Source: an optimization exercise on an open RTL-to-GDS flow (aim: small area and a short achievable clock period). Production flows keep margins and buffers that such runs may drop.
Where RTL was checked, it was by simulation tests only, not by an equivalence proof against the original.
Some runs may be left out. An edit can pass the tests and still lose a function that they never use.
No functional check of the RTL was part of runs 1 to 3, 8 and 9.
No activity file was given, so power comes from the tool's default toggle rates.

Figure 1. Cell density map (run 1).
The die is cut into 21 by 21 equal tiles; dark purple is low, yellow is high, 0 to 100% covered.
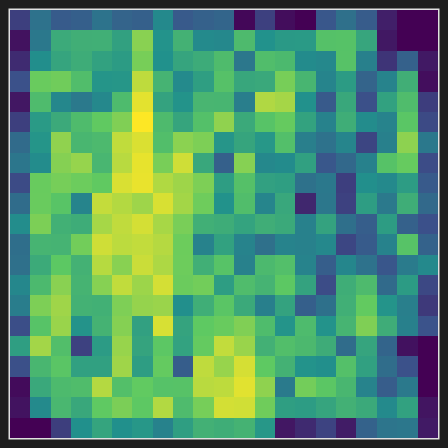
Figure 2. Clock distribution (run 1).
The bar under the picture is 50 um long.
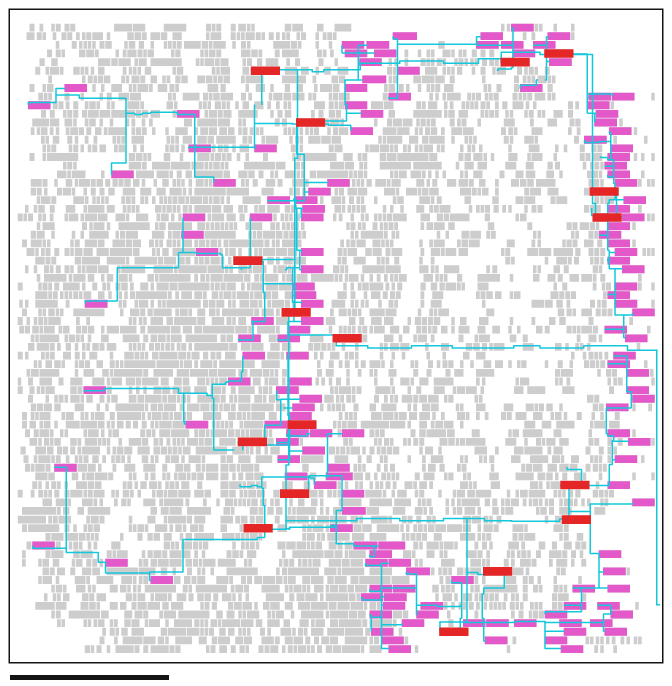
Figure 3. Placement view (run 1).
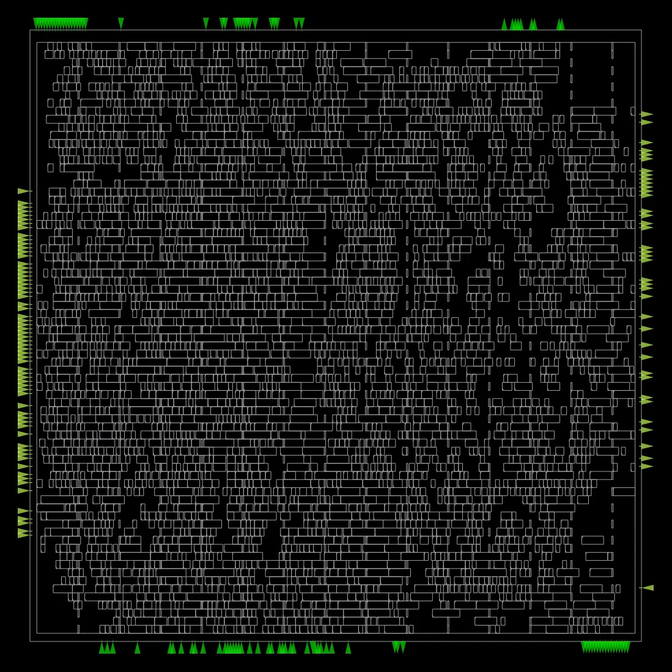
File: flow/run.sh
#!/bin/bash
# Standard ORFS layout (standard.sh), with the port buffers made from the
# smallest buffer cell instead of the one buffer_ports picks by default.
set -euo pipefail
bash standard.sh BUFFER_PORTS_ARGS="-buffer_cell sky130_fd_sc_hd__buf_1" finish > standard.log 2>&1
File: standard.sh
#!/bin/bash
# synth_recipe.tcl (not shown) runs the flow's synth.tcl, then flattens the netlist and writes it again
# the make line also repeats each setting of config.mk as NAME=value (left out here)
make -C /OpenROAD-flow-scripts/flow DESIGN_CONFIG=/design/flow/config.mk WORK_HOME=/design/flow/orfs CLKGATE_MAP_FILE= SYNTH_SCRIPT=/design/flow/synth_recipe.tcl "${@:-finish}"
File: config.mk
export PLATFORM = sky130hd
export DESIGN_NAME = alu64_sync
export DESIGN_NICKNAME = alu64_sync
export VERILOG_FILES = /design/flow/design.v
export SDC_FILE = /design/flow/constraint.sdc
export NUM_CORES = 4
export LEC_CHECK = 0
export ABC_AREA = 1
export CAP_MARGIN = 20
export CORE_MARGIN = 2
export CORE_UTILIZATION = 40
export SETUP_SLACK_MARGIN = 2.1
export SLEW_MARGIN = 20
File: constraint.sdc
create_clock -name core_clock -period 4.0 [get_ports {clk}]
set_input_delay 0.8000 -clock core_clock [delete_from_list [all_inputs] [get_ports {clk}]]
set_output_delay 0.8000 -clock core_clock [all_outputs]
set_load 0.01 [all_outputs]
File: design.v
`timescale 1ns / 1ps
module and64(
    input [63:0] A,
    input [63:0] B,
    output [63:0] S
    );
	assign S = A & B;
endmodule
`timescale 1ns / 1ps
module or64(
    input [63:0] A,
    input [63:0] B,
    output [63:0] S
    );
	assign S = A | B;
endmodule
`timescale 1ns / 1ps
module xnor64(
    input [63:0] A,
    input [63:0] B,
    output [63:0] S
    );
	assign S = A ^ B;
endmodule
`timescale 1ns / 1ps
module xor64_by_1(
    input [63:0] A,
    input B,
    output [63:0] S
    );
	assign S = A ^ {64{B}};
endmodule
`timescale 1ns / 1ps
module comp_sign_extend(
    input [63:0] din,
    input ext,
    output [64:0] dout
    );
	 assign dout[64:0] = {~ext & din[63], din[63:0]};
endmodule
`timescale 1ns / 1ps
module set_lsb(
    input set,
    output [63:0] dout
    );
	 assign dout[63:0] = {63'd0, set};
endmodule
`timescale 1ns / 1ps
module vadder64(
    input [63:0] A,
    input [63:0] B,
    input Cin,
    output Cout,
    output [63:0] S
    );
	 reg [64:0] out;
	 assign S = out[63:0];
	 assign Cout = out[64];
	 always @(*)
	 begin
		out = A + B + Cin;
	 end
endmodule
`timescale 1ns / 1ps
module shift64(D, V, FILL, REV, ADD, BC, S);
    input [63:0] D;
    input [5:0] V;
    input FILL;
    input REV;
    input ADD;
    input [7:1] BC;
    output [63:0] S;
    wire [63:0] fl;
    assign fl[0] = 1'b0;
    assign fl[1] = 1'b0;
    assign fl[2] = 1'b0;
    assign fl[3] = 1'b0;
    assign fl[4] = 1'b0;
    assign fl[5] = 1'b0;
    assign fl[6] = 1'b0;
    assign fl[7] = 1'b0;
    assign fl[8] = BC[1];
    assign fl[9] = BC[1] & (&D[8:8]);
    assign fl[10] = BC[1] & (&D[9:8]);
    assign fl[11] = BC[1] & (&D[10:8]);
    assign fl[12] = BC[1] & (&D[11:8]);
    assign fl[13] = BC[1] & (&D[12:8]);
    assign fl[14] = BC[1] & (&D[13:8]);
    assign fl[15] = BC[1] & (&D[14:8]);
    assign fl[16] = BC[2];
    assign fl[17] = BC[2] & (&D[16:16]);
    assign fl[18] = BC[2] & (&D[17:16]);
    assign fl[19] = BC[2] & (&D[18:16]);
    assign fl[20] = BC[2] & (&D[19:16]);
    assign fl[21] = BC[2] & (&D[20:16]);
    assign fl[22] = BC[2] & (&D[21:16]);
    assign fl[23] = BC[2] & (&D[22:16]);
    assign fl[24] = BC[3];
    assign fl[25] = BC[3] & (&D[24:24]);
    assign fl[26] = BC[3] & (&D[25:24]);
    assign fl[27] = BC[3] & (&D[26:24]);
    assign fl[28] = BC[3] & (&D[27:24]);
    assign fl[29] = BC[3] & (&D[28:24]);
    assign fl[30] = BC[3] & (&D[29:24]);
    assign fl[31] = BC[3] & (&D[30:24]);
    assign fl[32] = BC[4];
    assign fl[33] = BC[4] & (&D[32:32]);
    assign fl[34] = BC[4] & (&D[33:32]);
    assign fl[35] = BC[4] & (&D[34:32]);
    assign fl[36] = BC[4] & (&D[35:32]);
    assign fl[37] = BC[4] & (&D[36:32]);
    assign fl[38] = BC[4] & (&D[37:32]);
    assign fl[39] = BC[4] & (&D[38:32]);
    assign fl[40] = BC[5];
    assign fl[41] = BC[5] & (&D[40:40]);
    assign fl[42] = BC[5] & (&D[41:40]);
    assign fl[43] = BC[5] & (&D[42:40]);
    assign fl[44] = BC[5] & (&D[43:40]);
    assign fl[45] = BC[5] & (&D[44:40]);
    assign fl[46] = BC[5] & (&D[45:40]);
    assign fl[47] = BC[5] & (&D[46:40]);
    assign fl[48] = BC[6];
    assign fl[49] = BC[6] & (&D[48:48]);
    assign fl[50] = BC[6] & (&D[49:48]);
    assign fl[51] = BC[6] & (&D[50:48]);
    assign fl[52] = BC[6] & (&D[51:48]);
    assign fl[53] = BC[6] & (&D[52:48]);
    assign fl[54] = BC[6] & (&D[53:48]);
    assign fl[55] = BC[6] & (&D[54:48]);
    assign fl[56] = BC[7];
    assign fl[57] = BC[7] & (&D[56:56]);
    assign fl[58] = BC[7] & (&D[57:56]);
    assign fl[59] = BC[7] & (&D[58:56]);
    assign fl[60] = BC[7] & (&D[59:56]);
    assign fl[61] = BC[7] & (&D[60:56]);
    assign fl[62] = BC[7] & (&D[61:56]);
    assign fl[63] = BC[7] & (&D[62:56]);
    wire [63:0] sr0;
    assign sr0[0] = V[0] ? D[1] : D[0];
    assign sr0[1] = V[0] ? D[2] : D[1];
    assign sr0[2] = V[0] ? D[3] : D[2];
    assign sr0[3] = V[0] ? D[4] : D[3];
    assign sr0[4] = V[0] ? D[5] : D[4];
    assign sr0[5] = V[0] ? D[6] : D[5];
    assign sr0[6] = V[0] ? D[7] : D[6];
    assign sr0[7] = V[0] ? D[8] : D[7];
    assign sr0[8] = V[0] ? D[9] : D[8];
    assign sr0[9] = V[0] ? D[10] : D[9];
    assign sr0[10] = V[0] ? D[11] : D[10];
    assign sr0[11] = V[0] ? D[12] : D[11];
    assign sr0[12] = V[0] ? D[13] : D[12];
    assign sr0[13] = V[0] ? D[14] : D[13];
    assign sr0[14] = V[0] ? D[15] : D[14];
    assign sr0[15] = V[0] ? D[16] : D[15];
    assign sr0[16] = V[0] ? D[17] : D[16];
    assign sr0[17] = V[0] ? D[18] : D[17];
    assign sr0[18] = V[0] ? D[19] : D[18];
    assign sr0[19] = V[0] ? D[20] : D[19];
    assign sr0[20] = V[0] ? D[21] : D[20];
    assign sr0[21] = V[0] ? D[22] : D[21];
    assign sr0[22] = V[0] ? D[23] : D[22];
    assign sr0[23] = V[0] ? D[24] : D[23];
    assign sr0[24] = V[0] ? D[25] : D[24];
    assign sr0[25] = V[0] ? D[26] : D[25];
    assign sr0[26] = V[0] ? D[27] : D[26];
    assign sr0[27] = V[0] ? D[28] : D[27];
    assign sr0[28] = V[0] ? D[29] : D[28];
    assign sr0[29] = V[0] ? D[30] : D[29];
    assign sr0[30] = V[0] ? D[31] : D[30];
    assign sr0[31] = V[0] ? D[32] : D[31];
    assign sr0[32] = V[0] ? D[33] : D[32];
    assign sr0[33] = V[0] ? D[34] : D[33];
    assign sr0[34] = V[0] ? D[35] : D[34];
    assign sr0[35] = V[0] ? D[36] : D[35];
    assign sr0[36] = V[0] ? D[37] : D[36];
    assign sr0[37] = V[0] ? D[38] : D[37];
    assign sr0[38] = V[0] ? D[39] : D[38];
    assign sr0[39] = V[0] ? D[40] : D[39];
    assign sr0[40] = V[0] ? D[41] : D[40];
    assign sr0[41] = V[0] ? D[42] : D[41];
    assign sr0[42] = V[0] ? D[43] : D[42];
    assign sr0[43] = V[0] ? D[44] : D[43];
    assign sr0[44] = V[0] ? D[45] : D[44];
    assign sr0[45] = V[0] ? D[46] : D[45];
    assign sr0[46] = V[0] ? D[47] : D[46];
    assign sr0[47] = V[0] ? D[48] : D[47];
    assign sr0[48] = V[0] ? D[49] : D[48];
    assign sr0[49] = V[0] ? D[50] : D[49];
    assign sr0[50] = V[0] ? D[51] : D[50];
    assign sr0[51] = V[0] ? D[52] : D[51];
    assign sr0[52] = V[0] ? D[53] : D[52];
    assign sr0[53] = V[0] ? D[54] : D[53];
    assign sr0[54] = V[0] ? D[55] : D[54];
    assign sr0[55] = V[0] ? D[56] : D[55];
    assign sr0[56] = V[0] ? D[57] : D[56];
    assign sr0[57] = V[0] ? D[58] : D[57];
    assign sr0[58] = V[0] ? D[59] : D[58];
    assign sr0[59] = V[0] ? D[60] : D[59];
    assign sr0[60] = V[0] ? D[61] : D[60];
    assign sr0[61] = V[0] ? D[62] : D[61];
    assign sr0[62] = V[0] ? D[63] : D[62];
    assign sr0[63] = V[0] ? FILL : D[63];
    wire [63:0] sr1;
    assign sr1[0] = V[1] ? sr0[2] : sr0[0];
    assign sr1[1] = V[1] ? sr0[3] : sr0[1];
    assign sr1[2] = V[1] ? sr0[4] : sr0[2];
    assign sr1[3] = V[1] ? sr0[5] : sr0[3];
    assign sr1[4] = V[1] ? sr0[6] : sr0[4];
    assign sr1[5] = V[1] ? sr0[7] : sr0[5];
    assign sr1[6] = V[1] ? sr0[8] : sr0[6];
    assign sr1[7] = V[1] ? sr0[9] : sr0[7];
    assign sr1[8] = V[1] ? sr0[10] : sr0[8];
    assign sr1[9] = V[1] ? sr0[11] : sr0[9];
    assign sr1[10] = V[1] ? sr0[12] : sr0[10];
    assign sr1[11] = V[1] ? sr0[13] : sr0[11];
    assign sr1[12] = V[1] ? sr0[14] : sr0[12];
    assign sr1[13] = V[1] ? sr0[15] : sr0[13];
    assign sr1[14] = V[1] ? sr0[16] : sr0[14];
    assign sr1[15] = V[1] ? sr0[17] : sr0[15];
    assign sr1[16] = V[1] ? sr0[18] : sr0[16];
    assign sr1[17] = V[1] ? sr0[19] : sr0[17];
    assign sr1[18] = V[1] ? sr0[20] : sr0[18];
    assign sr1[19] = V[1] ? sr0[21] : sr0[19];
    assign sr1[20] = V[1] ? sr0[22] : sr0[20];
    assign sr1[21] = V[1] ? sr0[23] : sr0[21];
    assign sr1[22] = V[1] ? sr0[24] : sr0[22];
    assign sr1[23] = V[1] ? sr0[25] : sr0[23];
    assign sr1[24] = V[1] ? sr0[26] : sr0[24];
    assign sr1[25] = V[1] ? sr0[27] : sr0[25];
    assign sr1[26] = V[1] ? sr0[28] : sr0[26];
    assign sr1[27] = V[1] ? sr0[29] : sr0[27];
    assign sr1[28] = V[1] ? sr0[30] : sr0[28];
    assign sr1[29] = V[1] ? sr0[31] : sr0[29];
    assign sr1[30] = V[1] ? sr0[32] : sr0[30];
    assign sr1[31] = V[1] ? sr0[33] : sr0[31];
    assign sr1[32] = V[1] ? sr0[34] : sr0[32];
    assign sr1[33] = V[1] ? sr0[35] : sr0[33];
    assign sr1[34] = V[1] ? sr0[36] : sr0[34];
    assign sr1[35] = V[1] ? sr0[37] : sr0[35];
    assign sr1[36] = V[1] ? sr0[38] : sr0[36];
    assign sr1[37] = V[1] ? sr0[39] : sr0[37];
    assign sr1[38] = V[1] ? sr0[40] : sr0[38];
    assign sr1[39] = V[1] ? sr0[41] : sr0[39];
    assign sr1[40] = V[1] ? sr0[42] : sr0[40];
    assign sr1[41] = V[1] ? sr0[43] : sr0[41];
    assign sr1[42] = V[1] ? sr0[44] : sr0[42];
    assign sr1[43] = V[1] ? sr0[45] : sr0[43];
    assign sr1[44] = V[1] ? sr0[46] : sr0[44];
    assign sr1[45] = V[1] ? sr0[47] : sr0[45];
    assign sr1[46] = V[1] ? sr0[48] : sr0[46];
    assign sr1[47] = V[1] ? sr0[49] : sr0[47];
    assign sr1[48] = V[1] ? sr0[50] : sr0[48];
    assign sr1[49] = V[1] ? sr0[51] : sr0[49];
    assign sr1[50] = V[1] ? sr0[52] : sr0[50];
    assign sr1[51] = V[1] ? sr0[53] : sr0[51];
    assign sr1[52] = V[1] ? sr0[54] : sr0[52];
    assign sr1[53] = V[1] ? sr0[55] : sr0[53];
    assign sr1[54] = V[1] ? sr0[56] : sr0[54];
    assign sr1[55] = V[1] ? sr0[57] : sr0[55];
    assign sr1[56] = V[1] ? sr0[58] : sr0[56];
    assign sr1[57] = V[1] ? sr0[59] : sr0[57];
    assign sr1[58] = V[1] ? sr0[60] : sr0[58];
    assign sr1[59] = V[1] ? sr0[61] : sr0[59];
    assign sr1[60] = V[1] ? sr0[62] : sr0[60];
    assign sr1[61] = V[1] ? sr0[63] : sr0[61];
    assign sr1[62] = V[1] ? FILL : sr0[62];
    assign sr1[63] = V[1] ? FILL : sr0[63];
    wire [63:0] sr2;
    assign sr2[0] = V[2] ? sr1[4] : sr1[0];
    assign sr2[1] = V[2] ? sr1[5] : sr1[1];
    assign sr2[2] = V[2] ? sr1[6] : sr1[2];
    assign sr2[3] = V[2] ? sr1[7] : sr1[3];
    assign sr2[4] = V[2] ? sr1[8] : sr1[4];
    assign sr2[5] = V[2] ? sr1[9] : sr1[5];
    assign sr2[6] = V[2] ? sr1[10] : sr1[6];
    assign sr2[7] = V[2] ? sr1[11] : sr1[7];
    assign sr2[8] = V[2] ? sr1[12] : sr1[8];
    assign sr2[9] = V[2] ? sr1[13] : sr1[9];
    assign sr2[10] = V[2] ? sr1[14] : sr1[10];
    assign sr2[11] = V[2] ? sr1[15] : sr1[11];
    assign sr2[12] = V[2] ? sr1[16] : sr1[12];
    assign sr2[13] = V[2] ? sr1[17] : sr1[13];
    assign sr2[14] = V[2] ? sr1[18] : sr1[14];
    assign sr2[15] = V[2] ? sr1[19] : sr1[15];
    assign sr2[16] = V[2] ? sr1[20] : sr1[16];
    assign sr2[17] = V[2] ? sr1[21] : sr1[17];
    assign sr2[18] = V[2] ? sr1[22] : sr1[18];
    assign sr2[19] = V[2] ? sr1[23] : sr1[19];
    assign sr2[20] = V[2] ? sr1[24] : sr1[20];
    assign sr2[21] = V[2] ? sr1[25] : sr1[21];
    assign sr2[22] = V[2] ? sr1[26] : sr1[22];
    assign sr2[23] = V[2] ? sr1[27] : sr1[23];
    assign sr2[24] = V[2] ? sr1[28] : sr1[24];
    assign sr2[25] = V[2] ? sr1[29] : sr1[25];
    assign sr2[26] = V[2] ? sr1[30] : sr1[26];
    assign sr2[27] = V[2] ? sr1[31] : sr1[27];
    assign sr2[28] = V[2] ? sr1[32] : sr1[28];
    assign sr2[29] = V[2] ? sr1[33] : sr1[29];
    assign sr2[30] = V[2] ? sr1[34] : sr1[30];
    assign sr2[31] = V[2] ? sr1[35] : sr1[31];
    assign sr2[32] = V[2] ? sr1[36] : sr1[32];
    assign sr2[33] = V[2] ? sr1[37] : sr1[33];
    assign sr2[34] = V[2] ? sr1[38] : sr1[34];
    assign sr2[35] = V[2] ? sr1[39] : sr1[35];
    assign sr2[36] = V[2] ? sr1[40] : sr1[36];
    assign sr2[37] = V[2] ? sr1[41] : sr1[37];
    assign sr2[38] = V[2] ? sr1[42] : sr1[38];
    assign sr2[39] = V[2] ? sr1[43] : sr1[39];
    assign sr2[40] = V[2] ? sr1[44] : sr1[40];
    assign sr2[41] = V[2] ? sr1[45] : sr1[41];
    assign sr2[42] = V[2] ? sr1[46] : sr1[42];
    assign sr2[43] = V[2] ? sr1[47] : sr1[43];
    assign sr2[44] = V[2] ? sr1[48] : sr1[44];
    assign sr2[45] = V[2] ? sr1[49] : sr1[45];
    assign sr2[46] = V[2] ? sr1[50] : sr1[46];
    assign sr2[47] = V[2] ? sr1[51] : sr1[47];
    assign sr2[48] = V[2] ? sr1[52] : sr1[48];
    assign sr2[49] = V[2] ? sr1[53] : sr1[49];
    assign sr2[50] = V[2] ? sr1[54] : sr1[50];
    assign sr2[51] = V[2] ? sr1[55] : sr1[51];
    assign sr2[52] = V[2] ? sr1[56] : sr1[52];
    assign sr2[53] = V[2] ? sr1[57] : sr1[53];
    assign sr2[54] = V[2] ? sr1[58] : sr1[54];
    assign sr2[55] = V[2] ? sr1[59] : sr1[55];
    assign sr2[56] = V[2] ? sr1[60] : sr1[56];
    assign sr2[57] = V[2] ? sr1[61] : sr1[57];
    assign sr2[58] = V[2] ? sr1[62] : sr1[58];
    assign sr2[59] = V[2] ? sr1[63] : sr1[59];
    assign sr2[60] = V[2] ? FILL : sr1[60];
    assign sr2[61] = V[2] ? FILL : sr1[61];
    assign sr2[62] = V[2] ? FILL : sr1[62];
    assign sr2[63] = V[2] ? FILL : sr1[63];
    wire [63:0] sr3;
    assign sr3[0] = V[3] ? sr2[8] : sr2[0];
    assign sr3[1] = V[3] ? sr2[9] : sr2[1];
    assign sr3[2] = V[3] ? sr2[10] : sr2[2];
    assign sr3[3] = V[3] ? sr2[11] : sr2[3];
    assign sr3[4] = V[3] ? sr2[12] : sr2[4];
    assign sr3[5] = V[3] ? sr2[13] : sr2[5];
    assign sr3[6] = V[3] ? sr2[14] : sr2[6];
    assign sr3[7] = V[3] ? sr2[15] : sr2[7];
    assign sr3[8] = V[3] ? sr2[16] : sr2[8];
    assign sr3[9] = V[3] ? sr2[17] : sr2[9];
    assign sr3[10] = V[3] ? sr2[18] : sr2[10];
    assign sr3[11] = V[3] ? sr2[19] : sr2[11];
    assign sr3[12] = V[3] ? sr2[20] : sr2[12];
    assign sr3[13] = V[3] ? sr2[21] : sr2[13];
    assign sr3[14] = V[3] ? sr2[22] : sr2[14];
    assign sr3[15] = V[3] ? sr2[23] : sr2[15];
    assign sr3[16] = V[3] ? sr2[24] : sr2[16];
    assign sr3[17] = V[3] ? sr2[25] : sr2[17];
    assign sr3[18] = V[3] ? sr2[26] : sr2[18];
    assign sr3[19] = V[3] ? sr2[27] : sr2[19];
    assign sr3[20] = V[3] ? sr2[28] : sr2[20];
    assign sr3[21] = V[3] ? sr2[29] : sr2[21];
    assign sr3[22] = V[3] ? sr2[30] : sr2[22];
    assign sr3[23] = V[3] ? sr2[31] : sr2[23];
    assign sr3[24] = V[3] ? sr2[32] : sr2[24];
    assign sr3[25] = V[3] ? sr2[33] : sr2[25];
    assign sr3[26] = V[3] ? sr2[34] : sr2[26];
    assign sr3[27] = V[3] ? sr2[35] : sr2[27];
    assign sr3[28] = V[3] ? sr2[36] : sr2[28];
    assign sr3[29] = V[3] ? sr2[37] : sr2[29];
    assign sr3[30] = V[3] ? sr2[38] : sr2[30];
    assign sr3[31] = V[3] ? sr2[39] : sr2[31];
    assign sr3[32] = V[3] ? sr2[40] : sr2[32];
    assign sr3[33] = V[3] ? sr2[41] : sr2[33];
    assign sr3[34] = V[3] ? sr2[42] : sr2[34];
    assign sr3[35] = V[3] ? sr2[43] : sr2[35];
    assign sr3[36] = V[3] ? sr2[44] : sr2[36];
    assign sr3[37] = V[3] ? sr2[45] : sr2[37];
    assign sr3[38] = V[3] ? sr2[46] : sr2[38];
    assign sr3[39] = V[3] ? sr2[47] : sr2[39];
    assign sr3[40] = V[3] ? sr2[48] : sr2[40];
    assign sr3[41] = V[3] ? sr2[49] : sr2[41];
    assign sr3[42] = V[3] ? sr2[50] : sr2[42];
    assign sr3[43] = V[3] ? sr2[51] : sr2[43];
    assign sr3[44] = V[3] ? sr2[52] : sr2[44];
    assign sr3[45] = V[3] ? sr2[53] : sr2[45];
    assign sr3[46] = V[3] ? sr2[54] : sr2[46];
    assign sr3[47] = V[3] ? sr2[55] : sr2[47];
    assign sr3[48] = V[3] ? sr2[56] : sr2[48];
    assign sr3[49] = V[3] ? sr2[57] : sr2[49];
    assign sr3[50] = V[3] ? sr2[58] : sr2[50];
    assign sr3[51] = V[3] ? sr2[59] : sr2[51];
    assign sr3[52] = V[3] ? sr2[60] : sr2[52];
    assign sr3[53] = V[3] ? sr2[61] : sr2[53];
    assign sr3[54] = V[3] ? sr2[62] : sr2[54];
    assign sr3[55] = V[3] ? sr2[63] : sr2[55];
    assign sr3[56] = V[3] ? FILL : sr2[56];
    assign sr3[57] = V[3] ? FILL : sr2[57];
    assign sr3[58] = V[3] ? FILL : sr2[58];
    assign sr3[59] = V[3] ? FILL : sr2[59];
    assign sr3[60] = V[3] ? FILL : sr2[60];
    assign sr3[61] = V[3] ? FILL : sr2[61];
    assign sr3[62] = V[3] ? FILL : sr2[62];
    assign sr3[63] = V[3] ? FILL : sr2[63];
    wire [63:0] sr4;
    assign sr4[0] = V[4] ? sr3[16] : sr3[0];
    assign sr4[1] = V[4] ? sr3[17] : sr3[1];
    assign sr4[2] = V[4] ? sr3[18] : sr3[2];
    assign sr4[3] = V[4] ? sr3[19] : sr3[3];
    assign sr4[4] = V[4] ? sr3[20] : sr3[4];
    assign sr4[5] = V[4] ? sr3[21] : sr3[5];
    assign sr4[6] = V[4] ? sr3[22] : sr3[6];
    assign sr4[7] = V[4] ? sr3[23] : sr3[7];
    assign sr4[8] = V[4] ? sr3[24] : sr3[8];
    assign sr4[9] = V[4] ? sr3[25] : sr3[9];
    assign sr4[10] = V[4] ? sr3[26] : sr3[10];
    assign sr4[11] = V[4] ? sr3[27] : sr3[11];
    assign sr4[12] = V[4] ? sr3[28] : sr3[12];
    assign sr4[13] = V[4] ? sr3[29] : sr3[13];
    assign sr4[14] = V[4] ? sr3[30] : sr3[14];
    assign sr4[15] = V[4] ? sr3[31] : sr3[15];
    assign sr4[16] = V[4] ? sr3[32] : sr3[16];
    assign sr4[17] = V[4] ? sr3[33] : sr3[17];
    assign sr4[18] = V[4] ? sr3[34] : sr3[18];
    assign sr4[19] = V[4] ? sr3[35] : sr3[19];
    assign sr4[20] = V[4] ? sr3[36] : sr3[20];
    assign sr4[21] = V[4] ? sr3[37] : sr3[21];
    assign sr4[22] = V[4] ? sr3[38] : sr3[22];
    assign sr4[23] = V[4] ? sr3[39] : sr3[23];
    assign sr4[24] = V[4] ? sr3[40] : sr3[24];
    assign sr4[25] = V[4] ? sr3[41] : sr3[25];
    assign sr4[26] = V[4] ? sr3[42] : sr3[26];
    assign sr4[27] = V[4] ? sr3[43] : sr3[27];
    assign sr4[28] = V[4] ? sr3[44] : sr3[28];
    assign sr4[29] = V[4] ? sr3[45] : sr3[29];
    assign sr4[30] = V[4] ? sr3[46] : sr3[30];
    assign sr4[31] = V[4] ? sr3[47] : sr3[31];
    assign sr4[32] = V[4] ? sr3[48] : sr3[32];
    assign sr4[33] = V[4] ? sr3[49] : sr3[33];
    assign sr4[34] = V[4] ? sr3[50] : sr3[34];
    assign sr4[35] = V[4] ? sr3[51] : sr3[35];
    assign sr4[36] = V[4] ? sr3[52] : sr3[36];
    assign sr4[37] = V[4] ? sr3[53] : sr3[37];
    assign sr4[38] = V[4] ? sr3[54] : sr3[38];
    assign sr4[39] = V[4] ? sr3[55] : sr3[39];
    assign sr4[40] = V[4] ? sr3[56] : sr3[40];
    assign sr4[41] = V[4] ? sr3[57] : sr3[41];
    assign sr4[42] = V[4] ? sr3[58] : sr3[42];
    assign sr4[43] = V[4] ? sr3[59] : sr3[43];
    assign sr4[44] = V[4] ? sr3[60] : sr3[44];
    assign sr4[45] = V[4] ? sr3[61] : sr3[45];
    assign sr4[46] = V[4] ? sr3[62] : sr3[46];
    assign sr4[47] = V[4] ? sr3[63] : sr3[47];
    assign sr4[48] = V[4] ? FILL : sr3[48];
    assign sr4[49] = V[4] ? FILL : sr3[49];
    assign sr4[50] = V[4] ? FILL : sr3[50];
    assign sr4[51] = V[4] ? FILL : sr3[51];
    assign sr4[52] = V[4] ? FILL : sr3[52];
    assign sr4[53] = V[4] ? FILL : sr3[53];
    assign sr4[54] = V[4] ? FILL : sr3[54];
    assign sr4[55] = V[4] ? FILL : sr3[55];
    assign sr4[56] = V[4] ? FILL : sr3[56];
    assign sr4[57] = V[4] ? FILL : sr3[57];
    assign sr4[58] = V[4] ? FILL : sr3[58];
    assign sr4[59] = V[4] ? FILL : sr3[59];
    assign sr4[60] = V[4] ? FILL : sr3[60];
    assign sr4[61] = V[4] ? FILL : sr3[61];
    assign sr4[62] = V[4] ? FILL : sr3[62];
    assign sr4[63] = V[4] ? FILL : sr3[63];
    wire [63:0] sr5;
    assign sr5[0] = V[5] ? sr4[32] : sr4[0];
    assign sr5[1] = V[5] ? sr4[33] : sr4[1];
    assign sr5[2] = V[5] ? sr4[34] : sr4[2];
    assign sr5[3] = V[5] ? sr4[35] : sr4[3];
    assign sr5[4] = V[5] ? sr4[36] : sr4[4];
    assign sr5[5] = V[5] ? sr4[37] : sr4[5];
    assign sr5[6] = V[5] ? sr4[38] : sr4[6];
    assign sr5[7] = V[5] ? sr4[39] : sr4[7];
    assign sr5[8] = V[5] ? sr4[40] : sr4[8];
    assign sr5[9] = V[5] ? sr4[41] : sr4[9];
    assign sr5[10] = V[5] ? sr4[42] : sr4[10];
    assign sr5[11] = V[5] ? sr4[43] : sr4[11];
    assign sr5[12] = V[5] ? sr4[44] : sr4[12];
    assign sr5[13] = V[5] ? sr4[45] : sr4[13];
    assign sr5[14] = V[5] ? sr4[46] : sr4[14];
    assign sr5[15] = V[5] ? sr4[47] : sr4[15];
    assign sr5[16] = V[5] ? sr4[48] : sr4[16];
    assign sr5[17] = V[5] ? sr4[49] : sr4[17];
    assign sr5[18] = V[5] ? sr4[50] : sr4[18];
    assign sr5[19] = V[5] ? sr4[51] : sr4[19];
    assign sr5[20] = V[5] ? sr4[52] : sr4[20];
    assign sr5[21] = V[5] ? sr4[53] : sr4[21];
    assign sr5[22] = V[5] ? sr4[54] : sr4[22];
    assign sr5[23] = V[5] ? sr4[55] : sr4[23];
    assign sr5[24] = V[5] ? sr4[56] : sr4[24];
    assign sr5[25] = V[5] ? sr4[57] : sr4[25];
    assign sr5[26] = V[5] ? sr4[58] : sr4[26];
    assign sr5[27] = V[5] ? sr4[59] : sr4[27];
    assign sr5[28] = V[5] ? sr4[60] : sr4[28];
    assign sr5[29] = V[5] ? sr4[61] : sr4[29];
    assign sr5[30] = V[5] ? sr4[62] : sr4[30];
    assign sr5[31] = V[5] ? sr4[63] : sr4[31];
    assign sr5[32] = V[5] ? FILL : sr4[32];
    assign sr5[33] = V[5] ? FILL : sr4[33];
    assign sr5[34] = V[5] ? FILL : sr4[34];
    assign sr5[35] = V[5] ? FILL : sr4[35];
    assign sr5[36] = V[5] ? FILL : sr4[36];
    assign sr5[37] = V[5] ? FILL : sr4[37];
    assign sr5[38] = V[5] ? FILL : sr4[38];
    assign sr5[39] = V[5] ? FILL : sr4[39];
    assign sr5[40] = V[5] ? FILL : sr4[40];
    assign sr5[41] = V[5] ? FILL : sr4[41];
    assign sr5[42] = V[5] ? FILL : sr4[42];
    assign sr5[43] = V[5] ? FILL : sr4[43];
    assign sr5[44] = V[5] ? FILL : sr4[44];
    assign sr5[45] = V[5] ? FILL : sr4[45];
    assign sr5[46] = V[5] ? FILL : sr4[46];
    assign sr5[47] = V[5] ? FILL : sr4[47];
    assign sr5[48] = V[5] ? FILL : sr4[48];
    assign sr5[49] = V[5] ? FILL : sr4[49];
    assign sr5[50] = V[5] ? FILL : sr4[50];
    assign sr5[51] = V[5] ? FILL : sr4[51];
    assign sr5[52] = V[5] ? FILL : sr4[52];
    assign sr5[53] = V[5] ? FILL : sr4[53];
    assign sr5[54] = V[5] ? FILL : sr4[54];
    assign sr5[55] = V[5] ? FILL : sr4[55];
    assign sr5[56] = V[5] ? FILL : sr4[56];
    assign sr5[57] = V[5] ? FILL : sr4[57];
    assign sr5[58] = V[5] ? FILL : sr4[58];
    assign sr5[59] = V[5] ? FILL : sr4[59];
    assign sr5[60] = V[5] ? FILL : sr4[60];
    assign sr5[61] = V[5] ? FILL : sr4[61];
    assign sr5[62] = V[5] ? FILL : sr4[62];
    assign sr5[63] = V[5] ? FILL : sr4[63];
    wire nrm = ~REV & ~ADD;
    assign S[0] = (REV & sr5[63]) | (nrm & sr5[0]) | (ADD & (D[0] ^ fl[0]));
    assign S[1] = (REV & sr5[62]) | (nrm & sr5[1]) | (ADD & (D[1] ^ fl[1]));
    assign S[2] = (REV & sr5[61]) | (nrm & sr5[2]) | (ADD & (D[2] ^ fl[2]));
    assign S[3] = (REV & sr5[60]) | (nrm & sr5[3]) | (ADD & (D[3] ^ fl[3]));
    assign S[4] = (REV & sr5[59]) | (nrm & sr5[4]) | (ADD & (D[4] ^ fl[4]));
    assign S[5] = (REV & sr5[58]) | (nrm & sr5[5]) | (ADD & (D[5] ^ fl[5]));
    assign S[6] = (REV & sr5[57]) | (nrm & sr5[6]) | (ADD & (D[6] ^ fl[6]));
    assign S[7] = (REV & sr5[56]) | (nrm & sr5[7]) | (ADD & (D[7] ^ fl[7]));
    assign S[8] = (REV & sr5[55]) | (nrm & sr5[8]) | (ADD & (D[8] ^ fl[8]));
    assign S[9] = (REV & sr5[54]) | (nrm & sr5[9]) | (ADD & (D[9] ^ fl[9]));
    assign S[10] = (REV & sr5[53]) | (nrm & sr5[10]) | (ADD & (D[10] ^ fl[10]));
    assign S[11] = (REV & sr5[52]) | (nrm & sr5[11]) | (ADD & (D[11] ^ fl[11]));
    assign S[12] = (REV & sr5[51]) | (nrm & sr5[12]) | (ADD & (D[12] ^ fl[12]));
    assign S[13] = (REV & sr5[50]) | (nrm & sr5[13]) | (ADD & (D[13] ^ fl[13]));
    assign S[14] = (REV & sr5[49]) | (nrm & sr5[14]) | (ADD & (D[14] ^ fl[14]));
    assign S[15] = (REV & sr5[48]) | (nrm & sr5[15]) | (ADD & (D[15] ^ fl[15]));
    assign S[16] = (REV & sr5[47]) | (nrm & sr5[16]) | (ADD & (D[16] ^ fl[16]));
    assign S[17] = (REV & sr5[46]) | (nrm & sr5[17]) | (ADD & (D[17] ^ fl[17]));
    assign S[18] = (REV & sr5[45]) | (nrm & sr5[18]) | (ADD & (D[18] ^ fl[18]));
    assign S[19] = (REV & sr5[44]) | (nrm & sr5[19]) | (ADD & (D[19] ^ fl[19]));
    assign S[20] = (REV & sr5[43]) | (nrm & sr5[20]) | (ADD & (D[20] ^ fl[20]));
    assign S[21] = (REV & sr5[42]) | (nrm & sr5[21]) | (ADD & (D[21] ^ fl[21]));
    assign S[22] = (REV & sr5[41]) | (nrm & sr5[22]) | (ADD & (D[22] ^ fl[22]));
    assign S[23] = (REV & sr5[40]) | (nrm & sr5[23]) | (ADD & (D[23] ^ fl[23]));
    assign S[24] = (REV & sr5[39]) | (nrm & sr5[24]) | (ADD & (D[24] ^ fl[24]));
    assign S[25] = (REV & sr5[38]) | (nrm & sr5[25]) | (ADD & (D[25] ^ fl[25]));
    assign S[26] = (REV & sr5[37]) | (nrm & sr5[26]) | (ADD & (D[26] ^ fl[26]));
    assign S[27] = (REV & sr5[36]) | (nrm & sr5[27]) | (ADD & (D[27] ^ fl[27]));
    assign S[28] = (REV & sr5[35]) | (nrm & sr5[28]) | (ADD & (D[28] ^ fl[28]));
    assign S[29] = (REV & sr5[34]) | (nrm & sr5[29]) | (ADD & (D[29] ^ fl[29]));
    assign S[30] = (REV & sr5[33]) | (nrm & sr5[30]) | (ADD & (D[30] ^ fl[30]));
    assign S[31] = (REV & sr5[32]) | (nrm & sr5[31]) | (ADD & (D[31] ^ fl[31]));
    assign S[32] = (REV & sr5[31]) | (nrm & sr5[32]) | (ADD & (D[32] ^ fl[32]));
    assign S[33] = (REV & sr5[30]) | (nrm & sr5[33]) | (ADD & (D[33] ^ fl[33]));
    assign S[34] = (REV & sr5[29]) | (nrm & sr5[34]) | (ADD & (D[34] ^ fl[34]));
    assign S[35] = (REV & sr5[28]) | (nrm & sr5[35]) | (ADD & (D[35] ^ fl[35]));
    assign S[36] = (REV & sr5[27]) | (nrm & sr5[36]) | (ADD & (D[36] ^ fl[36]));
    assign S[37] = (REV & sr5[26]) | (nrm & sr5[37]) | (ADD & (D[37] ^ fl[37]));
    assign S[38] = (REV & sr5[25]) | (nrm & sr5[38]) | (ADD & (D[38] ^ fl[38]));
    assign S[39] = (REV & sr5[24]) | (nrm & sr5[39]) | (ADD & (D[39] ^ fl[39]));
    assign S[40] = (REV & sr5[23]) | (nrm & sr5[40]) | (ADD & (D[40] ^ fl[40]));
    assign S[41] = (REV & sr5[22]) | (nrm & sr5[41]) | (ADD & (D[41] ^ fl[41]));
    assign S[42] = (REV & sr5[21]) | (nrm & sr5[42]) | (ADD & (D[42] ^ fl[42]));
    assign S[43] = (REV & sr5[20]) | (nrm & sr5[43]) | (ADD & (D[43] ^ fl[43]));
    assign S[44] = (REV & sr5[19]) | (nrm & sr5[44]) | (ADD & (D[44] ^ fl[44]));
    assign S[45] = (REV & sr5[18]) | (nrm & sr5[45]) | (ADD & (D[45] ^ fl[45]));
    assign S[46] = (REV & sr5[17]) | (nrm & sr5[46]) | (ADD & (D[46] ^ fl[46]));
    assign S[47] = (REV & sr5[16]) | (nrm & sr5[47]) | (ADD & (D[47] ^ fl[47]));
    assign S[48] = (REV & sr5[15]) | (nrm & sr5[48]) | (ADD & (D[48] ^ fl[48]));
    assign S[49] = (REV & sr5[14]) | (nrm & sr5[49]) | (ADD & (D[49] ^ fl[49]));
    assign S[50] = (REV & sr5[13]) | (nrm & sr5[50]) | (ADD & (D[50] ^ fl[50]));
    assign S[51] = (REV & sr5[12]) | (nrm & sr5[51]) | (ADD & (D[51] ^ fl[51]));
    assign S[52] = (REV & sr5[11]) | (nrm & sr5[52]) | (ADD & (D[52] ^ fl[52]));
    assign S[53] = (REV & sr5[10]) | (nrm & sr5[53]) | (ADD & (D[53] ^ fl[53]));
    assign S[54] = (REV & sr5[9]) | (nrm & sr5[54]) | (ADD & (D[54] ^ fl[54]));
    assign S[55] = (REV & sr5[8]) | (nrm & sr5[55]) | (ADD & (D[55] ^ fl[55]));
    assign S[56] = (REV & sr5[7]) | (nrm & sr5[56]) | (ADD & (D[56] ^ fl[56]));
    assign S[57] = (REV & sr5[6]) | (nrm & sr5[57]) | (ADD & (D[57] ^ fl[57]));
    assign S[58] = (REV & sr5[5]) | (nrm & sr5[58]) | (ADD & (D[58] ^ fl[58]));
    assign S[59] = (REV & sr5[4]) | (nrm & sr5[59]) | (ADD & (D[59] ^ fl[59]));
    assign S[60] = (REV & sr5[3]) | (nrm & sr5[60]) | (ADD & (D[60] ^ fl[60]));
    assign S[61] = (REV & sr5[2]) | (nrm & sr5[61]) | (ADD & (D[61] ^ fl[61]));
    assign S[62] = (REV & sr5[1]) | (nrm & sr5[62]) | (ADD & (D[62] ^ fl[62]));
    assign S[63] = (REV & sr5[0]) | (nrm & sr5[63]) | (ADD & (D[63] ^ fl[63]));
endmodule
`timescale 1ns / 1ps
module lt65(
    input [64:0] a,
    input [64:0] b,
    output a_lt_b
    );
	assign a_lt_b = $signed(a) < $signed(b);
endmodule
`timescale 1ns / 1ps
module gt65(
    input [64:0] a,
    input [64:0] b,
    output a_gt_b
    );
	assign a_gt_b = $signed(a) > $signed(b);
endmodule
`timescale 1ns / 1ps
module mux8_to_1_x64(
    input [63:0] X0,
    input [63:0] X1,
    input [63:0] X2,
    input [63:0] X3,
    input [63:0] X4,
    input [63:0] X5,
    input [63:0] X6,
    input [63:0] X7,
	 input [63:0] XD,
    input [2:0] S,
	 input EN,
    output [63:0] Q
    );
	reg [63:0] out;
	assign Q = out;
	always @(*)
	begin
		if (EN)
		begin
			case (S)
				3'b000:	out = X0;
				3'b001:	out = X1;
				3'b010:	out = X2;
				3'b011:	out = X3;
				3'b100:	out = X4;
				3'b101:	out = X5;
				3'b110:	out = X6;
				3'b111:	out = X7;
				default:	out = X0;
			endcase
		end
		else
		begin
			out = XD;
		end
	end
endmodule
`timescale 1ns / 1ps
module alu64(en, MD, OP, R1, R2, D, V, FILL, REV, ADD, BC, SLT, SGT, LT, EQ, OVR);
    input en;
    input MD;
    input [2:0] OP;
    input [63:0] R1;
    input [63:0] R2;
    output [63:0] D;       
    output [5:0] V;        
    output FILL;           
    output REV;            
    output ADD;            
    output [7:1] BC;       
    output SLT;            
    output SGT;            
    output LT;
    output EQ;
    output OVR;
    wire [63:0] a = R1;
    wire [63:0] b = R2;
    wire [63:0] p = a ^ b ^ {64{MD}};    
    wire [63:0] g = a & ~p;              
    wire [63:0] cl;    
    wire g0c = g[0] | (p[0] & MD);
    wire G0_1 = g[1] | (p[1] & g0c);
    wire P0_1 = p[1] & p[0];
    wire G0_3 = g[3] | (p[3] & g[2]);
    wire P0_3 = p[3] & p[2];
    wire G0_5 = g[5] | (p[5] & g[4]);
    wire P0_5 = p[5] & p[4];
    wire G0_7 = g[7] | (p[7] & g[6]);
    wire P0_7 = p[7] & p[6];
    wire G1_2 = g[2] | (p[2] & G0_1);
    wire P1_2 = p[2] & P0_1;
    wire G1_3 = G0_3 | (P0_3 & G0_1);
    wire P1_3 = P0_3 & P0_1;
    wire G1_6 = g[6] | (p[6] & G0_5);
    wire P1_6 = p[6] & P0_5;
    wire G1_7 = G0_7 | (P0_7 & G0_5);
    wire P1_7 = P0_7 & P0_5;
    wire G2_4 = g[4] | (p[4] & G1_3);
    wire P2_4 = p[4] & P1_3;
    wire G2_5 = G0_5 | (P0_5 & G1_3);
    wire P2_5 = P0_5 & P1_3;
    wire G2_6 = G1_6 | (P1_6 & G1_3);
    wire P2_6 = P1_6 & P1_3;
    wire G2_7 = G1_7 | (P1_7 & G1_3);
    wire P2_7 = P1_7 & P1_3;
    assign cl[0] = MD;
    assign cl[1] = g0c;
    assign cl[2] = G0_1;
    assign cl[3] = G1_2;
    assign cl[4] = G1_3;
    assign cl[5] = G2_4;
    assign cl[6] = G2_5;
    assign cl[7] = G2_6;
    wire G0_9 = g[9] | (p[9] & g[8]);
    wire P0_9 = p[9] & p[8];
    wire G0_11 = g[11] | (p[11] & g[10]);
    wire P0_11 = p[11] & p[10];
    wire G0_13 = g[13] | (p[13] & g[12]);
    wire P0_13 = p[13] & p[12];
    wire G0_15 = g[15] | (p[15] & g[14]);
    wire P0_15 = p[15] & p[14];
    wire G1_10 = g[10] | (p[10] & G0_9);
    wire P1_10 = p[10] & P0_9;
    wire G1_11 = G0_11 | (P0_11 & G0_9);
    wire P1_11 = P0_11 & P0_9;
    wire G1_14 = g[14] | (p[14] & G0_13);
    wire P1_14 = p[14] & P0_13;
    wire G1_15 = G0_15 | (P0_15 & G0_13);
    wire P1_15 = P0_15 & P0_13;
    wire G2_12 = g[12] | (p[12] & G1_11);
    wire P2_12 = p[12] & P1_11;
    wire G2_13 = G0_13 | (P0_13 & G1_11);
    wire P2_13 = P0_13 & P1_11;
    wire G2_14 = G1_14 | (P1_14 & G1_11);
    wire P2_14 = P1_14 & P1_11;
    wire G2_15 = G1_15 | (P1_15 & G1_11);
    wire P2_15 = P1_15 & P1_11;
    assign cl[8] = 1'b0;
    assign cl[9] = g[8];
    assign cl[10] = G0_9;
    assign cl[11] = G1_10;
    assign cl[12] = G1_11;
    assign cl[13] = G2_12;
    assign cl[14] = G2_13;
    assign cl[15] = G2_14;
    wire G0_17 = g[17] | (p[17] & g[16]);
    wire P0_17 = p[17] & p[16];
    wire G0_19 = g[19] | (p[19] & g[18]);
    wire P0_19 = p[19] & p[18];
    wire G0_21 = g[21] | (p[21] & g[20]);
    wire P0_21 = p[21] & p[20];
    wire G0_23 = g[23] | (p[23] & g[22]);
    wire P0_23 = p[23] & p[22];
    wire G1_18 = g[18] | (p[18] & G0_17);
    wire P1_18 = p[18] & P0_17;
    wire G1_19 = G0_19 | (P0_19 & G0_17);
    wire P1_19 = P0_19 & P0_17;
    wire G1_22 = g[22] | (p[22] & G0_21);
    wire P1_22 = p[22] & P0_21;
    wire G1_23 = G0_23 | (P0_23 & G0_21);
    wire P1_23 = P0_23 & P0_21;
    wire G2_20 = g[20] | (p[20] & G1_19);
    wire P2_20 = p[20] & P1_19;
    wire G2_21 = G0_21 | (P0_21 & G1_19);
    wire P2_21 = P0_21 & P1_19;
    wire G2_22 = G1_22 | (P1_22 & G1_19);
    wire P2_22 = P1_22 & P1_19;
    wire G2_23 = G1_23 | (P1_23 & G1_19);
    wire P2_23 = P1_23 & P1_19;
    assign cl[16] = 1'b0;
    assign cl[17] = g[16];
    assign cl[18] = G0_17;
    assign cl[19] = G1_18;
    assign cl[20] = G1_19;
    assign cl[21] = G2_20;
    assign cl[22] = G2_21;
    assign cl[23] = G2_22;
    wire G0_25 = g[25] | (p[25] & g[24]);
    wire P0_25 = p[25] & p[24];
    wire G0_27 = g[27] | (p[27] & g[26]);
    wire P0_27 = p[27] & p[26];
    wire G0_29 = g[29] | (p[29] & g[28]);
    wire P0_29 = p[29] & p[28];
    wire G0_31 = g[31] | (p[31] & g[30]);
    wire P0_31 = p[31] & p[30];
    wire G1_26 = g[26] | (p[26] & G0_25);
    wire P1_26 = p[26] & P0_25;
    wire G1_27 = G0_27 | (P0_27 & G0_25);
    wire P1_27 = P0_27 & P0_25;
    wire G1_30 = g[30] | (p[30] & G0_29);
    wire P1_30 = p[30] & P0_29;
    wire G1_31 = G0_31 | (P0_31 & G0_29);
    wire P1_31 = P0_31 & P0_29;
    wire G2_28 = g[28] | (p[28] & G1_27);
    wire P2_28 = p[28] & P1_27;
    wire G2_29 = G0_29 | (P0_29 & G1_27);
    wire P2_29 = P0_29 & P1_27;
    wire G2_30 = G1_30 | (P1_30 & G1_27);
    wire P2_30 = P1_30 & P1_27;
    wire G2_31 = G1_31 | (P1_31 & G1_27);
    wire P2_31 = P1_31 & P1_27;
    assign cl[24] = 1'b0;
    assign cl[25] = g[24];
    assign cl[26] = G0_25;
    assign cl[27] = G1_26;
    assign cl[28] = G1_27;
    assign cl[29] = G2_28;
    assign cl[30] = G2_29;
    assign cl[31] = G2_30;
    wire G0_33 = g[33] | (p[33] & g[32]);
    wire P0_33 = p[33] & p[32];
    wire G0_35 = g[35] | (p[35] & g[34]);
    wire P0_35 = p[35] & p[34];
    wire G0_37 = g[37] | (p[37] & g[36]);
    wire P0_37 = p[37] & p[36];
    wire G0_39 = g[39] | (p[39] & g[38]);
    wire P0_39 = p[39] & p[38];
    wire G1_34 = g[34] | (p[34] & G0_33);
    wire P1_34 = p[34] & P0_33;
    wire G1_35 = G0_35 | (P0_35 & G0_33);
    wire P1_35 = P0_35 & P0_33;
    wire G1_38 = g[38] | (p[38] & G0_37);
    wire P1_38 = p[38] & P0_37;
    wire G1_39 = G0_39 | (P0_39 & G0_37);
    wire P1_39 = P0_39 & P0_37;
    wire G2_36 = g[36] | (p[36] & G1_35);
    wire P2_36 = p[36] & P1_35;
    wire G2_37 = G0_37 | (P0_37 & G1_35);
    wire P2_37 = P0_37 & P1_35;
    wire G2_38 = G1_38 | (P1_38 & G1_35);
    wire P2_38 = P1_38 & P1_35;
    wire G2_39 = G1_39 | (P1_39 & G1_35);
    wire P2_39 = P1_39 & P1_35;
    assign cl[32] = 1'b0;
    assign cl[33] = g[32];
    assign cl[34] = G0_33;
    assign cl[35] = G1_34;
    assign cl[36] = G1_35;
    assign cl[37] = G2_36;
    assign cl[38] = G2_37;
    assign cl[39] = G2_38;
    wire G0_41 = g[41] | (p[41] & g[40]);
    wire P0_41 = p[41] & p[40];
    wire G0_43 = g[43] | (p[43] & g[42]);
    wire P0_43 = p[43] & p[42];
    wire G0_45 = g[45] | (p[45] & g[44]);
    wire P0_45 = p[45] & p[44];
    wire G0_47 = g[47] | (p[47] & g[46]);
    wire P0_47 = p[47] & p[46];
    wire G1_42 = g[42] | (p[42] & G0_41);
    wire P1_42 = p[42] & P0_41;
    wire G1_43 = G0_43 | (P0_43 & G0_41);
    wire P1_43 = P0_43 & P0_41;
    wire G1_46 = g[46] | (p[46] & G0_45);
    wire P1_46 = p[46] & P0_45;
    wire G1_47 = G0_47 | (P0_47 & G0_45);
    wire P1_47 = P0_47 & P0_45;
    wire G2_44 = g[44] | (p[44] & G1_43);
    wire P2_44 = p[44] & P1_43;
    wire G2_45 = G0_45 | (P0_45 & G1_43);
    wire P2_45 = P0_45 & P1_43;
    wire G2_46 = G1_46 | (P1_46 & G1_43);
    wire P2_46 = P1_46 & P1_43;
    wire G2_47 = G1_47 | (P1_47 & G1_43);
    wire P2_47 = P1_47 & P1_43;
    assign cl[40] = 1'b0;
    assign cl[41] = g[40];
    assign cl[42] = G0_41;
    assign cl[43] = G1_42;
    assign cl[44] = G1_43;
    assign cl[45] = G2_44;
    assign cl[46] = G2_45;
    assign cl[47] = G2_46;
    wire G0_49 = g[49] | (p[49] & g[48]);
    wire P0_49 = p[49] & p[48];
    wire G0_51 = g[51] | (p[51] & g[50]);
    wire P0_51 = p[51] & p[50];
    wire G0_53 = g[53] | (p[53] & g[52]);
    wire P0_53 = p[53] & p[52];
    wire G0_55 = g[55] | (p[55] & g[54]);
    wire P0_55 = p[55] & p[54];
    wire G1_50 = g[50] | (p[50] & G0_49);
    wire P1_50 = p[50] & P0_49;
    wire G1_51 = G0_51 | (P0_51 & G0_49);
    wire P1_51 = P0_51 & P0_49;
    wire G1_54 = g[54] | (p[54] & G0_53);
    wire P1_54 = p[54] & P0_53;
    wire G1_55 = G0_55 | (P0_55 & G0_53);
    wire P1_55 = P0_55 & P0_53;
    wire G2_52 = g[52] | (p[52] & G1_51);
    wire P2_52 = p[52] & P1_51;
    wire G2_53 = G0_53 | (P0_53 & G1_51);
    wire P2_53 = P0_53 & P1_51;
    wire G2_54 = G1_54 | (P1_54 & G1_51);
    wire P2_54 = P1_54 & P1_51;
    wire G2_55 = G1_55 | (P1_55 & G1_51);
    wire P2_55 = P1_55 & P1_51;
    assign cl[48] = 1'b0;
    assign cl[49] = g[48];
    assign cl[50] = G0_49;
    assign cl[51] = G1_50;
    assign cl[52] = G1_51;
    assign cl[53] = G2_52;
    assign cl[54] = G2_53;
    assign cl[55] = G2_54;
    wire G0_57 = g[57] | (p[57] & g[56]);
    wire P0_57 = p[57] & p[56];
    wire G0_59 = g[59] | (p[59] & g[58]);
    wire P0_59 = p[59] & p[58];
    wire G0_61 = g[61] | (p[61] & g[60]);
    wire P0_61 = p[61] & p[60];
    wire G0_63 = g[63] | (p[63] & g[62]);
    wire P0_63 = p[63] & p[62];
    wire G1_58 = g[58] | (p[58] & G0_57);
    wire P1_58 = p[58] & P0_57;
    wire G1_59 = G0_59 | (P0_59 & G0_57);
    wire P1_59 = P0_59 & P0_57;
    wire G1_62 = g[62] | (p[62] & G0_61);
    wire P1_62 = p[62] & P0_61;
    wire G1_63 = G0_63 | (P0_63 & G0_61);
    wire P1_63 = P0_63 & P0_61;
    wire G2_60 = g[60] | (p[60] & G1_59);
    wire P2_60 = p[60] & P1_59;
    wire G2_61 = G0_61 | (P0_61 & G1_59);
    wire P2_61 = P0_61 & P1_59;
    wire G2_62 = G1_62 | (P1_62 & G1_59);
    wire P2_62 = P1_62 & P1_59;
    wire G2_63 = G1_63 | (P1_63 & G1_59);
    wire P2_63 = P1_63 & P1_59;
    assign cl[56] = 1'b0;
    assign cl[57] = g[56];
    assign cl[58] = G0_57;
    assign cl[59] = G1_58;
    assign cl[60] = G1_59;
    assign cl[61] = G2_60;
    assign cl[62] = G2_61;
    assign cl[63] = G2_62;
    wire BG0_1 = G2_15 | (P2_15 & G2_7);
    wire BP0_1 = P2_15 & P2_7;
    wire BG0_3 = G2_31 | (P2_31 & G2_23);
    wire BP0_3 = P2_31 & P2_23;
    wire BG0_5 = G2_47 | (P2_47 & G2_39);
    wire BP0_5 = P2_47 & P2_39;
    wire BG0_7 = G2_63 | (P2_63 & G2_55);
    wire BP0_7 = P2_63 & P2_55;
    wire BG1_2 = G2_23 | (P2_23 & BG0_1);
    wire BP1_2 = P2_23 & BP0_1;
    wire BG1_3 = BG0_3 | (BP0_3 & BG0_1);
    wire BP1_3 = BP0_3 & BP0_1;
    wire BG1_6 = G2_55 | (P2_55 & BG0_5);
    wire BP1_6 = P2_55 & BP0_5;
    wire BG1_7 = BG0_7 | (BP0_7 & BG0_5);
    wire BP1_7 = BP0_7 & BP0_5;
    wire BG2_4 = G2_39 | (P2_39 & BG1_3);
    wire BP2_4 = P2_39 & BP1_3;
    wire BG2_5 = BG0_5 | (BP0_5 & BG1_3);
    wire BP2_5 = BP0_5 & BP1_3;
    wire BG2_6 = BG1_6 | (BP1_6 & BG1_3);
    wire BP2_6 = BP1_6 & BP1_3;
    wire BG2_7 = BG1_7 | (BP1_7 & BG1_3);
    wire BP2_7 = BP1_7 & BP1_3;
    wire [8:0] bc;    
    assign bc[0] = MD;
    assign bc[1] = G2_7;
    assign bc[2] = BG0_1;
    assign bc[3] = BG1_2;
    assign bc[4] = BG1_3;
    assign bc[5] = BG2_4;
    assign bc[6] = BG2_5;
    assign bc[7] = BG2_6;
    assign bc[8] = BG2_7;
    wire [63:0] s0 = p ^ cl;
    assign OVR = bc[8];
    wire [63:0] lg;
    wire [63:0] le;
    assign lg[62:0] = ~a[62:0] & p[62:0];
    assign lg[63] = a[63] & p[63];
    assign le = ~p;
    wire CL0_0 = lg[1] | (le[1] & lg[0]);
    wire CE0_0 = le[1] & le[0];
    wire CL0_1 = lg[3] | (le[3] & lg[2]);
    wire CE0_1 = le[3] & le[2];
    wire CL0_2 = lg[5] | (le[5] & lg[4]);
    wire CE0_2 = le[5] & le[4];
    wire CL0_3 = lg[7] | (le[7] & lg[6]);
    wire CE0_3 = le[7] & le[6];
    wire CL0_4 = lg[9] | (le[9] & lg[8]);
    wire CE0_4 = le[9] & le[8];
    wire CL0_5 = lg[11] | (le[11] & lg[10]);
    wire CE0_5 = le[11] & le[10];
    wire CL0_6 = lg[13] | (le[13] & lg[12]);
    wire CE0_6 = le[13] & le[12];
    wire CL0_7 = lg[15] | (le[15] & lg[14]);
    wire CE0_7 = le[15] & le[14];
    wire CL0_8 = lg[17] | (le[17] & lg[16]);
    wire CE0_8 = le[17] & le[16];
    wire CL0_9 = lg[19] | (le[19] & lg[18]);
    wire CE0_9 = le[19] & le[18];
    wire CL0_10 = lg[21] | (le[21] & lg[20]);
    wire CE0_10 = le[21] & le[20];
    wire CL0_11 = lg[23] | (le[23] & lg[22]);
    wire CE0_11 = le[23] & le[22];
    wire CL0_12 = lg[25] | (le[25] & lg[24]);
    wire CE0_12 = le[25] & le[24];
    wire CL0_13 = lg[27] | (le[27] & lg[26]);
    wire CE0_13 = le[27] & le[26];
    wire CL0_14 = lg[29] | (le[29] & lg[28]);
    wire CE0_14 = le[29] & le[28];
    wire CL0_15 = lg[31] | (le[31] & lg[30]);
    wire CE0_15 = le[31] & le[30];
    wire CL0_16 = lg[33] | (le[33] & lg[32]);
    wire CE0_16 = le[33] & le[32];
    wire CL0_17 = lg[35] | (le[35] & lg[34]);
    wire CE0_17 = le[35] & le[34];
    wire CL0_18 = lg[37] | (le[37] & lg[36]);
    wire CE0_18 = le[37] & le[36];
    wire CL0_19 = lg[39] | (le[39] & lg[38]);
    wire CE0_19 = le[39] & le[38];
    wire CL0_20 = lg[41] | (le[41] & lg[40]);
    wire CE0_20 = le[41] & le[40];
    wire CL0_21 = lg[43] | (le[43] & lg[42]);
    wire CE0_21 = le[43] & le[42];
    wire CL0_22 = lg[45] | (le[45] & lg[44]);
    wire CE0_22 = le[45] & le[44];
    wire CL0_23 = lg[47] | (le[47] & lg[46]);
    wire CE0_23 = le[47] & le[46];
    wire CL0_24 = lg[49] | (le[49] & lg[48]);
    wire CE0_24 = le[49] & le[48];
    wire CL0_25 = lg[51] | (le[51] & lg[50]);
    wire CE0_25 = le[51] & le[50];
    wire CL0_26 = lg[53] | (le[53] & lg[52]);
    wire CE0_26 = le[53] & le[52];
    wire CL0_27 = lg[55] | (le[55] & lg[54]);
    wire CE0_27 = le[55] & le[54];
    wire CL0_28 = lg[57] | (le[57] & lg[56]);
    wire CE0_28 = le[57] & le[56];
    wire CL0_29 = lg[59] | (le[59] & lg[58]);
    wire CE0_29 = le[59] & le[58];
    wire CL0_30 = lg[61] | (le[61] & lg[60]);
    wire CE0_30 = le[61] & le[60];
    wire CL0_31 = lg[63] | (le[63] & lg[62]);
    wire CE0_31 = le[63] & le[62];
    wire CL1_0 = CL0_1 | (CE0_1 & CL0_0);
    wire CE1_0 = CE0_1 & CE0_0;
    wire CL1_1 = CL0_3 | (CE0_3 & CL0_2);
    wire CE1_1 = CE0_3 & CE0_2;
    wire CL1_2 = CL0_5 | (CE0_5 & CL0_4);
    wire CE1_2 = CE0_5 & CE0_4;
    wire CL1_3 = CL0_7 | (CE0_7 & CL0_6);
    wire CE1_3 = CE0_7 & CE0_6;
    wire CL1_4 = CL0_9 | (CE0_9 & CL0_8);
    wire CE1_4 = CE0_9 & CE0_8;
    wire CL1_5 = CL0_11 | (CE0_11 & CL0_10);
    wire CE1_5 = CE0_11 & CE0_10;
    wire CL1_6 = CL0_13 | (CE0_13 & CL0_12);
    wire CE1_6 = CE0_13 & CE0_12;
    wire CL1_7 = CL0_15 | (CE0_15 & CL0_14);
    wire CE1_7 = CE0_15 & CE0_14;
    wire CL1_8 = CL0_17 | (CE0_17 & CL0_16);
    wire CE1_8 = CE0_17 & CE0_16;
    wire CL1_9 = CL0_19 | (CE0_19 & CL0_18);
    wire CE1_9 = CE0_19 & CE0_18;
    wire CL1_10 = CL0_21 | (CE0_21 & CL0_20);
    wire CE1_10 = CE0_21 & CE0_20;
    wire CL1_11 = CL0_23 | (CE0_23 & CL0_22);
    wire CE1_11 = CE0_23 & CE0_22;
    wire CL1_12 = CL0_25 | (CE0_25 & CL0_24);
    wire CE1_12 = CE0_25 & CE0_24;
    wire CL1_13 = CL0_27 | (CE0_27 & CL0_26);
    wire CE1_13 = CE0_27 & CE0_26;
    wire CL1_14 = CL0_29 | (CE0_29 & CL0_28);
    wire CE1_14 = CE0_29 & CE0_28;
    wire CL1_15 = CL0_31 | (CE0_31 & CL0_30);
    wire CE1_15 = CE0_31 & CE0_30;
    wire CL2_0 = CL1_1 | (CE1_1 & CL1_0);
    wire CE2_0 = CE1_1 & CE1_0;
    wire CL2_1 = CL1_3 | (CE1_3 & CL1_2);
    wire CE2_1 = CE1_3 & CE1_2;
    wire CL2_2 = CL1_5 | (CE1_5 & CL1_4);
    wire CE2_2 = CE1_5 & CE1_4;
    wire CL2_3 = CL1_7 | (CE1_7 & CL1_6);
    wire CE2_3 = CE1_7 & CE1_6;
    wire CL2_4 = CL1_9 | (CE1_9 & CL1_8);
    wire CE2_4 = CE1_9 & CE1_8;
    wire CL2_5 = CL1_11 | (CE1_11 & CL1_10);
    wire CE2_5 = CE1_11 & CE1_10;
    wire CL2_6 = CL1_13 | (CE1_13 & CL1_12);
    wire CE2_6 = CE1_13 & CE1_12;
    wire CL2_7 = CL1_15 | (CE1_15 & CL1_14);
    wire CE2_7 = CE1_15 & CE1_14;
    wire CL3_0 = CL2_1 | (CE2_1 & CL2_0);
    wire CE3_0 = CE2_1 & CE2_0;
    wire CL3_1 = CL2_3 | (CE2_3 & CL2_2);
    wire CE3_1 = CE2_3 & CE2_2;
    wire CL3_2 = CL2_5 | (CE2_5 & CL2_4);
    wire CE3_2 = CE2_5 & CE2_4;
    wire CL3_3 = CL2_7 | (CE2_7 & CL2_6);
    wire CE3_3 = CE2_7 & CE2_6;
    wire CL4_0 = CL3_1 | (CE3_1 & CL3_0);
    wire CE4_0 = CE3_1 & CE3_0;
    wire CL4_1 = CL3_3 | (CE3_3 & CL3_2);
    wire CE4_1 = CE3_3 & CE3_2;
    wire CL5_0 = CL4_1 | (CE4_1 & CL4_0);
    wire CE5_0 = CE4_1 & CE4_0;
    wire lt0 = CL5_0;
    wire eq0 = CE5_0;
    wire eq1 = &p;
    assign LT = MD ? ~OVR : lt0;
    assign EQ = MD ? eq1 : eq0;
    wire s_add = en & (OP == 3'b000);
    wire s_shl = en & (OP == 3'b001);
    wire s_shr = en & (OP == 3'b101);
    wire op_x = en & (OP == 3'b100);
    wire op_o = en & (OP == 3'b110);
    wire op_a = en & (OP == 3'b111);
    wire pas = ~en;
    wire t00 = 1'b0;
    wire t01 = op_x | op_o;
    wire t10 = op_x | op_o | pas;
    wire t11 = op_o | op_a | pas;
    assign SLT = en & (OP == 3'b010);
    assign SGT = en & (OP == 3'b011);
    assign ADD = s_add;
    assign REV = s_shl;
    assign FILL = s_shr & MD & a[63];
    assign V = (s_shl | s_shr) ? b[5:0] : 6'd0;
    assign BC[1] = s_add & bc[1];
    assign BC[2] = s_add & bc[2];
    assign BC[3] = s_add & bc[3];
    assign BC[4] = s_add & bc[4];
    assign BC[5] = s_add & bc[5];
    assign BC[6] = s_add & bc[6];
    assign BC[7] = s_add & bc[7];
    assign D[0] = (s_add & s0[0]) | (b[0] ? (a[0] ? t11 : t01) : (a[0] & t10)) | (s_shr & a[0]) | (s_shl & a[63]);
    assign D[1] = (s_add & s0[1]) | (b[1] ? (a[1] ? t11 : t01) : (a[1] & t10)) | (s_shr & a[1]) | (s_shl & a[62]);
    assign D[2] = (s_add & s0[2]) | (b[2] ? (a[2] ? t11 : t01) : (a[2] & t10)) | (s_shr & a[2]) | (s_shl & a[61]);
    assign D[3] = (s_add & s0[3]) | (b[3] ? (a[3] ? t11 : t01) : (a[3] & t10)) | (s_shr & a[3]) | (s_shl & a[60]);
    assign D[4] = (s_add & s0[4]) | (b[4] ? (a[4] ? t11 : t01) : (a[4] & t10)) | (s_shr & a[4]) | (s_shl & a[59]);
    assign D[5] = (s_add & s0[5]) | (b[5] ? (a[5] ? t11 : t01) : (a[5] & t10)) | (s_shr & a[5]) | (s_shl & a[58]);
    assign D[6] = (s_add & s0[6]) | (b[6] ? (a[6] ? t11 : t01) : (a[6] & t10)) | (s_shr & a[6]) | (s_shl & a[57]);
    assign D[7] = (s_add & s0[7]) | (b[7] ? (a[7] ? t11 : t01) : (a[7] & t10)) | (s_shr & a[7]) | (s_shl & a[56]);
    assign D[8] = (s_add & s0[8]) | (b[8] ? (a[8] ? t11 : t01) : (a[8] & t10)) | (s_shr & a[8]) | (s_shl & a[55]);
    assign D[9] = (s_add & s0[9]) | (b[9] ? (a[9] ? t11 : t01) : (a[9] & t10)) | (s_shr & a[9]) | (s_shl & a[54]);
    assign D[10] = (s_add & s0[10]) | (b[10] ? (a[10] ? t11 : t01) : (a[10] & t10)) | (s_shr & a[10]) | (s_shl & a[53]);
    assign D[11] = (s_add & s0[11]) | (b[11] ? (a[11] ? t11 : t01) : (a[11] & t10)) | (s_shr & a[11]) | (s_shl & a[52]);
    assign D[12] = (s_add & s0[12]) | (b[12] ? (a[12] ? t11 : t01) : (a[12] & t10)) | (s_shr & a[12]) | (s_shl & a[51]);
    assign D[13] = (s_add & s0[13]) | (b[13] ? (a[13] ? t11 : t01) : (a[13] & t10)) | (s_shr & a[13]) | (s_shl & a[50]);
    assign D[14] = (s_add & s0[14]) | (b[14] ? (a[14] ? t11 : t01) : (a[14] & t10)) | (s_shr & a[14]) | (s_shl & a[49]);
    assign D[15] = (s_add & s0[15]) | (b[15] ? (a[15] ? t11 : t01) : (a[15] & t10)) | (s_shr & a[15]) | (s_shl & a[48]);
    assign D[16] = (s_add & s0[16]) | (b[16] ? (a[16] ? t11 : t01) : (a[16] & t10)) | (s_shr & a[16]) | (s_shl & a[47]);
    assign D[17] = (s_add & s0[17]) | (b[17] ? (a[17] ? t11 : t01) : (a[17] & t10)) | (s_shr & a[17]) | (s_shl & a[46]);
    assign D[18] = (s_add & s0[18]) | (b[18] ? (a[18] ? t11 : t01) : (a[18] & t10)) | (s_shr & a[18]) | (s_shl & a[45]);
    assign D[19] = (s_add & s0[19]) | (b[19] ? (a[19] ? t11 : t01) : (a[19] & t10)) | (s_shr & a[19]) | (s_shl & a[44]);
    assign D[20] = (s_add & s0[20]) | (b[20] ? (a[20] ? t11 : t01) : (a[20] & t10)) | (s_shr & a[20]) | (s_shl & a[43]);
    assign D[21] = (s_add & s0[21]) | (b[21] ? (a[21] ? t11 : t01) : (a[21] & t10)) | (s_shr & a[21]) | (s_shl & a[42]);
    assign D[22] = (s_add & s0[22]) | (b[22] ? (a[22] ? t11 : t01) : (a[22] & t10)) | (s_shr & a[22]) | (s_shl & a[41]);
    assign D[23] = (s_add & s0[23]) | (b[23] ? (a[23] ? t11 : t01) : (a[23] & t10)) | (s_shr & a[23]) | (s_shl & a[40]);
    assign D[24] = (s_add & s0[24]) | (b[24] ? (a[24] ? t11 : t01) : (a[24] & t10)) | (s_shr & a[24]) | (s_shl & a[39]);
    assign D[25] = (s_add & s0[25]) | (b[25] ? (a[25] ? t11 : t01) : (a[25] & t10)) | (s_shr & a[25]) | (s_shl & a[38]);
    assign D[26] = (s_add & s0[26]) | (b[26] ? (a[26] ? t11 : t01) : (a[26] & t10)) | (s_shr & a[26]) | (s_shl & a[37]);
    assign D[27] = (s_add & s0[27]) | (b[27] ? (a[27] ? t11 : t01) : (a[27] & t10)) | (s_shr & a[27]) | (s_shl & a[36]);
    assign D[28] = (s_add & s0[28]) | (b[28] ? (a[28] ? t11 : t01) : (a[28] & t10)) | (s_shr & a[28]) | (s_shl & a[35]);
    assign D[29] = (s_add & s0[29]) | (b[29] ? (a[29] ? t11 : t01) : (a[29] & t10)) | (s_shr & a[29]) | (s_shl & a[34]);
    assign D[30] = (s_add & s0[30]) | (b[30] ? (a[30] ? t11 : t01) : (a[30] & t10)) | (s_shr & a[30]) | (s_shl & a[33]);
    assign D[31] = (s_add & s0[31]) | (b[31] ? (a[31] ? t11 : t01) : (a[31] & t10)) | (s_shr & a[31]) | (s_shl & a[32]);
    assign D[32] = (s_add & s0[32]) | (b[32] ? (a[32] ? t11 : t01) : (a[32] & t10)) | (s_shr & a[32]) | (s_shl & a[31]);
    assign D[33] = (s_add & s0[33]) | (b[33] ? (a[33] ? t11 : t01) : (a[33] & t10)) | (s_shr & a[33]) | (s_shl & a[30]);
    assign D[34] = (s_add & s0[34]) | (b[34] ? (a[34] ? t11 : t01) : (a[34] & t10)) | (s_shr & a[34]) | (s_shl & a[29]);
    assign D[35] = (s_add & s0[35]) | (b[35] ? (a[35] ? t11 : t01) : (a[35] & t10)) | (s_shr & a[35]) | (s_shl & a[28]);
    assign D[36] = (s_add & s0[36]) | (b[36] ? (a[36] ? t11 : t01) : (a[36] & t10)) | (s_shr & a[36]) | (s_shl & a[27]);
    assign D[37] = (s_add & s0[37]) | (b[37] ? (a[37] ? t11 : t01) : (a[37] & t10)) | (s_shr & a[37]) | (s_shl & a[26]);
    assign D[38] = (s_add & s0[38]) | (b[38] ? (a[38] ? t11 : t01) : (a[38] & t10)) | (s_shr & a[38]) | (s_shl & a[25]);
    assign D[39] = (s_add & s0[39]) | (b[39] ? (a[39] ? t11 : t01) : (a[39] & t10)) | (s_shr & a[39]) | (s_shl & a[24]);
    assign D[40] = (s_add & s0[40]) | (b[40] ? (a[40] ? t11 : t01) : (a[40] & t10)) | (s_shr & a[40]) | (s_shl & a[23]);
    assign D[41] = (s_add & s0[41]) | (b[41] ? (a[41] ? t11 : t01) : (a[41] & t10)) | (s_shr & a[41]) | (s_shl & a[22]);
    assign D[42] = (s_add & s0[42]) | (b[42] ? (a[42] ? t11 : t01) : (a[42] & t10)) | (s_shr & a[42]) | (s_shl & a[21]);
    assign D[43] = (s_add & s0[43]) | (b[43] ? (a[43] ? t11 : t01) : (a[43] & t10)) | (s_shr & a[43]) | (s_shl & a[20]);
    assign D[44] = (s_add & s0[44]) | (b[44] ? (a[44] ? t11 : t01) : (a[44] & t10)) | (s_shr & a[44]) | (s_shl & a[19]);
    assign D[45] = (s_add & s0[45]) | (b[45] ? (a[45] ? t11 : t01) : (a[45] & t10)) | (s_shr & a[45]) | (s_shl & a[18]);
    assign D[46] = (s_add & s0[46]) | (b[46] ? (a[46] ? t11 : t01) : (a[46] & t10)) | (s_shr & a[46]) | (s_shl & a[17]);
    assign D[47] = (s_add & s0[47]) | (b[47] ? (a[47] ? t11 : t01) : (a[47] & t10)) | (s_shr & a[47]) | (s_shl & a[16]);
    assign D[48] = (s_add & s0[48]) | (b[48] ? (a[48] ? t11 : t01) : (a[48] & t10)) | (s_shr & a[48]) | (s_shl & a[15]);
    assign D[49] = (s_add & s0[49]) | (b[49] ? (a[49] ? t11 : t01) : (a[49] & t10)) | (s_shr & a[49]) | (s_shl & a[14]);
    assign D[50] = (s_add & s0[50]) | (b[50] ? (a[50] ? t11 : t01) : (a[50] & t10)) | (s_shr & a[50]) | (s_shl & a[13]);
    assign D[51] = (s_add & s0[51]) | (b[51] ? (a[51] ? t11 : t01) : (a[51] & t10)) | (s_shr & a[51]) | (s_shl & a[12]);
    assign D[52] = (s_add & s0[52]) | (b[52] ? (a[52] ? t11 : t01) : (a[52] & t10)) | (s_shr & a[52]) | (s_shl & a[11]);
    assign D[53] = (s_add & s0[53]) | (b[53] ? (a[53] ? t11 : t01) : (a[53] & t10)) | (s_shr & a[53]) | (s_shl & a[10]);
    assign D[54] = (s_add & s0[54]) | (b[54] ? (a[54] ? t11 : t01) : (a[54] & t10)) | (s_shr & a[54]) | (s_shl & a[9]);
    assign D[55] = (s_add & s0[55]) | (b[55] ? (a[55] ? t11 : t01) : (a[55] & t10)) | (s_shr & a[55]) | (s_shl & a[8]);
    assign D[56] = (s_add & s0[56]) | (b[56] ? (a[56] ? t11 : t01) : (a[56] & t10)) | (s_shr & a[56]) | (s_shl & a[7]);
    assign D[57] = (s_add & s0[57]) | (b[57] ? (a[57] ? t11 : t01) : (a[57] & t10)) | (s_shr & a[57]) | (s_shl & a[6]);
    assign D[58] = (s_add & s0[58]) | (b[58] ? (a[58] ? t11 : t01) : (a[58] & t10)) | (s_shr & a[58]) | (s_shl & a[5]);
    assign D[59] = (s_add & s0[59]) | (b[59] ? (a[59] ? t11 : t01) : (a[59] & t10)) | (s_shr & a[59]) | (s_shl & a[4]);
    assign D[60] = (s_add & s0[60]) | (b[60] ? (a[60] ? t11 : t01) : (a[60] & t10)) | (s_shr & a[60]) | (s_shl & a[3]);
    assign D[61] = (s_add & s0[61]) | (b[61] ? (a[61] ? t11 : t01) : (a[61] & t10)) | (s_shr & a[61]) | (s_shl & a[2]);
    assign D[62] = (s_add & s0[62]) | (b[62] ? (a[62] ? t11 : t01) : (a[62] & t10)) | (s_shr & a[62]) | (s_shl & a[1]);
    assign D[63] = (s_add & s0[63]) | (b[63] ? (a[63] ? t11 : t01) : (a[63] & t10)) | (s_shr & a[63]) | (s_shl & a[0]);
endmodule
`timescale 1ns / 1ps
module alu64_sync(
    input clk,
    input en,
    input MD,
    input [2:0] OP,
    input [63:0] R1,
    input [63:0] R2,
    output reg EQ,
    output reg GT,
    output reg LT,
    output reg OVR,
    output reg [63:0] Q
    );
	reg [63:0] D_r;
	reg [5:0] V_r;
	reg FILL_r, REV_r, ADD_r, SLT_r, SGT_r, LT_r, EQ_r, OVR_r;
	reg [7:1] BC_r;
	wire [63:0] D_w, S_w;
	wire [5:0] V_w;
	wire FILL_w, REV_w, ADD_w, SLT_w, SGT_w, LT_w, EQ_w, OVR_w;
	wire [7:1] BC_w;
	wire GT_1 = ~(LT_r | EQ_r);
	always @(posedge clk)
	begin
		D_r <= D_w;
		V_r <= V_w;
		FILL_r <= FILL_w;
		REV_r <= REV_w;
		ADD_r <= ADD_w;
		BC_r <= BC_w;
		SLT_r <= SLT_w;
		SGT_r <= SGT_w;
		LT_r <= LT_w;
		EQ_r <= EQ_w;
		OVR_r <= OVR_w;
		EQ <= EQ_r;
		GT <= GT_1;
		LT <= LT_r;
		OVR <= OVR_r;
		Q <= {S_w[63:1], S_w[0] | (SLT_r & LT_r) | (SGT_r & GT_1)};
	end
	alu64 u_front (
		.en(en), .MD(MD), .OP(OP), .R1(R1), .R2(R2),
		.D(D_w), .V(V_w), .FILL(FILL_w), .REV(REV_w), .ADD(ADD_w), .BC(BC_w),
		.SLT(SLT_w), .SGT(SGT_w), .LT(LT_w), .EQ(EQ_w), .OVR(OVR_w));
	shift64 u_back (
		.D(D_r), .V(V_r), .FILL(FILL_r), .REV(REV_r), .ADD(ADD_r), .BC(BC_r),
		.S(S_w));
endmodule
==> results.cfg, run 1 <==
[logic_synthesis]
synth_flop_cell = dfxtp_1
yosysTopAreaCellShare = 0.267
syn_area_per_cell_um2 = 5.38
synth_commonest_cells = nand2_1 (1155), nand3_1 (426), inv_1 (300)
synthAdderAreaFrac = 0.00540
syn_area_um2 = 16200
synth_area_leaders = nand2_1 (27%), dfxtp_1 (19%), nand3_1 (13%)
ys_seq_area_frac = 0.189
ys_ff_latch = 153
synth_edf_count = 0
yosysMostFrequentCell = nand2_1
synth_compound_area_frac = 0.183
ys_warn_count = 1
synth_top_family_by_area = simple AND/OR/NAND/NOR gates

[power]
seqPwrFrac = 0.265
p_per_area_nw_per_um2 = 291
leakage_nw = 11.5
pg_seq_mw = 1.87
swShare = 0.441
top_power_group = combinational cells
internal-power_mw = 3.95
comb_cell_power_mw = 3.45
comb_power_share = 0.488

[grt]
use_met3 = 0.0611
grt_pass1_wl_um = 116000
gr-total-overflow = 0
antenna_found_initial = 1
grt_usage = 0.363

[final_layout]
multi_input_cells = 2401
nets = 3506
seq_cell_count = 153
area_growth_syn_to_layout_pct = 49.6
antenna_cells = 1
layout.cells.most_common_list = nand2_1 (916), nand3_1 (304), inv_1 (235)
fin_area_um2 = 24300
nNonClkInverters = 332
clockNetworkAreaShare = 0.0248
buffer_area_frac = 0.159
layout-drive-gt1-share = 0.334
largestClassByArea = multi-input gates
multi_input_area_share = 0.600

[floorplanning]
pin_count = 202
dieHeight_um = 205
die_area_um2 = 42200
core_area_um2 = 39900
fp-row-count = 73

[critical_path]
crit_family = simple AND/OR/NAND/NOR gates
worst_path_max_delay_cell = dfxtp_4
rrSetupSlack_ps = 1730
cp_cell_sequence = buf_8 -> buf_12 -> buf_16 -> nand2_2 -> o21ai_2 -> mux2i_2 -> nand2_1 -> o21ai_2 -> nand2_1 -> nand3_1 -> o211ai_1 -> nand3_1 -> nand3_1
end_kind = register
reg2reg_depth = 13
worst-path-buf-inv = 3
worstSetupStartpointType = register
startpoint = V_r[0]$_SDFF_PN0_
crit_path_max_fanout = 6
r2r_end = Q[28]$_DFF_P_
arrival_ps = 2630
timing.critical_path.required_ps = 4350
cp_slowest_stage_delay_ps = 390
path_class = reg -> reg

[min_path]
hold_end = OVR$_DFF_P_
hold-path-cell-count = 0
hold_path.class = reg -> reg

[timing]
worst_pin_slew_ps = 789
fin_skew_ps = 22.0
rsz0062_at_grt = yes
fmax_ghz = 0.440
slew-limit-headroom = 0.473
final_hold_viol_count = 0
fin_ws_ps = 1730

[route]
wl_met1_um = 33500
dr_wl_met2_um = 36800
firstDrtPassIters = 6
ant_nets = 0
wl_met3_um = 8130

[clocking]
cts_inserted_buffers = 17
numClockSinks = 153
cts_setup_buffers = 130
cts-resized-gates = 555
cts_tree = done
root_buffer = clkbuf_16

[status]
status = timing/DRC/antenna clean

[flow_run]
drv_cap = 0

[placement]
io_buffers = 201
dpl_cell_area_um2 = 17700
About Figure 1:
nearly empty tiles: 2.5%
mean over tiles: 56%
tiles over 75% full: 24%
fullest tile: 100%

About Figure 2:
legend:
  red:
    item: clock drivers
    count: 17
  cyan:
    item: clock wires
    length: 2470 um
  magenta:
    item: flip-flops
    count: 153
flops lie: all over the die
routed clock nets: 18
clock network fraction of design power: 0.246
Clk Latency, worst-skew pair: 480 ps
power in the clock group: 1.74 mW

About Figure 3:
sequential portion of the cell area: 0.127
Core Util, Final: 0.609
final std cells w/o fill: 3904
# Taps: 525
fillers: 3705

==> run 1 -> run 2 <==
--- a/design.v
+++ b/design.v
@@ -526,69 +526,68 @@
     assign sr5[62] = V[5] ? FILL : sr4[62];
     assign sr5[63] = V[5] ? FILL : sr4[63];
-    wire nrm = ~REV & ~ADD;
-    assign S[0] = (REV & sr5[63]) | (nrm & sr5[0]) | (ADD & (D[0] ^ fl[0]));
-    assign S[1] = (REV & sr5[62]) | (nrm & sr5[1]) | (ADD & (D[1] ^ fl[1]));
-    assign S[2] = (REV & sr5[61]) | (nrm & sr5[2]) | (ADD & (D[2] ^ fl[2]));
-    assign S[3] = (REV & sr5[60]) | (nrm & sr5[3]) | (ADD & (D[3] ^ fl[3]));
-    assign S[4] = (REV & sr5[59]) | (nrm & sr5[4]) | (ADD & (D[4] ^ fl[4]));
-    assign S[5] = (REV & sr5[58]) | (nrm & sr5[5]) | (ADD & (D[5] ^ fl[5]));
-    assign S[6] = (REV & sr5[57]) | (nrm & sr5[6]) | (ADD & (D[6] ^ fl[6]));
-    assign S[7] = (REV & sr5[56]) | (nrm & sr5[7]) | (ADD & (D[7] ^ fl[7]));
-    assign S[8] = (REV & sr5[55]) | (nrm & sr5[8]) | (ADD & (D[8] ^ fl[8]));
-    assign S[9] = (REV & sr5[54]) | (nrm & sr5[9]) | (ADD & (D[9] ^ fl[9]));
-    assign S[10] = (REV & sr5[53]) | (nrm & sr5[10]) | (ADD & (D[10] ^ fl[10]));
-    assign S[11] = (REV & sr5[52]) | (nrm & sr5[11]) | (ADD & (D[11] ^ fl[11]));
-    assign S[12] = (REV & sr5[51]) | (nrm & sr5[12]) | (ADD & (D[12] ^ fl[12]));
-    assign S[13] = (REV & sr5[50]) | (nrm & sr5[13]) | (ADD & (D[13] ^ fl[13]));
-    assign S[14] = (REV & sr5[49]) | (nrm & sr5[14]) | (ADD & (D[14] ^ fl[14]));
-    assign S[15] = (REV & sr5[48]) | (nrm & sr5[15]) | (ADD & (D[15] ^ fl[15]));
-    assign S[16] = (REV & sr5[47]) | (nrm & sr5[16]) | (ADD & (D[16] ^ fl[16]));
-    assign S[17] = (REV & sr5[46]) | (nrm & sr5[17]) | (ADD & (D[17] ^ fl[17]));
-    assign S[18] = (REV & sr5[45]) | (nrm & sr5[18]) | (ADD & (D[18] ^ fl[18]));
-    assign S[19] = (REV & sr5[44]) | (nrm & sr5[19]) | (ADD & (D[19] ^ fl[19]));
-    assign S[20] = (REV & sr5[43]) | (nrm & sr5[20]) | (ADD & (D[20] ^ fl[20]));
-    assign S[21] = (REV & sr5[42]) | (nrm & sr5[21]) | (ADD & (D[21] ^ fl[21]));
-    assign S[22] = (REV & sr5[41]) | (nrm & sr5[22]) | (ADD & (D[22] ^ fl[22]));
-    assign S[23] = (REV & sr5[40]) | (nrm & sr5[23]) | (ADD & (D[23] ^ fl[23]));
-    assign S[24] = (REV & sr5[39]) | (nrm & sr5[24]) | (ADD & (D[24] ^ fl[24]));
-    assign S[25] = (REV & sr5[38]) | (nrm & sr5[25]) | (ADD & (D[25] ^ fl[25]));
-    assign S[26] = (REV & sr5[37]) | (nrm & sr5[26]) | (ADD & (D[26] ^ fl[26]));
-    assign S[27] = (REV & sr5[36]) | (nrm & sr5[27]) | (ADD & (D[27] ^ fl[27]));
-    assign S[28] = (REV & sr5[35]) | (nrm & sr5[28]) | (ADD & (D[28] ^ fl[28]));
-    assign S[29] = (REV & sr5[34]) | (nrm & sr5[29]) | (ADD & (D[29] ^ fl[29]));
-    assign S[30] = (REV & sr5[33]) | (nrm & sr5[30]) | (ADD & (D[30] ^ fl[30]));
-    assign S[31] = (REV & sr5[32]) | (nrm & sr5[31]) | (ADD & (D[31] ^ fl[31]));
-    assign S[32] = (REV & sr5[31]) | (nrm & sr5[32]) | (ADD & (D[32] ^ fl[32]));
-    assign S[33] = (REV & sr5[30]) | (nrm & sr5[33]) | (ADD & (D[33] ^ fl[33]));
-    assign S[34] = (REV & sr5[29]) | (nrm & sr5[34]) | (ADD & (D[34] ^ fl[34]));
-    assign S[35] = (REV & sr5[28]) | (nrm & sr5[35]) | (ADD & (D[35] ^ fl[35]));
-    assign S[36] = (REV & sr5[27]) | (nrm & sr5[36]) | (ADD & (D[36] ^ fl[36]));
-    assign S[37] = (REV & sr5[26]) | (nrm & sr5[37]) | (ADD & (D[37] ^ fl[37]));
-    assign S[38] = (REV & sr5[25]) | (nrm & sr5[38]) | (ADD & (D[38] ^ fl[38]));
-    assign S[39] = (REV & sr5[24]) | (nrm & sr5[39]) | (ADD & (D[39] ^ fl[39]));
-    assign S[40] = (REV & sr5[23]) | (nrm & sr5[40]) | (ADD & (D[40] ^ fl[40]));
-    assign S[41] = (REV & sr5[22]) | (nrm & sr5[41]) | (ADD & (D[41] ^ fl[41]));
-    assign S[42] = (REV & sr5[21]) | (nrm & sr5[42]) | (ADD & (D[42] ^ fl[42]));
-    assign S[43] = (REV & sr5[20]) | (nrm & sr5[43]) | (ADD & (D[43] ^ fl[43]));
-    assign S[44] = (REV & sr5[19]) | (nrm & sr5[44]) | (ADD & (D[44] ^ fl[44]));
-    assign S[45] = (REV & sr5[18]) | (nrm & sr5[45]) | (ADD & (D[45] ^ fl[45]));
-    assign S[46] = (REV & sr5[17]) | (nrm & sr5[46]) | (ADD & (D[46] ^ fl[46]));
-    assign S[47] = (REV & sr5[16]) | (nrm & sr5[47]) | (ADD & (D[47] ^ fl[47]));
-    assign S[48] = (REV & sr5[15]) | (nrm & sr5[48]) | (ADD & (D[48] ^ fl[48]));
-    assign S[49] = (REV & sr5[14]) | (nrm & sr5[49]) | (ADD & (D[49] ^ fl[49]));
-    assign S[50] = (REV & sr5[13]) | (nrm & sr5[50]) | (ADD & (D[50] ^ fl[50]));
-    assign S[51] = (REV & sr5[12]) | (nrm & sr5[51]) | (ADD & (D[51] ^ fl[51]));
-    assign S[52] = (REV & sr5[11]) | (nrm & sr5[52]) | (ADD & (D[52] ^ fl[52]));
-    assign S[53] = (REV & sr5[10]) | (nrm & sr5[53]) | (ADD & (D[53] ^ fl[53]));
-    assign S[54] = (REV & sr5[9]) | (nrm & sr5[54]) | (ADD & (D[54] ^ fl[54]));
-    assign S[55] = (REV & sr5[8]) | (nrm & sr5[55]) | (ADD & (D[55] ^ fl[55]));
-    assign S[56] = (REV & sr5[7]) | (nrm & sr5[56]) | (ADD & (D[56] ^ fl[56]));
-    assign S[57] = (REV & sr5[6]) | (nrm & sr5[57]) | (ADD & (D[57] ^ fl[57]));
-    assign S[58] = (REV & sr5[5]) | (nrm & sr5[58]) | (ADD & (D[58] ^ fl[58]));
-    assign S[59] = (REV & sr5[4]) | (nrm & sr5[59]) | (ADD & (D[59] ^ fl[59]));
-    assign S[60] = (REV & sr5[3]) | (nrm & sr5[60]) | (ADD & (D[60] ^ fl[60]));
-    assign S[61] = (REV & sr5[2]) | (nrm & sr5[61]) | (ADD & (D[61] ^ fl[61]));
-    assign S[62] = (REV & sr5[1]) | (nrm & sr5[62]) | (ADD & (D[62] ^ fl[62]));
-    assign S[63] = (REV & sr5[0]) | (nrm & sr5[63]) | (ADD & (D[63] ^ fl[63]));
+    assign S[0] = ADD ? (D[0] ^ fl[0]) : sr5[0];
+    assign S[1] = ADD ? (D[1] ^ fl[1]) : sr5[1];
+    assign S[2] = ADD ? (D[2] ^ fl[2]) : sr5[2];
+    assign S[3] = ADD ? (D[3] ^ fl[3]) : sr5[3];
+    assign S[4] = ADD ? (D[4] ^ fl[4]) : sr5[4];
+    assign S[5] = ADD ? (D[5] ^ fl[5]) : sr5[5];
+    assign S[6] = ADD ? (D[6] ^ fl[6]) : sr5[6];
+    assign S[7] = ADD ? (D[7] ^ fl[7]) : sr5[7];
+    assign S[8] = ADD ? (D[8] ^ fl[8]) : sr5[8];
+    assign S[9] = ADD ? (D[9] ^ fl[9]) : sr5[9];
+    assign S[10] = ADD ? (D[10] ^ fl[10]) : sr5[10];
+    assign S[11] = ADD ? (D[11] ^ fl[11]) : sr5[11];
+    assign S[12] = ADD ? (D[12] ^ fl[12]) : sr5[12];
+    assign S[13] = ADD ? (D[13] ^ fl[13]) : sr5[13];
+    assign S[14] = ADD ? (D[14] ^ fl[14]) : sr5[14];
+    assign S[15] = ADD ? (D[15] ^ fl[15]) : sr5[15];
+    assign S[16] = ADD ? (D[16] ^ fl[16]) : sr5[16];
+    assign S[17] = ADD ? (D[17] ^ fl[17]) : sr5[17];
+    assign S[18] = ADD ? (D[18] ^ fl[18]) : sr5[18];
+    assign S[19] = ADD ? (D[19] ^ fl[19]) : sr5[19];
+    assign S[20] = ADD ? (D[20] ^ fl[20]) : sr5[20];
+    assign S[21] = ADD ? (D[21] ^ fl[21]) : sr5[21];
+    assign S[22] = ADD ? (D[22] ^ fl[22]) : sr5[22];
+    assign S[23] = ADD ? (D[23] ^ fl[23]) : sr5[23];
+    assign S[24] = ADD ? (D[24] ^ fl[24]) : sr5[24];
+    assign S[25] = ADD ? (D[25] ^ fl[25]) : sr5[25];
+    assign S[26] = ADD ? (D[26] ^ fl[26]) : sr5[26];
+    assign S[27] = ADD ? (D[27] ^ fl[27]) : sr5[27];
+    assign S[28] = ADD ? (D[28] ^ fl[28]) : sr5[28];
+    assign S[29] = ADD ? (D[29] ^ fl[29]) : sr5[29];
+    assign S[30] = ADD ? (D[30] ^ fl[30]) : sr5[30];
+    assign S[31] = ADD ? (D[31] ^ fl[31]) : sr5[31];
+    assign S[32] = ADD ? (D[32] ^ fl[32]) : sr5[32];
+    assign S[33] = ADD ? (D[33] ^ fl[33]) : sr5[33];
+    assign S[34] = ADD ? (D[34] ^ fl[34]) : sr5[34];
+    assign S[35] = ADD ? (D[35] ^ fl[35]) : sr5[35];
+    assign S[36] = ADD ? (D[36] ^ fl[36]) : sr5[36];
+    assign S[37] = ADD ? (D[37] ^ fl[37]) : sr5[37];
+    assign S[38] = ADD ? (D[38] ^ fl[38]) : sr5[38];
+    assign S[39] = ADD ? (D[39] ^ fl[39]) : sr5[39];
+    assign S[40] = ADD ? (D[40] ^ fl[40]) : sr5[40];
+    assign S[41] = ADD ? (D[41] ^ fl[41]) : sr5[41];
+    assign S[42] = ADD ? (D[42] ^ fl[42]) : sr5[42];
+    assign S[43] = ADD ? (D[43] ^ fl[43]) : sr5[43];
+    assign S[44] = ADD ? (D[44] ^ fl[44]) : sr5[44];
+    assign S[45] = ADD ? (D[45] ^ fl[45]) : sr5[45];
+    assign S[46] = ADD ? (D[46] ^ fl[46]) : sr5[46];
+    assign S[47] = ADD ? (D[47] ^ fl[47]) : sr5[47];
+    assign S[48] = ADD ? (D[48] ^ fl[48]) : sr5[48];
+    assign S[49] = ADD ? (D[49] ^ fl[49]) : sr5[49];
+    assign S[50] = ADD ? (D[50] ^ fl[50]) : sr5[50];
+    assign S[51] = ADD ? (D[51] ^ fl[51]) : sr5[51];
+    assign S[52] = ADD ? (D[52] ^ fl[52]) : sr5[52];
+    assign S[53] = ADD ? (D[53] ^ fl[53]) : sr5[53];
+    assign S[54] = ADD ? (D[54] ^ fl[54]) : sr5[54];
+    assign S[55] = ADD ? (D[55] ^ fl[55]) : sr5[55];
+    assign S[56] = ADD ? (D[56] ^ fl[56]) : sr5[56];
+    assign S[57] = ADD ? (D[57] ^ fl[57]) : sr5[57];
+    assign S[58] = ADD ? (D[58] ^ fl[58]) : sr5[58];
+    assign S[59] = ADD ? (D[59] ^ fl[59]) : sr5[59];
+    assign S[60] = ADD ? (D[60] ^ fl[60]) : sr5[60];
+    assign S[61] = ADD ? (D[61] ^ fl[61]) : sr5[61];
+    assign S[62] = ADD ? (D[62] ^ fl[62]) : sr5[62];
+    assign S[63] = ADD ? (D[63] ^ fl[63]) : sr5[63];
 endmodule
 `timescale 1ns / 1ps
@@ -1106,8 +1105,9 @@
     wire op_a = en & (OP == 3'b111);
     wire pas = ~en;
-    wire t00 = 1'b0;
+    wire shr_a = s_shr;
+    wire shl_a = s_shl;
     wire t01 = op_x | op_o;
-    wire t10 = op_x | op_o | pas;
-    wire t11 = op_o | op_a | pas;
+    wire t10 = op_x | op_o | pas | shr_a;
+    wire t11 = op_o | op_a | pas | shr_a;
     assign SLT = en & (OP == 3'b010);
     assign SGT = en & (OP == 3'b011);
@@ -1123,68 +1123,68 @@
     assign BC[6] = s_add & bc[6];
     assign BC[7] = s_add & bc[7];
-    assign D[0] = (s_add & s0[0]) | (b[0] ? (a[0] ? t11 : t01) : (a[0] & t10)) | (s_shr & a[0]) | (s_shl & a[63]);
-    assign D[1] = (s_add & s0[1]) | (b[1] ? (a[1] ? t11 : t01) : (a[1] & t10)) | (s_shr & a[1]) | (s_shl & a[62]);
-    assign D[2] = (s_add & s0[2]) | (b[2] ? (a[2] ? t11 : t01) : (a[2] & t10)) | (s_shr & a[2]) | (s_shl & a[61]);
-    assign D[3] = (s_add & s0[3]) | (b[3] ? (a[3] ? t11 : t01) : (a[3] & t10)) | (s_shr & a[3]) | (s_shl & a[60]);
-    assign D[4] = (s_add & s0[4]) | (b[4] ? (a[4] ? t11 : t01) : (a[4] & t10)) | (s_shr & a[4]) | (s_shl & a[59]);
-    assign D[5] = (s_add & s0[5]) | (b[5] ? (a[5] ? t11 : t01) : (a[5] & t10)) | (s_shr & a[5]) | (s_shl & a[58]);
-    assign D[6] = (s_add & s0[6]) | (b[6] ? (a[6] ? t11 : t01) : (a[6] & t10)) | (s_shr & a[6]) | (s_shl & a[57]);
-    assign D[7] = (s_add & s0[7]) | (b[7] ? (a[7] ? t11 : t01) : (a[7] & t10)) | (s_shr & a[7]) | (s_shl & a[56]);
-    assign D[8] = (s_add & s0[8]) | (b[8] ? (a[8] ? t11 : t01) : (a[8] & t10)) | (s_shr & a[8]) | (s_shl & a[55]);
-    assign D[9] = (s_add & s0[9]) | (b[9] ? (a[9] ? t11 : t01) : (a[9] & t10)) | (s_shr & a[9]) | (s_shl & a[54]);
-    assign D[10] = (s_add & s0[10]) | (b[10] ? (a[10] ? t11 : t01) : (a[10] & t10)) | (s_shr & a[10]) | (s_shl & a[53]);
-    assign D[11] = (s_add & s0[11]) | (b[11] ? (a[11] ? t11 : t01) : (a[11] & t10)) | (s_shr & a[11]) | (s_shl & a[52]);
-    assign D[12] = (s_add & s0[12]) | (b[12] ? (a[12] ? t11 : t01) : (a[12] & t10)) | (s_shr & a[12]) | (s_shl & a[51]);
-    assign D[13] = (s_add & s0[13]) | (b[13] ? (a[13] ? t11 : t01) : (a[13] & t10)) | (s_shr & a[13]) | (s_shl & a[50]);
-    assign D[14] = (s_add & s0[14]) | (b[14] ? (a[14] ? t11 : t01) : (a[14] & t10)) | (s_shr & a[14]) | (s_shl & a[49]);
-    assign D[15] = (s_add & s0[15]) | (b[15] ? (a[15] ? t11 : t01) : (a[15] & t10)) | (s_shr & a[15]) | (s_shl & a[48]);
-    assign D[16] = (s_add & s0[16]) | (b[16] ? (a[16] ? t11 : t01) : (a[16] & t10)) | (s_shr & a[16]) | (s_shl & a[47]);
-    assign D[17] = (s_add & s0[17]) | (b[17] ? (a[17] ? t11 : t01) : (a[17] & t10)) | (s_shr & a[17]) | (s_shl & a[46]);
-    assign D[18] = (s_add & s0[18]) | (b[18] ? (a[18] ? t11 : t01) : (a[18] & t10)) | (s_shr & a[18]) | (s_shl & a[45]);
-    assign D[19] = (s_add & s0[19]) | (b[19] ? (a[19] ? t11 : t01) : (a[19] & t10)) | (s_shr & a[19]) | (s_shl & a[44]);
-    assign D[20] = (s_add & s0[20]) | (b[20] ? (a[20] ? t11 : t01) : (a[20] & t10)) | (s_shr & a[20]) | (s_shl & a[43]);
-    assign D[21] = (s_add & s0[21]) | (b[21] ? (a[21] ? t11 : t01) : (a[21] & t10)) | (s_shr & a[21]) | (s_shl & a[42]);
-    assign D[22] = (s_add & s0[22]) | (b[22] ? (a[22] ? t11 : t01) : (a[22] & t10)) | (s_shr & a[22]) | (s_shl & a[41]);
-    assign D[23] = (s_add & s0[23]) | (b[23] ? (a[23] ? t11 : t01) : (a[23] & t10)) | (s_shr & a[23]) | (s_shl & a[40]);
-    assign D[24] = (s_add & s0[24]) | (b[24] ? (a[24] ? t11 : t01) : (a[24] & t10)) | (s_shr & a[24]) | (s_shl & a[39]);
-    assign D[25] = (s_add & s0[25]) | (b[25] ? (a[25] ? t11 : t01) : (a[25] & t10)) | (s_shr & a[25]) | (s_shl & a[38]);
-    assign D[26] = (s_add & s0[26]) | (b[26] ? (a[26] ? t11 : t01) : (a[26] & t10)) | (s_shr & a[26]) | (s_shl & a[37]);
-    assign D[27] = (s_add & s0[27]) | (b[27] ? (a[27] ? t11 : t01) : (a[27] & t10)) | (s_shr & a[27]) | (s_shl & a[36]);
-    assign D[28] = (s_add & s0[28]) | (b[28] ? (a[28] ? t11 : t01) : (a[28] & t10)) | (s_shr & a[28]) | (s_shl & a[35]);
-    assign D[29] = (s_add & s0[29]) | (b[29] ? (a[29] ? t11 : t01) : (a[29] & t10)) | (s_shr & a[29]) | (s_shl & a[34]);
-    assign D[30] = (s_add & s0[30]) | (b[30] ? (a[30] ? t11 : t01) : (a[30] & t10)) | (s_shr & a[30]) | (s_shl & a[33]);
-    assign D[31] = (s_add & s0[31]) | (b[31] ? (a[31] ? t11 : t01) : (a[31] & t10)) | (s_shr & a[31]) | (s_shl & a[32]);
-    assign D[32] = (s_add & s0[32]) | (b[32] ? (a[32] ? t11 : t01) : (a[32] & t10)) | (s_shr & a[32]) | (s_shl & a[31]);
-    assign D[33] = (s_add & s0[33]) | (b[33] ? (a[33] ? t11 : t01) : (a[33] & t10)) | (s_shr & a[33]) | (s_shl & a[30]);
-    assign D[34] = (s_add & s0[34]) | (b[34] ? (a[34] ? t11 : t01) : (a[34] & t10)) | (s_shr & a[34]) | (s_shl & a[29]);
-    assign D[35] = (s_add & s0[35]) | (b[35] ? (a[35] ? t11 : t01) : (a[35] & t10)) | (s_shr & a[35]) | (s_shl & a[28]);
-    assign D[36] = (s_add & s0[36]) | (b[36] ? (a[36] ? t11 : t01) : (a[36] & t10)) | (s_shr & a[36]) | (s_shl & a[27]);
-    assign D[37] = (s_add & s0[37]) | (b[37] ? (a[37] ? t11 : t01) : (a[37] & t10)) | (s_shr & a[37]) | (s_shl & a[26]);
-    assign D[38] = (s_add & s0[38]) | (b[38] ? (a[38] ? t11 : t01) : (a[38] & t10)) | (s_shr & a[38]) | (s_shl & a[25]);
-    assign D[39] = (s_add & s0[39]) | (b[39] ? (a[39] ? t11 : t01) : (a[39] & t10)) | (s_shr & a[39]) | (s_shl & a[24]);
-    assign D[40] = (s_add & s0[40]) | (b[40] ? (a[40] ? t11 : t01) : (a[40] & t10)) | (s_shr & a[40]) | (s_shl & a[23]);
-    assign D[41] = (s_add & s0[41]) | (b[41] ? (a[41] ? t11 : t01) : (a[41] & t10)) | (s_shr & a[41]) | (s_shl & a[22]);
-    assign D[42] = (s_add & s0[42]) | (b[42] ? (a[42] ? t11 : t01) : (a[42] & t10)) | (s_shr & a[42]) | (s_shl & a[21]);
-    assign D[43] = (s_add & s0[43]) | (b[43] ? (a[43] ? t11 : t01) : (a[43] & t10)) | (s_shr & a[43]) | (s_shl & a[20]);
-    assign D[44] = (s_add & s0[44]) | (b[44] ? (a[44] ? t11 : t01) : (a[44] & t10)) | (s_shr & a[44]) | (s_shl & a[19]);
-    assign D[45] = (s_add & s0[45]) | (b[45] ? (a[45] ? t11 : t01) : (a[45] & t10)) | (s_shr & a[45]) | (s_shl & a[18]);
-    assign D[46] = (s_add & s0[46]) | (b[46] ? (a[46] ? t11 : t01) : (a[46] & t10)) | (s_shr & a[46]) | (s_shl & a[17]);
-    assign D[47] = (s_add & s0[47]) | (b[47] ? (a[47] ? t11 : t01) : (a[47] & t10)) | (s_shr & a[47]) | (s_shl & a[16]);
-    assign D[48] = (s_add & s0[48]) | (b[48] ? (a[48] ? t11 : t01) : (a[48] & t10)) | (s_shr & a[48]) | (s_shl & a[15]);
-    assign D[49] = (s_add & s0[49]) | (b[49] ? (a[49] ? t11 : t01) : (a[49] & t10)) | (s_shr & a[49]) | (s_shl & a[14]);
-    assign D[50] = (s_add & s0[50]) | (b[50] ? (a[50] ? t11 : t01) : (a[50] & t10)) | (s_shr & a[50]) | (s_shl & a[13]);
-    assign D[51] = (s_add & s0[51]) | (b[51] ? (a[51] ? t11 : t01) : (a[51] & t10)) | (s_shr & a[51]) | (s_shl & a[12]);
-    assign D[52] = (s_add & s0[52]) | (b[52] ? (a[52] ? t11 : t01) : (a[52] & t10)) | (s_shr & a[52]) | (s_shl & a[11]);
-    assign D[53] = (s_add & s0[53]) | (b[53] ? (a[53] ? t11 : t01) : (a[53] & t10)) | (s_shr & a[53]) | (s_shl & a[10]);
-    assign D[54] = (s_add & s0[54]) | (b[54] ? (a[54] ? t11 : t01) : (a[54] & t10)) | (s_shr & a[54]) | (s_shl & a[9]);
-    assign D[55] = (s_add & s0[55]) | (b[55] ? (a[55] ? t11 : t01) : (a[55] & t10)) | (s_shr & a[55]) | (s_shl & a[8]);
-    assign D[56] = (s_add & s0[56]) | (b[56] ? (a[56] ? t11 : t01) : (a[56] & t10)) | (s_shr & a[56]) | (s_shl & a[7]);
-    assign D[57] = (s_add & s0[57]) | (b[57] ? (a[57] ? t11 : t01) : (a[57] & t10)) | (s_shr & a[57]) | (s_shl & a[6]);
-    assign D[58] = (s_add & s0[58]) | (b[58] ? (a[58] ? t11 : t01) : (a[58] & t10)) | (s_shr & a[58]) | (s_shl & a[5]);
-    assign D[59] = (s_add & s0[59]) | (b[59] ? (a[59] ? t11 : t01) : (a[59] & t10)) | (s_shr & a[59]) | (s_shl & a[4]);
-    assign D[60] = (s_add & s0[60]) | (b[60] ? (a[60] ? t11 : t01) : (a[60] & t10)) | (s_shr & a[60]) | (s_shl & a[3]);
-    assign D[61] = (s_add & s0[61]) | (b[61] ? (a[61] ? t11 : t01) : (a[61] & t10)) | (s_shr & a[61]) | (s_shl & a[2]);
-    assign D[62] = (s_add & s0[62]) | (b[62] ? (a[62] ? t11 : t01) : (a[62] & t10)) | (s_shr & a[62]) | (s_shl & a[1]);
-    assign D[63] = (s_add & s0[63]) | (b[63] ? (a[63] ? t11 : t01) : (a[63] & t10)) | (s_shr & a[63]) | (s_shl & a[0]);
+    assign D[0] = (s_add & s0[0]) | (b[0] ? (a[0] ? t11 : t01) : (a[0] & t10)) | (shl_a & a[63]);
+    assign D[1] = (s_add & s0[1]) | (b[1] ? (a[1] ? t11 : t01) : (a[1] & t10)) | (shl_a & a[62]);
+    assign D[2] = (s_add & s0[2]) | (b[2] ? (a[2] ? t11 : t01) : (a[2] & t10)) | (shl_a & a[61]);
+    assign D[3] = (s_add & s0[3]) | (b[3] ? (a[3] ? t11 : t01) : (a[3] & t10)) | (shl_a & a[60]);
+    assign D[4] = (s_add & s0[4]) | (b[4] ? (a[4] ? t11 : t01) : (a[4] & t10)) | (shl_a & a[59]);
+    assign D[5] = (s_add & s0[5]) | (b[5] ? (a[5] ? t11 : t01) : (a[5] & t10)) | (shl_a & a[58]);
+    assign D[6] = (s_add & s0[6]) | (b[6] ? (a[6] ? t11 : t01) : (a[6] & t10)) | (shl_a & a[57]);
+    assign D[7] = (s_add & s0[7]) | (b[7] ? (a[7] ? t11 : t01) : (a[7] & t10)) | (shl_a & a[56]);
+    assign D[8] = (s_add & s0[8]) | (b[8] ? (a[8] ? t11 : t01) : (a[8] & t10)) | (shl_a & a[55]);
+    assign D[9] = (s_add & s0[9]) | (b[9] ? (a[9] ? t11 : t01) : (a[9] & t10)) | (shl_a & a[54]);
+    assign D[10] = (s_add & s0[10]) | (b[10] ? (a[10] ? t11 : t01) : (a[10] & t10)) | (shl_a & a[53]);
+    assign D[11] = (s_add & s0[11]) | (b[11] ? (a[11] ? t11 : t01) : (a[11] & t10)) | (shl_a & a[52]);
+    assign D[12] = (s_add & s0[12]) | (b[12] ? (a[12] ? t11 : t01) : (a[12] & t10)) | (shl_a & a[51]);
+    assign D[13] = (s_add & s0[13]) | (b[13] ? (a[13] ? t11 : t01) : (a[13] & t10)) | (shl_a & a[50]);
+    assign D[14] = (s_add & s0[14]) | (b[14] ? (a[14] ? t11 : t01) : (a[14] & t10)) | (shl_a & a[49]);
+    assign D[15] = (s_add & s0[15]) | (b[15] ? (a[15] ? t11 : t01) : (a[15] & t10)) | (shl_a & a[48]);
+    assign D[16] = (s_add & s0[16]) | (b[16] ? (a[16] ? t11 : t01) : (a[16] & t10)) | (shl_a & a[47]);
+    assign D[17] = (s_add & s0[17]) | (b[17] ? (a[17] ? t11 : t01) : (a[17] & t10)) | (shl_a & a[46]);
+    assign D[18] = (s_add & s0[18]) | (b[18] ? (a[18] ? t11 : t01) : (a[18] & t10)) | (shl_a & a[45]);
+    assign D[19] = (s_add & s0[19]) | (b[19] ? (a[19] ? t11 : t01) : (a[19] & t10)) | (shl_a & a[44]);
+    assign D[20] = (s_add & s0[20]) | (b[20] ? (a[20] ? t11 : t01) : (a[20] & t10)) | (shl_a & a[43]);
+    assign D[21] = (s_add & s0[21]) | (b[21] ? (a[21] ? t11 : t01) : (a[21] & t10)) | (shl_a & a[42]);
+    assign D[22] = (s_add & s0[22]) | (b[22] ? (a[22] ? t11 : t01) : (a[22] & t10)) | (shl_a & a[41]);
+    assign D[23] = (s_add & s0[23]) | (b[23] ? (a[23] ? t11 : t01) : (a[23] & t10)) | (shl_a & a[40]);
+    assign D[24] = (s_add & s0[24]) | (b[24] ? (a[24] ? t11 : t01) : (a[24] & t10)) | (shl_a & a[39]);
+    assign D[25] = (s_add & s0[25]) | (b[25] ? (a[25] ? t11 : t01) : (a[25] & t10)) | (shl_a & a[38]);
+    assign D[26] = (s_add & s0[26]) | (b[26] ? (a[26] ? t11 : t01) : (a[26] & t10)) | (shl_a & a[37]);
+    assign D[27] = (s_add & s0[27]) | (b[27] ? (a[27] ? t11 : t01) : (a[27] & t10)) | (shl_a & a[36]);
+    assign D[28] = (s_add & s0[28]) | (b[28] ? (a[28] ? t11 : t01) : (a[28] & t10)) | (shl_a & a[35]);
+    assign D[29] = (s_add & s0[29]) | (b[29] ? (a[29] ? t11 : t01) : (a[29] & t10)) | (shl_a & a[34]);
+    assign D[30] = (s_add & s0[30]) | (b[30] ? (a[30] ? t11 : t01) : (a[30] & t10)) | (shl_a & a[33]);
+    assign D[31] = (s_add & s0[31]) | (b[31] ? (a[31] ? t11 : t01) : (a[31] & t10)) | (shl_a & a[32]);
+    assign D[32] = (s_add & s0[32]) | (b[32] ? (a[32] ? t11 : t01) : (a[32] & t10)) | (shl_a & a[31]);
+    assign D[33] = (s_add & s0[33]) | (b[33] ? (a[33] ? t11 : t01) : (a[33] & t10)) | (shl_a & a[30]);
+    assign D[34] = (s_add & s0[34]) | (b[34] ? (a[34] ? t11 : t01) : (a[34] & t10)) | (shl_a & a[29]);
+    assign D[35] = (s_add & s0[35]) | (b[35] ? (a[35] ? t11 : t01) : (a[35] & t10)) | (shl_a & a[28]);
+    assign D[36] = (s_add & s0[36]) | (b[36] ? (a[36] ? t11 : t01) : (a[36] & t10)) | (shl_a & a[27]);
+    assign D[37] = (s_add & s0[37]) | (b[37] ? (a[37] ? t11 : t01) : (a[37] & t10)) | (shl_a & a[26]);
+    assign D[38] = (s_add & s0[38]) | (b[38] ? (a[38] ? t11 : t01) : (a[38] & t10)) | (shl_a & a[25]);
+    assign D[39] = (s_add & s0[39]) | (b[39] ? (a[39] ? t11 : t01) : (a[39] & t10)) | (shl_a & a[24]);
+    assign D[40] = (s_add & s0[40]) | (b[40] ? (a[40] ? t11 : t01) : (a[40] & t10)) | (shl_a & a[23]);
+    assign D[41] = (s_add & s0[41]) | (b[41] ? (a[41] ? t11 : t01) : (a[41] & t10)) | (shl_a & a[22]);
+    assign D[42] = (s_add & s0[42]) | (b[42] ? (a[42] ? t11 : t01) : (a[42] & t10)) | (shl_a & a[21]);
+    assign D[43] = (s_add & s0[43]) | (b[43] ? (a[43] ? t11 : t01) : (a[43] & t10)) | (shl_a & a[20]);
+    assign D[44] = (s_add & s0[44]) | (b[44] ? (a[44] ? t11 : t01) : (a[44] & t10)) | (shl_a & a[19]);
+    assign D[45] = (s_add & s0[45]) | (b[45] ? (a[45] ? t11 : t01) : (a[45] & t10)) | (shl_a & a[18]);
+    assign D[46] = (s_add & s0[46]) | (b[46] ? (a[46] ? t11 : t01) : (a[46] & t10)) | (shl_a & a[17]);
+    assign D[47] = (s_add & s0[47]) | (b[47] ? (a[47] ? t11 : t01) : (a[47] & t10)) | (shl_a & a[16]);
+    assign D[48] = (s_add & s0[48]) | (b[48] ? (a[48] ? t11 : t01) : (a[48] & t10)) | (shl_a & a[15]);
+    assign D[49] = (s_add & s0[49]) | (b[49] ? (a[49] ? t11 : t01) : (a[49] & t10)) | (shl_a & a[14]);
+    assign D[50] = (s_add & s0[50]) | (b[50] ? (a[50] ? t11 : t01) : (a[50] & t10)) | (shl_a & a[13]);
+    assign D[51] = (s_add & s0[51]) | (b[51] ? (a[51] ? t11 : t01) : (a[51] & t10)) | (shl_a & a[12]);
+    assign D[52] = (s_add & s0[52]) | (b[52] ? (a[52] ? t11 : t01) : (a[52] & t10)) | (shl_a & a[11]);
+    assign D[53] = (s_add & s0[53]) | (b[53] ? (a[53] ? t11 : t01) : (a[53] & t10)) | (shl_a & a[10]);
+    assign D[54] = (s_add & s0[54]) | (b[54] ? (a[54] ? t11 : t01) : (a[54] & t10)) | (shl_a & a[9]);
+    assign D[55] = (s_add & s0[55]) | (b[55] ? (a[55] ? t11 : t01) : (a[55] & t10)) | (shl_a & a[8]);
+    assign D[56] = (s_add & s0[56]) | (b[56] ? (a[56] ? t11 : t01) : (a[56] & t10)) | (shl_a & a[7]);
+    assign D[57] = (s_add & s0[57]) | (b[57] ? (a[57] ? t11 : t01) : (a[57] & t10)) | (shl_a & a[6]);
+    assign D[58] = (s_add & s0[58]) | (b[58] ? (a[58] ? t11 : t01) : (a[58] & t10)) | (shl_a & a[5]);
+    assign D[59] = (s_add & s0[59]) | (b[59] ? (a[59] ? t11 : t01) : (a[59] & t10)) | (shl_a & a[4]);
+    assign D[60] = (s_add & s0[60]) | (b[60] ? (a[60] ? t11 : t01) : (a[60] & t10)) | (shl_a & a[3]);
+    assign D[61] = (s_add & s0[61]) | (b[61] ? (a[61] ? t11 : t01) : (a[61] & t10)) | (shl_a & a[2]);
+    assign D[62] = (s_add & s0[62]) | (b[62] ? (a[62] ? t11 : t01) : (a[62] & t10)) | (shl_a & a[1]);
+    assign D[63] = (s_add & s0[63]) | (b[63] ? (a[63] ? t11 : t01) : (a[63] & t10)) | (shl_a & a[0]);
 endmodule
 `timescale 1ns / 1ps
@@ -1200,5 +1200,5 @@
     output reg LT,
     output reg OVR,
-    output reg [63:0] Q
+    output [63:0] Q
     );
 	reg [63:0] D_r;
@@ -1206,4 +1206,6 @@
 	reg FILL_r, REV_r, ADD_r, SLT_r, SGT_r, LT_r, EQ_r, OVR_r;
 	reg [7:1] BC_r;
+	reg [63:0] Q2;
+	reg REV2;
 	wire [63:0] D_w, S_w;
 	wire [5:0] V_w;
@@ -1214,5 +1216,5 @@
 	begin
 		D_r <= D_w;
-		V_r <= V_w;
+		V_r <= V_w[5:0];
 		FILL_r <= FILL_w;
 		REV_r <= REV_w;
@@ -1228,6 +1230,11 @@
 		LT <= LT_r;
 		OVR <= OVR_r;
-		Q <= {S_w[63:1], S_w[0] | (SLT_r & LT_r) | (SGT_r & GT_1)};
+		Q2 <= {S_w[63:1], S_w[0] | (SLT_r & LT_r) | (SGT_r & GT_1)};
+		REV2 <= REV_r;
 	end
+	genvar i;
+	generate for (i = 0; i < 64; i = i + 1) begin : g_q
+		assign Q[i] = REV2 ? Q2[63 - i] : Q2[i];
+	end endgenerate
 	alu64 u_front (
 		.en(en), .MD(MD), .OP(OP), .R1(R1), .R2(R2),
--- a/config.mk
+++ b/config.mk
@@ -10,4 +10,4 @@
 export CORE_MARGIN = 2
 export CORE_UTILIZATION = 40
-export SETUP_SLACK_MARGIN = 2.1
+export SETUP_SLACK_MARGIN = 1.5
 export SLEW_MARGIN = 20
==> run 2 against run 1 <==
Cell area shrank 25%. Clock power fell by 2%. Utilization down 15 points. Still clean. Critical path type unchanged. Highest routed layer unchanged. Largest cell class unchanged. Largest power group unchanged. Critical endpoint is now Q2[9]$_DFF_P_. Fmax fell by 6.5%.
==> results.cfg, run 2 <==
[route]
firstDrtPassIters = 6
dr_wl_met2_um = 30700
wl_met1_um = 30300
ant_nets = 0
wl_met3_um = 6000

[floorplanning]
die_area_um2 = 42400
core_area_um2 = 40000
num_tap_cells = 525
dieHeight_um = 206
fp-row-count = 73
pin_count = 202

[logic_synthesis]
synthAdderAreaFrac = 0.00538
yosysMostFrequentCell = nand2_1
synth_commonest_cells = nand2_1 (1056), inv_1 (310), o21ai_0 (281)
syn_area_um2 = 16300
synth_top_family_by_area = simple AND/OR/NAND/NOR gates
synth_flop_cell = dfxtp_1
ys_seq_area_frac = 0.189
ys_warn_count = 1
yosysTopAreaCellShare = 0.243
ys_ff_latch = 154
syn_area_per_cell_um2 = 5.48
synth_edf_count = 0
synth_compound_area_frac = 0.231

[final_layout]
multi_input_area_share = 0.620
antenna_cells = 0
fin_cells = 3630
nets = 3233
buffer_area_frac = 0.0717
clockNetworkAreaShare = 0.0334
sh_seq_area = 0.169
largestClassByArea = multi-input gates
multi_input_cells = 2344
area_growth_syn_to_layout_pct = 12.3

[clocking]
cts_setup_buffers = 1
numClockSinks = 154
root_buffer = clkbuf_16
cts-resized-gates = 11
cts_tree = done

[power]
comb_power_share = 0.399
pg_seq_mw = 1.89
top_power_group = combinational cells
p_per_area_nw_per_um2 = 327
comb_cell_power_mw = 2.38
swShare = 0.426
internal-power_mw = 3.43
leakage_nw = 8.90

[grt]
antenna_found_initial = 2
grt.busiest_layer = met2
use_met3 = 0.0447
grt_usage = 0.314
grt_pass1_wl_um = 102000
gr-total-overflow = 0

[flow_run]
drv_cap = 0

[timing]
fin_ws_ps = 1570
rsz0062_at_grt = yes
final_hold_viol_count = 0
slew-limit-headroom = 0.273
fmax_ghz = 0.411
worst_pin_slew_ps = 1090

[critical_path]
worst_path_max_delay_cell = dfxtp_1
cp_cell_sequence = inv_1 -> o21ai_0 -> o21ai_1 -> or2_2 -> o21ai_0 -> o21ai_1 -> o211ai_1 -> nand3_1 -> nand2_1
end_kind = register
path_class = reg -> reg
crit_family = compound AO/OA/AOI/OAI gates
timing.critical_path.required_ps = 4390
cp_slowest_stage_delay_ps = 460
crit_path_max_fanout = 4
worstSetupStartpointType = register
rrSetupSlack_ps = 1570
worst-path-buf-inv = 1
r2r_end = Q2[9]$_DFF_P_
reg2reg_depth = 9

[min_path]
hold_end = REV2$_DFF_P_
hold-path-cell-count = 0
hold_path.class = reg -> reg

[placement]
io_buffers = 201
dpl_cell_area_um2 = 17300

[status]
status = timing/DRC/antenna clean
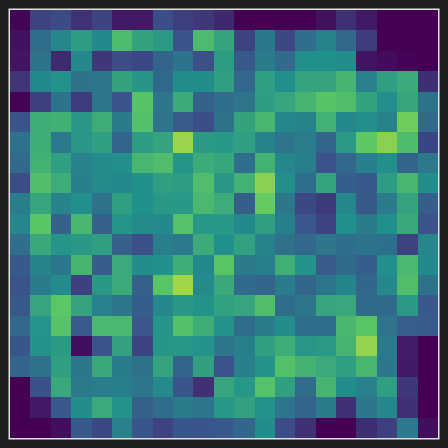
Figure 4: run 2, cell density map.
The die is cut into 21 by 21 equal tiles; dark purple is low, yellow is high, 0 to 100% covered.
nearly empty tiles: 5.4%
mean over tiles: 42%
tiles over 75% full: 1.6%
densest ninth of the die: centre

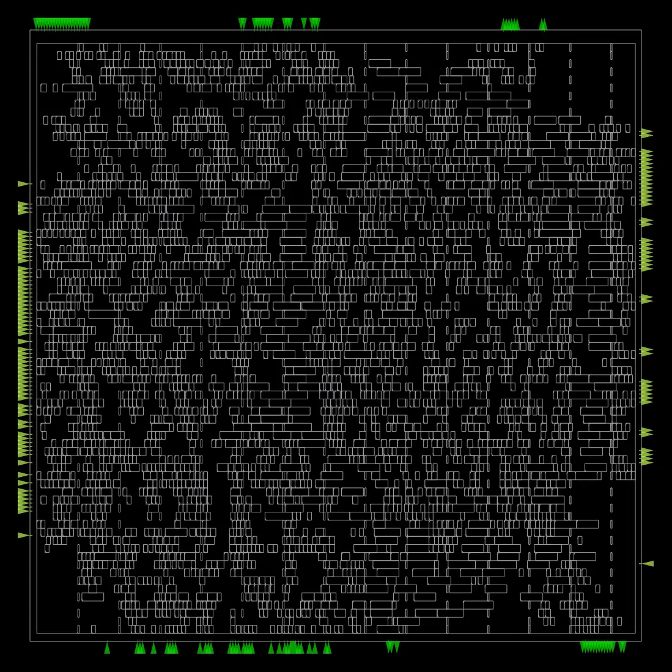
Figure 5: run 2, placement view.
fillers: 4457
Core Util, Final: 0.457
num sequential: 154

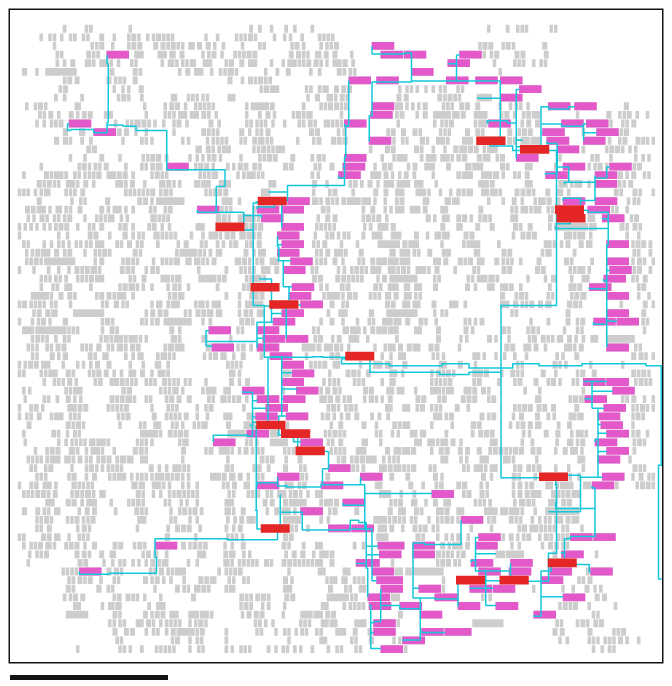
Figure 6: run 2, clock distribution.
The bar under the picture is 50 um long.
legend:
  magenta:
    item: flip-flops
    count: 154
  cyan:
    item: clock wires
    length: 2140 um
  red:
    item: clock drivers
    count: 17
routed clock nets: 18
power in the clock group: 1.70 mW
Worst Clk Skew: 14.1 ps
Clk Latency, worst-skew pair: 450 ps

==> run 2 -> run 3 <==
--- a/design.v
+++ b/design.v
@@ -136,134 +136,69 @@
     assign fl[62] = BC[7] & (&D[61:56]);
     assign fl[63] = BC[7] & (&D[62:56]);
-    wire [63:0] sr0;
-    assign sr0[0] = V[0] ? D[1] : D[0];
-    assign sr0[1] = V[0] ? D[2] : D[1];
-    assign sr0[2] = V[0] ? D[3] : D[2];
-    assign sr0[3] = V[0] ? D[4] : D[3];
-    assign sr0[4] = V[0] ? D[5] : D[4];
-    assign sr0[5] = V[0] ? D[6] : D[5];
-    assign sr0[6] = V[0] ? D[7] : D[6];
-    assign sr0[7] = V[0] ? D[8] : D[7];
-    assign sr0[8] = V[0] ? D[9] : D[8];
-    assign sr0[9] = V[0] ? D[10] : D[9];
-    assign sr0[10] = V[0] ? D[11] : D[10];
-    assign sr0[11] = V[0] ? D[12] : D[11];
-    assign sr0[12] = V[0] ? D[13] : D[12];
-    assign sr0[13] = V[0] ? D[14] : D[13];
-    assign sr0[14] = V[0] ? D[15] : D[14];
-    assign sr0[15] = V[0] ? D[16] : D[15];
-    assign sr0[16] = V[0] ? D[17] : D[16];
-    assign sr0[17] = V[0] ? D[18] : D[17];
-    assign sr0[18] = V[0] ? D[19] : D[18];
-    assign sr0[19] = V[0] ? D[20] : D[19];
-    assign sr0[20] = V[0] ? D[21] : D[20];
-    assign sr0[21] = V[0] ? D[22] : D[21];
-    assign sr0[22] = V[0] ? D[23] : D[22];
-    assign sr0[23] = V[0] ? D[24] : D[23];
-    assign sr0[24] = V[0] ? D[25] : D[24];
-    assign sr0[25] = V[0] ? D[26] : D[25];
-    assign sr0[26] = V[0] ? D[27] : D[26];
-    assign sr0[27] = V[0] ? D[28] : D[27];
-    assign sr0[28] = V[0] ? D[29] : D[28];
-    assign sr0[29] = V[0] ? D[30] : D[29];
-    assign sr0[30] = V[0] ? D[31] : D[30];
-    assign sr0[31] = V[0] ? D[32] : D[31];
-    assign sr0[32] = V[0] ? D[33] : D[32];
-    assign sr0[33] = V[0] ? D[34] : D[33];
-    assign sr0[34] = V[0] ? D[35] : D[34];
-    assign sr0[35] = V[0] ? D[36] : D[35];
-    assign sr0[36] = V[0] ? D[37] : D[36];
-    assign sr0[37] = V[0] ? D[38] : D[37];
-    assign sr0[38] = V[0] ? D[39] : D[38];
-    assign sr0[39] = V[0] ? D[40] : D[39];
-    assign sr0[40] = V[0] ? D[41] : D[40];
-    assign sr0[41] = V[0] ? D[42] : D[41];
-    assign sr0[42] = V[0] ? D[43] : D[42];
-    assign sr0[43] = V[0] ? D[44] : D[43];
-    assign sr0[44] = V[0] ? D[45] : D[44];
-    assign sr0[45] = V[0] ? D[46] : D[45];
-    assign sr0[46] = V[0] ? D[47] : D[46];
-    assign sr0[47] = V[0] ? D[48] : D[47];
-    assign sr0[48] = V[0] ? D[49] : D[48];
-    assign sr0[49] = V[0] ? D[50] : D[49];
-    assign sr0[50] = V[0] ? D[51] : D[50];
-    assign sr0[51] = V[0] ? D[52] : D[51];
-    assign sr0[52] = V[0] ? D[53] : D[52];
-    assign sr0[53] = V[0] ? D[54] : D[53];
-    assign sr0[54] = V[0] ? D[55] : D[54];
-    assign sr0[55] = V[0] ? D[56] : D[55];
-    assign sr0[56] = V[0] ? D[57] : D[56];
-    assign sr0[57] = V[0] ? D[58] : D[57];
-    assign sr0[58] = V[0] ? D[59] : D[58];
-    assign sr0[59] = V[0] ? D[60] : D[59];
-    assign sr0[60] = V[0] ? D[61] : D[60];
-    assign sr0[61] = V[0] ? D[62] : D[61];
-    assign sr0[62] = V[0] ? D[63] : D[62];
-    assign sr0[63] = V[0] ? FILL : D[63];
     wire [63:0] sr1;
-    assign sr1[0] = V[1] ? sr0[2] : sr0[0];
-    assign sr1[1] = V[1] ? sr0[3] : sr0[1];
-    assign sr1[2] = V[1] ? sr0[4] : sr0[2];
-    assign sr1[3] = V[1] ? sr0[5] : sr0[3];
-    assign sr1[4] = V[1] ? sr0[6] : sr0[4];
-    assign sr1[5] = V[1] ? sr0[7] : sr0[5];
-    assign sr1[6] = V[1] ? sr0[8] : sr0[6];
-    assign sr1[7] = V[1] ? sr0[9] : sr0[7];
-    assign sr1[8] = V[1] ? sr0[10] : sr0[8];
-    assign sr1[9] = V[1] ? sr0[11] : sr0[9];
-    assign sr1[10] = V[1] ? sr0[12] : sr0[10];
-    assign sr1[11] = V[1] ? sr0[13] : sr0[11];
-    assign sr1[12] = V[1] ? sr0[14] : sr0[12];
-    assign sr1[13] = V[1] ? sr0[15] : sr0[13];
-    assign sr1[14] = V[1] ? sr0[16] : sr0[14];
-    assign sr1[15] = V[1] ? sr0[17] : sr0[15];
-    assign sr1[16] = V[1] ? sr0[18] : sr0[16];
-    assign sr1[17] = V[1] ? sr0[19] : sr0[17];
-    assign sr1[18] = V[1] ? sr0[20] : sr0[18];
-    assign sr1[19] = V[1] ? sr0[21] : sr0[19];
-    assign sr1[20] = V[1] ? sr0[22] : sr0[20];
-    assign sr1[21] = V[1] ? sr0[23] : sr0[21];
-    assign sr1[22] = V[1] ? sr0[24] : sr0[22];
-    assign sr1[23] = V[1] ? sr0[25] : sr0[23];
-    assign sr1[24] = V[1] ? sr0[26] : sr0[24];
-    assign sr1[25] = V[1] ? sr0[27] : sr0[25];
-    assign sr1[26] = V[1] ? sr0[28] : sr0[26];
-    assign sr1[27] = V[1] ? sr0[29] : sr0[27];
-    assign sr1[28] = V[1] ? sr0[30] : sr0[28];
-    assign sr1[29] = V[1] ? sr0[31] : sr0[29];
-    assign sr1[30] = V[1] ? sr0[32] : sr0[30];
-    assign sr1[31] = V[1] ? sr0[33] : sr0[31];
-    assign sr1[32] = V[1] ? sr0[34] : sr0[32];
-    assign sr1[33] = V[1] ? sr0[35] : sr0[33];
-    assign sr1[34] = V[1] ? sr0[36] : sr0[34];
-    assign sr1[35] = V[1] ? sr0[37] : sr0[35];
-    assign sr1[36] = V[1] ? sr0[38] : sr0[36];
-    assign sr1[37] = V[1] ? sr0[39] : sr0[37];
-    assign sr1[38] = V[1] ? sr0[40] : sr0[38];
-    assign sr1[39] = V[1] ? sr0[41] : sr0[39];
-    assign sr1[40] = V[1] ? sr0[42] : sr0[40];
-    assign sr1[41] = V[1] ? sr0[43] : sr0[41];
-    assign sr1[42] = V[1] ? sr0[44] : sr0[42];
-    assign sr1[43] = V[1] ? sr0[45] : sr0[43];
-    assign sr1[44] = V[1] ? sr0[46] : sr0[44];
-    assign sr1[45] = V[1] ? sr0[47] : sr0[45];
-    assign sr1[46] = V[1] ? sr0[48] : sr0[46];
-    assign sr1[47] = V[1] ? sr0[49] : sr0[47];
-    assign sr1[48] = V[1] ? sr0[50] : sr0[48];
-    assign sr1[49] = V[1] ? sr0[51] : sr0[49];
-    assign sr1[50] = V[1] ? sr0[52] : sr0[50];
-    assign sr1[51] = V[1] ? sr0[53] : sr0[51];
-    assign sr1[52] = V[1] ? sr0[54] : sr0[52];
-    assign sr1[53] = V[1] ? sr0[55] : sr0[53];
-    assign sr1[54] = V[1] ? sr0[56] : sr0[54];
-    assign sr1[55] = V[1] ? sr0[57] : sr0[55];
-    assign sr1[56] = V[1] ? sr0[58] : sr0[56];
-    assign sr1[57] = V[1] ? sr0[59] : sr0[57];
-    assign sr1[58] = V[1] ? sr0[60] : sr0[58];
-    assign sr1[59] = V[1] ? sr0[61] : sr0[59];
-    assign sr1[60] = V[1] ? sr0[62] : sr0[60];
-    assign sr1[61] = V[1] ? sr0[63] : sr0[61];
-    assign sr1[62] = V[1] ? FILL : sr0[62];
-    assign sr1[63] = V[1] ? FILL : sr0[63];
+    assign sr1[0] = V[1] ? D[2] : D[0];
+    assign sr1[1] = V[1] ? D[3] : D[1];
+    assign sr1[2] = V[1] ? D[4] : D[2];
+    assign sr1[3] = V[1] ? D[5] : D[3];
+    assign sr1[4] = V[1] ? D[6] : D[4];
+    assign sr1[5] = V[1] ? D[7] : D[5];
+    assign sr1[6] = V[1] ? D[8] : D[6];
+    assign sr1[7] = V[1] ? D[9] : D[7];
+    assign sr1[8] = V[1] ? D[10] : D[8];
+    assign sr1[9] = V[1] ? D[11] : D[9];
+    assign sr1[10] = V[1] ? D[12] : D[10];
+    assign sr1[11] = V[1] ? D[13] : D[11];
+    assign sr1[12] = V[1] ? D[14] : D[12];
+    assign sr1[13] = V[1] ? D[15] : D[13];
+    assign sr1[14] = V[1] ? D[16] : D[14];
+    assign sr1[15] = V[1] ? D[17] : D[15];
+    assign sr1[16] = V[1] ? D[18] : D[16];
+    assign sr1[17] = V[1] ? D[19] : D[17];
+    assign sr1[18] = V[1] ? D[20] : D[18];
+    assign sr1[19] = V[1] ? D[21] : D[19];
+    assign sr1[20] = V[1] ? D[22] : D[20];
+    assign sr1[21] = V[1] ? D[23] : D[21];
+    assign sr1[22] = V[1] ? D[24] : D[22];
+    assign sr1[23] = V[1] ? D[25] : D[23];
+    assign sr1[24] = V[1] ? D[26] : D[24];
+    assign sr1[25] = V[1] ? D[27] : D[25];
+    assign sr1[26] = V[1] ? D[28] : D[26];
+    assign sr1[27] = V[1] ? D[29] : D[27];
+    assign sr1[28] = V[1] ? D[30] : D[28];
+    assign sr1[29] = V[1] ? D[31] : D[29];
+    assign sr1[30] = V[1] ? D[32] : D[30];
+    assign sr1[31] = V[1] ? D[33] : D[31];
+    assign sr1[32] = V[1] ? D[34] : D[32];
+    assign sr1[33] = V[1] ? D[35] : D[33];
+    assign sr1[34] = V[1] ? D[36] : D[34];
+    assign sr1[35] = V[1] ? D[37] : D[35];
+    assign sr1[36] = V[1] ? D[38] : D[36];
+    assign sr1[37] = V[1] ? D[39] : D[37];
+    assign sr1[38] = V[1] ? D[40] : D[38];
+    assign sr1[39] = V[1] ? D[41] : D[39];
+    assign sr1[40] = V[1] ? D[42] : D[40];
+    assign sr1[41] = V[1] ? D[43] : D[41];
+    assign sr1[42] = V[1] ? D[44] : D[42];
+    assign sr1[43] = V[1] ? D[45] : D[43];
+    assign sr1[44] = V[1] ? D[46] : D[44];
+    assign sr1[45] = V[1] ? D[47] : D[45];
+    assign sr1[46] = V[1] ? D[48] : D[46];
+    assign sr1[47] = V[1] ? D[49] : D[47];
+    assign sr1[48] = V[1] ? D[50] : D[48];
+    assign sr1[49] = V[1] ? D[51] : D[49];
+    assign sr1[50] = V[1] ? D[52] : D[50];
+    assign sr1[51] = V[1] ? D[53] : D[51];
+    assign sr1[52] = V[1] ? D[54] : D[52];
+    assign sr1[53] = V[1] ? D[55] : D[53];
+    assign sr1[54] = V[1] ? D[56] : D[54];
+    assign sr1[55] = V[1] ? D[57] : D[55];
+    assign sr1[56] = V[1] ? D[58] : D[56];
+    assign sr1[57] = V[1] ? D[59] : D[57];
+    assign sr1[58] = V[1] ? D[60] : D[58];
+    assign sr1[59] = V[1] ? D[61] : D[59];
+    assign sr1[60] = V[1] ? D[62] : D[60];
+    assign sr1[61] = V[1] ? D[63] : D[61];
+    assign sr1[62] = V[1] ? FILL : D[62];
+    assign sr1[63] = V[1] ? FILL : D[63];
     wire [63:0] sr2;
     assign sr2[0] = V[2] ? sr1[4] : sr1[0];
@@ -1105,6 +1040,9 @@
     wire op_a = en & (OP == 3'b111);
     wire pas = ~en;
-    wire shr_a = s_shr;
-    wire shl_a = s_shl;
+    wire sh0 = b[0];
+    wire shr_a = s_shr & ~sh0;    
+    wire shr_b = s_shr & sh0;     
+    wire shl_a = s_shl & ~sh0;    
+    wire shl_b = s_shl & sh0;     
     wire t01 = op_x | op_o;
     wire t10 = op_x | op_o | pas | shr_a;
@@ -1115,5 +1053,5 @@
     assign REV = s_shl;
     assign FILL = s_shr & MD & a[63];
-    assign V = (s_shl | s_shr) ? b[5:0] : 6'd0;
+    assign V = {(s_shl | s_shr) ? b[5:1] : 5'd0, 1'b0};
     assign BC[1] = s_add & bc[1];
     assign BC[2] = s_add & bc[2];
@@ -1123,68 +1061,68 @@
     assign BC[6] = s_add & bc[6];
     assign BC[7] = s_add & bc[7];
-    assign D[0] = (s_add & s0[0]) | (b[0] ? (a[0] ? t11 : t01) : (a[0] & t10)) | (shl_a & a[63]);
-    assign D[1] = (s_add & s0[1]) | (b[1] ? (a[1] ? t11 : t01) : (a[1] & t10)) | (shl_a & a[62]);
-    assign D[2] = (s_add & s0[2]) | (b[2] ? (a[2] ? t11 : t01) : (a[2] & t10)) | (shl_a & a[61]);
-    assign D[3] = (s_add & s0[3]) | (b[3] ? (a[3] ? t11 : t01) : (a[3] & t10)) | (shl_a & a[60]);
-    assign D[4] = (s_add & s0[4]) | (b[4] ? (a[4] ? t11 : t01) : (a[4] & t10)) | (shl_a & a[59]);
-    assign D[5] = (s_add & s0[5]) | (b[5] ? (a[5] ? t11 : t01) : (a[5] & t10)) | (shl_a & a[58]);
-    assign D[6] = (s_add & s0[6]) | (b[6] ? (a[6] ? t11 : t01) : (a[6] & t10)) | (shl_a & a[57]);
-    assign D[7] = (s_add & s0[7]) | (b[7] ? (a[7] ? t11 : t01) : (a[7] & t10)) | (shl_a & a[56]);
-    assign D[8] = (s_add & s0[8]) | (b[8] ? (a[8] ? t11 : t01) : (a[8] & t10)) | (shl_a & a[55]);
-    assign D[9] = (s_add & s0[9]) | (b[9] ? (a[9] ? t11 : t01) : (a[9] & t10)) | (shl_a & a[54]);
-    assign D[10] = (s_add & s0[10]) | (b[10] ? (a[10] ? t11 : t01) : (a[10] & t10)) | (shl_a & a[53]);
-    assign D[11] = (s_add & s0[11]) | (b[11] ? (a[11] ? t11 : t01) : (a[11] & t10)) | (shl_a & a[52]);
-    assign D[12] = (s_add & s0[12]) | (b[12] ? (a[12] ? t11 : t01) : (a[12] & t10)) | (shl_a & a[51]);
-    assign D[13] = (s_add & s0[13]) | (b[13] ? (a[13] ? t11 : t01) : (a[13] & t10)) | (shl_a & a[50]);
-    assign D[14] = (s_add & s0[14]) | (b[14] ? (a[14] ? t11 : t01) : (a[14] & t10)) | (shl_a & a[49]);
-    assign D[15] = (s_add & s0[15]) | (b[15] ? (a[15] ? t11 : t01) : (a[15] & t10)) | (shl_a & a[48]);
-    assign D[16] = (s_add & s0[16]) | (b[16] ? (a[16] ? t11 : t01) : (a[16] & t10)) | (shl_a & a[47]);
-    assign D[17] = (s_add & s0[17]) | (b[17] ? (a[17] ? t11 : t01) : (a[17] & t10)) | (shl_a & a[46]);
-    assign D[18] = (s_add & s0[18]) | (b[18] ? (a[18] ? t11 : t01) : (a[18] & t10)) | (shl_a & a[45]);
-    assign D[19] = (s_add & s0[19]) | (b[19] ? (a[19] ? t11 : t01) : (a[19] & t10)) | (shl_a & a[44]);
-    assign D[20] = (s_add & s0[20]) | (b[20] ? (a[20] ? t11 : t01) : (a[20] & t10)) | (shl_a & a[43]);
-    assign D[21] = (s_add & s0[21]) | (b[21] ? (a[21] ? t11 : t01) : (a[21] & t10)) | (shl_a & a[42]);
-    assign D[22] = (s_add & s0[22]) | (b[22] ? (a[22] ? t11 : t01) : (a[22] & t10)) | (shl_a & a[41]);
-    assign D[23] = (s_add & s0[23]) | (b[23] ? (a[23] ? t11 : t01) : (a[23] & t10)) | (shl_a & a[40]);
-    assign D[24] = (s_add & s0[24]) | (b[24] ? (a[24] ? t11 : t01) : (a[24] & t10)) | (shl_a & a[39]);
-    assign D[25] = (s_add & s0[25]) | (b[25] ? (a[25] ? t11 : t01) : (a[25] & t10)) | (shl_a & a[38]);
-    assign D[26] = (s_add & s0[26]) | (b[26] ? (a[26] ? t11 : t01) : (a[26] & t10)) | (shl_a & a[37]);
-    assign D[27] = (s_add & s0[27]) | (b[27] ? (a[27] ? t11 : t01) : (a[27] & t10)) | (shl_a & a[36]);
-    assign D[28] = (s_add & s0[28]) | (b[28] ? (a[28] ? t11 : t01) : (a[28] & t10)) | (shl_a & a[35]);
-    assign D[29] = (s_add & s0[29]) | (b[29] ? (a[29] ? t11 : t01) : (a[29] & t10)) | (shl_a & a[34]);
-    assign D[30] = (s_add & s0[30]) | (b[30] ? (a[30] ? t11 : t01) : (a[30] & t10)) | (shl_a & a[33]);
-    assign D[31] = (s_add & s0[31]) | (b[31] ? (a[31] ? t11 : t01) : (a[31] & t10)) | (shl_a & a[32]);
-    assign D[32] = (s_add & s0[32]) | (b[32] ? (a[32] ? t11 : t01) : (a[32] & t10)) | (shl_a & a[31]);
-    assign D[33] = (s_add & s0[33]) | (b[33] ? (a[33] ? t11 : t01) : (a[33] & t10)) | (shl_a & a[30]);
-    assign D[34] = (s_add & s0[34]) | (b[34] ? (a[34] ? t11 : t01) : (a[34] & t10)) | (shl_a & a[29]);
-    assign D[35] = (s_add & s0[35]) | (b[35] ? (a[35] ? t11 : t01) : (a[35] & t10)) | (shl_a & a[28]);
-    assign D[36] = (s_add & s0[36]) | (b[36] ? (a[36] ? t11 : t01) : (a[36] & t10)) | (shl_a & a[27]);
-    assign D[37] = (s_add & s0[37]) | (b[37] ? (a[37] ? t11 : t01) : (a[37] & t10)) | (shl_a & a[26]);
-    assign D[38] = (s_add & s0[38]) | (b[38] ? (a[38] ? t11 : t01) : (a[38] & t10)) | (shl_a & a[25]);
-    assign D[39] = (s_add & s0[39]) | (b[39] ? (a[39] ? t11 : t01) : (a[39] & t10)) | (shl_a & a[24]);
-    assign D[40] = (s_add & s0[40]) | (b[40] ? (a[40] ? t11 : t01) : (a[40] & t10)) | (shl_a & a[23]);
-    assign D[41] = (s_add & s0[41]) | (b[41] ? (a[41] ? t11 : t01) : (a[41] & t10)) | (shl_a & a[22]);
-    assign D[42] = (s_add & s0[42]) | (b[42] ? (a[42] ? t11 : t01) : (a[42] & t10)) | (shl_a & a[21]);
-    assign D[43] = (s_add & s0[43]) | (b[43] ? (a[43] ? t11 : t01) : (a[43] & t10)) | (shl_a & a[20]);
-    assign D[44] = (s_add & s0[44]) | (b[44] ? (a[44] ? t11 : t01) : (a[44] & t10)) | (shl_a & a[19]);
-    assign D[45] = (s_add & s0[45]) | (b[45] ? (a[45] ? t11 : t01) : (a[45] & t10)) | (shl_a & a[18]);
-    assign D[46] = (s_add & s0[46]) | (b[46] ? (a[46] ? t11 : t01) : (a[46] & t10)) | (shl_a & a[17]);
-    assign D[47] = (s_add & s0[47]) | (b[47] ? (a[47] ? t11 : t01) : (a[47] & t10)) | (shl_a & a[16]);
-    assign D[48] = (s_add & s0[48]) | (b[48] ? (a[48] ? t11 : t01) : (a[48] & t10)) | (shl_a & a[15]);
-    assign D[49] = (s_add & s0[49]) | (b[49] ? (a[49] ? t11 : t01) : (a[49] & t10)) | (shl_a & a[14]);
-    assign D[50] = (s_add & s0[50]) | (b[50] ? (a[50] ? t11 : t01) : (a[50] & t10)) | (shl_a & a[13]);
-    assign D[51] = (s_add & s0[51]) | (b[51] ? (a[51] ? t11 : t01) : (a[51] & t10)) | (shl_a & a[12]);
-    assign D[52] = (s_add & s0[52]) | (b[52] ? (a[52] ? t11 : t01) : (a[52] & t10)) | (shl_a & a[11]);
-    assign D[53] = (s_add & s0[53]) | (b[53] ? (a[53] ? t11 : t01) : (a[53] & t10)) | (shl_a & a[10]);
-    assign D[54] = (s_add & s0[54]) | (b[54] ? (a[54] ? t11 : t01) : (a[54] & t10)) | (shl_a & a[9]);
-    assign D[55] = (s_add & s0[55]) | (b[55] ? (a[55] ? t11 : t01) : (a[55] & t10)) | (shl_a & a[8]);
-    assign D[56] = (s_add & s0[56]) | (b[56] ? (a[56] ? t11 : t01) : (a[56] & t10)) | (shl_a & a[7]);
-    assign D[57] = (s_add & s0[57]) | (b[57] ? (a[57] ? t11 : t01) : (a[57] & t10)) | (shl_a & a[6]);
-    assign D[58] = (s_add & s0[58]) | (b[58] ? (a[58] ? t11 : t01) : (a[58] & t10)) | (shl_a & a[5]);
-    assign D[59] = (s_add & s0[59]) | (b[59] ? (a[59] ? t11 : t01) : (a[59] & t10)) | (shl_a & a[4]);
-    assign D[60] = (s_add & s0[60]) | (b[60] ? (a[60] ? t11 : t01) : (a[60] & t10)) | (shl_a & a[3]);
-    assign D[61] = (s_add & s0[61]) | (b[61] ? (a[61] ? t11 : t01) : (a[61] & t10)) | (shl_a & a[2]);
-    assign D[62] = (s_add & s0[62]) | (b[62] ? (a[62] ? t11 : t01) : (a[62] & t10)) | (shl_a & a[1]);
-    assign D[63] = (s_add & s0[63]) | (b[63] ? (a[63] ? t11 : t01) : (a[63] & t10)) | (shl_a & a[0]);
+    assign D[0] = (s_add & s0[0]) | (b[0] ? (a[0] ? t11 : t01) : (a[0] & t10)) | (shl_a & a[63]) | (shr_b & a[1]) | (shl_b & a[62]);
+    assign D[1] = (s_add & s0[1]) | (b[1] ? (a[1] ? t11 : t01) : (a[1] & t10)) | (shl_a & a[62]) | (shr_b & a[2]) | (shl_b & a[61]);
+    assign D[2] = (s_add & s0[2]) | (b[2] ? (a[2] ? t11 : t01) : (a[2] & t10)) | (shl_a & a[61]) | (shr_b & a[3]) | (shl_b & a[60]);
+    assign D[3] = (s_add & s0[3]) | (b[3] ? (a[3] ? t11 : t01) : (a[3] & t10)) | (shl_a & a[60]) | (shr_b & a[4]) | (shl_b & a[59]);
+    assign D[4] = (s_add & s0[4]) | (b[4] ? (a[4] ? t11 : t01) : (a[4] & t10)) | (shl_a & a[59]) | (shr_b & a[5]) | (shl_b & a[58]);
+    assign D[5] = (s_add & s0[5]) | (b[5] ? (a[5] ? t11 : t01) : (a[5] & t10)) | (shl_a & a[58]) | (shr_b & a[6]) | (shl_b & a[57]);
+    assign D[6] = (s_add & s0[6]) | (b[6] ? (a[6] ? t11 : t01) : (a[6] & t10)) | (shl_a & a[57]) | (shr_b & a[7]) | (shl_b & a[56]);
+    assign D[7] = (s_add & s0[7]) | (b[7] ? (a[7] ? t11 : t01) : (a[7] & t10)) | (shl_a & a[56]) | (shr_b & a[8]) | (shl_b & a[55]);
+    assign D[8] = (s_add & s0[8]) | (b[8] ? (a[8] ? t11 : t01) : (a[8] & t10)) | (shl_a & a[55]) | (shr_b & a[9]) | (shl_b & a[54]);
+    assign D[9] = (s_add & s0[9]) | (b[9] ? (a[9] ? t11 : t01) : (a[9] & t10)) | (shl_a & a[54]) | (shr_b & a[10]) | (shl_b & a[53]);
+    assign D[10] = (s_add & s0[10]) | (b[10] ? (a[10] ? t11 : t01) : (a[10] & t10)) | (shl_a & a[53]) | (shr_b & a[11]) | (shl_b & a[52]);
+    assign D[11] = (s_add & s0[11]) | (b[11] ? (a[11] ? t11 : t01) : (a[11] & t10)) | (shl_a & a[52]) | (shr_b & a[12]) | (shl_b & a[51]);
+    assign D[12] = (s_add & s0[12]) | (b[12] ? (a[12] ? t11 : t01) : (a[12] & t10)) | (shl_a & a[51]) | (shr_b & a[13]) | (shl_b & a[50]);
+    assign D[13] = (s_add & s0[13]) | (b[13] ? (a[13] ? t11 : t01) : (a[13] & t10)) | (shl_a & a[50]) | (shr_b & a[14]) | (shl_b & a[49]);
+    assign D[14] = (s_add & s0[14]) | (b[14] ? (a[14] ? t11 : t01) : (a[14] & t10)) | (shl_a & a[49]) | (shr_b & a[15]) | (shl_b & a[48]);
+    assign D[15] = (s_add & s0[15]) | (b[15] ? (a[15] ? t11 : t01) : (a[15] & t10)) | (shl_a & a[48]) | (shr_b & a[16]) | (shl_b & a[47]);
+    assign D[16] = (s_add & s0[16]) | (b[16] ? (a[16] ? t11 : t01) : (a[16] & t10)) | (shl_a & a[47]) | (shr_b & a[17]) | (shl_b & a[46]);
+    assign D[17] = (s_add & s0[17]) | (b[17] ? (a[17] ? t11 : t01) : (a[17] & t10)) | (shl_a & a[46]) | (shr_b & a[18]) | (shl_b & a[45]);
+    assign D[18] = (s_add & s0[18]) | (b[18] ? (a[18] ? t11 : t01) : (a[18] & t10)) | (shl_a & a[45]) | (shr_b & a[19]) | (shl_b & a[44]);
+    assign D[19] = (s_add & s0[19]) | (b[19] ? (a[19] ? t11 : t01) : (a[19] & t10)) | (shl_a & a[44]) | (shr_b & a[20]) | (shl_b & a[43]);
+    assign D[20] = (s_add & s0[20]) | (b[20] ? (a[20] ? t11 : t01) : (a[20] & t10)) | (shl_a & a[43]) | (shr_b & a[21]) | (shl_b & a[42]);
+    assign D[21] = (s_add & s0[21]) | (b[21] ? (a[21] ? t11 : t01) : (a[21] & t10)) | (shl_a & a[42]) | (shr_b & a[22]) | (shl_b & a[41]);
+    assign D[22] = (s_add & s0[22]) | (b[22] ? (a[22] ? t11 : t01) : (a[22] & t10)) | (shl_a & a[41]) | (shr_b & a[23]) | (shl_b & a[40]);
+    assign D[23] = (s_add & s0[23]) | (b[23] ? (a[23] ? t11 : t01) : (a[23] & t10)) | (shl_a & a[40]) | (shr_b & a[24]) | (shl_b & a[39]);
+    assign D[24] = (s_add & s0[24]) | (b[24] ? (a[24] ? t11 : t01) : (a[24] & t10)) | (shl_a & a[39]) | (shr_b & a[25]) | (shl_b & a[38]);
+    assign D[25] = (s_add & s0[25]) | (b[25] ? (a[25] ? t11 : t01) : (a[25] & t10)) | (shl_a & a[38]) | (shr_b & a[26]) | (shl_b & a[37]);
+    assign D[26] = (s_add & s0[26]) | (b[26] ? (a[26] ? t11 : t01) : (a[26] & t10)) | (shl_a & a[37]) | (shr_b & a[27]) | (shl_b & a[36]);
+    assign D[27] = (s_add & s0[27]) | (b[27] ? (a[27] ? t11 : t01) : (a[27] & t10)) | (shl_a & a[36]) | (shr_b & a[28]) | (shl_b & a[35]);
+    assign D[28] = (s_add & s0[28]) | (b[28] ? (a[28] ? t11 : t01) : (a[28] & t10)) | (shl_a & a[35]) | (shr_b & a[29]) | (shl_b & a[34]);
+    assign D[29] = (s_add & s0[29]) | (b[29] ? (a[29] ? t11 : t01) : (a[29] & t10)) | (shl_a & a[34]) | (shr_b & a[30]) | (shl_b & a[33]);
+    assign D[30] = (s_add & s0[30]) | (b[30] ? (a[30] ? t11 : t01) : (a[30] & t10)) | (shl_a & a[33]) | (shr_b & a[31]) | (shl_b & a[32]);
+    assign D[31] = (s_add & s0[31]) | (b[31] ? (a[31] ? t11 : t01) : (a[31] & t10)) | (shl_a & a[32]) | (shr_b & a[32]) | (shl_b & a[31]);
+    assign D[32] = (s_add & s0[32]) | (b[32] ? (a[32] ? t11 : t01) : (a[32] & t10)) | (shl_a & a[31]) | (shr_b & a[33]) | (shl_b & a[30]);
+    assign D[33] = (s_add & s0[33]) | (b[33] ? (a[33] ? t11 : t01) : (a[33] & t10)) | (shl_a & a[30]) | (shr_b & a[34]) | (shl_b & a[29]);
+    assign D[34] = (s_add & s0[34]) | (b[34] ? (a[34] ? t11 : t01) : (a[34] & t10)) | (shl_a & a[29]) | (shr_b & a[35]) | (shl_b & a[28]);
+    assign D[35] = (s_add & s0[35]) | (b[35] ? (a[35] ? t11 : t01) : (a[35] & t10)) | (shl_a & a[28]) | (shr_b & a[36]) | (shl_b & a[27]);
+    assign D[36] = (s_add & s0[36]) | (b[36] ? (a[36] ? t11 : t01) : (a[36] & t10)) | (shl_a & a[27]) | (shr_b & a[37]) | (shl_b & a[26]);
+    assign D[37] = (s_add & s0[37]) | (b[37] ? (a[37] ? t11 : t01) : (a[37] & t10)) | (shl_a & a[26]) | (shr_b & a[38]) | (shl_b & a[25]);
+    assign D[38] = (s_add & s0[38]) | (b[38] ? (a[38] ? t11 : t01) : (a[38] & t10)) | (shl_a & a[25]) | (shr_b & a[39]) | (shl_b & a[24]);
+    assign D[39] = (s_add & s0[39]) | (b[39] ? (a[39] ? t11 : t01) : (a[39] & t10)) | (shl_a & a[24]) | (shr_b & a[40]) | (shl_b & a[23]);
+    assign D[40] = (s_add & s0[40]) | (b[40] ? (a[40] ? t11 : t01) : (a[40] & t10)) | (shl_a & a[23]) | (shr_b & a[41]) | (shl_b & a[22]);
+    assign D[41] = (s_add & s0[41]) | (b[41] ? (a[41] ? t11 : t01) : (a[41] & t10)) | (shl_a & a[22]) | (shr_b & a[42]) | (shl_b & a[21]);
+    assign D[42] = (s_add & s0[42]) | (b[42] ? (a[42] ? t11 : t01) : (a[42] & t10)) | (shl_a & a[21]) | (shr_b & a[43]) | (shl_b & a[20]);
+    assign D[43] = (s_add & s0[43]) | (b[43] ? (a[43] ? t11 : t01) : (a[43] & t10)) | (shl_a & a[20]) | (shr_b & a[44]) | (shl_b & a[19]);
+    assign D[44] = (s_add & s0[44]) | (b[44] ? (a[44] ? t11 : t01) : (a[44] & t10)) | (shl_a & a[19]) | (shr_b & a[45]) | (shl_b & a[18]);
+    assign D[45] = (s_add & s0[45]) | (b[45] ? (a[45] ? t11 : t01) : (a[45] & t10)) | (shl_a & a[18]) | (shr_b & a[46]) | (shl_b & a[17]);
+    assign D[46] = (s_add & s0[46]) | (b[46] ? (a[46] ? t11 : t01) : (a[46] & t10)) | (shl_a & a[17]) | (shr_b & a[47]) | (shl_b & a[16]);
+    assign D[47] = (s_add & s0[47]) | (b[47] ? (a[47] ? t11 : t01) : (a[47] & t10)) | (shl_a & a[16]) | (shr_b & a[48]) | (shl_b & a[15]);
+    assign D[48] = (s_add & s0[48]) | (b[48] ? (a[48] ? t11 : t01) : (a[48] & t10)) | (shl_a & a[15]) | (shr_b & a[49]) | (shl_b & a[14]);
+    assign D[49] = (s_add & s0[49]) | (b[49] ? (a[49] ? t11 : t01) : (a[49] & t10)) | (shl_a & a[14]) | (shr_b & a[50]) | (shl_b & a[13]);
+    assign D[50] = (s_add & s0[50]) | (b[50] ? (a[50] ? t11 : t01) : (a[50] & t10)) | (shl_a & a[13]) | (shr_b & a[51]) | (shl_b & a[12]);
+    assign D[51] = (s_add & s0[51]) | (b[51] ? (a[51] ? t11 : t01) : (a[51] & t10)) | (shl_a & a[12]) | (shr_b & a[52]) | (shl_b & a[11]);
+    assign D[52] = (s_add & s0[52]) | (b[52] ? (a[52] ? t11 : t01) : (a[52] & t10)) | (shl_a & a[11]) | (shr_b & a[53]) | (shl_b & a[10]);
+    assign D[53] = (s_add & s0[53]) | (b[53] ? (a[53] ? t11 : t01) : (a[53] & t10)) | (shl_a & a[10]) | (shr_b & a[54]) | (shl_b & a[9]);
+    assign D[54] = (s_add & s0[54]) | (b[54] ? (a[54] ? t11 : t01) : (a[54] & t10)) | (shl_a & a[9]) | (shr_b & a[55]) | (shl_b & a[8]);
+    assign D[55] = (s_add & s0[55]) | (b[55] ? (a[55] ? t11 : t01) : (a[55] & t10)) | (shl_a & a[8]) | (shr_b & a[56]) | (shl_b & a[7]);
+    assign D[56] = (s_add & s0[56]) | (b[56] ? (a[56] ? t11 : t01) : (a[56] & t10)) | (shl_a & a[7]) | (shr_b & a[57]) | (shl_b & a[6]);
+    assign D[57] = (s_add & s0[57]) | (b[57] ? (a[57] ? t11 : t01) : (a[57] & t10)) | (shl_a & a[6]) | (shr_b & a[58]) | (shl_b & a[5]);
+    assign D[58] = (s_add & s0[58]) | (b[58] ? (a[58] ? t11 : t01) : (a[58] & t10)) | (shl_a & a[5]) | (shr_b & a[59]) | (shl_b & a[4]);
+    assign D[59] = (s_add & s0[59]) | (b[59] ? (a[59] ? t11 : t01) : (a[59] & t10)) | (shl_a & a[4]) | (shr_b & a[60]) | (shl_b & a[3]);
+    assign D[60] = (s_add & s0[60]) | (b[60] ? (a[60] ? t11 : t01) : (a[60] & t10)) | (shl_a & a[3]) | (shr_b & a[61]) | (shl_b & a[2]);
+    assign D[61] = (s_add & s0[61]) | (b[61] ? (a[61] ? t11 : t01) : (a[61] & t10)) | (shl_a & a[2]) | (shr_b & a[62]) | (shl_b & a[1]);
+    assign D[62] = (s_add & s0[62]) | (b[62] ? (a[62] ? t11 : t01) : (a[62] & t10)) | (shl_a & a[1]) | (shr_b & a[63]) | (shl_b & a[0]);
+    assign D[63] = (s_add & s0[63]) | (b[63] ? (a[63] ? t11 : t01) : (a[63] & t10)) | (shl_a & a[0]) | (shr_b & MD & a[63]) | (shl_b & 1'b0);
 endmodule
 `timescale 1ns / 1ps
@@ -1203,5 +1141,5 @@
     );
 	reg [63:0] D_r;
-	reg [5:0] V_r;
+	reg [5:1] V_r;
 	reg FILL_r, REV_r, ADD_r, SLT_r, SGT_r, LT_r, EQ_r, OVR_r;
 	reg [7:1] BC_r;
@@ -1216,5 +1154,5 @@
 	begin
 		D_r <= D_w;
-		V_r <= V_w[5:0];
+		V_r <= V_w[5:1];
 		FILL_r <= FILL_w;
 		REV_r <= REV_w;
@@ -1242,5 +1180,5 @@
 		.SLT(SLT_w), .SGT(SGT_w), .LT(LT_w), .EQ(EQ_w), .OVR(OVR_w));
 	shift64 u_back (
-		.D(D_r), .V(V_r), .FILL(FILL_r), .REV(REV_r), .ADD(ADD_r), .BC(BC_r),
+		.D(D_r), .V({V_r, 1'b0}), .FILL(FILL_r), .REV(REV_r), .ADD(ADD_r), .BC(BC_r),
 		.S(S_w));
 endmodule
==> run 3 against run 2 <==
First-iteration DRC count grew 12%. Clock power fell by 4%. Setup slack lost 110 ps. Still clean on timing, DRC and antenna. Largest power group unchanged. Sequential power is essentially flat. Sequential cell count down 1. Highest routed layer unchanged. Sequential share of layout area grew 0.18 points. Critical endpoint is now Q2[12]$_DFF_P_.
==> results.cfg, run 3 <==
[status]
status = timing/DRC/antenna clean

[min_path]
hold_end = REV2$_DFF_P_
hold-path-cell-count = 0

[critical_path]
r2r_end = Q2[12]$_DFF_P_
cp_common_cell = o21ai_0
reg2reg_depth = 8
crit_family = compound AO/OA/AOI/OAI gates
worstSetupStartpointType = register
cp_cell_sequence = buf_16 -> o21ai_0 -> mux2i_1 -> o21ai_1 -> o21ai_0 -> a21oi_1 -> o21ai_0 -> o31ai_1
rrSetupSlack_ps = 1450
timing.critical_path.required_ps = 4290
end_kind = register
startpoint = V_r[1]$_SDFF_PN0_
crit_path_max_fanout = 52
worst_path_max_delay_cell = o21ai_0
critical_path.endpoint = Q2[12]$_DFF_P_
path_class = reg -> reg

[final_layout]
buffer_area_frac = 0.0712
largestClassByArea = multi-input gates
antenna_cells = 0
fin_area_um2 = 18000
nNonClkInverters = 349
multi_input_cells = 2260
sh_seq_area = 0.171
layout-drive-gt1-share = 0.0876
multi_input_area_share = 0.614
nets = 3166
clockNetworkAreaShare = 0.0325
layout.cells.most_common_list = nand2_1 (941), inv_1 (274), o21ai_0 (271)

[timing]
slew-limit-headroom = 0.285
fin_skew_ps = 16.2
final_hold_viol_count = 0
worst_pin_slew_ps = 1070
rsz0062_at_grt = yes
fmax_ghz = 0.393
tns_ps = 0

[clocking]
cts_inserted_buffers = 17
cts_tree = done
clock_latency_ps = 460
cts_setup_buffers = 2
cts-resized-gates = 3
numClockSinks = 153

[logic_synthesis]
yosysTopAreaCellShare = 0.220
ys_seq_area_frac = 0.191
synth_compound_area_frac = 0.258
yosysMostFrequentCell = nand2_1
syn_area_um2 = 16100
synthAdderAreaFrac = 0.00546
syn_area_per_cell_um2 = 5.52
synth_top_family_by_area = simple AND/OR/NAND/NOR gates
synth_area_leaders = nand2_1 (22%), dfxtp_1 (19%), o21ai_0 (8.7%)
ys_warn_count = 1
synth_commonest_cells = nand2_1 (942), o21ai_0 (280), inv_1 (278)

[grt]
grt_pass1_wl_um = 106000
use_met3 = 0.0545
grt_usage = 0.329
antenna_found_initial = 2
gr-total-overflow = 0
grt.busiest_layer = met2

[power]
clkPwrFrac = 0.282
pg_seq_mw = 1.89
clk-power_mw = 1.63
comb_power_share = 0.391
seqPwrFrac = 0.327
p_per_area_nw_per_um2 = 322
internal-power_mw = 3.32
leakage_nw = 8.40
swShare = 0.424

[route]
wl_met1_um = 29600
dr_wl_met2_um = 30600

[floorplanning]
core_area_um2 = 39600
num_tap_cells = 525
dieHeight_um = 204
die_area_um2 = 41800

[placement]
dpl_cell_area_um2 = 17100

[flow_run]
drv_cap = 0
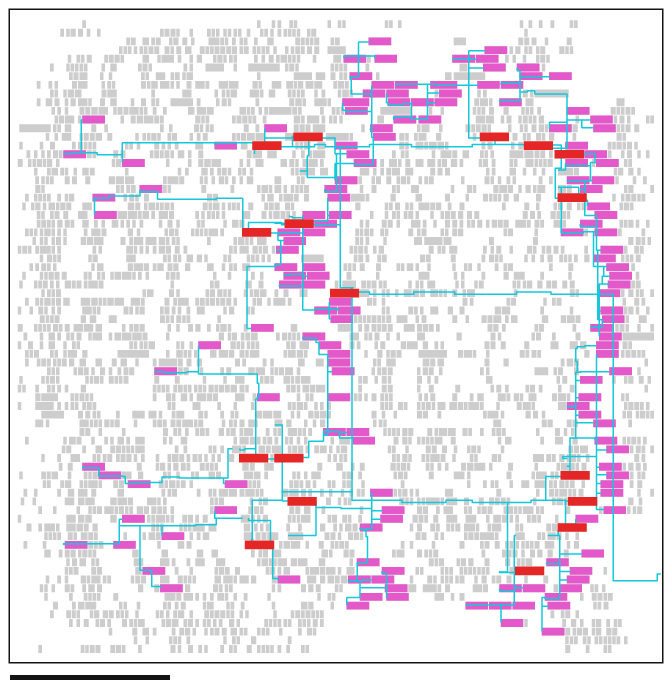
Figure 7: run 3, clock distribution.
The bar under the picture is 50 um long.
legend:
  cyan:
    item: clock wires
    length: 2320 um
  red:
    item: clock drivers
    count: 17
  magenta:
    item: flip-flops
    count: 153
routed clock nets: 18
flops lie: all over the die

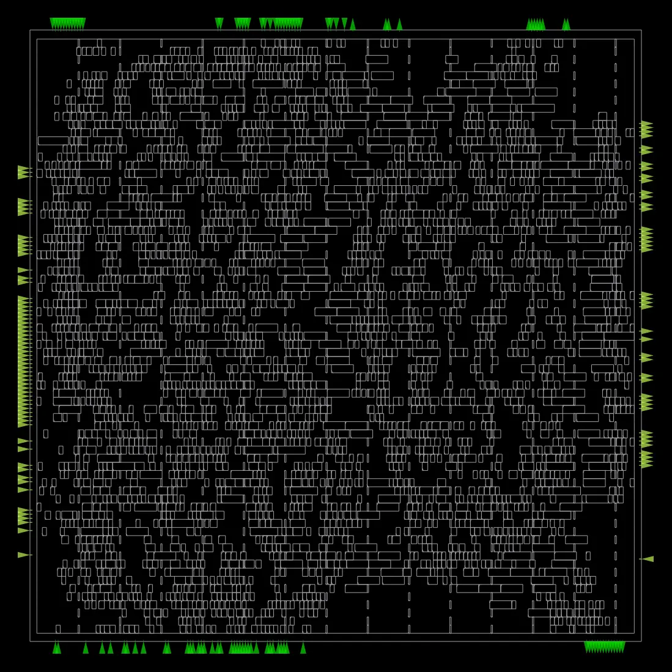
Figure 8: run 3, placement view.
final std cells w/o fill: 3563
Core Util, Final: 0.453
num sequential: 153
fillers: 4454
standard-cell rows: 73

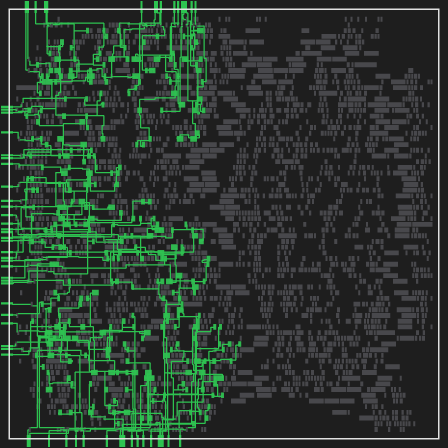
Figure 9: run 3, nets reached from selected ports.
legend:
  green:
    port: `R1`
    bits: 64
    direction: input
    edge: 29 left, 19 bottom, 16 top
    end_cells: 328
    buffers: 64
    wire: 5390 um
port bufs: 201
# IOs: 202

==> run 3 -> run 4 <==
--- a/design.v
+++ b/design.v
@@ -461,68 +461,69 @@
     assign sr5[62] = V[5] ? FILL : sr4[62];
     assign sr5[63] = V[5] ? FILL : sr4[63];
-    assign S[0] = ADD ? (D[0] ^ fl[0]) : sr5[0];
-    assign S[1] = ADD ? (D[1] ^ fl[1]) : sr5[1];
-    assign S[2] = ADD ? (D[2] ^ fl[2]) : sr5[2];
-    assign S[3] = ADD ? (D[3] ^ fl[3]) : sr5[3];
-    assign S[4] = ADD ? (D[4] ^ fl[4]) : sr5[4];
-    assign S[5] = ADD ? (D[5] ^ fl[5]) : sr5[5];
-    assign S[6] = ADD ? (D[6] ^ fl[6]) : sr5[6];
-    assign S[7] = ADD ? (D[7] ^ fl[7]) : sr5[7];
-    assign S[8] = ADD ? (D[8] ^ fl[8]) : sr5[8];
-    assign S[9] = ADD ? (D[9] ^ fl[9]) : sr5[9];
-    assign S[10] = ADD ? (D[10] ^ fl[10]) : sr5[10];
-    assign S[11] = ADD ? (D[11] ^ fl[11]) : sr5[11];
-    assign S[12] = ADD ? (D[12] ^ fl[12]) : sr5[12];
-    assign S[13] = ADD ? (D[13] ^ fl[13]) : sr5[13];
-    assign S[14] = ADD ? (D[14] ^ fl[14]) : sr5[14];
-    assign S[15] = ADD ? (D[15] ^ fl[15]) : sr5[15];
-    assign S[16] = ADD ? (D[16] ^ fl[16]) : sr5[16];
-    assign S[17] = ADD ? (D[17] ^ fl[17]) : sr5[17];
-    assign S[18] = ADD ? (D[18] ^ fl[18]) : sr5[18];
-    assign S[19] = ADD ? (D[19] ^ fl[19]) : sr5[19];
-    assign S[20] = ADD ? (D[20] ^ fl[20]) : sr5[20];
-    assign S[21] = ADD ? (D[21] ^ fl[21]) : sr5[21];
-    assign S[22] = ADD ? (D[22] ^ fl[22]) : sr5[22];
-    assign S[23] = ADD ? (D[23] ^ fl[23]) : sr5[23];
-    assign S[24] = ADD ? (D[24] ^ fl[24]) : sr5[24];
-    assign S[25] = ADD ? (D[25] ^ fl[25]) : sr5[25];
-    assign S[26] = ADD ? (D[26] ^ fl[26]) : sr5[26];
-    assign S[27] = ADD ? (D[27] ^ fl[27]) : sr5[27];
-    assign S[28] = ADD ? (D[28] ^ fl[28]) : sr5[28];
-    assign S[29] = ADD ? (D[29] ^ fl[29]) : sr5[29];
-    assign S[30] = ADD ? (D[30] ^ fl[30]) : sr5[30];
-    assign S[31] = ADD ? (D[31] ^ fl[31]) : sr5[31];
-    assign S[32] = ADD ? (D[32] ^ fl[32]) : sr5[32];
-    assign S[33] = ADD ? (D[33] ^ fl[33]) : sr5[33];
-    assign S[34] = ADD ? (D[34] ^ fl[34]) : sr5[34];
-    assign S[35] = ADD ? (D[35] ^ fl[35]) : sr5[35];
-    assign S[36] = ADD ? (D[36] ^ fl[36]) : sr5[36];
-    assign S[37] = ADD ? (D[37] ^ fl[37]) : sr5[37];
-    assign S[38] = ADD ? (D[38] ^ fl[38]) : sr5[38];
-    assign S[39] = ADD ? (D[39] ^ fl[39]) : sr5[39];
-    assign S[40] = ADD ? (D[40] ^ fl[40]) : sr5[40];
-    assign S[41] = ADD ? (D[41] ^ fl[41]) : sr5[41];
-    assign S[42] = ADD ? (D[42] ^ fl[42]) : sr5[42];
-    assign S[43] = ADD ? (D[43] ^ fl[43]) : sr5[43];
-    assign S[44] = ADD ? (D[44] ^ fl[44]) : sr5[44];
-    assign S[45] = ADD ? (D[45] ^ fl[45]) : sr5[45];
-    assign S[46] = ADD ? (D[46] ^ fl[46]) : sr5[46];
-    assign S[47] = ADD ? (D[47] ^ fl[47]) : sr5[47];
-    assign S[48] = ADD ? (D[48] ^ fl[48]) : sr5[48];
-    assign S[49] = ADD ? (D[49] ^ fl[49]) : sr5[49];
-    assign S[50] = ADD ? (D[50] ^ fl[50]) : sr5[50];
-    assign S[51] = ADD ? (D[51] ^ fl[51]) : sr5[51];
-    assign S[52] = ADD ? (D[52] ^ fl[52]) : sr5[52];
-    assign S[53] = ADD ? (D[53] ^ fl[53]) : sr5[53];
-    assign S[54] = ADD ? (D[54] ^ fl[54]) : sr5[54];
-    assign S[55] = ADD ? (D[55] ^ fl[55]) : sr5[55];
-    assign S[56] = ADD ? (D[56] ^ fl[56]) : sr5[56];
-    assign S[57] = ADD ? (D[57] ^ fl[57]) : sr5[57];
-    assign S[58] = ADD ? (D[58] ^ fl[58]) : sr5[58];
-    assign S[59] = ADD ? (D[59] ^ fl[59]) : sr5[59];
-    assign S[60] = ADD ? (D[60] ^ fl[60]) : sr5[60];
-    assign S[61] = ADD ? (D[61] ^ fl[61]) : sr5[61];
-    assign S[62] = ADD ? (D[62] ^ fl[62]) : sr5[62];
-    assign S[63] = ADD ? (D[63] ^ fl[63]) : sr5[63];
+    wire nrm = ~REV & ~ADD;
+    assign S[0] = (REV & sr5[63]) | (nrm & sr5[0]) | (ADD & (D[0] ^ fl[0]));
+    assign S[1] = (REV & sr5[62]) | (nrm & sr5[1]) | (ADD & (D[1] ^ fl[1]));
+    assign S[2] = (REV & sr5[61]) | (nrm & sr5[2]) | (ADD & (D[2] ^ fl[2]));
+    assign S[3] = (REV & sr5[60]) | (nrm & sr5[3]) | (ADD & (D[3] ^ fl[3]));
+    assign S[4] = (REV & sr5[59]) | (nrm & sr5[4]) | (ADD & (D[4] ^ fl[4]));
+    assign S[5] = (REV & sr5[58]) | (nrm & sr5[5]) | (ADD & (D[5] ^ fl[5]));
+    assign S[6] = (REV & sr5[57]) | (nrm & sr5[6]) | (ADD & (D[6] ^ fl[6]));
+    assign S[7] = (REV & sr5[56]) | (nrm & sr5[7]) | (ADD & (D[7] ^ fl[7]));
+    assign S[8] = (REV & sr5[55]) | (nrm & sr5[8]) | (ADD & (D[8] ^ fl[8]));
+    assign S[9] = (REV & sr5[54]) | (nrm & sr5[9]) | (ADD & (D[9] ^ fl[9]));
+    assign S[10] = (REV & sr5[53]) | (nrm & sr5[10]) | (ADD & (D[10] ^ fl[10]));
+    assign S[11] = (REV & sr5[52]) | (nrm & sr5[11]) | (ADD & (D[11] ^ fl[11]));
+    assign S[12] = (REV & sr5[51]) | (nrm & sr5[12]) | (ADD & (D[12] ^ fl[12]));
+    assign S[13] = (REV & sr5[50]) | (nrm & sr5[13]) | (ADD & (D[13] ^ fl[13]));
+    assign S[14] = (REV & sr5[49]) | (nrm & sr5[14]) | (ADD & (D[14] ^ fl[14]));
+    assign S[15] = (REV & sr5[48]) | (nrm & sr5[15]) | (ADD & (D[15] ^ fl[15]));
+    assign S[16] = (REV & sr5[47]) | (nrm & sr5[16]) | (ADD & (D[16] ^ fl[16]));
+    assign S[17] = (REV & sr5[46]) | (nrm & sr5[17]) | (ADD & (D[17] ^ fl[17]));
+    assign S[18] = (REV & sr5[45]) | (nrm & sr5[18]) | (ADD & (D[18] ^ fl[18]));
+    assign S[19] = (REV & sr5[44]) | (nrm & sr5[19]) | (ADD & (D[19] ^ fl[19]));
+    assign S[20] = (REV & sr5[43]) | (nrm & sr5[20]) | (ADD & (D[20] ^ fl[20]));
+    assign S[21] = (REV & sr5[42]) | (nrm & sr5[21]) | (ADD & (D[21] ^ fl[21]));
+    assign S[22] = (REV & sr5[41]) | (nrm & sr5[22]) | (ADD & (D[22] ^ fl[22]));
+    assign S[23] = (REV & sr5[40]) | (nrm & sr5[23]) | (ADD & (D[23] ^ fl[23]));
+    assign S[24] = (REV & sr5[39]) | (nrm & sr5[24]) | (ADD & (D[24] ^ fl[24]));
+    assign S[25] = (REV & sr5[38]) | (nrm & sr5[25]) | (ADD & (D[25] ^ fl[25]));
+    assign S[26] = (REV & sr5[37]) | (nrm & sr5[26]) | (ADD & (D[26] ^ fl[26]));
+    assign S[27] = (REV & sr5[36]) | (nrm & sr5[27]) | (ADD & (D[27] ^ fl[27]));
+    assign S[28] = (REV & sr5[35]) | (nrm & sr5[28]) | (ADD & (D[28] ^ fl[28]));
+    assign S[29] = (REV & sr5[34]) | (nrm & sr5[29]) | (ADD & (D[29] ^ fl[29]));
+    assign S[30] = (REV & sr5[33]) | (nrm & sr5[30]) | (ADD & (D[30] ^ fl[30]));
+    assign S[31] = (REV & sr5[32]) | (nrm & sr5[31]) | (ADD & (D[31] ^ fl[31]));
+    assign S[32] = (REV & sr5[31]) | (nrm & sr5[32]) | (ADD & (D[32] ^ fl[32]));
+    assign S[33] = (REV & sr5[30]) | (nrm & sr5[33]) | (ADD & (D[33] ^ fl[33]));
+    assign S[34] = (REV & sr5[29]) | (nrm & sr5[34]) | (ADD & (D[34] ^ fl[34]));
+    assign S[35] = (REV & sr5[28]) | (nrm & sr5[35]) | (ADD & (D[35] ^ fl[35]));
+    assign S[36] = (REV & sr5[27]) | (nrm & sr5[36]) | (ADD & (D[36] ^ fl[36]));
+    assign S[37] = (REV & sr5[26]) | (nrm & sr5[37]) | (ADD & (D[37] ^ fl[37]));
+    assign S[38] = (REV & sr5[25]) | (nrm & sr5[38]) | (ADD & (D[38] ^ fl[38]));
+    assign S[39] = (REV & sr5[24]) | (nrm & sr5[39]) | (ADD & (D[39] ^ fl[39]));
+    assign S[40] = (REV & sr5[23]) | (nrm & sr5[40]) | (ADD & (D[40] ^ fl[40]));
+    assign S[41] = (REV & sr5[22]) | (nrm & sr5[41]) | (ADD & (D[41] ^ fl[41]));
+    assign S[42] = (REV & sr5[21]) | (nrm & sr5[42]) | (ADD & (D[42] ^ fl[42]));
+    assign S[43] = (REV & sr5[20]) | (nrm & sr5[43]) | (ADD & (D[43] ^ fl[43]));
+    assign S[44] = (REV & sr5[19]) | (nrm & sr5[44]) | (ADD & (D[44] ^ fl[44]));
+    assign S[45] = (REV & sr5[18]) | (nrm & sr5[45]) | (ADD & (D[45] ^ fl[45]));
+    assign S[46] = (REV & sr5[17]) | (nrm & sr5[46]) | (ADD & (D[46] ^ fl[46]));
+    assign S[47] = (REV & sr5[16]) | (nrm & sr5[47]) | (ADD & (D[47] ^ fl[47]));
+    assign S[48] = (REV & sr5[15]) | (nrm & sr5[48]) | (ADD & (D[48] ^ fl[48]));
+    assign S[49] = (REV & sr5[14]) | (nrm & sr5[49]) | (ADD & (D[49] ^ fl[49]));
+    assign S[50] = (REV & sr5[13]) | (nrm & sr5[50]) | (ADD & (D[50] ^ fl[50]));
+    assign S[51] = (REV & sr5[12]) | (nrm & sr5[51]) | (ADD & (D[51] ^ fl[51]));
+    assign S[52] = (REV & sr5[11]) | (nrm & sr5[52]) | (ADD & (D[52] ^ fl[52]));
+    assign S[53] = (REV & sr5[10]) | (nrm & sr5[53]) | (ADD & (D[53] ^ fl[53]));
+    assign S[54] = (REV & sr5[9]) | (nrm & sr5[54]) | (ADD & (D[54] ^ fl[54]));
+    assign S[55] = (REV & sr5[8]) | (nrm & sr5[55]) | (ADD & (D[55] ^ fl[55]));
+    assign S[56] = (REV & sr5[7]) | (nrm & sr5[56]) | (ADD & (D[56] ^ fl[56]));
+    assign S[57] = (REV & sr5[6]) | (nrm & sr5[57]) | (ADD & (D[57] ^ fl[57]));
+    assign S[58] = (REV & sr5[5]) | (nrm & sr5[58]) | (ADD & (D[58] ^ fl[58]));
+    assign S[59] = (REV & sr5[4]) | (nrm & sr5[59]) | (ADD & (D[59] ^ fl[59]));
+    assign S[60] = (REV & sr5[3]) | (nrm & sr5[60]) | (ADD & (D[60] ^ fl[60]));
+    assign S[61] = (REV & sr5[2]) | (nrm & sr5[61]) | (ADD & (D[61] ^ fl[61]));
+    assign S[62] = (REV & sr5[1]) | (nrm & sr5[62]) | (ADD & (D[62] ^ fl[62]));
+    assign S[63] = (REV & sr5[0]) | (nrm & sr5[63]) | (ADD & (D[63] ^ fl[63]));
 endmodule
 `timescale 1ns / 1ps
@@ -1138,5 +1139,5 @@
     output reg LT,
     output reg OVR,
-    output [63:0] Q
+    output reg [63:0] Q
     );
 	reg [63:0] D_r;
@@ -1144,6 +1145,4 @@
 	reg FILL_r, REV_r, ADD_r, SLT_r, SGT_r, LT_r, EQ_r, OVR_r;
 	reg [7:1] BC_r;
-	reg [63:0] Q2;
-	reg REV2;
 	wire [63:0] D_w, S_w;
 	wire [5:0] V_w;
@@ -1168,11 +1167,6 @@
 		LT <= LT_r;
 		OVR <= OVR_r;
-		Q2 <= {S_w[63:1], S_w[0] | (SLT_r & LT_r) | (SGT_r & GT_1)};
-		REV2 <= REV_r;
+		Q <= {S_w[63:1], S_w[0] | (SLT_r & LT_r) | (SGT_r & GT_1)};
 	end
-	genvar i;
-	generate for (i = 0; i < 64; i = i + 1) begin : g_q
-		assign Q[i] = REV2 ? Q2[63 - i] : Q2[i];
-	end endgenerate
 	alu64 u_front (
 		.en(en), .MD(MD), .OP(OP), .R1(R1), .R2(R2),
--- a/config.mk
+++ b/config.mk
@@ -9,5 +9,6 @@
 export CAP_MARGIN = 20
 export CORE_MARGIN = 2
-export CORE_UTILIZATION = 40
+export CORE_UTILIZATION = 60
+export CTS_BUF_LIST = sky130_fd_sc_hd__clkbuf_4 sky130_fd_sc_hd__clkbuf_8
 export SETUP_SLACK_MARGIN = 1.5
 export SLEW_MARGIN = 20
==> run 4 against run 3 <==
Fmax up 0.87%. Routed wire length is 5.9% lower. Register-to-register slack improved by 20 ps. Clock power down 23%. Power is 7.5% lower. Clock skew rose by 17 ps. Synthesized cell count is 1.4% lower. Die area is 34% lower. Count of clock-buffer cells in the layout shrank 3.
==> results.cfg, run 4 <==
[timing]
fin_ws_ps = 1480
rsz0062_at_grt = no
worst_pin_slew_ps = 870
final_hold_viol_count = 0
setup_viol = 0
min_period_ps = 2520
tns_ps = 0
maxSlewViolCount = 0
timing.final.crit_share = 0.631
fmax_ghz = 0.396
hold_ws_ps = 364
slew-limit-headroom = 0.419

[final_layout]
fin_cells = 3338
seq_cell_count = 152
layout.cells.most_common_list = nand2_1 (1052), nand3_1 (350), inv_1 (296)
antenna_cells = 0
num-fill-cells = 2475
buffer_area_frac = 0.0744
nets = 3131
multi_input_cells = 2256
layout-drive-gt1-share = 0.0566
clockNetworkAreaShare = 0.0228
nNonClkInverters = 316
multi_input_area_share = 0.631
reg_top3 = D_r (64), Q (64), BC_r (7)
final_common_cell = nand2_1
multi_input_area_um2 = 10900
largestClassByArea = multi-input gates
sh_seq_area = 0.177
final_util = 0.668
area_growth_syn_to_layout_pct = 10.3
fin_area_um2 = 17300

[grt]
grt.busiest_layer = met2
grt_usage = 0.465
first_global_vias = 18300
grt_start_max_net_pins = 68
use_met1 = 0.617
use_met3 = 0.149
antenna_found_initial = 2
gr-total-overflow = 0
grt_pass1_wl_um = 98400

[clocking]
cts_tree = done
hold_buffers = 0
cts.path.max_buffers = 2
path_clk_slew_ps = 90
cts_inserted_buffers = 17
cts-resized-gates = 14
cts_setup_buffers = 0
numClockSinks = 152
root_buffer = clkbuf_8

[critical_path]
reg2reg_depth = 10
cp_common_cell = inv_1
path_class = in -> reg
end_kind = register
rrSetupSlack_ps = 1480
worst-path-buf-inv = 7
worst_path_max_delay_cell = nor2_2
startpoint = OP[0]
arrival_ps = 2830
timing.critical_path.required_ps = 4310
r2r_end = Q[37]$_DFF_P_
cp_num_cells = 13
cp_slowest_stage_delay_ps = 350
cp_cell_sequence = buf_1 -> inv_1 -> nor2_1 -> inv_1 -> nor2_1 -> inv_1 -> nor2_2 -> clkinvlp_4 -> buf_4 -> buf_4 -> o22ai_1 -> a21oi_1 -> o2111ai_1
critical_path.endpoint = D_r[56]$_DFF_P_
crit_family = buffers and inverters
crit_path_max_fanout = 9
worstSetupStartpointType = primary input

[logic_synthesis]
synthMuxAreaShare = 0.0237
synth_area_leaders = nand2_1 (25%), dfxtp_1 (19%), nand3_1 (11%)
synth_nets = 3007
yosys.area.top_type = nand2_1
async_reset_ff_frac = 0
ys_seq_area_frac = 0.194
synthAdderAreaFrac = 0.00560
yosysTopAreaCellShare = 0.254
synth_xor_area_frac = 0.0115
syn_area_per_cell_um2 = 5.46
synth_edf_count = 0
synth_top_family_by_area = simple AND/OR/NAND/NOR gates
synth_compound_area_frac = 0.216
yosysMostFrequentCell = nand2_1
synthCells = 2866
ys_ff_latch = 152
synthSimpleGateAreaFrac = 0.433
synth_flop_cell = dfxtp_1
synth_cell_type_count = 47
ys_warn_count = 1
syn_area_um2 = 15700
synth_commonest_cells = nand2_1 (1057), nand3_1 (351), inv_1 (299)

[route]
firstDrtPassIters = 10
wl_met3_um = 10600
routed.top_layer = met5
ant_nets = 0
dr_wl_met2_um = 26800
avgViaCountPerCell = 6.41
wl_met1_um = 24400
drt_iter0_drc = 4006

[power]
leakage_nw = 8.42
p_sw_mw = 2.42
max-vdd-ir-drop_mv = 0.271
power_mw = 5.34
comb_cell_power_mw = 2.22
pg_seq_mw = 1.87
swShare = 0.454
comb_power_share = 0.415
seqPwrFrac = 0.350
internal-power_mw = 2.92
top_power_group = combinational cells
p_per_area_nw_per_um2 = 309

[floorplanning]
pin_count = 202
start_util = 0.606
core_area_um2 = 25800
die_w_um = 166
dieHeight_um = 166
num_tap_cells = 335
die_area_um2 = 27400
fp-row-count = 59

[placement]
place_hpwl_um = 49000
dpl_cell_area_um2 = 16600
dp_cells = 3295
place_congestion = 1.07
io_buffers = 201

[min_path]
hold_start = OVR_r$_DFF_P_
hold_end = OVR$_DFF_P_
hold-path-cell-count = 0
hold_path.class = reg -> reg

[status]
status = timing/DRC/antenna clean

[flow_run]
drv_cap = 0
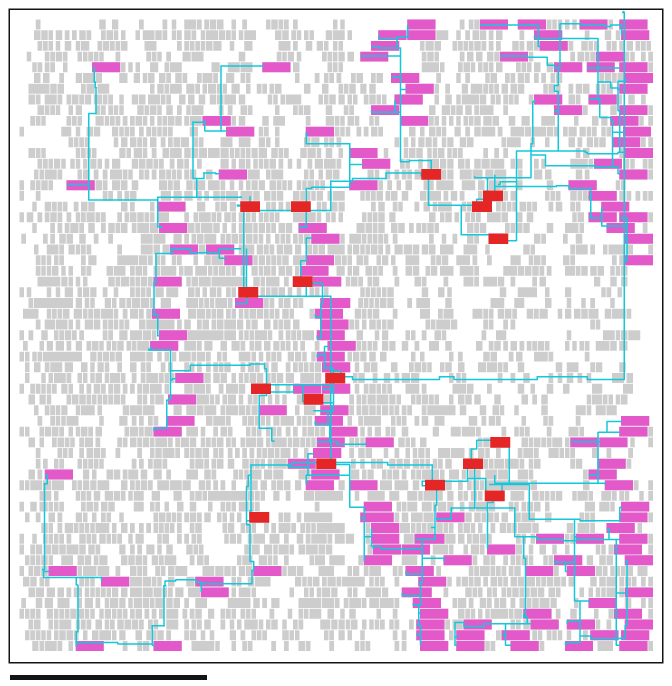
Figure 10: run 4, clock distribution.
The bar under the picture is 50 um long.
legend:
  red:
    item: clock drivers
    count: 17
  cyan:
    item: clock wires
    length: 2160 um
  magenta:
    item: flip-flops
    count: 152
routed clock nets: 18
flops lie: all over the die
power in the clock group: 1.25 mW
Clk Latency, worst-skew pair: 490 ps
clock network fraction of design power: 0.235
Worst Clk Skew: 33.5 ps

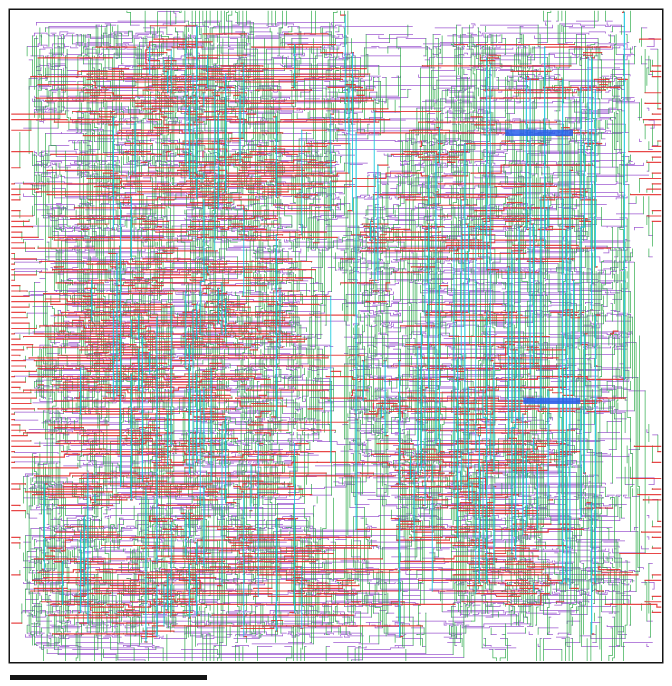
Figure 11: run 4, wiring by layer.
The bar under the picture is 50 um long.
legend:
  red:
    layer: metal 3
    wire_length: 10600 um
  cyan:
    layer: metal 4
    wire_length: 4530 um
  blue:
    layer: metal 5
    wire_length: 28.5 um
  purple:
    layer: metal 1
    wire_length: 24.4 mm
  green:
    layer: metal 2
    wire_length: 26.8 mm
routed len/inst: 19.9 um
via count: 21400

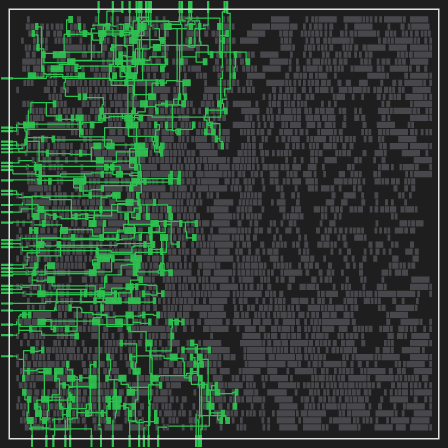
Figure 12: run 4, nets reached from selected ports.
legend:
  green:
    port: `R1`
    bits: 64
    direction: input
    edge: 31 left, 17 top, 16 bottom
    end_cells: 330
    buffers: 64
    wire: 4530 um

==> run 4 -> run 5 <==
--- a/config.mk
+++ b/config.mk
@@ -9,6 +9,6 @@
 export CAP_MARGIN = 20
 export CORE_MARGIN = 2
-export CORE_UTILIZATION = 60
+export CORE_UTILIZATION = 50
 export CTS_BUF_LIST = sky130_fd_sc_hd__clkbuf_4 sky130_fd_sc_hd__clkbuf_8
-export SETUP_SLACK_MARGIN = 1.5
+export SETUP_SLACK_MARGIN = 1.7
 export SLEW_MARGIN = 20
==> run 5 against run 4 <==
Via count decreased by 2.2%. Clock skew shrank 15 ps. Non-clock buffer count increased by 21. Fmax grew 8.4%. Sequential power about the same. Largest cell class unchanged. Highest routed layer unchanged.
==> results.cfg, run 5 <==
[logic_synthesis]
synth_area_leaders = nand2_1 (25%), dfxtp_1 (19%), nand3_1 (11%)
synthMuxAreaShare = 0.0237
synthSimpleGateAreaFrac = 0.433
yosysTopAreaCellShare = 0.254
synth_flop_cell = dfxtp_1
ys_seq_area_frac = 0.194
ys_warn_count = 1
syn_area_um2 = 15700
synth_commonest_cells = nand2_1 (1057), nand3_1 (351), inv_1 (299)
yosysMostFrequentCell = nand2_1
synth_edf_count = 0
synth_top_family_by_area = simple AND/OR/NAND/NOR gates
synthCells = 2866
async_reset_ff_frac = 0
synth_xor_area_frac = 0.0115
syn_area_per_cell_um2 = 5.46
yosys.area.top_type = nand2_1

[clocking]
clock_latency_ps = 480
path_clk_slew_ps = 80
cts_tree = done
root_buffer = clkbuf_8
cts.path.max_buffers = 2
cts_setup_buffers = 6

[final_layout]
final_common_cell = nand2_1
multi_input_cells = 2256
largestClassByArea = multi-input gates
nets = 3150
nNonClkInverters = 314
fin_area_um2 = 17900
layout.cells.most_common_list = nand2_1 (1027), nand3_1 (345), inv_1 (279)

[status]
status = timing/DRC/antenna clean

[min_path]
hold_end = OVR$_DFF_P_
hold-path-cell-count = 0

[critical_path]
timing.critical_path.required_ps = 4370
cp_num_cells = 14
reg2reg_depth = 10
cp_common_cell = nand3_1
worst-path-buf-inv = 5
r2r_end = Q[52]$_DFF_P_
worst_path_max_delay_cell = bufbuf_16
crit_family = simple AND/OR/NAND/NOR gates
arrival_ps = 2690
worstSetupStartpointType = primary input
startpoint = MD

[grt]
antenna_found_initial = 6
gr-total-overflow = 0

[placement]
place_hpwl_um = 50400
dp_cells = 3354
dpl_cell_area_um2 = 16600

[flow_run]
drv_cap = 0

[route]
wl_per_cell_um = 19.9
routed.top_layer = met5
vias = 20900

[power]
swShare = 0.455
comb_power_share = 0.435
p_per_area_nw_per_um2 = 298
top_power_group = combinational cells
comb_cell_power_mw = 2.33
leakage_nw = 8.70

[timing]
final_hold_viol_count = 0
fin_skew_ps = 18.5
setup_viol = 0
slew-limit-headroom = 0.435
timing.final.crit_share = 0.582
maxSlewViolCount = 0
fmax_ghz = 0.429

[floorplanning]
pin_count = 202
start_util = 0.510
die_area_um2 = 32700
fp-row-count = 64
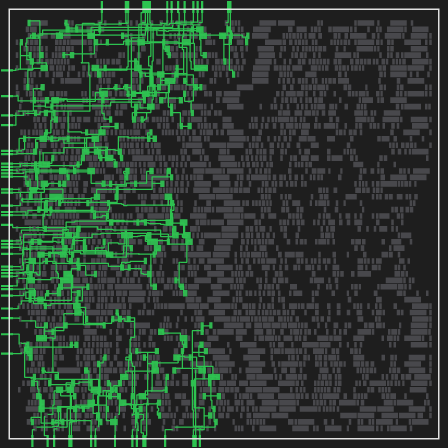
Figure 13: run 5, nets reached from selected ports.
legend:
  green:
    port: `R1`
    bits: 64
    direction: input
    edge: 32 left, 16 bottom, 16 top
    end_cells: 330
    buffers: 64
    wire: 4630 um

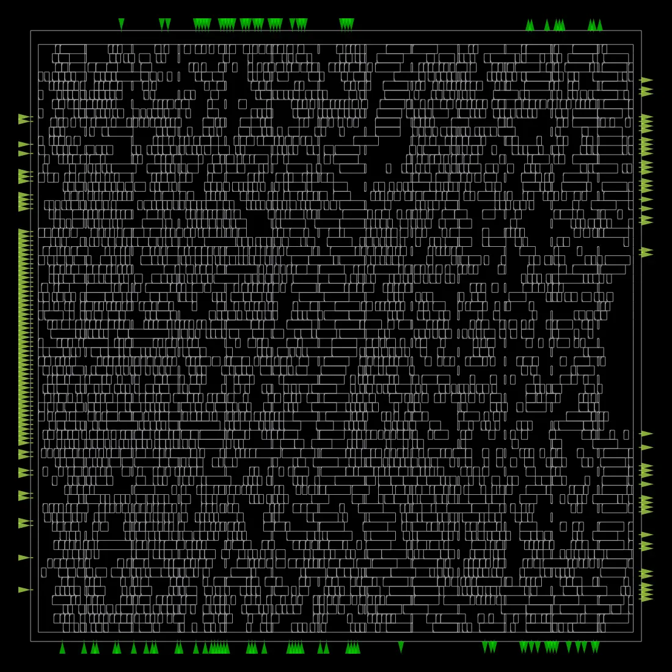
Figure 14: run 5, placement view.
final std cells w/o fill: 3419
fillers: 3194
sequential portion of the cell area: 0.170

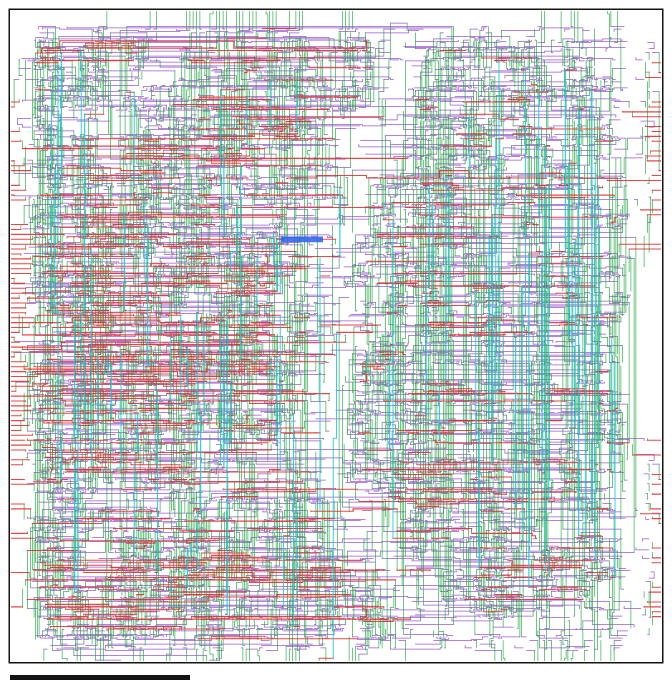
Figure 15: run 5, wiring by layer.
The bar under the picture is 50 um long.
legend:
  blue:
    layer: metal 5
    wire_length: 10.1 um
  purple:
    layer: metal 1
    wire_length: 27.0 mm
  green:
    layer: metal 2
    wire_length: 28.7 mm
  cyan:
    layer: metal 4
    wire_length: 3810 um
  red:
    layer: metal 3
    wire_length: 8400 um

==> run 5 -> run 6 <==
--- a/config.mk
+++ b/config.mk
@@ -9,6 +9,5 @@
 export CAP_MARGIN = 20
 export CORE_MARGIN = 2
-export CORE_UTILIZATION = 50
-export CTS_BUF_LIST = sky130_fd_sc_hd__clkbuf_4 sky130_fd_sc_hd__clkbuf_8
-export SETUP_SLACK_MARGIN = 1.7
+export CORE_UTILIZATION = 40
+export SETUP_SLACK_MARGIN = 1.5
 export SLEW_MARGIN = 20
==> run 6 against run 5 <==
Largest power group unchanged. Register-to-register slack got worse by 150 ps. Non-clock buffer count rose by 1. Combinational power fell by 2%. Sequential share of layout area fell by 0.15 points. Critical endpoint is now Q[56]$_DFF_P_. Still clean on timing, DRC and antenna. Routed wire length rose by 6.9%. Count of clock-buffer cells in the layout rose by 2. Sequential power barely moved.
==> results.cfg, run 6 <==
[timing]
timing.final.crit_share = 0.611
tns_ps = 0
slew-limit-headroom = 0.509
rsz0062_at_grt = yes
maxSlewViolCount = 0
fin_skew_ps = 13.9
fmax_ghz = 0.409
setup_viol = 0
min_period_ps = 2440
final_hold_viol_count = 0

[final_layout]
largestClassByArea = multi-input gates
layout-drive-gt1-share = 0.0718
num-fill-cells = 4293
nets = 3151
multi_input_area_um2 = 11000
buffer_area_frac = 0.0888
final_util = 0.468
area_growth_syn_to_layout_pct = 15.6
fin_cells = 3541
clockNetworkAreaShare = 0.0339
final_common_cell = nand2_1
antenna_cells = 0
sh_seq_area = 0.169
reg_top3 = D_r (64), Q (64), BC_r (7)
multi_input_area_share = 0.606

[logic_synthesis]
synth_compound_area_frac = 0.216
ys_ff_latch = 152
async_reset_ff_frac = 0
synth_nets = 3007
syn_area_per_cell_um2 = 5.46
syn_area_um2 = 15700
synth_top_family_by_area = simple AND/OR/NAND/NOR gates
yosysMostFrequentCell = nand2_1
synth_edf_count = 0
synth_cell_type_count = 47
synth_commonest_cells = nand2_1 (1057), nand3_1 (351), inv_1 (299)
synthSimpleGateAreaFrac = 0.433

[critical_path]
cp_slowest_stage_delay_ps = 430
r2r_end = Q[56]$_DFF_P_
reg2reg_depth = 12
end_kind = register
crit_path_max_fanout = 7
worst-path-buf-inv = 4
critical_path.endpoint = Q[56]$_DFF_P_
path_class = reg -> reg
timing.critical_path.required_ps = 4320
arrival_ps = 2760
worstSetupStartpointType = register
cp_cell_sequence = clkinvlp_4 -> buf_4 -> buf_4 -> buf_4 -> o21ai_0 -> nand2_1 -> o21ai_0 -> nand2_1 -> a31oi_1 -> a22oi_1 -> nand2_1 -> nand3_1
worst_path_max_delay_cell = dfxtp_4
rrSetupSlack_ps = 1560
startpoint = V_r[1]$_SDFF_PN0_
crit_family = compound AO/OA/AOI/OAI gates

[floorplanning]
start_util = 0.405
die_w_um = 202
fp-row-count = 72
pin_count = 202
num_tap_cells = 518
dieHeight_um = 202

[route]
wl_met1_um = 31000
drt_iter0_drc = 2278
routed.top_layer = met5
ant_nets = 0
vias = 20600
avgViaCountPerCell = 5.83

[power]
leakage_nw = 8.67
seqPwrFrac = 0.318
clkPwrFrac = 0.295
power_mw = 5.90
p_sw_mw = 2.47
comb_power_share = 0.387
internal-power_mw = 3.43
clk-power_mw = 1.74
top_power_group = combinational cells

[grt]
grt_pass1_wl_um = 107000
gr-total-overflow = 0
grt_usage = 0.338
use_met1 = 0.465
use_met3 = 0.0484
first_global_vias = 18400

[flow_run]
drv_cap = 0

[min_path]
hold_end = OVR$_DFF_P_
hold_path.class = reg -> reg
hold_start = OVR_r$_DFF_P_

[placement]
place_hpwl_um = 54800
io_buffers = 201
place_congestion = 1.00
dp_cells = 3482

[clocking]
hold_buffers = 0
path_clk_slew_ps = 70
numClockSinks = 152
cts_tree = done
clock_latency_ps = 450
cts.path.max_buffers = 2
cts-resized-gates = 15
cts_setup_buffers = 5
cts_inserted_buffers = 17

[status]
status = timing/DRC/antenna clean
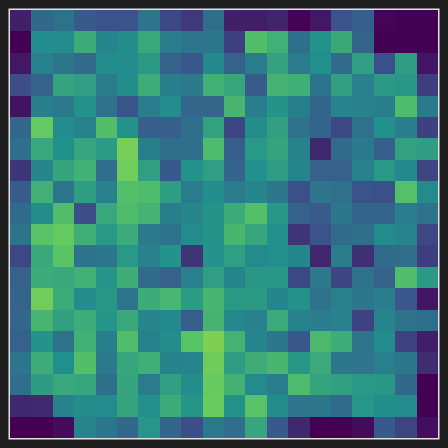
Figure 16: run 6, cell density map.
The die is cut into 20 by 20 equal tiles; dark purple is low, yellow is high, 0 to 100% covered.
nearly empty tiles: 3.5%
tiles over 75% full: 2.2%
fullest tile: 80%
mean over tiles: 43%

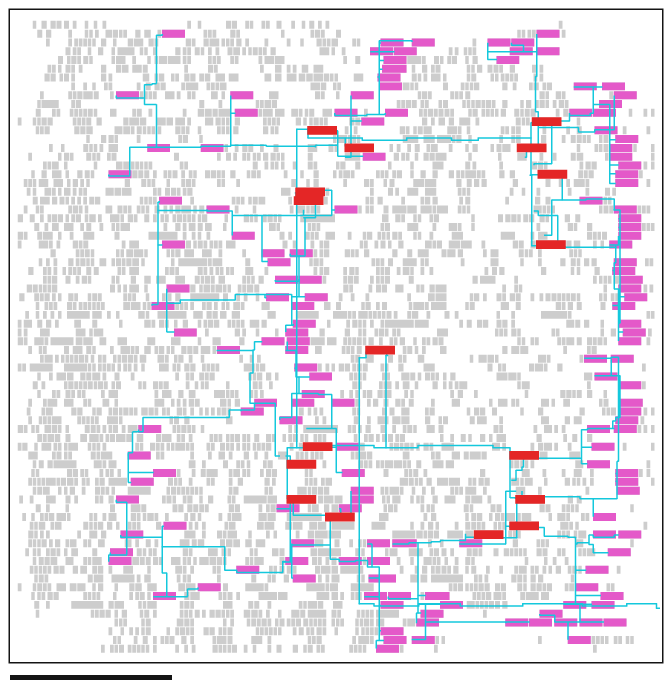
Figure 17: run 6, clock distribution.
The bar under the picture is 50 um long.
legend:
  red:
    item: clock drivers
    count: 17
  cyan:
    item: clock wires
    length: 2430 um
  magenta:
    item: flip-flops
    count: 152
flops lie: all over the die
routed clock nets: 18

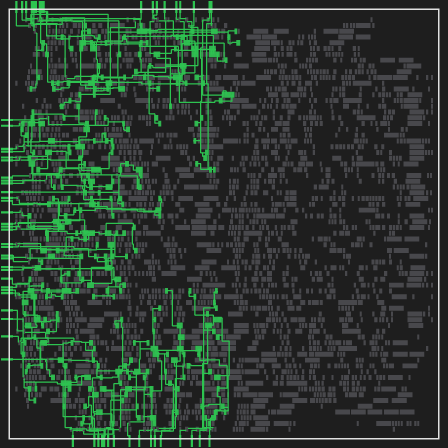
Figure 18: run 6, nets reached from selected ports.
legend:
  green:
    port: `R1`
    bits: 64
    direction: input
    edge: 30 left, 18 top, 16 bottom
    end_cells: 330
    buffers: 65
    wire: 5210 um

==> run 6 -> run 7 <==
==> flow/run.sh (replaced) <==
#!/bin/bash
# Layout flow: standard.sh throughout, with two changes.
#  1. Synthesis runs with a copy of the ORFS scripts whose ABC area script is
#     replaced by flow/abc_area.script (logic optimisation before the standard delay-aware mapping);
#     everything else in synthesis (synth_recipe.tcl, synth.tcl) is unchanged.
#  2. The port buffers use the smallest buffer cell (buf_1).
set -euo pipefail
rm -rf scripts_mod
cp -r "$FLOW_HOME/scripts" scripts_mod
cp flow/abc_area.script scripts_mod/abc_area.script
bash standard.sh SCRIPTS_DIR="$PWD/scripts_mod" ABC_AREA=1 synth > synth.log 2>&1
bash standard.sh BUFFER_PORTS_ARGS="-buffer_cell sky130_fd_sc_hd__buf_1" finish > standard.log 2>&1
==> flow/abc_area.script (new file) <==
strash
refactor
rewrite
dc2
dch
map -B 0.9
topo
stime -c
buffer -c
upsize -c
dnsize -c
==> run 7 against run 6 <==
Still clean. Via count fell by 7.6%. Fmax decreased by 13%. Area after synthesis shrank 6.0%. Combinational power is 21% higher. Hold slack worse by 11 ps. Utilization up 5.9 points. Final cell count shrank 10%. Count of clock-buffer cells in the layout down 1. Sequential cell count did not move. Sequential share of layout area is 0.96 points lower. Critical endpoint is now LT_r$_DFF_P_.
==> results.cfg, run 7 <==
[status]
status = timing/DRC/antenna clean

[placement]
place_hpwl_um = 54900
place_congestion = 0.968
place_ws_ps = 374
dp_cells = 3038
io_buffers = 201
dpl_cell_area_um2 = 16200

[final_layout]
regArea_um2 = 3050
fin_area_um2 = 19200
buffer_area_frac = 0.136
reg_top3 = D_r (64), Q (64), BC_r (7)
multi_input_area_um2 = 11300
multi_input_area_share = 0.587
signal_buffers = 382
num-fill-cells = 3734
antenna_cells = 3
area_growth_syn_to_layout_pct = 30.3
largestClassByArea = multi-input gates
multi_input_cells = 1872
final_util = 0.526
nets = 2841
clockNetworkAreaShare = 0.0302
nClkBuffers = 18
nNonClkInverters = 275
final_common_cell = nand2_1
layout.cells.most_common_list = nand2_1 (504), o21ai_0 (254), inv_1 (246)
layout-drive-gt1-share = 0.185

[logic_synthesis]
synth_edf_count = 0
yosys.area.top_type = dfxtp_1
synth_top_family_by_area = simple AND/OR/NAND/NOR gates
synth_commonest_cells = nand2_1 (538), o21ai_0 (309), inv_1 (262)
synth_compound_area_frac = 0.278
async_reset_ff_frac = 0
yosysMostFrequentCell = nand2_1
ys_seq_area_frac = 0.207
synthMuxAreaShare = 0.0354
synthSimpleGateAreaFrac = 0.285
syn_area_per_cell_um2 = 6.04
syn_area_um2 = 14700
synthCells = 2437
synthAdderAreaFrac = 0.00595
ys_ff_latch = 152
synth_xor_area_frac = 0.0752
synth_cell_type_count = 59
ys_warn_count = 1
yosysTopAreaCellShare = 0.207
synth_nets = 2578
synth_area_leaders = dfxtp_1 (21%), nand2_1 (14%), o21ai_0 (11%)
synth_flop_cell = dfxtp_1

[clocking]
cts_setup_buffers = 72
clock_latency_ps = 450
cts_tree = done
cts-resized-gates = 228
root_buffer = clkbuf_16
cts_max_level = 4
cts.path.max_buffers = 2
cts_inserted_buffers = 17
hold_buffers = 0
path_clk_slew_ps = 70
numClockSinks = 152

[critical_path]
worst_path_max_delay_cell = buf_1
path_class = in -> reg
timing.critical_path.required_ps = 4390
critical_path.endpoint = LT_r$_DFF_P_
crit_family = simple AND/OR/NAND/NOR gates
reg2reg_depth = 9
startpoint = R1[13]
crit_path_max_fanout = 6
cp_num_cells = 21
cp_slowest_stage_delay_ps = 290
worst-path-buf-inv = 1
r2r_end = Q[2]$_DFF_P_
cp_cell_sequence = buf_1 -> xor2_2 -> xor2_2 -> o21ai_0 -> a21oi_1 -> nand2_2 -> a21oi_4 -> nand2_2 -> nand2_2 -> nand2_2 -> nand2_2 -> nand2_1 -> nand2_1 -> nand2_1 -> nand2_1 -> nand2_1 -> nand2_1 -> nand2_1 -> nand2_2 -> nand2_2 -> a21oi_2
worstSetupStartpointType = primary input
r2r_start = V_r[1]$_SDFF_PN0_
arrival_ps = 3200
end_kind = register
rrSetupSlack_ps = 1490

[floorplanning]
die_area_um2 = 38300
start_util = 0.404
pin_count = 202
fp-row-count = 70
die_w_um = 196
dieHeight_um = 196

[route]
avgViaCountPerCell = 5.99
vias = 19100
drt_iter0_drc = 1734
ant_nets = 0
dr_wl_met2_um = 33900
wl_per_cell_um = 23.5
totalWireLength_um = 74700
wl_met3_um = 7320
drc = 0
routed.top_layer = met5
firstDrtPassIters = 8
wl_met1_um = 29000

[grt]
grt.busiest_layer = met2
antenna_found_initial = 7
met2_usage = 0.607
use_met1 = 0.463
grt_pass1_wl_um = 108000
first_global_vias = 17500
use_met3 = 0.0789
gr-total-overflow = 0
grt_usage = 0.372
grt_start_max_net_pins = 90

[timing]
fin_ws_ps = 1190
fmax_ghz = 0.356
maxSlewViolCount = 0
rsz0062_at_grt = yes
slew-limit-headroom = 0.335
min_period_ps = 2810
final_hold_viol_count = 0
tns_ps = 0
setup_viol = 0
fin_skew_ps = 17.9
hold_ws_ps = 392
timing.final.crit_share = 0.703
worst_pin_slew_ps = 997

[power]
pg_seq_mw = 1.87
p_per_area_nw_per_um2 = 326
max-vdd-ir-drop_mv = 0.306
comb_power_share = 0.441
power_mw = 6.25
comb_cell_power_mw = 2.76
swShare = 0.427
clk-power_mw = 1.62
p_sw_mw = 2.67
leakage_nw = 8.17
top_power_group = combinational cells
seqPwrFrac = 0.300
internal-power_mw = 3.58
clkPwrFrac = 0.259

[min_path]
hold-path-cell-count = 0
hold_start = OVR_r$_DFF_P_
hold_end = OVR$_DFF_P_
hold_path.class = reg -> reg

[flow_run]
drv_cap = 0
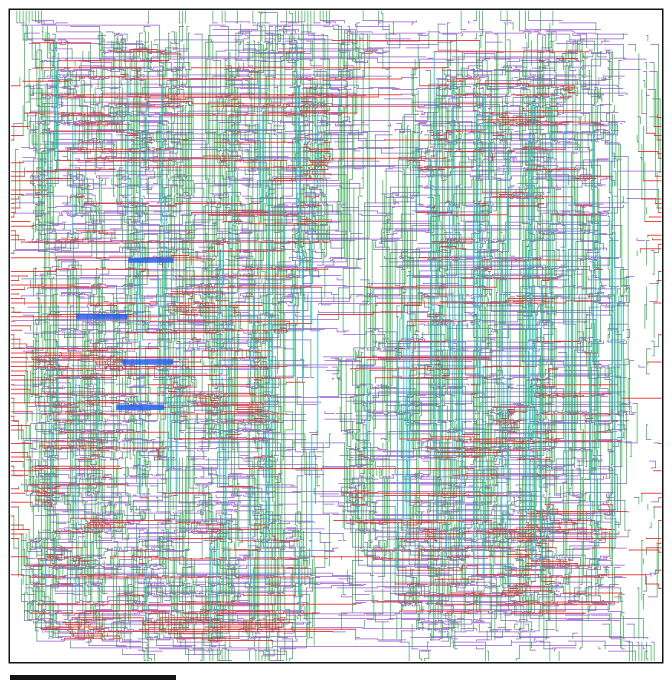
Figure 19: run 7, wiring by layer.
The bar under the picture is 50 um long.
legend:
  cyan:
    layer: metal 4
    wire_length: 4370 um
  purple:
    layer: metal 1
    wire_length: 29.0 mm
  blue:
    layer: metal 5
    wire_length: 52.4 um
  green:
    layer: metal 2
    wire_length: 33.9 mm
  red:
    layer: metal 3
    wire_length: 7320 um

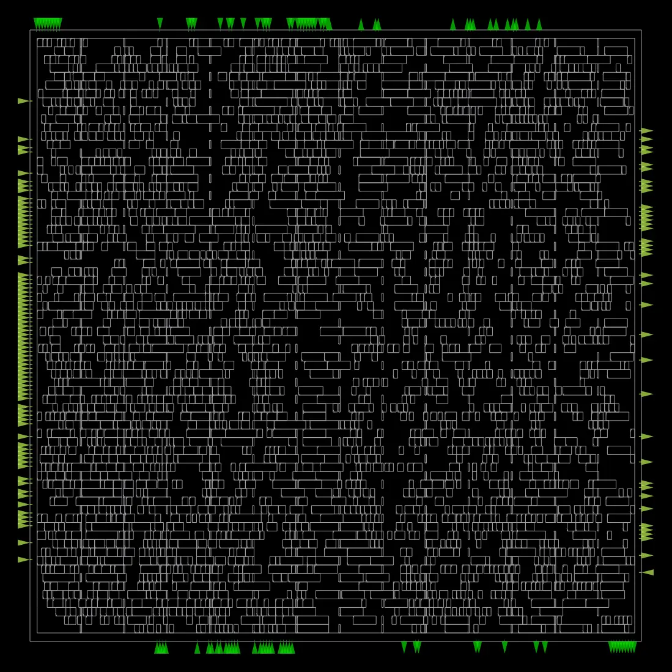
Figure 20: run 7, placement view.
num sequential: 152
Core Box Area: 36400 um2
sequential portion of the cell area: 0.159
final std cells w/o fill: 3184
# Taps: 468

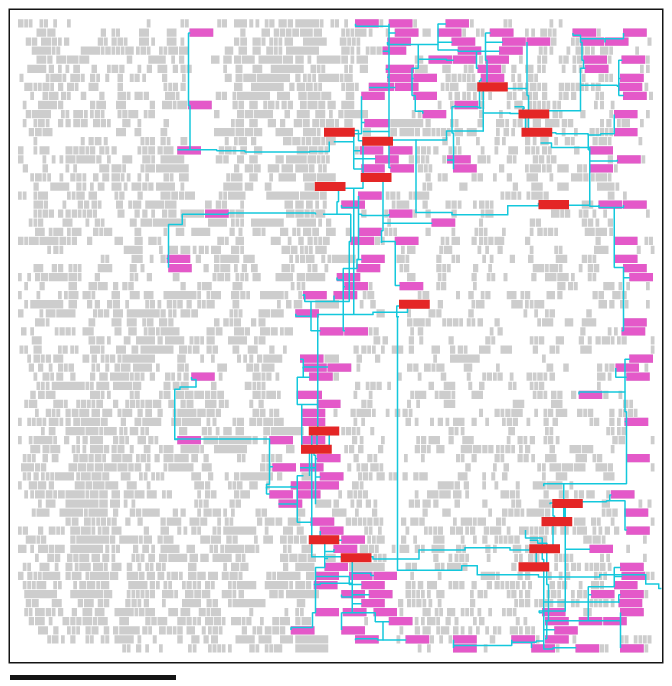
Figure 21: run 7, clock distribution.
The bar under the picture is 50 um long.
legend:
  magenta:
    item: flip-flops
    count: 152
  cyan:
    item: clock wires
    length: 2270 um
  red:
    item: clock drivers
    count: 17
routed clock nets: 18

==> run 7 -> run 8 <==
--- a/design.v
+++ b/design.v
@@ -898,9 +898,10 @@
     wire [63:0] s0 = p ^ cl;
     assign OVR = bc[8];
-    wire [63:0] lg;
-    wire [63:0] le;
-    assign lg[62:0] = ~a[62:0] & p[62:0];
-    assign lg[63] = a[63] & p[63];
-    assign le = ~p;
+    wire [63:0] x = a ^ b;
+    wire [63:0] lg;    
+    wire [63:0] le;    
+    assign lg[62:0] = ~a[62:0] & x[62:0];
+    assign lg[63] = x[63] & (a[63] ^ MD);
+    assign le = ~x;
     wire CL0_0 = lg[1] | (le[1] & lg[0]);
     wire CE0_0 = le[1] & le[0];
@@ -1029,9 +1030,6 @@
     wire CL5_0 = CL4_1 | (CE4_1 & CL4_0);
     wire CE5_0 = CE4_1 & CE4_0;
-    wire lt0 = CL5_0;
-    wire eq0 = CE5_0;
-    wire eq1 = &p;
-    assign LT = MD ? ~OVR : lt0;
-    assign EQ = MD ? eq1 : eq0;
+    assign LT = CL5_0;
+    assign EQ = CE5_0;
     wire s_add = en & (OP == 3'b000);
     wire s_shl = en & (OP == 3'b001);
==> flow/run.sh (replaced) <==
#!/bin/bash
# Standard ORFS layout (standard.sh), with the port buffers made from the
# smallest buffer cell instead of the one buffer_ports picks by default.
set -euo pipefail
bash standard.sh BUFFER_PORTS_ARGS="-buffer_cell sky130_fd_sc_hd__buf_1" finish > standard.log 2>&1
--- a/config.mk
+++ b/config.mk
@@ -9,5 +9,6 @@
 export CAP_MARGIN = 20
 export CORE_MARGIN = 2
-export CORE_UTILIZATION = 40
-export SETUP_SLACK_MARGIN = 1.5
+export CORE_UTILIZATION = 55
+export CTS_BUF_LIST = sky130_fd_sc_hd__clkbuf_4 sky130_fd_sc_hd__clkbuf_8
+export SETUP_SLACK_MARGIN = 1.7
 export SLEW_MARGIN = 20
removed: flow/abc_area.script
==> run 8 against run 7 <==
Setup slack improved by 500 ps. Clock skew rose by 13 ps. Global-route usage rose by 6.2 points. Largest cell class unchanged. Critical path depth fell by 10. Fmax rose by 22%. Via count rose by 8.6%. Count of clock-buffer cells in the layout fell by 1. Power fell by 11%. Die area fell by 24%. Combinational power fell by 12%. Sequential cell count did not move. Largest power group unchanged. Still clean on timing, DRC and antenna. Sequential power barely moved.
==> results.cfg, run 8 <==
[critical_path]
worst_path_max_delay_cell = dfxtp_4
critical_path.endpoint = Q[8]$_DFF_P_
cp_slowest_stage_delay_ps = 470
cp_num_cells = 11
r2r_start = V_r[1]$_SDFF_PN0_
path_class = reg -> reg
worstSetupStartpointType = register
crit_path_max_fanout = 6
reg2reg_depth = 11
worst-path-buf-inv = 2
startpoint = V_r[1]$_SDFF_PN0_
end_kind = register
rrSetupSlack_ps = 1690
cp_cell_sequence = clkinvlp_4 -> buf_12 -> nand2_1 -> o21ai_4 -> or2_2 -> o21ai_2 -> mux2i_1 -> o22ai_1 -> nand2_1 -> nand3_1 -> nand3_1
crit_family = simple AND/OR/NAND/NOR gates
arrival_ps = 2680
timing.critical_path.required_ps = 4370
r2r_end = Q[8]$_DFF_P_

[final_layout]
signal_buffers = 274
multi_input_area_share = 0.629
area_growth_syn_to_layout_pct = 18.0
layout-drive-gt1-share = 0.121
sh_seq_area = 0.168
buffer_area_frac = 0.0891
final_common_cell = nand2_1
fin_cells = 3239
fin_area_um2 = 18100
seq_cell_count = 152
multi_input_cells = 2112
nets = 3020
num-fill-cells = 2720
multi_input_area_um2 = 11400
nClkBuffers = 17
clockNetworkAreaShare = 0.0222
antenna_cells = 1
nNonClkInverters = 290
regArea_um2 = 3050
layout.cells.most_common_list = nand2_1 (814), nand3_1 (319), inv_1 (257)
largestClassByArea = multi-input gates
reg_top3 = D_r (64), Q (64), BC_r (7)
final_util = 0.656

[route]
vias = 20700
firstDrtPassIters = 10
dr_wl_met2_um = 28600
avgViaCountPerCell = 6.40
drt_iter0_drc = 3028
wl_per_cell_um = 20.9
totalWireLength_um = 67800
wl_met3_um = 9450
ant_nets = 0
routed.top_layer = met5
drc = 0
wl_met1_um = 24600

[flow_run]
drv_cap = 0

[timing]
min_period_ps = 2310
tns_ps = 0
timing.final.crit_share = 0.578
slew-limit-headroom = 0.285
fin_ws_ps = 1690
rsz0062_at_grt = yes
fmax_ghz = 0.432
hold_ws_ps = 331
maxSlewViolCount = 0
setup_viol = 0
worst_pin_slew_ps = 1070
final_hold_viol_count = 0

[grt]
grt_pass1_wl_um = 98200
gr-total-overflow = 0
use_met1 = 0.561
grt_start_max_net_pins = 74
met2_usage = 0.666
use_met3 = 0.0972
grt_usage = 0.435
first_global_vias = 18000
grt.busiest_layer = met2
antenna_found_initial = 5

[clocking]
cts_max_level = 4
cts-resized-gates = 86
cts_tree = done
cts_setup_buffers = 10
root_buffer = clkbuf_8
cts_inserted_buffers = 17
hold_buffers = 0
numClockSinks = 152
cts.path.max_buffers = 2
path_clk_slew_ps = 110

[power]
pg_seq_mw = 1.86
comb_power_share = 0.436
swShare = 0.445
top_power_group = combinational cells
max-vdd-ir-drop_mv = 0.214
internal-power_mw = 3.08
comb_cell_power_mw = 2.42
power_mw = 5.55
leakage_nw = 8.43
p_sw_mw = 2.47
seqPwrFrac = 0.335
p_per_area_nw_per_um2 = 307

[status]
status = timing/DRC/antenna clean

[placement]
place_congestion = 1.05
io_buffers = 201
dp_cells = 3166
place_ws_ps = 802
place_hpwl_um = 49000
dpl_cell_area_um2 = 16400

[floorplanning]
die_w_um = 171
dieHeight_um = 171
num_tap_cells = 378
pin_count = 202
start_util = 0.556
fp-row-count = 61
die_area_um2 = 29300
core_area_um2 = 27600

[min_path]
hold_start = OVR_r$_DFF_P_
hold_end = OVR$_DFF_P_
hold-path-cell-count = 0
hold_path.class = reg -> reg

[logic_synthesis]
synth_flop_cell = dfxtp_1
ys_ff_latch = 152
synth_edf_count = 0
yosys.area.top_type = nand2_1
synthMuxAreaShare = 0.0261
syn_area_per_cell_um2 = 5.71
syn_area_um2 = 15400
synth_top_family_by_area = simple AND/OR/NAND/NOR gates
yosysTopAreaCellShare = 0.202
synth_commonest_cells = nand2_1 (828), nand3_1 (328), inv_1 (277)
synthAdderAreaFrac = 0.0318
synth_compound_area_frac = 0.219
synth_xor_area_frac = 0.0230
synth_nets = 2860
synthSimpleGateAreaFrac = 0.392
yosysMostFrequentCell = nand2_1
synth_cell_type_count = 56
async_reset_ff_frac = 0
ys_warn_count = 1
ys_seq_area_frac = 0.198
synth_area_leaders = nand2_1 (20%), dfxtp_1 (20%), nand3_1 (11%)
synthCells = 2687
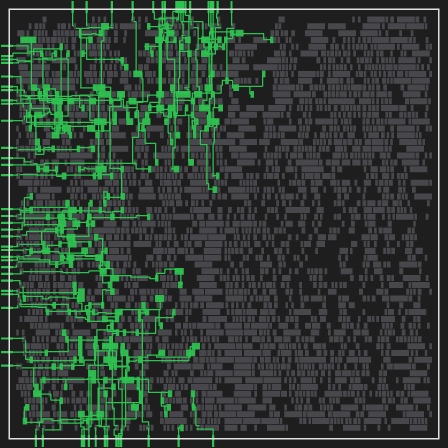
Figure 22: run 8, nets reached from selected ports.
legend:
  green:
    port: `R1`
    bits: 64
    direction: input
    edge: 32 left, 18 top, 14 bottom
    end_cells: 280
    buffers: 64
    wire: 3860 um

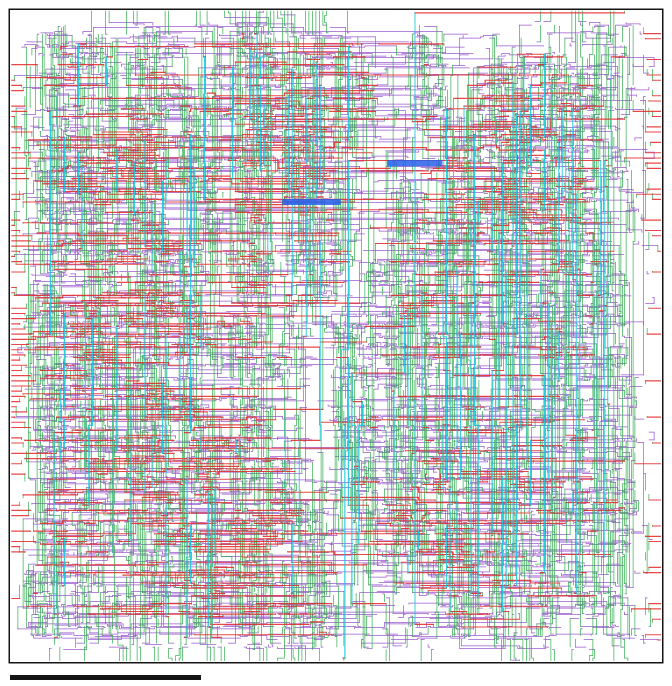
Figure 23: run 8, wiring by layer.
The bar under the picture is 50 um long.
legend:
  purple:
    layer: metal 1
    wire_length: 24.6 mm
  blue:
    layer: metal 5
    wire_length: 26.7 um
  red:
    layer: metal 3
    wire_length: 9450 um
  cyan:
    layer: metal 4
    wire_length: 5200 um
  green:
    layer: metal 2
    wire_length: 28.6 mm

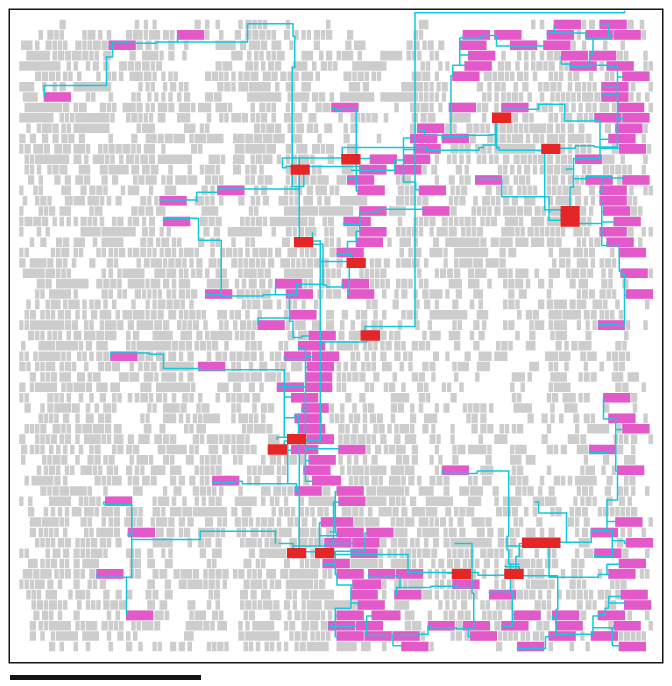
Figure 24: run 8, clock distribution.
The bar under the picture is 50 um long.
legend:
  cyan:
    item: clock wires
    length: 2190 um
  red:
    item: clock drivers
    count: 17
  magenta:
    item: flip-flops
    count: 152
routed clock nets: 18
Worst Clk Skew: 31.0 ps
power in the clock group: 1.27 mW
clock network fraction of design power: 0.229
Clk Latency, worst-skew pair: 500 ps

==> run 8 -> run 9 <==
--- a/design.v
+++ b/design.v
@@ -583,5 +583,5 @@
 endmodule
 `timescale 1ns / 1ps
-module alu64(en, MD, OP, R1, R2, D, V, FILL, REV, ADD, BC, SLT, SGT, LT, EQ, OVR);
+module alu64(en, MD, OP, R1, R2, D, V, FILL, REV, ADD, BC, SLT, SGT, LT0, EQ0, EQ1, OVR);
     input en;
     input MD;
@@ -597,6 +597,7 @@
     output SLT;            
     output SGT;            
-    output LT;
-    output EQ;
+    output LT0;            
+    output EQ0;            
+    output EQ1;            
     output OVR;
     wire [63:0] a = R1;
@@ -898,10 +899,9 @@
     wire [63:0] s0 = p ^ cl;
     assign OVR = bc[8];
-    wire [63:0] x = a ^ b;
-    wire [63:0] lg;    
-    wire [63:0] le;    
-    assign lg[62:0] = ~a[62:0] & x[62:0];
-    assign lg[63] = x[63] & (a[63] ^ MD);
-    assign le = ~x;
+    wire [63:0] lg;
+    wire [63:0] le;
+    assign lg[62:0] = ~a[62:0] & p[62:0];
+    assign lg[63] = a[63] & p[63];
+    assign le = ~p;
     wire CL0_0 = lg[1] | (le[1] & lg[0]);
     wire CE0_0 = le[1] & le[0];
@@ -1030,6 +1030,10 @@
     wire CL5_0 = CL4_1 | (CE4_1 & CL4_0);
     wire CE5_0 = CE4_1 & CE4_0;
-    assign LT = CL5_0;
-    assign EQ = CE5_0;
+    wire lt0 = CL5_0;
+    wire eq0 = CE5_0;
+    wire eq1 = &p;
+    assign LT0 = lt0;
+    assign EQ0 = eq0;
+    assign EQ1 = eq1;
     wire s_add = en & (OP == 3'b000);
     wire s_shl = en & (OP == 3'b001);
@@ -1141,10 +1145,12 @@
 	reg [63:0] D_r;
 	reg [5:1] V_r;
-	reg FILL_r, REV_r, ADD_r, SLT_r, SGT_r, LT_r, EQ_r, OVR_r;
+	reg FILL_r, REV_r, ADD_r, SLT_r, SGT_r, LT0_r, EQ0_r, EQ1_r, MD_r, OVR_r;
 	reg [7:1] BC_r;
 	wire [63:0] D_w, S_w;
 	wire [5:0] V_w;
-	wire FILL_w, REV_w, ADD_w, SLT_w, SGT_w, LT_w, EQ_w, OVR_w;
+	wire FILL_w, REV_w, ADD_w, SLT_w, SGT_w, LT0_w, EQ0_w, EQ1_w, OVR_w;
 	wire [7:1] BC_w;
+	wire LT_r = MD_r ? ~OVR_r : LT0_r;
+	wire EQ_r = MD_r ? EQ1_r : EQ0_r;
 	wire GT_1 = ~(LT_r | EQ_r);
 	always @(posedge clk)
@@ -1158,6 +1164,8 @@
 		SLT_r <= SLT_w;
 		SGT_r <= SGT_w;
-		LT_r <= LT_w;
-		EQ_r <= EQ_w;
+		LT0_r <= LT0_w;
+		EQ0_r <= EQ0_w;
+		EQ1_r <= EQ1_w;
+		MD_r <= MD;
 		OVR_r <= OVR_w;
 		EQ <= EQ_r;
@@ -1170,5 +1178,5 @@
 		.en(en), .MD(MD), .OP(OP), .R1(R1), .R2(R2),
 		.D(D_w), .V(V_w), .FILL(FILL_w), .REV(REV_w), .ADD(ADD_w), .BC(BC_w),
-		.SLT(SLT_w), .SGT(SGT_w), .LT(LT_w), .EQ(EQ_w), .OVR(OVR_w));
+		.SLT(SLT_w), .SGT(SGT_w), .LT0(LT0_w), .EQ0(EQ0_w), .EQ1(EQ1_w), .OVR(OVR_w));
 	shift64 u_back (
 		.D(D_r), .V({V_r, 1'b0}), .FILL(FILL_r), .REV(REV_r), .ADD(ADD_r), .BC(BC_r),
--- a/config.mk
+++ b/config.mk
@@ -9,6 +9,5 @@
 export CAP_MARGIN = 20
 export CORE_MARGIN = 2
-export CORE_UTILIZATION = 55
-export CTS_BUF_LIST = sky130_fd_sc_hd__clkbuf_4 sky130_fd_sc_hd__clkbuf_8
-export SETUP_SLACK_MARGIN = 1.7
+export CORE_UTILIZATION = 40
+export SETUP_SLACK_MARGIN = 1.5
 export SLEW_MARGIN = 20
==> run 9 against run 8 <==
Still clean on timing, DRC and antenna. Critical path depth down 2. Setup slack lost 170 ps. First-iteration DRC count decreased by 24%. Sequential cell count rose by 2. Non-clock buffer count shrank 15. Die area is 41% higher. Fmax decreased by 6.7%. Count of clock-buffer cells in the layout increased by 4. Sequential share of layout area grew 0.28 points. Register-to-register slack worse by 170 ps. Area after synthesis is 3.0% higher. Largest cell class unchanged. Largest power group unchanged.
==> results.cfg, run 9 <==
[status]
status = timing/DRC/antenna clean

[flow_run]
drv_cap = 0

[critical_path]
cp_num_cells = 9
worst-path-buf-inv = 2
worst_path_max_delay_cell = a21oi_1
r2r_start = V_r[3]$_SDFF_PN0_
worstSetupStartpointType = register
critical_path.endpoint = Q[29]$_DFF_P_
startpoint = V_r[3]$_SDFF_PN0_
end_kind = register
arrival_ps = 2850
cp_cell_sequence = clkbuf_8 -> nand2_1 -> inv_1 -> a21oi_1 -> o21ai_0 -> nor2_1 -> a21oi_1 -> nand2_1 -> nand3_1
rrSetupSlack_ps = 1520
crit_family = compound AO/OA/AOI/OAI gates
cp_slowest_stage_delay_ps = 390
path_class = reg -> reg

[logic_synthesis]
synth_cell_type_count = 54
syn_area_um2 = 15800
ys_ff_latch = 154
synthMuxAreaShare = 0.0197
synthSimpleGateAreaFrac = 0.420
ys_seq_area_frac = 0.195
yosysTopAreaCellShare = 0.233
synth_xor_area_frac = 0.0324
synthAdderAreaFrac = 0.00554
async_reset_ff_frac = 0
synth_area_leaders = nand2_1 (23%), dfxtp_1 (19%), nand3_1 (11%)
ys_warn_count = 1
synth_compound_area_frac = 0.215
synthCells = 2837
synth_commonest_cells = nand2_1 (981), nand3_1 (358), inv_1 (283)
yosys.area.top_type = nand2_1
synth_top_family_by_area = simple AND/OR/NAND/NOR gates
synth_edf_count = 0
yosysMostFrequentCell = nand2_1

[grt]
gr-total-overflow = 0
use_met1 = 0.448
grt_usage = 0.333
grt_start_max_net_pins = 75
use_met3 = 0.0398
first_global_vias = 18000
grt_pass1_wl_um = 106000
grt.busiest_layer = met2

[route]
dr_wl_met2_um = 32200
ant_nets = 0
wl_per_cell_um = 20.4
totalWireLength_um = 71300
avgViaCountPerCell = 5.78

[min_path]
hold_end = OVR$_DFF_P_
hold_path.class = reg -> reg

[power]
top_power_group = combinational cells
internal-power_mw = 3.57
comb_power_share = 0.386
swShare = 0.409
seqPwrFrac = 0.312
pg_seq_mw = 1.89
leakage_nw = 8.48
p_sw_mw = 2.47
power_mw = 6.04
p_per_area_nw_per_um2 = 335
clkPwrFrac = 0.302
comb_cell_power_mw = 2.33

[final_layout]
multi_input_cells = 2242
area_growth_syn_to_layout_pct = 14.2
fin_cells = 3505
fin_area_um2 = 18100
nClkBuffers = 21
seq_cell_count = 154
nNonClkInverters = 301
num-fill-cells = 4322
layout.cells.most_common_list = nand2_1 (979), nand3_1 (356), inv_1 (279)
signal_buffers = 259
antenna_cells = 0
final_util = 0.465
buffer_area_frac = 0.0775
regArea_um2 = 3090
layout-drive-gt1-share = 0.0646
largestClassByArea = multi-input gates
reg_top3 = D_r (64), Q (64), BC_r (7)

[timing]
min_period_ps = 2480
timing.final.crit_share = 0.620
tns_ps = 0
setup_viol = 0
worst_pin_slew_ps = 998
maxSlewViolCount = 0
slew-limit-headroom = 0.334
final_hold_viol_count = 0
fin_ws_ps = 1520
fmax_ghz = 0.403

[floorplanning]
fp-row-count = 72
die_area_um2 = 41100
num_tap_cells = 518
die_w_um = 203
start_util = 0.407

[placement]
io_buffers = 201
place_congestion = 1.01
dp_cells = 3453

[clocking]
cts.path.max_buffers = 2
hold_buffers = 0
cts_setup_buffers = 2
root_buffer = clkbuf_16
cts_inserted_buffers = 17
cts_tree = done
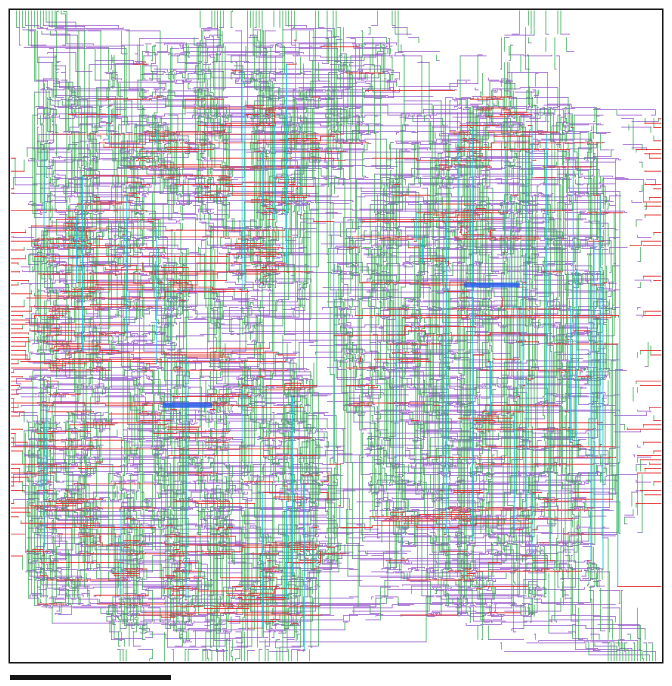
Figure 25: run 9, wiring by layer.
The bar under the picture is 50 um long.
legend:
  cyan:
    layer: metal 4
    wire_length: 2940 um
  purple:
    layer: metal 1
    wire_length: 29.9 mm
  red:
    layer: metal 3
    wire_length: 6290 um
  green:
    layer: metal 2
    wire_length: 32.2 mm
  blue:
    layer: metal 5
    wire_length: 29.4 um

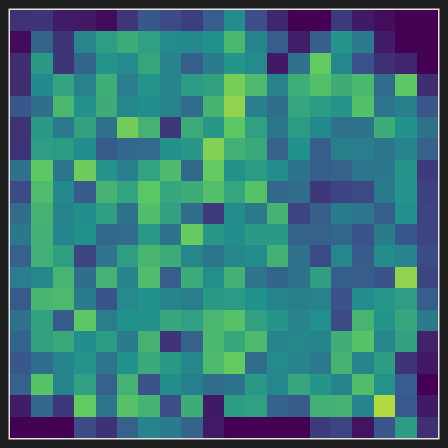
Figure 26: run 9, cell density map.
The die is cut into 20 by 20 equal tiles; dark purple is low, yellow is high, 0 to 100% covered.
mean over tiles: 42%
tiles over 75% full: 3.0%
fullest tile: 88%

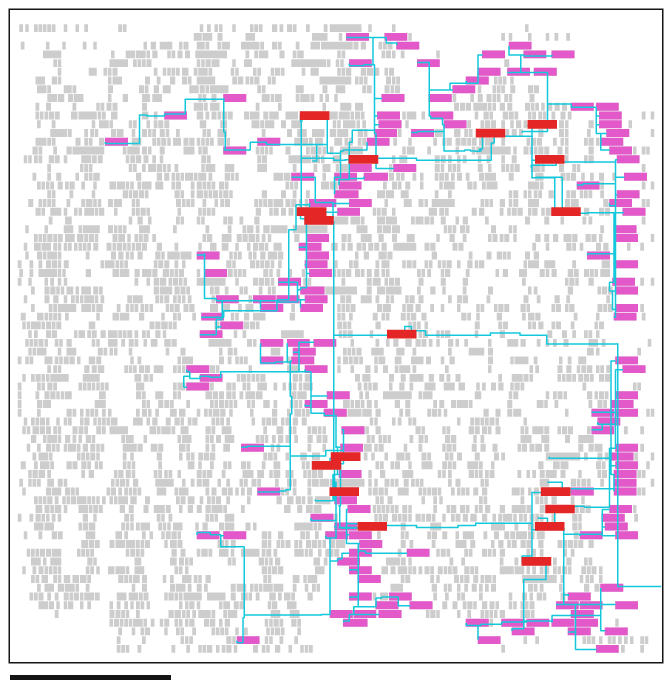
Figure 27: run 9, clock distribution.
The bar under the picture is 50 um long.
legend:
  cyan:
    item: clock wires
    length: 2340 um
  magenta:
    item: flip-flops
    count: 154
  red:
    item: clock drivers
    count: 17
routed clock nets: 18
Clk Latency, worst-skew pair: 450 ps
power in the clock group: 1.83 mW

==> run 10: too many edits to list; what changed since run 9 <==
design.v: 1184 -> 1170 lines; modules unchanged: 10
  shift64: edited, 464 -> 464 lines
  alu64: edited, 546 -> 536 lines
  alu64_sync: edited, 53 -> 49 lines
==> module alu64_sync as of run 10 <==
module alu64_sync(
    input clk,
    input en,
    input MD,
    input [2:0] OP,
    input [63:0] R1,
    input [63:0] R2,
    output reg EQ,
    output reg GT,
    output reg LT,
    output reg OVR,
    output reg [63:0] Q
    );
	reg [63:0] D_r;
	reg [5:1] V_r;
	reg FILL_r, REV_r, ADD_r, SLT_r, SGT_r, LT_r, EQ_r, OVR_r;
	reg [15:1] BC_r;
	wire [63:0] D_w, S_w;
	wire [5:0] V_w;
	wire FILL_w, REV_w, ADD_w, SLT_w, SGT_w, LT_w, EQ_w, OVR_w;
	wire [15:1] BC_w;
	wire GT_1 = ~(LT_r | EQ_r);
	always @(posedge clk)
	begin
		D_r <= D_w;
		V_r <= V_w[5:1];
		FILL_r <= FILL_w;
		REV_r <= REV_w;
		ADD_r <= ADD_w;
		BC_r <= BC_w;
		SLT_r <= SLT_w;
		SGT_r <= SGT_w;
		LT_r <= LT_w;
		EQ_r <= EQ_w;
		OVR_r <= OVR_w;
		EQ <= EQ_r;
		GT <= GT_1;
		LT <= LT_r;
		OVR <= OVR_r;
		Q <= {S_w[63:1], S_w[0] | (SLT_r & LT_r) | (SGT_r & GT_1)};
	end
	alu64 u_front (
		.en(en), .MD(MD), .OP(OP), .R1(R1), .R2(R2),
		.D(D_w), .V(V_w), .FILL(FILL_w), .REV(REV_w), .ADD(ADD_w), .BC(BC_w),
		.SLT(SLT_w), .SGT(SGT_w), .LT(LT_w), .EQ(EQ_w), .OVR(OVR_w));
	shift64 u_back (
		.D(D_r), .V({V_r, 1'b0}), .FILL(FILL_r), .REV(REV_r), .ADD(ADD_r), .BC(BC_r),
		.S(S_w));
endmodule
==> run 10 against run 9 <==
Non-clock buffer count decreased by 13. Clock power decreased by 8%. Register-to-register slack about the same. Cell area decreased by 2.2%. Die area decreased by 1.8%. Fmax decreased by 0.12%. Area after synthesis decreased by 1.8%. Setup slack got worse by 3.1 ps. Sequential share of layout area increased by 1.1 points. Final cell count decreased by 1.9%. First-iteration DRC count decreased by 4.9%. Via count decreased by 1.1%. Critical endpoint is now Q[59]$_DFF_P_. Largest power group unchanged. Highest routed layer is now met4.
==> results.cfg, run 10 <==
[status]
status = timing/DRC/antenna clean

[grt]
use_met3 = 0.0679
grt.busiest_layer = met2
antenna_found_initial = 0

[timing]
maxSlewViolCount = 0
hold_ws_ps = 377
min_period_ps = 2480
timing.final.crit_share = 0.621
worst_pin_slew_ps = 1040

[logic_synthesis]
synth_cell_type_count = 49
ys_warn_count = 1
synth_commonest_cells = nand2_1 (1006), nand3_1 (304), inv_1 (279)
synth_nets = 2930
synth_area_leaders = nand2_1 (24%), dfxtp_1 (21%), nand3_1 (9.8%)
async_reset_ff_frac = 0
synthSimpleGateAreaFrac = 0.398
synth_flop_cell = dfxtp_1
yosys.area.top_type = nand2_1
synth_compound_area_frac = 0.243

[final_layout]
seq_cell_count = 160
nets = 3055
largestClassByArea = multi-input gates
final_util = 0.459
nNonClkInverters = 292
fin_cells = 3437
final_common_cell = nand2_1
clockNetworkAreaShare = 0.0332
signal_buffers = 246
nClkBuffers = 18
regArea_um2 = 3210

[critical_path]
startpoint = V_r[1]$_SDFF_PN0_
end_kind = register
crit_family = compound AO/OA/AOI/OAI gates
cp_num_cells = 9
cp_common_cell = o21ai_0
crit_path_max_fanout = 23

[floorplanning]
dieHeight_um = 201
die_w_um = 201
die_area_um2 = 40400
num_tap_cells = 518
pin_count = 202

[power]
power_mw = 5.79
top_power_group = combinational cells
leakage_nw = 8.50
p_sw_mw = 2.42
swShare = 0.417
seqPwrFrac = 0.341
clk-power_mw = 1.69

[placement]
place_hpwl_um = 51500
dpl_cell_area_um2 = 16600
io_buffers = 201

[clocking]
cts_setup_buffers = 5
hold_buffers = 0
path_clk_slew_ps = 70
numClockSinks = 160
clock_latency_ps = 470
cts_inserted_buffers = 17

[route]
drc = 0
ant_nets = 0
wl_per_cell_um = 20.3
wl_met3_um = 7060
wl_met1_um = 30500
avgViaCountPerCell = 5.84

[min_path]
hold_start = OVR_r$_DFF_P_
hold_end = OVR$_DFF_P_
hold_path.class = reg -> reg

[flow_run]
drv_cap = 0
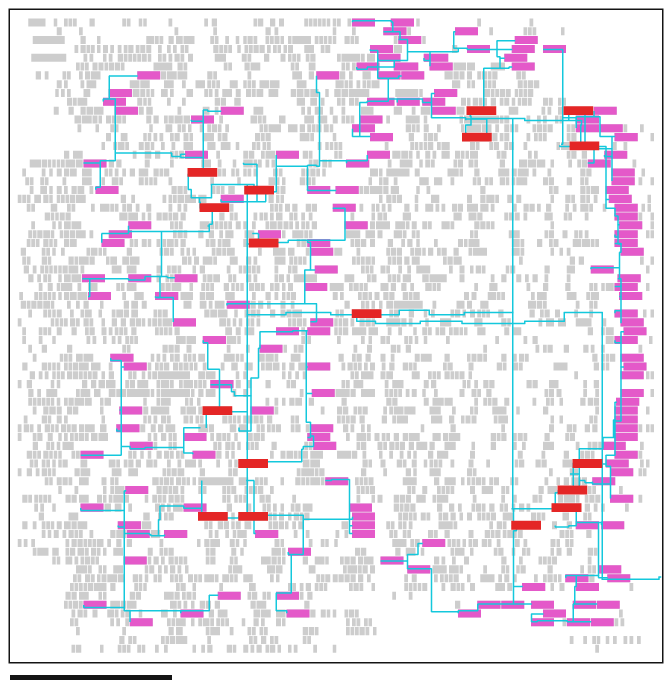
Figure 28: run 10, clock distribution.
The bar under the picture is 50 um long.
legend:
  magenta:
    item: flip-flops
    count: 160
  red:
    item: clock drivers
    count: 17
  cyan:
    item: clock wires
    length: 2430 um
flops lie: all over the die
routed clock nets: 18
Worst Clk Skew: 19.5 ps
clock network fraction of design power: 0.291

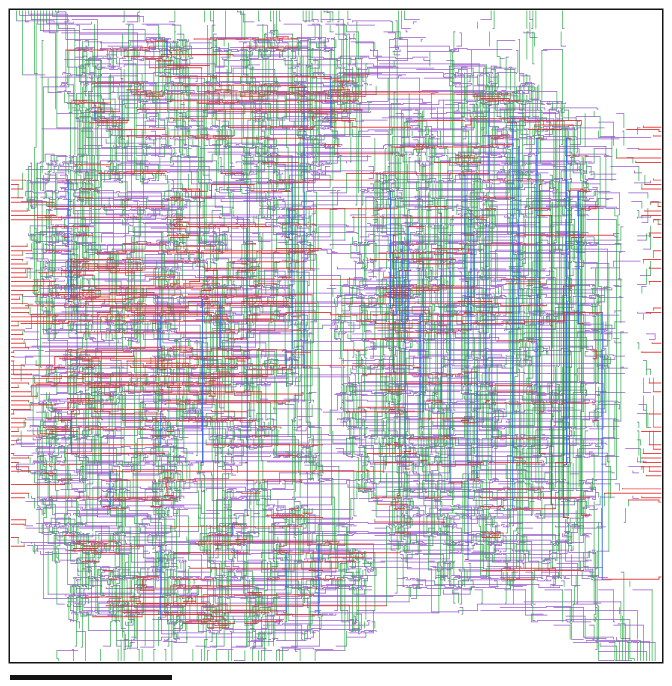
Figure 29: run 10, wiring by layer.
The bar under the picture is 50 um long.
legend:
  purple:
    layer: metal 1
    wire_length: 30.5 mm
  red:
    layer: metal 3
    wire_length: 7060 um
  green:
    layer: metal 2
    wire_length: 29.8 mm
  blue:
    layer: metal 4
    wire_length: 2440 um
via count: 20100
Post-Route WL: 69800 um

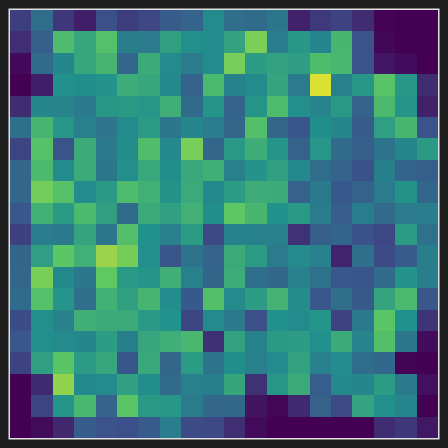
Figure 30: run 10, cell density map.
The die is cut into 20 by 20 equal tiles; dark purple is low, yellow is high, 0 to 100% covered.
fullest tile: 95%
nearly empty tiles: 5.0%
tiles over 75% full: 2.2%
mean over tiles: 42%

==> run 10 -> run 11 <==
--- a/config.mk
+++ b/config.mk
@@ -10,4 +10,5 @@
 export CORE_MARGIN = 2
 export CORE_UTILIZATION = 40
+export CTS_BUF_LIST = sky130_fd_sc_hd__clkbuf_4 sky130_fd_sc_hd__clkbuf_8
 export SETUP_SLACK_MARGIN = 1.5
 export SLEW_MARGIN = 20
==> run 11 against run 10 <==
Setup slack improved by 58 ps. Area after synthesis is the same. Synthesized cell count is the same. Clock skew increased by 7.7 ps. Hold slack better by 13 ps. Largest cell class unchanged. Highest routed layer unchanged.
==> results.cfg, run 11 <==
[power]
p_sw_mw = 2.35
internal-power_mw = 3.01
power_mw = 5.36
clkPwrFrac = 0.237
pg_seq_mw = 1.97
seqPwrFrac = 0.368
swShare = 0.439
max-vdd-ir-drop_mv = 0.180
comb_cell_power_mw = 2.11
p_per_area_nw_per_um2 = 308
top_power_group = combinational cells

[floorplanning]
die_w_um = 201
fp-row-count = 72
num_tap_cells = 518
die_area_um2 = 40400
core_area_um2 = 38500
start_util = 0.404

[final_layout]
reg_top3 = D_r (64), Q (64), BC_r (15)
sh_seq_area = 0.185
layout-drive-gt1-share = 0.0606
multi_input_cells = 2189
multi_input_area_um2 = 10700
final_common_cell = nand2_1
nNonClkInverters = 293
signal_buffers = 246
regArea_um2 = 3210
layout.cells.most_common_list = nand2_1 (1005), nand3_1 (303), inv_1 (276)
multi_input_area_share = 0.618
num-fill-cells = 4274
area_growth_syn_to_layout_pct = 11.8
antenna_cells = 0
largestClassByArea = multi-input gates

[critical_path]
crit_family = buffers and inverters
startpoint = OP[0]
reg2reg_depth = 10
rrSetupSlack_ps = 1610
worstSetupStartpointType = primary input
path_class = in -> reg
worst_path_max_delay_cell = buf_4
r2r_end = Q[58]$_DFF_P_
crit_path_max_fanout = 63
cp_num_cells = 7
end_kind = register
cp_cell_sequence = buf_1 -> nor3_1 -> inv_2 -> buf_4 -> o22ai_1 -> a221oi_1 -> o2111ai_1
worst-path-buf-inv = 3
timing.critical_path.required_ps = 4360
r2r_start = V_r[1]$_SDFF_PN0_
cp_slowest_stage_delay_ps = 600

[timing]
fin_skew_ps = 27.1
hold_ws_ps = 391
tns_ps = 0
slew-limit-headroom = 0.285
fin_ws_ps = 1580
worst_pin_slew_ps = 1070
rsz0062_at_grt = yes
timing.final.crit_share = 0.606
min_period_ps = 2420
fmax_ghz = 0.412
final_hold_viol_count = 0
maxSlewViolCount = 0
setup_viol = 0

[logic_synthesis]
yosysMostFrequentCell = nand2_1
synthSimpleGateAreaFrac = 0.398
synth_area_leaders = nand2_1 (24%), dfxtp_1 (21%), nand3_1 (9.8%)
synth_flop_cell = dfxtp_1
synth_nets = 2930
synth_compound_area_frac = 0.243
synth_top_family_by_area = simple AND/OR/NAND/NOR gates
ys_warn_count = 1
yosys.area.top_type = nand2_1
syn_area_per_cell_um2 = 5.58
synthMuxAreaShare = 0.0180
synth_cell_type_count = 49
async_reset_ff_frac = 0
synth_edf_count = 0
synth_commonest_cells = nand2_1 (1006), nand3_1 (304), inv_1 (279)
ys_seq_area_frac = 0.206
ys_ff_latch = 160
yosysTopAreaCellShare = 0.243
synthCells = 2781
synth_xor_area_frac = 0.0112

[clocking]
cts.path.max_buffers = 2
cts_inserted_buffers = 17
root_buffer = clkbuf_8
cts_max_level = 4
clock_latency_ps = 520
numClockSinks = 160
cts-resized-gates = 24
hold_buffers = 0

[flow_run]
drv_cap = 0

[placement]
dp_cells = 3392
place_ws_ps = 791
place_congestion = 0.965
dpl_cell_area_um2 = 16600
place_hpwl_um = 51500
io_buffers = 201

[route]
routed.top_layer = met4
drt_iter0_drc = 2458
wl_met1_um = 30400
drc = 0
firstDrtPassIters = 5
dr_wl_met2_um = 29600

[grt]
antenna_found_initial = 0
met2_usage = 0.493
gr-total-overflow = 0
first_global_vias = 17900
grt_pass1_wl_um = 104000
grt_start_max_net_pins = 86
grt.busiest_layer = met2
use_met1 = 0.463

[status]
status = timing/DRC/antenna clean

[min_path]
hold-path-cell-count = 0
hold_end = OVR$_DFF_P_
hold_path.class = reg -> reg
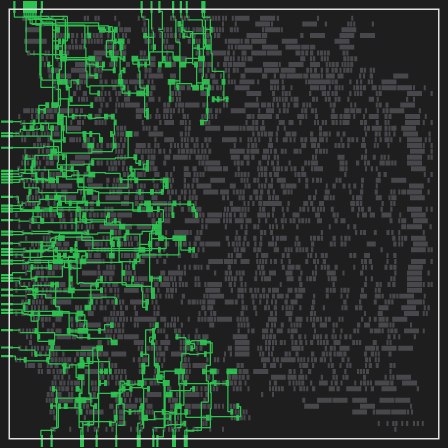
Figure 31: run 11, nets reached from selected ports.
legend:
  green:
    port: `R1`
    bits: 64
    direction: input
    edge: 33 left, 17 top, 14 bottom
    end_cells: 330
    buffers: 64
    wire: 4700 um

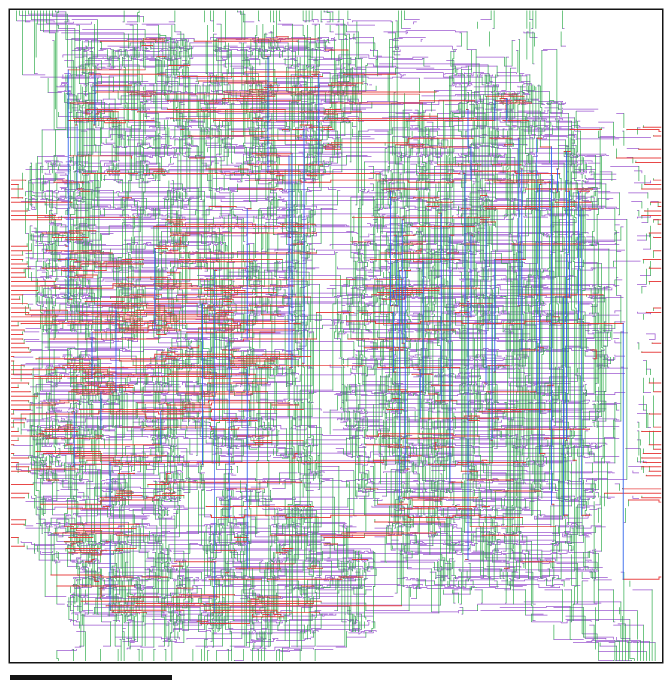
Figure 32: run 11, wiring by layer.
The bar under the picture is 50 um long.
legend:
  green:
    layer: metal 2
    wire_length: 29.6 mm
  red:
    layer: metal 3
    wire_length: 7180 um
  blue:
    layer: metal 4
    wire_length: 2350 um
  purple:
    layer: metal 1
    wire_length: 30.4 mm
Post-Route WL: 69500 um
routed len/inst: 20.2 um
Total Routing Usage GR: 0.327
via count: 20100

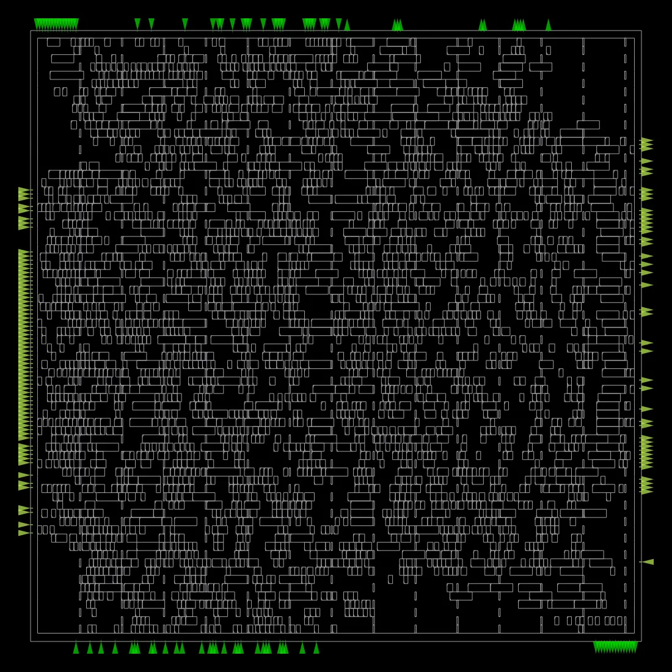
Figure 33: run 11, placement view.
Core Util, Final: 0.452
num sequential: 160
final std cells w/o fill: 3438

==> run 11 -> run 12 <==
--- a/config.mk
+++ b/config.mk
@@ -11,4 +11,4 @@
 export CORE_UTILIZATION = 40
 export CTS_BUF_LIST = sky130_fd_sc_hd__clkbuf_4 sky130_fd_sc_hd__clkbuf_8
-export SETUP_SLACK_MARGIN = 1.5
+export SETUP_SLACK_MARGIN = 1.3
 export SLEW_MARGIN = 20
==> run 12 against run 11 <==
First-iteration DRC count fell by 3.7%. Critical path type unchanged. Critical path depth fell by 1. Utilization fell by 0.48 points. Via count fell by 0.58%.
==> results.cfg, run 12 <==
[power]
power_mw = 5.32
clkPwrFrac = 0.239
leakage_nw = 8.25
p_sw_mw = 2.33
comb_cell_power_mw = 2.08
top_power_group = combinational cells
swShare = 0.438
p_per_area_nw_per_um2 = 310

[clocking]
cts_inserted_buffers = 17
path_clk_slew_ps = 90
clock_latency_ps = 520
cts-resized-gates = 4
numClockSinks = 160
cts_tree = done

[floorplanning]
fp-row-count = 72
die_area_um2 = 40400
start_util = 0.404
die_w_um = 201
dieHeight_um = 201
num_tap_cells = 518
pin_count = 202

[placement]
place_hpwl_um = 51500
dp_cells = 3392
dpl_cell_area_um2 = 16600
place_congestion = 0.965

[final_layout]
layout-drive-gt1-share = 0.0463
largestClassByArea = multi-input gates
area_growth_syn_to_layout_pct = 10.6
layout.cells.most_common_list = nand2_1 (1005), nand3_1 (304), inv_1 (276)
clockNetworkAreaShare = 0.0232
nNonClkInverters = 292
multi_input_area_share = 0.619
nets = 3050
antenna_cells = 0
signal_buffers = 241
nClkBuffers = 18
reg_top3 = D_r (64), Q (64), BC_r (15)
sh_seq_area = 0.187
multi_input_area_um2 = 10600
seq_cell_count = 160

[grt]
use_met3 = 0.0692
antenna_found_initial = 0
met2_usage = 0.490
grt_start_max_net_pins = 86
grt.busiest_layer = met2
grt_pass1_wl_um = 103000

[critical_path]
worstSetupStartpointType = primary input
critical_path.endpoint = D_r[18]$_DFF_P_
arrival_ps = 2990
cp_slowest_stage_delay_ps = 740
r2r_end = Q[34]$_DFF_P_
reg2reg_depth = 10
crit_family = buffers and inverters
startpoint = R2[0]
worst_path_max_delay_cell = a221oi_1
timing.critical_path.required_ps = 4360
rrSetupSlack_ps = 1410
worst-path-buf-inv = 3
crit_path_max_fanout = 17
path_class = in -> reg
end_kind = register

[status]
status = timing/DRC/antenna clean

[logic_synthesis]
synthMuxAreaShare = 0.0180
yosysMostFrequentCell = nand2_1
synthCells = 2781
synth_xor_area_frac = 0.0112
syn_area_um2 = 15500
synthSimpleGateAreaFrac = 0.398
synth_nets = 2930
synth_area_leaders = nand2_1 (24%), dfxtp_1 (21%), nand3_1 (9.8%)
synthAdderAreaFrac = 0.0121
synth_commonest_cells = nand2_1 (1006), nand3_1 (304), inv_1 (279)
ys_warn_count = 1
async_reset_ff_frac = 0
synth_cell_type_count = 49
synth_compound_area_frac = 0.243

[route]
drc = 0
routed.top_layer = met4
drt_iter0_drc = 2366
avgViaCountPerCell = 5.83
wl_met1_um = 29700
wl_met3_um = 7610
dr_wl_met2_um = 29200
ant_nets = 0

[timing]
min_period_ps = 2630
timing.final.crit_share = 0.657
maxSlewViolCount = 0
fmax_ghz = 0.381
tns_ps = 0
worst_pin_slew_ps = 1040
hold_ws_ps = 384
setup_viol = 0
fin_ws_ps = 1370

[min_path]
hold-path-cell-count = 0
hold_end = OVR$_DFF_P_
hold_start = OVR_r$_DFF_P_
hold_path.class = reg -> reg

[flow_run]
drv_cap = 0
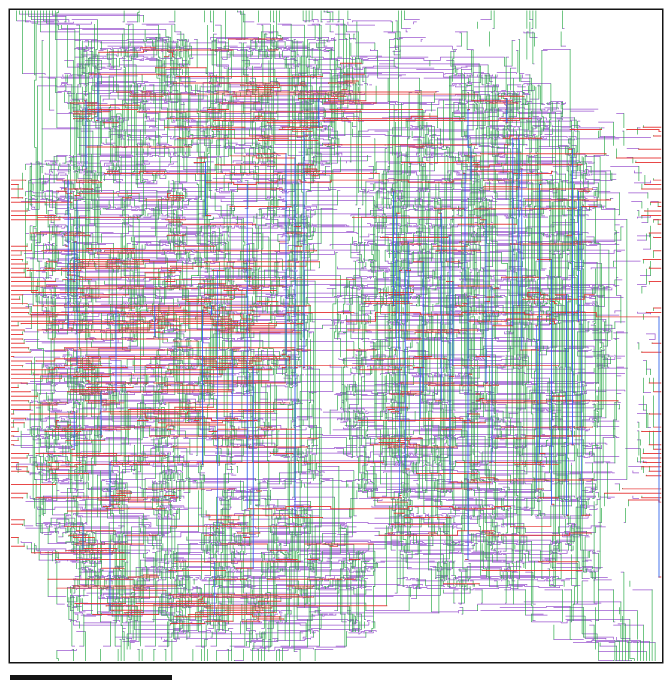
Figure 34: run 12, wiring by layer.
The bar under the picture is 50 um long.
legend:
  red:
    layer: metal 3
    wire_length: 7610 um
  purple:
    layer: metal 1
    wire_length: 29.7 mm
  green:
    layer: metal 2
    wire_length: 29.2 mm
  blue:
    layer: metal 4
    wire_length: 2290 um
Post-Route WL: 68800 um
Total Routing Usage GR: 0.327

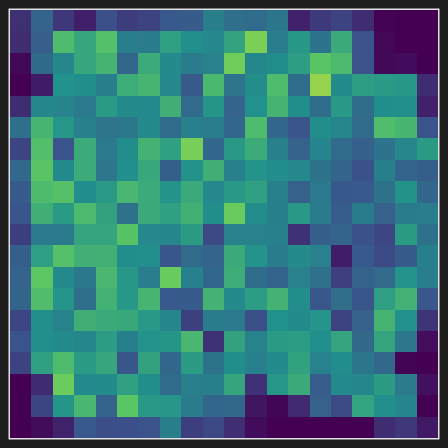
Figure 35: run 12, cell density map.
The die is cut into 20 by 20 equal tiles; dark purple is low, yellow is high, 0 to 100% covered.
tiles over 75% full: 1.8%
densest ninth of the die: middle left
mean over tiles: 41%

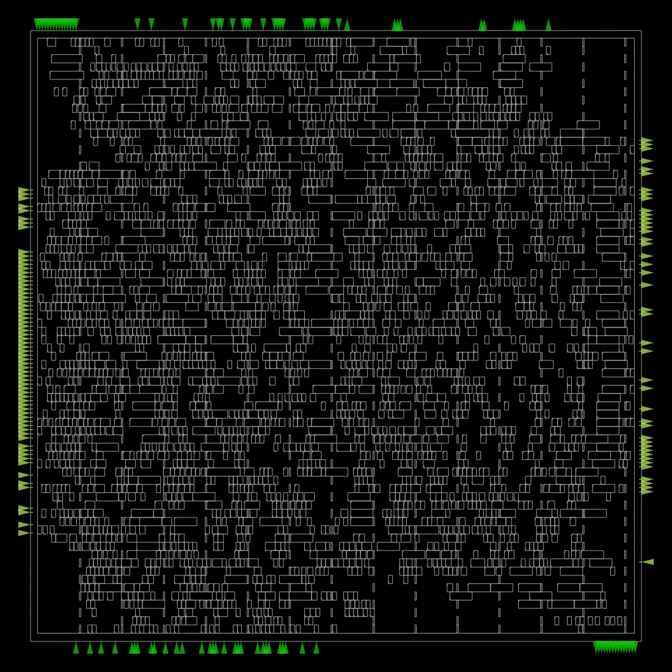
Figure 36: run 12, placement view.
fillers: 4290
Core Box Area: 38500 um2

==> run 12 -> run 13 <==
--- a/config.mk
+++ b/config.mk
@@ -9,6 +9,6 @@
 export CAP_MARGIN = 20
 export CORE_MARGIN = 2
-export CORE_UTILIZATION = 40
+export CORE_UTILIZATION = 50
 export CTS_BUF_LIST = sky130_fd_sc_hd__clkbuf_4 sky130_fd_sc_hd__clkbuf_8
-export SETUP_SLACK_MARGIN = 1.3
+export SETUP_SLACK_MARGIN = 1.5
 export SLEW_MARGIN = 20
==> run 13 against run 12 <==
Still clean. Power is essentially flat. Sequential cell count is the same. Sequential power is essentially flat. Fmax grew 6.7%. Hold slack lost 49 ps. First-iteration DRC count grew 20%. Largest power group unchanged.
==> results.cfg, run 13 <==
[logic_synthesis]
yosys.area.top_type = nand2_1
ys_warn_count = 1
synth_flop_cell = dfxtp_1
synth_commonest_cells = nand2_1 (1006), nand3_1 (304), inv_1 (279)
async_reset_ff_frac = 0
synth_xor_area_frac = 0.0112
synth_nets = 2930
syn_area_per_cell_um2 = 5.58
synthCells = 2781
synth_edf_count = 0
synth_cell_type_count = 49
synthSimpleGateAreaFrac = 0.398
synth_compound_area_frac = 0.243

[placement]
dpl_cell_area_um2 = 16500
dp_cells = 3278
place_hpwl_um = 50500
place_ws_ps = 856

[timing]
fin_ws_ps = 1540
final_hold_viol_count = 0
hold_ws_ps = 335
min_period_ps = 2460
setup_viol = 0
fin_skew_ps = 17.9

[route]
drc = 0
wl_met3_um = 8230
wl_met1_um = 27300
firstDrtPassIters = 9

[floorplanning]
pin_count = 202
dieHeight_um = 180
num_tap_cells = 396
die_area_um2 = 32500

[critical_path]
worstSetupStartpointType = primary input
critical_path.endpoint = LT_r$_DFF_P_
cp_cell_sequence = buf_1 -> inv_1 -> nand2_1 -> nand2_1 -> xor2_4 -> inv_2 -> nor3_2 -> nand2_1 -> nor2_1 -> and2b_1 -> nand2_1 -> nand2_1 -> nand2_1 -> nand2_1
worst_path_max_delay_cell = nor3_2
cp_slowest_stage_delay_ps = 270
cp_num_cells = 14
crit_family = simple AND/OR/NAND/NOR gates
worst-path-buf-inv = 3

[min_path]
hold_start = OVR_r$_DFF_P_

[final_layout]
final_common_cell = nand2_1
clockNetworkAreaShare = 0.0211
seq_cell_count = 160
area_growth_syn_to_layout_pct = 11.8
multi_input_area_share = 0.622
nets = 3066
layout.cells.most_common_list = nand2_1 (998), nand3_1 (302), inv_1 (271)
signal_buffers = 258
regArea_um2 = 3210

[clocking]
cts.path.max_buffers = 2
cts_inserted_buffers = 17
cts_max_level = 4
cts_tree = done
cts-resized-gates = 24

[grt]
gr-total-overflow = 0
grt.busiest_layer = met2
antenna_found_initial = 1
use_met1 = 0.540

[power]
clk-power_mw = 1.22
p_sw_mw = 2.37

[status]
status = timing/DRC/antenna clean
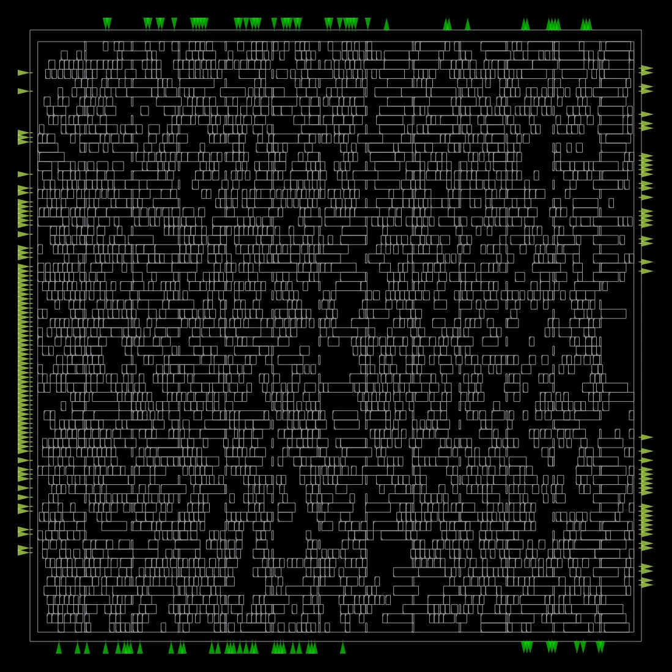
Figure 37: run 13, placement view.
Core Util, Final: 0.567
sequential portion of the cell area: 0.185
fillers: 3228
standard-cell rows: 64

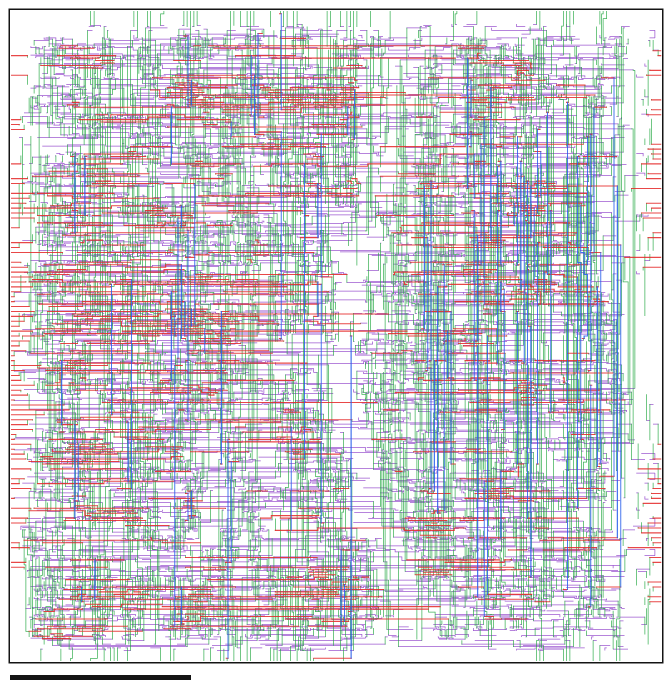
Figure 38: run 13, wiring by layer.
The bar under the picture is 50 um long.
legend:
  blue:
    layer: metal 4
    wire_length: 3690 um
  purple:
    layer: metal 1
    wire_length: 27.3 mm
  red:
    layer: metal 3
    wire_length: 8230 um
  green:
    layer: metal 2
    wire_length: 27.6 mm
routed len/inst: 20.1 um
Total Routing Usage GR: 0.388
via count: 20600
Post-Route WL: 66900 um

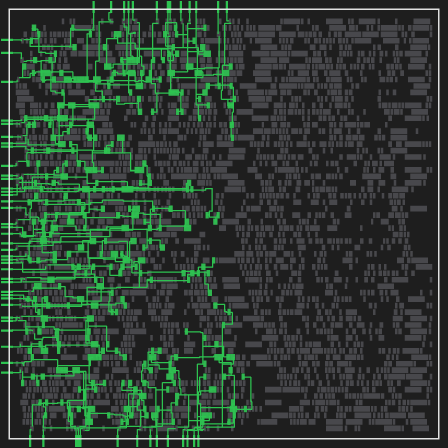
Figure 39: run 13, nets reached from selected ports.
legend:
  green:
    port: `R1`
    bits: 64
    direction: input
    edge: 37 left, 14 bottom, 13 top
    end_cells: 330
    buffers: 64
    wire: 4360 um

==> run 13 -> run 14 <==
--- a/config.mk
+++ b/config.mk
@@ -11,4 +11,4 @@
 export CORE_UTILIZATION = 50
 export CTS_BUF_LIST = sky130_fd_sc_hd__clkbuf_4 sky130_fd_sc_hd__clkbuf_8
-export SETUP_SLACK_MARGIN = 1.5
+export SETUP_SLACK_MARGIN = 1.9
 export SLEW_MARGIN = 20
==> run 14 against run 13 <==
Via count is 3.3% higher. Routed wire length is 8.6% higher. Setup slack better by 290 ps. Critical path type is now reg -> reg. Largest cell class unchanged.
==> results.cfg, run 14 <==
[critical_path]
timing.critical_path.required_ps = 4440
path_class = reg -> reg
worst-path-buf-inv = 2
arrival_ps = 2610
cp_cell_sequence = buf_2 -> o21ai_0 -> mux2i_1 -> o211ai_1 -> nand3_2 -> o21ai_2 -> buf_4 -> nand2_1 -> nand3_1
cp_num_cells = 9
cp_slowest_stage_delay_ps = 500
end_kind = register
worst_path_max_delay_cell = o21ai_0
startpoint = V_r[1]$_SDFF_PN0_
critical_path.endpoint = Q[6]$_DFF_P_
crit_path_max_fanout = 10
r2r_end = Q[6]$_DFF_P_
worstSetupStartpointType = register
reg2reg_depth = 9
crit_family = compound AO/OA/AOI/OAI gates
r2r_start = V_r[1]$_SDFF_PN0_
rrSetupSlack_ps = 1830

[grt]
use_met3 = 0.0776
use_met1 = 0.547
grt_pass1_wl_um = 103000
antenna_found_initial = 3
met2_usage = 0.620
grt_start_max_net_pins = 65
grt_usage = 0.404
first_global_vias = 18100
grt.busiest_layer = met2

[timing]
final_hold_viol_count = 0
worst_pin_slew_ps = 768
hold_ws_ps = 370
rsz0062_at_grt = yes
fin_skew_ps = 24.6
fmax_ghz = 0.461
timing.final.crit_share = 0.542
maxSlewViolCount = 0
min_period_ps = 2170
setup_viol = 0
slew-limit-headroom = 0.488
tns_ps = 0
fin_ws_ps = 1830

[min_path]
hold_end = OVR$_DFF_P_
hold_start = OVR_r$_DFF_P_
hold_path.class = reg -> reg

[clocking]
path_clk_slew_ps = 110
cts_setup_buffers = 27
cts_max_level = 4
cts.path.max_buffers = 2
hold_buffers = 0
cts-resized-gates = 237
cts_inserted_buffers = 17
numClockSinks = 160
clock_latency_ps = 510
root_buffer = clkbuf_8

[floorplanning]
num_tap_cells = 396
start_util = 0.508
die_area_um2 = 32500
die_w_um = 180
dieHeight_um = 180

[logic_synthesis]
syn_area_um2 = 15500
yosysTopAreaCellShare = 0.243
syn_area_per_cell_um2 = 5.58
synth_cell_type_count = 49
synthCells = 2781
synth_top_family_by_area = simple AND/OR/NAND/NOR gates
yosys.area.top_type = nand2_1
ys_ff_latch = 160
synth_nets = 2930
synth_area_leaders = nand2_1 (24%), dfxtp_1 (21%), nand3_1 (9.8%)
synthSimpleGateAreaFrac = 0.398
synthMuxAreaShare = 0.0180
yosysMostFrequentCell = nand2_1
synth_edf_count = 0
synth_compound_area_frac = 0.243
synth_commonest_cells = nand2_1 (1006), nand3_1 (304), inv_1 (279)
synth_xor_area_frac = 0.0112
synthAdderAreaFrac = 0.0121

[route]
routed.top_layer = met5
dr_wl_met2_um = 30600
firstDrtPassIters = 9
vias = 21200
wl_met1_um = 27600
drt_iter0_drc = 2896
ant_nets = 0
wl_per_cell_um = 21.4

[power]
clk-power_mw = 1.41
leakage_nw = 9.40
p_per_area_nw_per_um2 = 301
seqPwrFrac = 0.327
pg_seq_mw = 1.96
top_power_group = combinational cells
power_mw = 5.99
swShare = 0.444
internal-power_mw = 3.33
p_sw_mw = 2.66
clkPwrFrac = 0.235
comb_power_share = 0.438
max-vdd-ir-drop_mv = 0.220
comb_cell_power_mw = 2.62

[final_layout]
buffer_area_frac = 0.112
nets = 3128
final_common_cell = nand2_1
sh_seq_area = 0.161
antenna_cells = 1
area_growth_syn_to_layout_pct = 28.2
multi_input_area_um2 = 12300
clockNetworkAreaShare = 0.0223
multi_input_cells = 2189
layout.cells.most_common_list = nand2_1 (855), nand3_1 (267), inv_1 (208)
regArea_um2 = 3210
largestClassByArea = multi-input gates
nClkBuffers = 17
multi_input_area_share = 0.617
fin_cells = 3389

[status]
status = timing/DRC/antenna clean

[placement]
place_ws_ps = 1010
io_buffers = 201
place_congestion = 1.02
dp_cells = 3270
dpl_cell_area_um2 = 16500
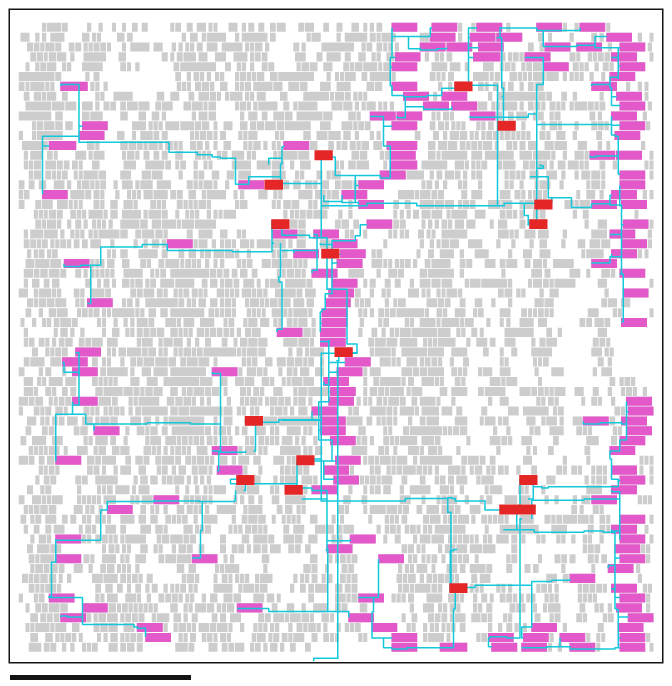
Figure 40: run 14, clock distribution.
The bar under the picture is 50 um long.
legend:
  red:
    item: clock drivers
    count: 17
  cyan:
    item: clock wires
    length: 2270 um
  magenta:
    item: flip-flops
    count: 160
flops lie: all over the die
routed clock nets: 18

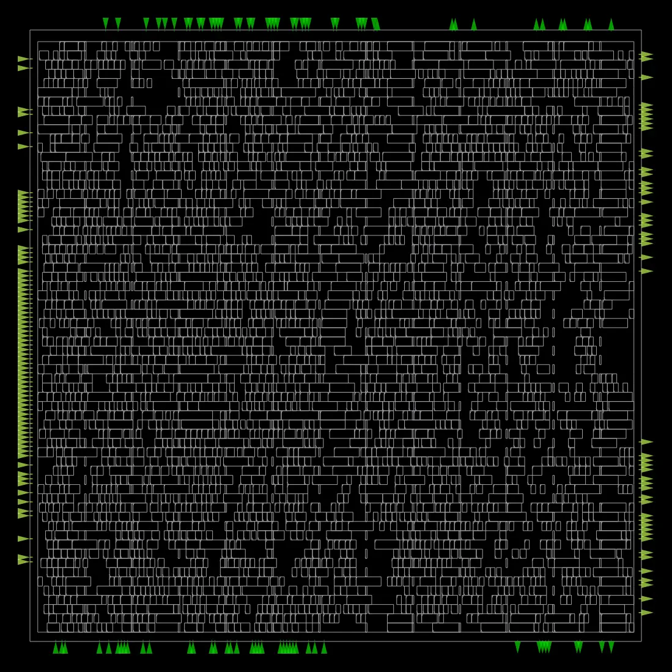
Figure 41: run 14, placement view.
Core Box Area: 30600 um2
Core Util, Final: 0.651

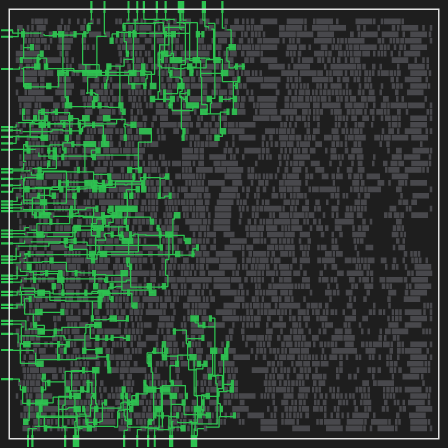
Figure 42: run 14, nets reached from selected ports.
legend:
  green:
    port: `R1`
    bits: 64
    direction: input
    edge: 36 left, 15 bottom, 13 top
    end_cells: 330
    buffers: 64
    wire: 4420 um

[afterwards: timing with drivers on the ports]
How much do the figures lean on ideal ports? The routed layouts below were timed once more, with nothing changed but the port constraints. Step 1 sets driving cells, clkbuf_16 on the clock port and buf_2 on the other inputs (assumed; they add their load-dependent delay and slew). Step 2 also shifts input and output timing later by t, the mid clock arrival at the registers, as if the neighbouring blocks saw the same clock. a / b / c = no drivers / after step 1 / after step 2; a / b = the first two.
run	t, ns	setup WS [ns]	worst setup path after step 2	slew at the worst register clock pin (ns)	cell pins on the clock port's net
run 1	0.527	1.726 / 1.726 / 1.218	input to register	0.09 / 0.09	1
run 2	0.501	1.568 / 1.568 / 1.166	input to register	0.08 / 0.08	1
run 3	0.506	1.454 / 1.454 / 1.069	input to register	0.07 / 0.07	1
run 4	0.526	1.476 / 1.483 / 0.981	input to register	0.12 / 0.12	1
run 5	0.510	1.671 / 1.658 / 1.148	input to register	0.11 / 0.11	1
run 6	0.492	1.557 / 1.557 / 1.108	input to register	0.08 / 0.08	1
run 7	0.494	1.189 / 1.173 / 0.679	input to register	0.07 / 0.07	1
run 8	0.522	1.687 / 1.687 / 1.204	input to register	0.12 / 0.12	1
run 9	0.492	1.521 / 1.521 / 1.082	input to register	0.07 / 0.07	1
run 10	0.514	1.518 / 1.518 / 1.107	input to register	0.08 / 0.08	1
run 11	0.552	1.575 / 1.604 / 1.051	input to register	0.11 / 0.11	1
run 12	0.554	1.372 / 1.400 / 0.846	input to register	0.11 / 0.11	1
run 13	0.520	1.538 / 1.546 / 1.028	input to register	0.11 / 0.11	1
run 14	0.531	1.832 / 1.800 / 1.269	input to register	0.12 / 0.12	1
After both steps setup and hold are still met in every run listed. The setup slack of run 14, which loses most, moves by -0.032 ns with the drivers and by -0.563 ns with both steps.
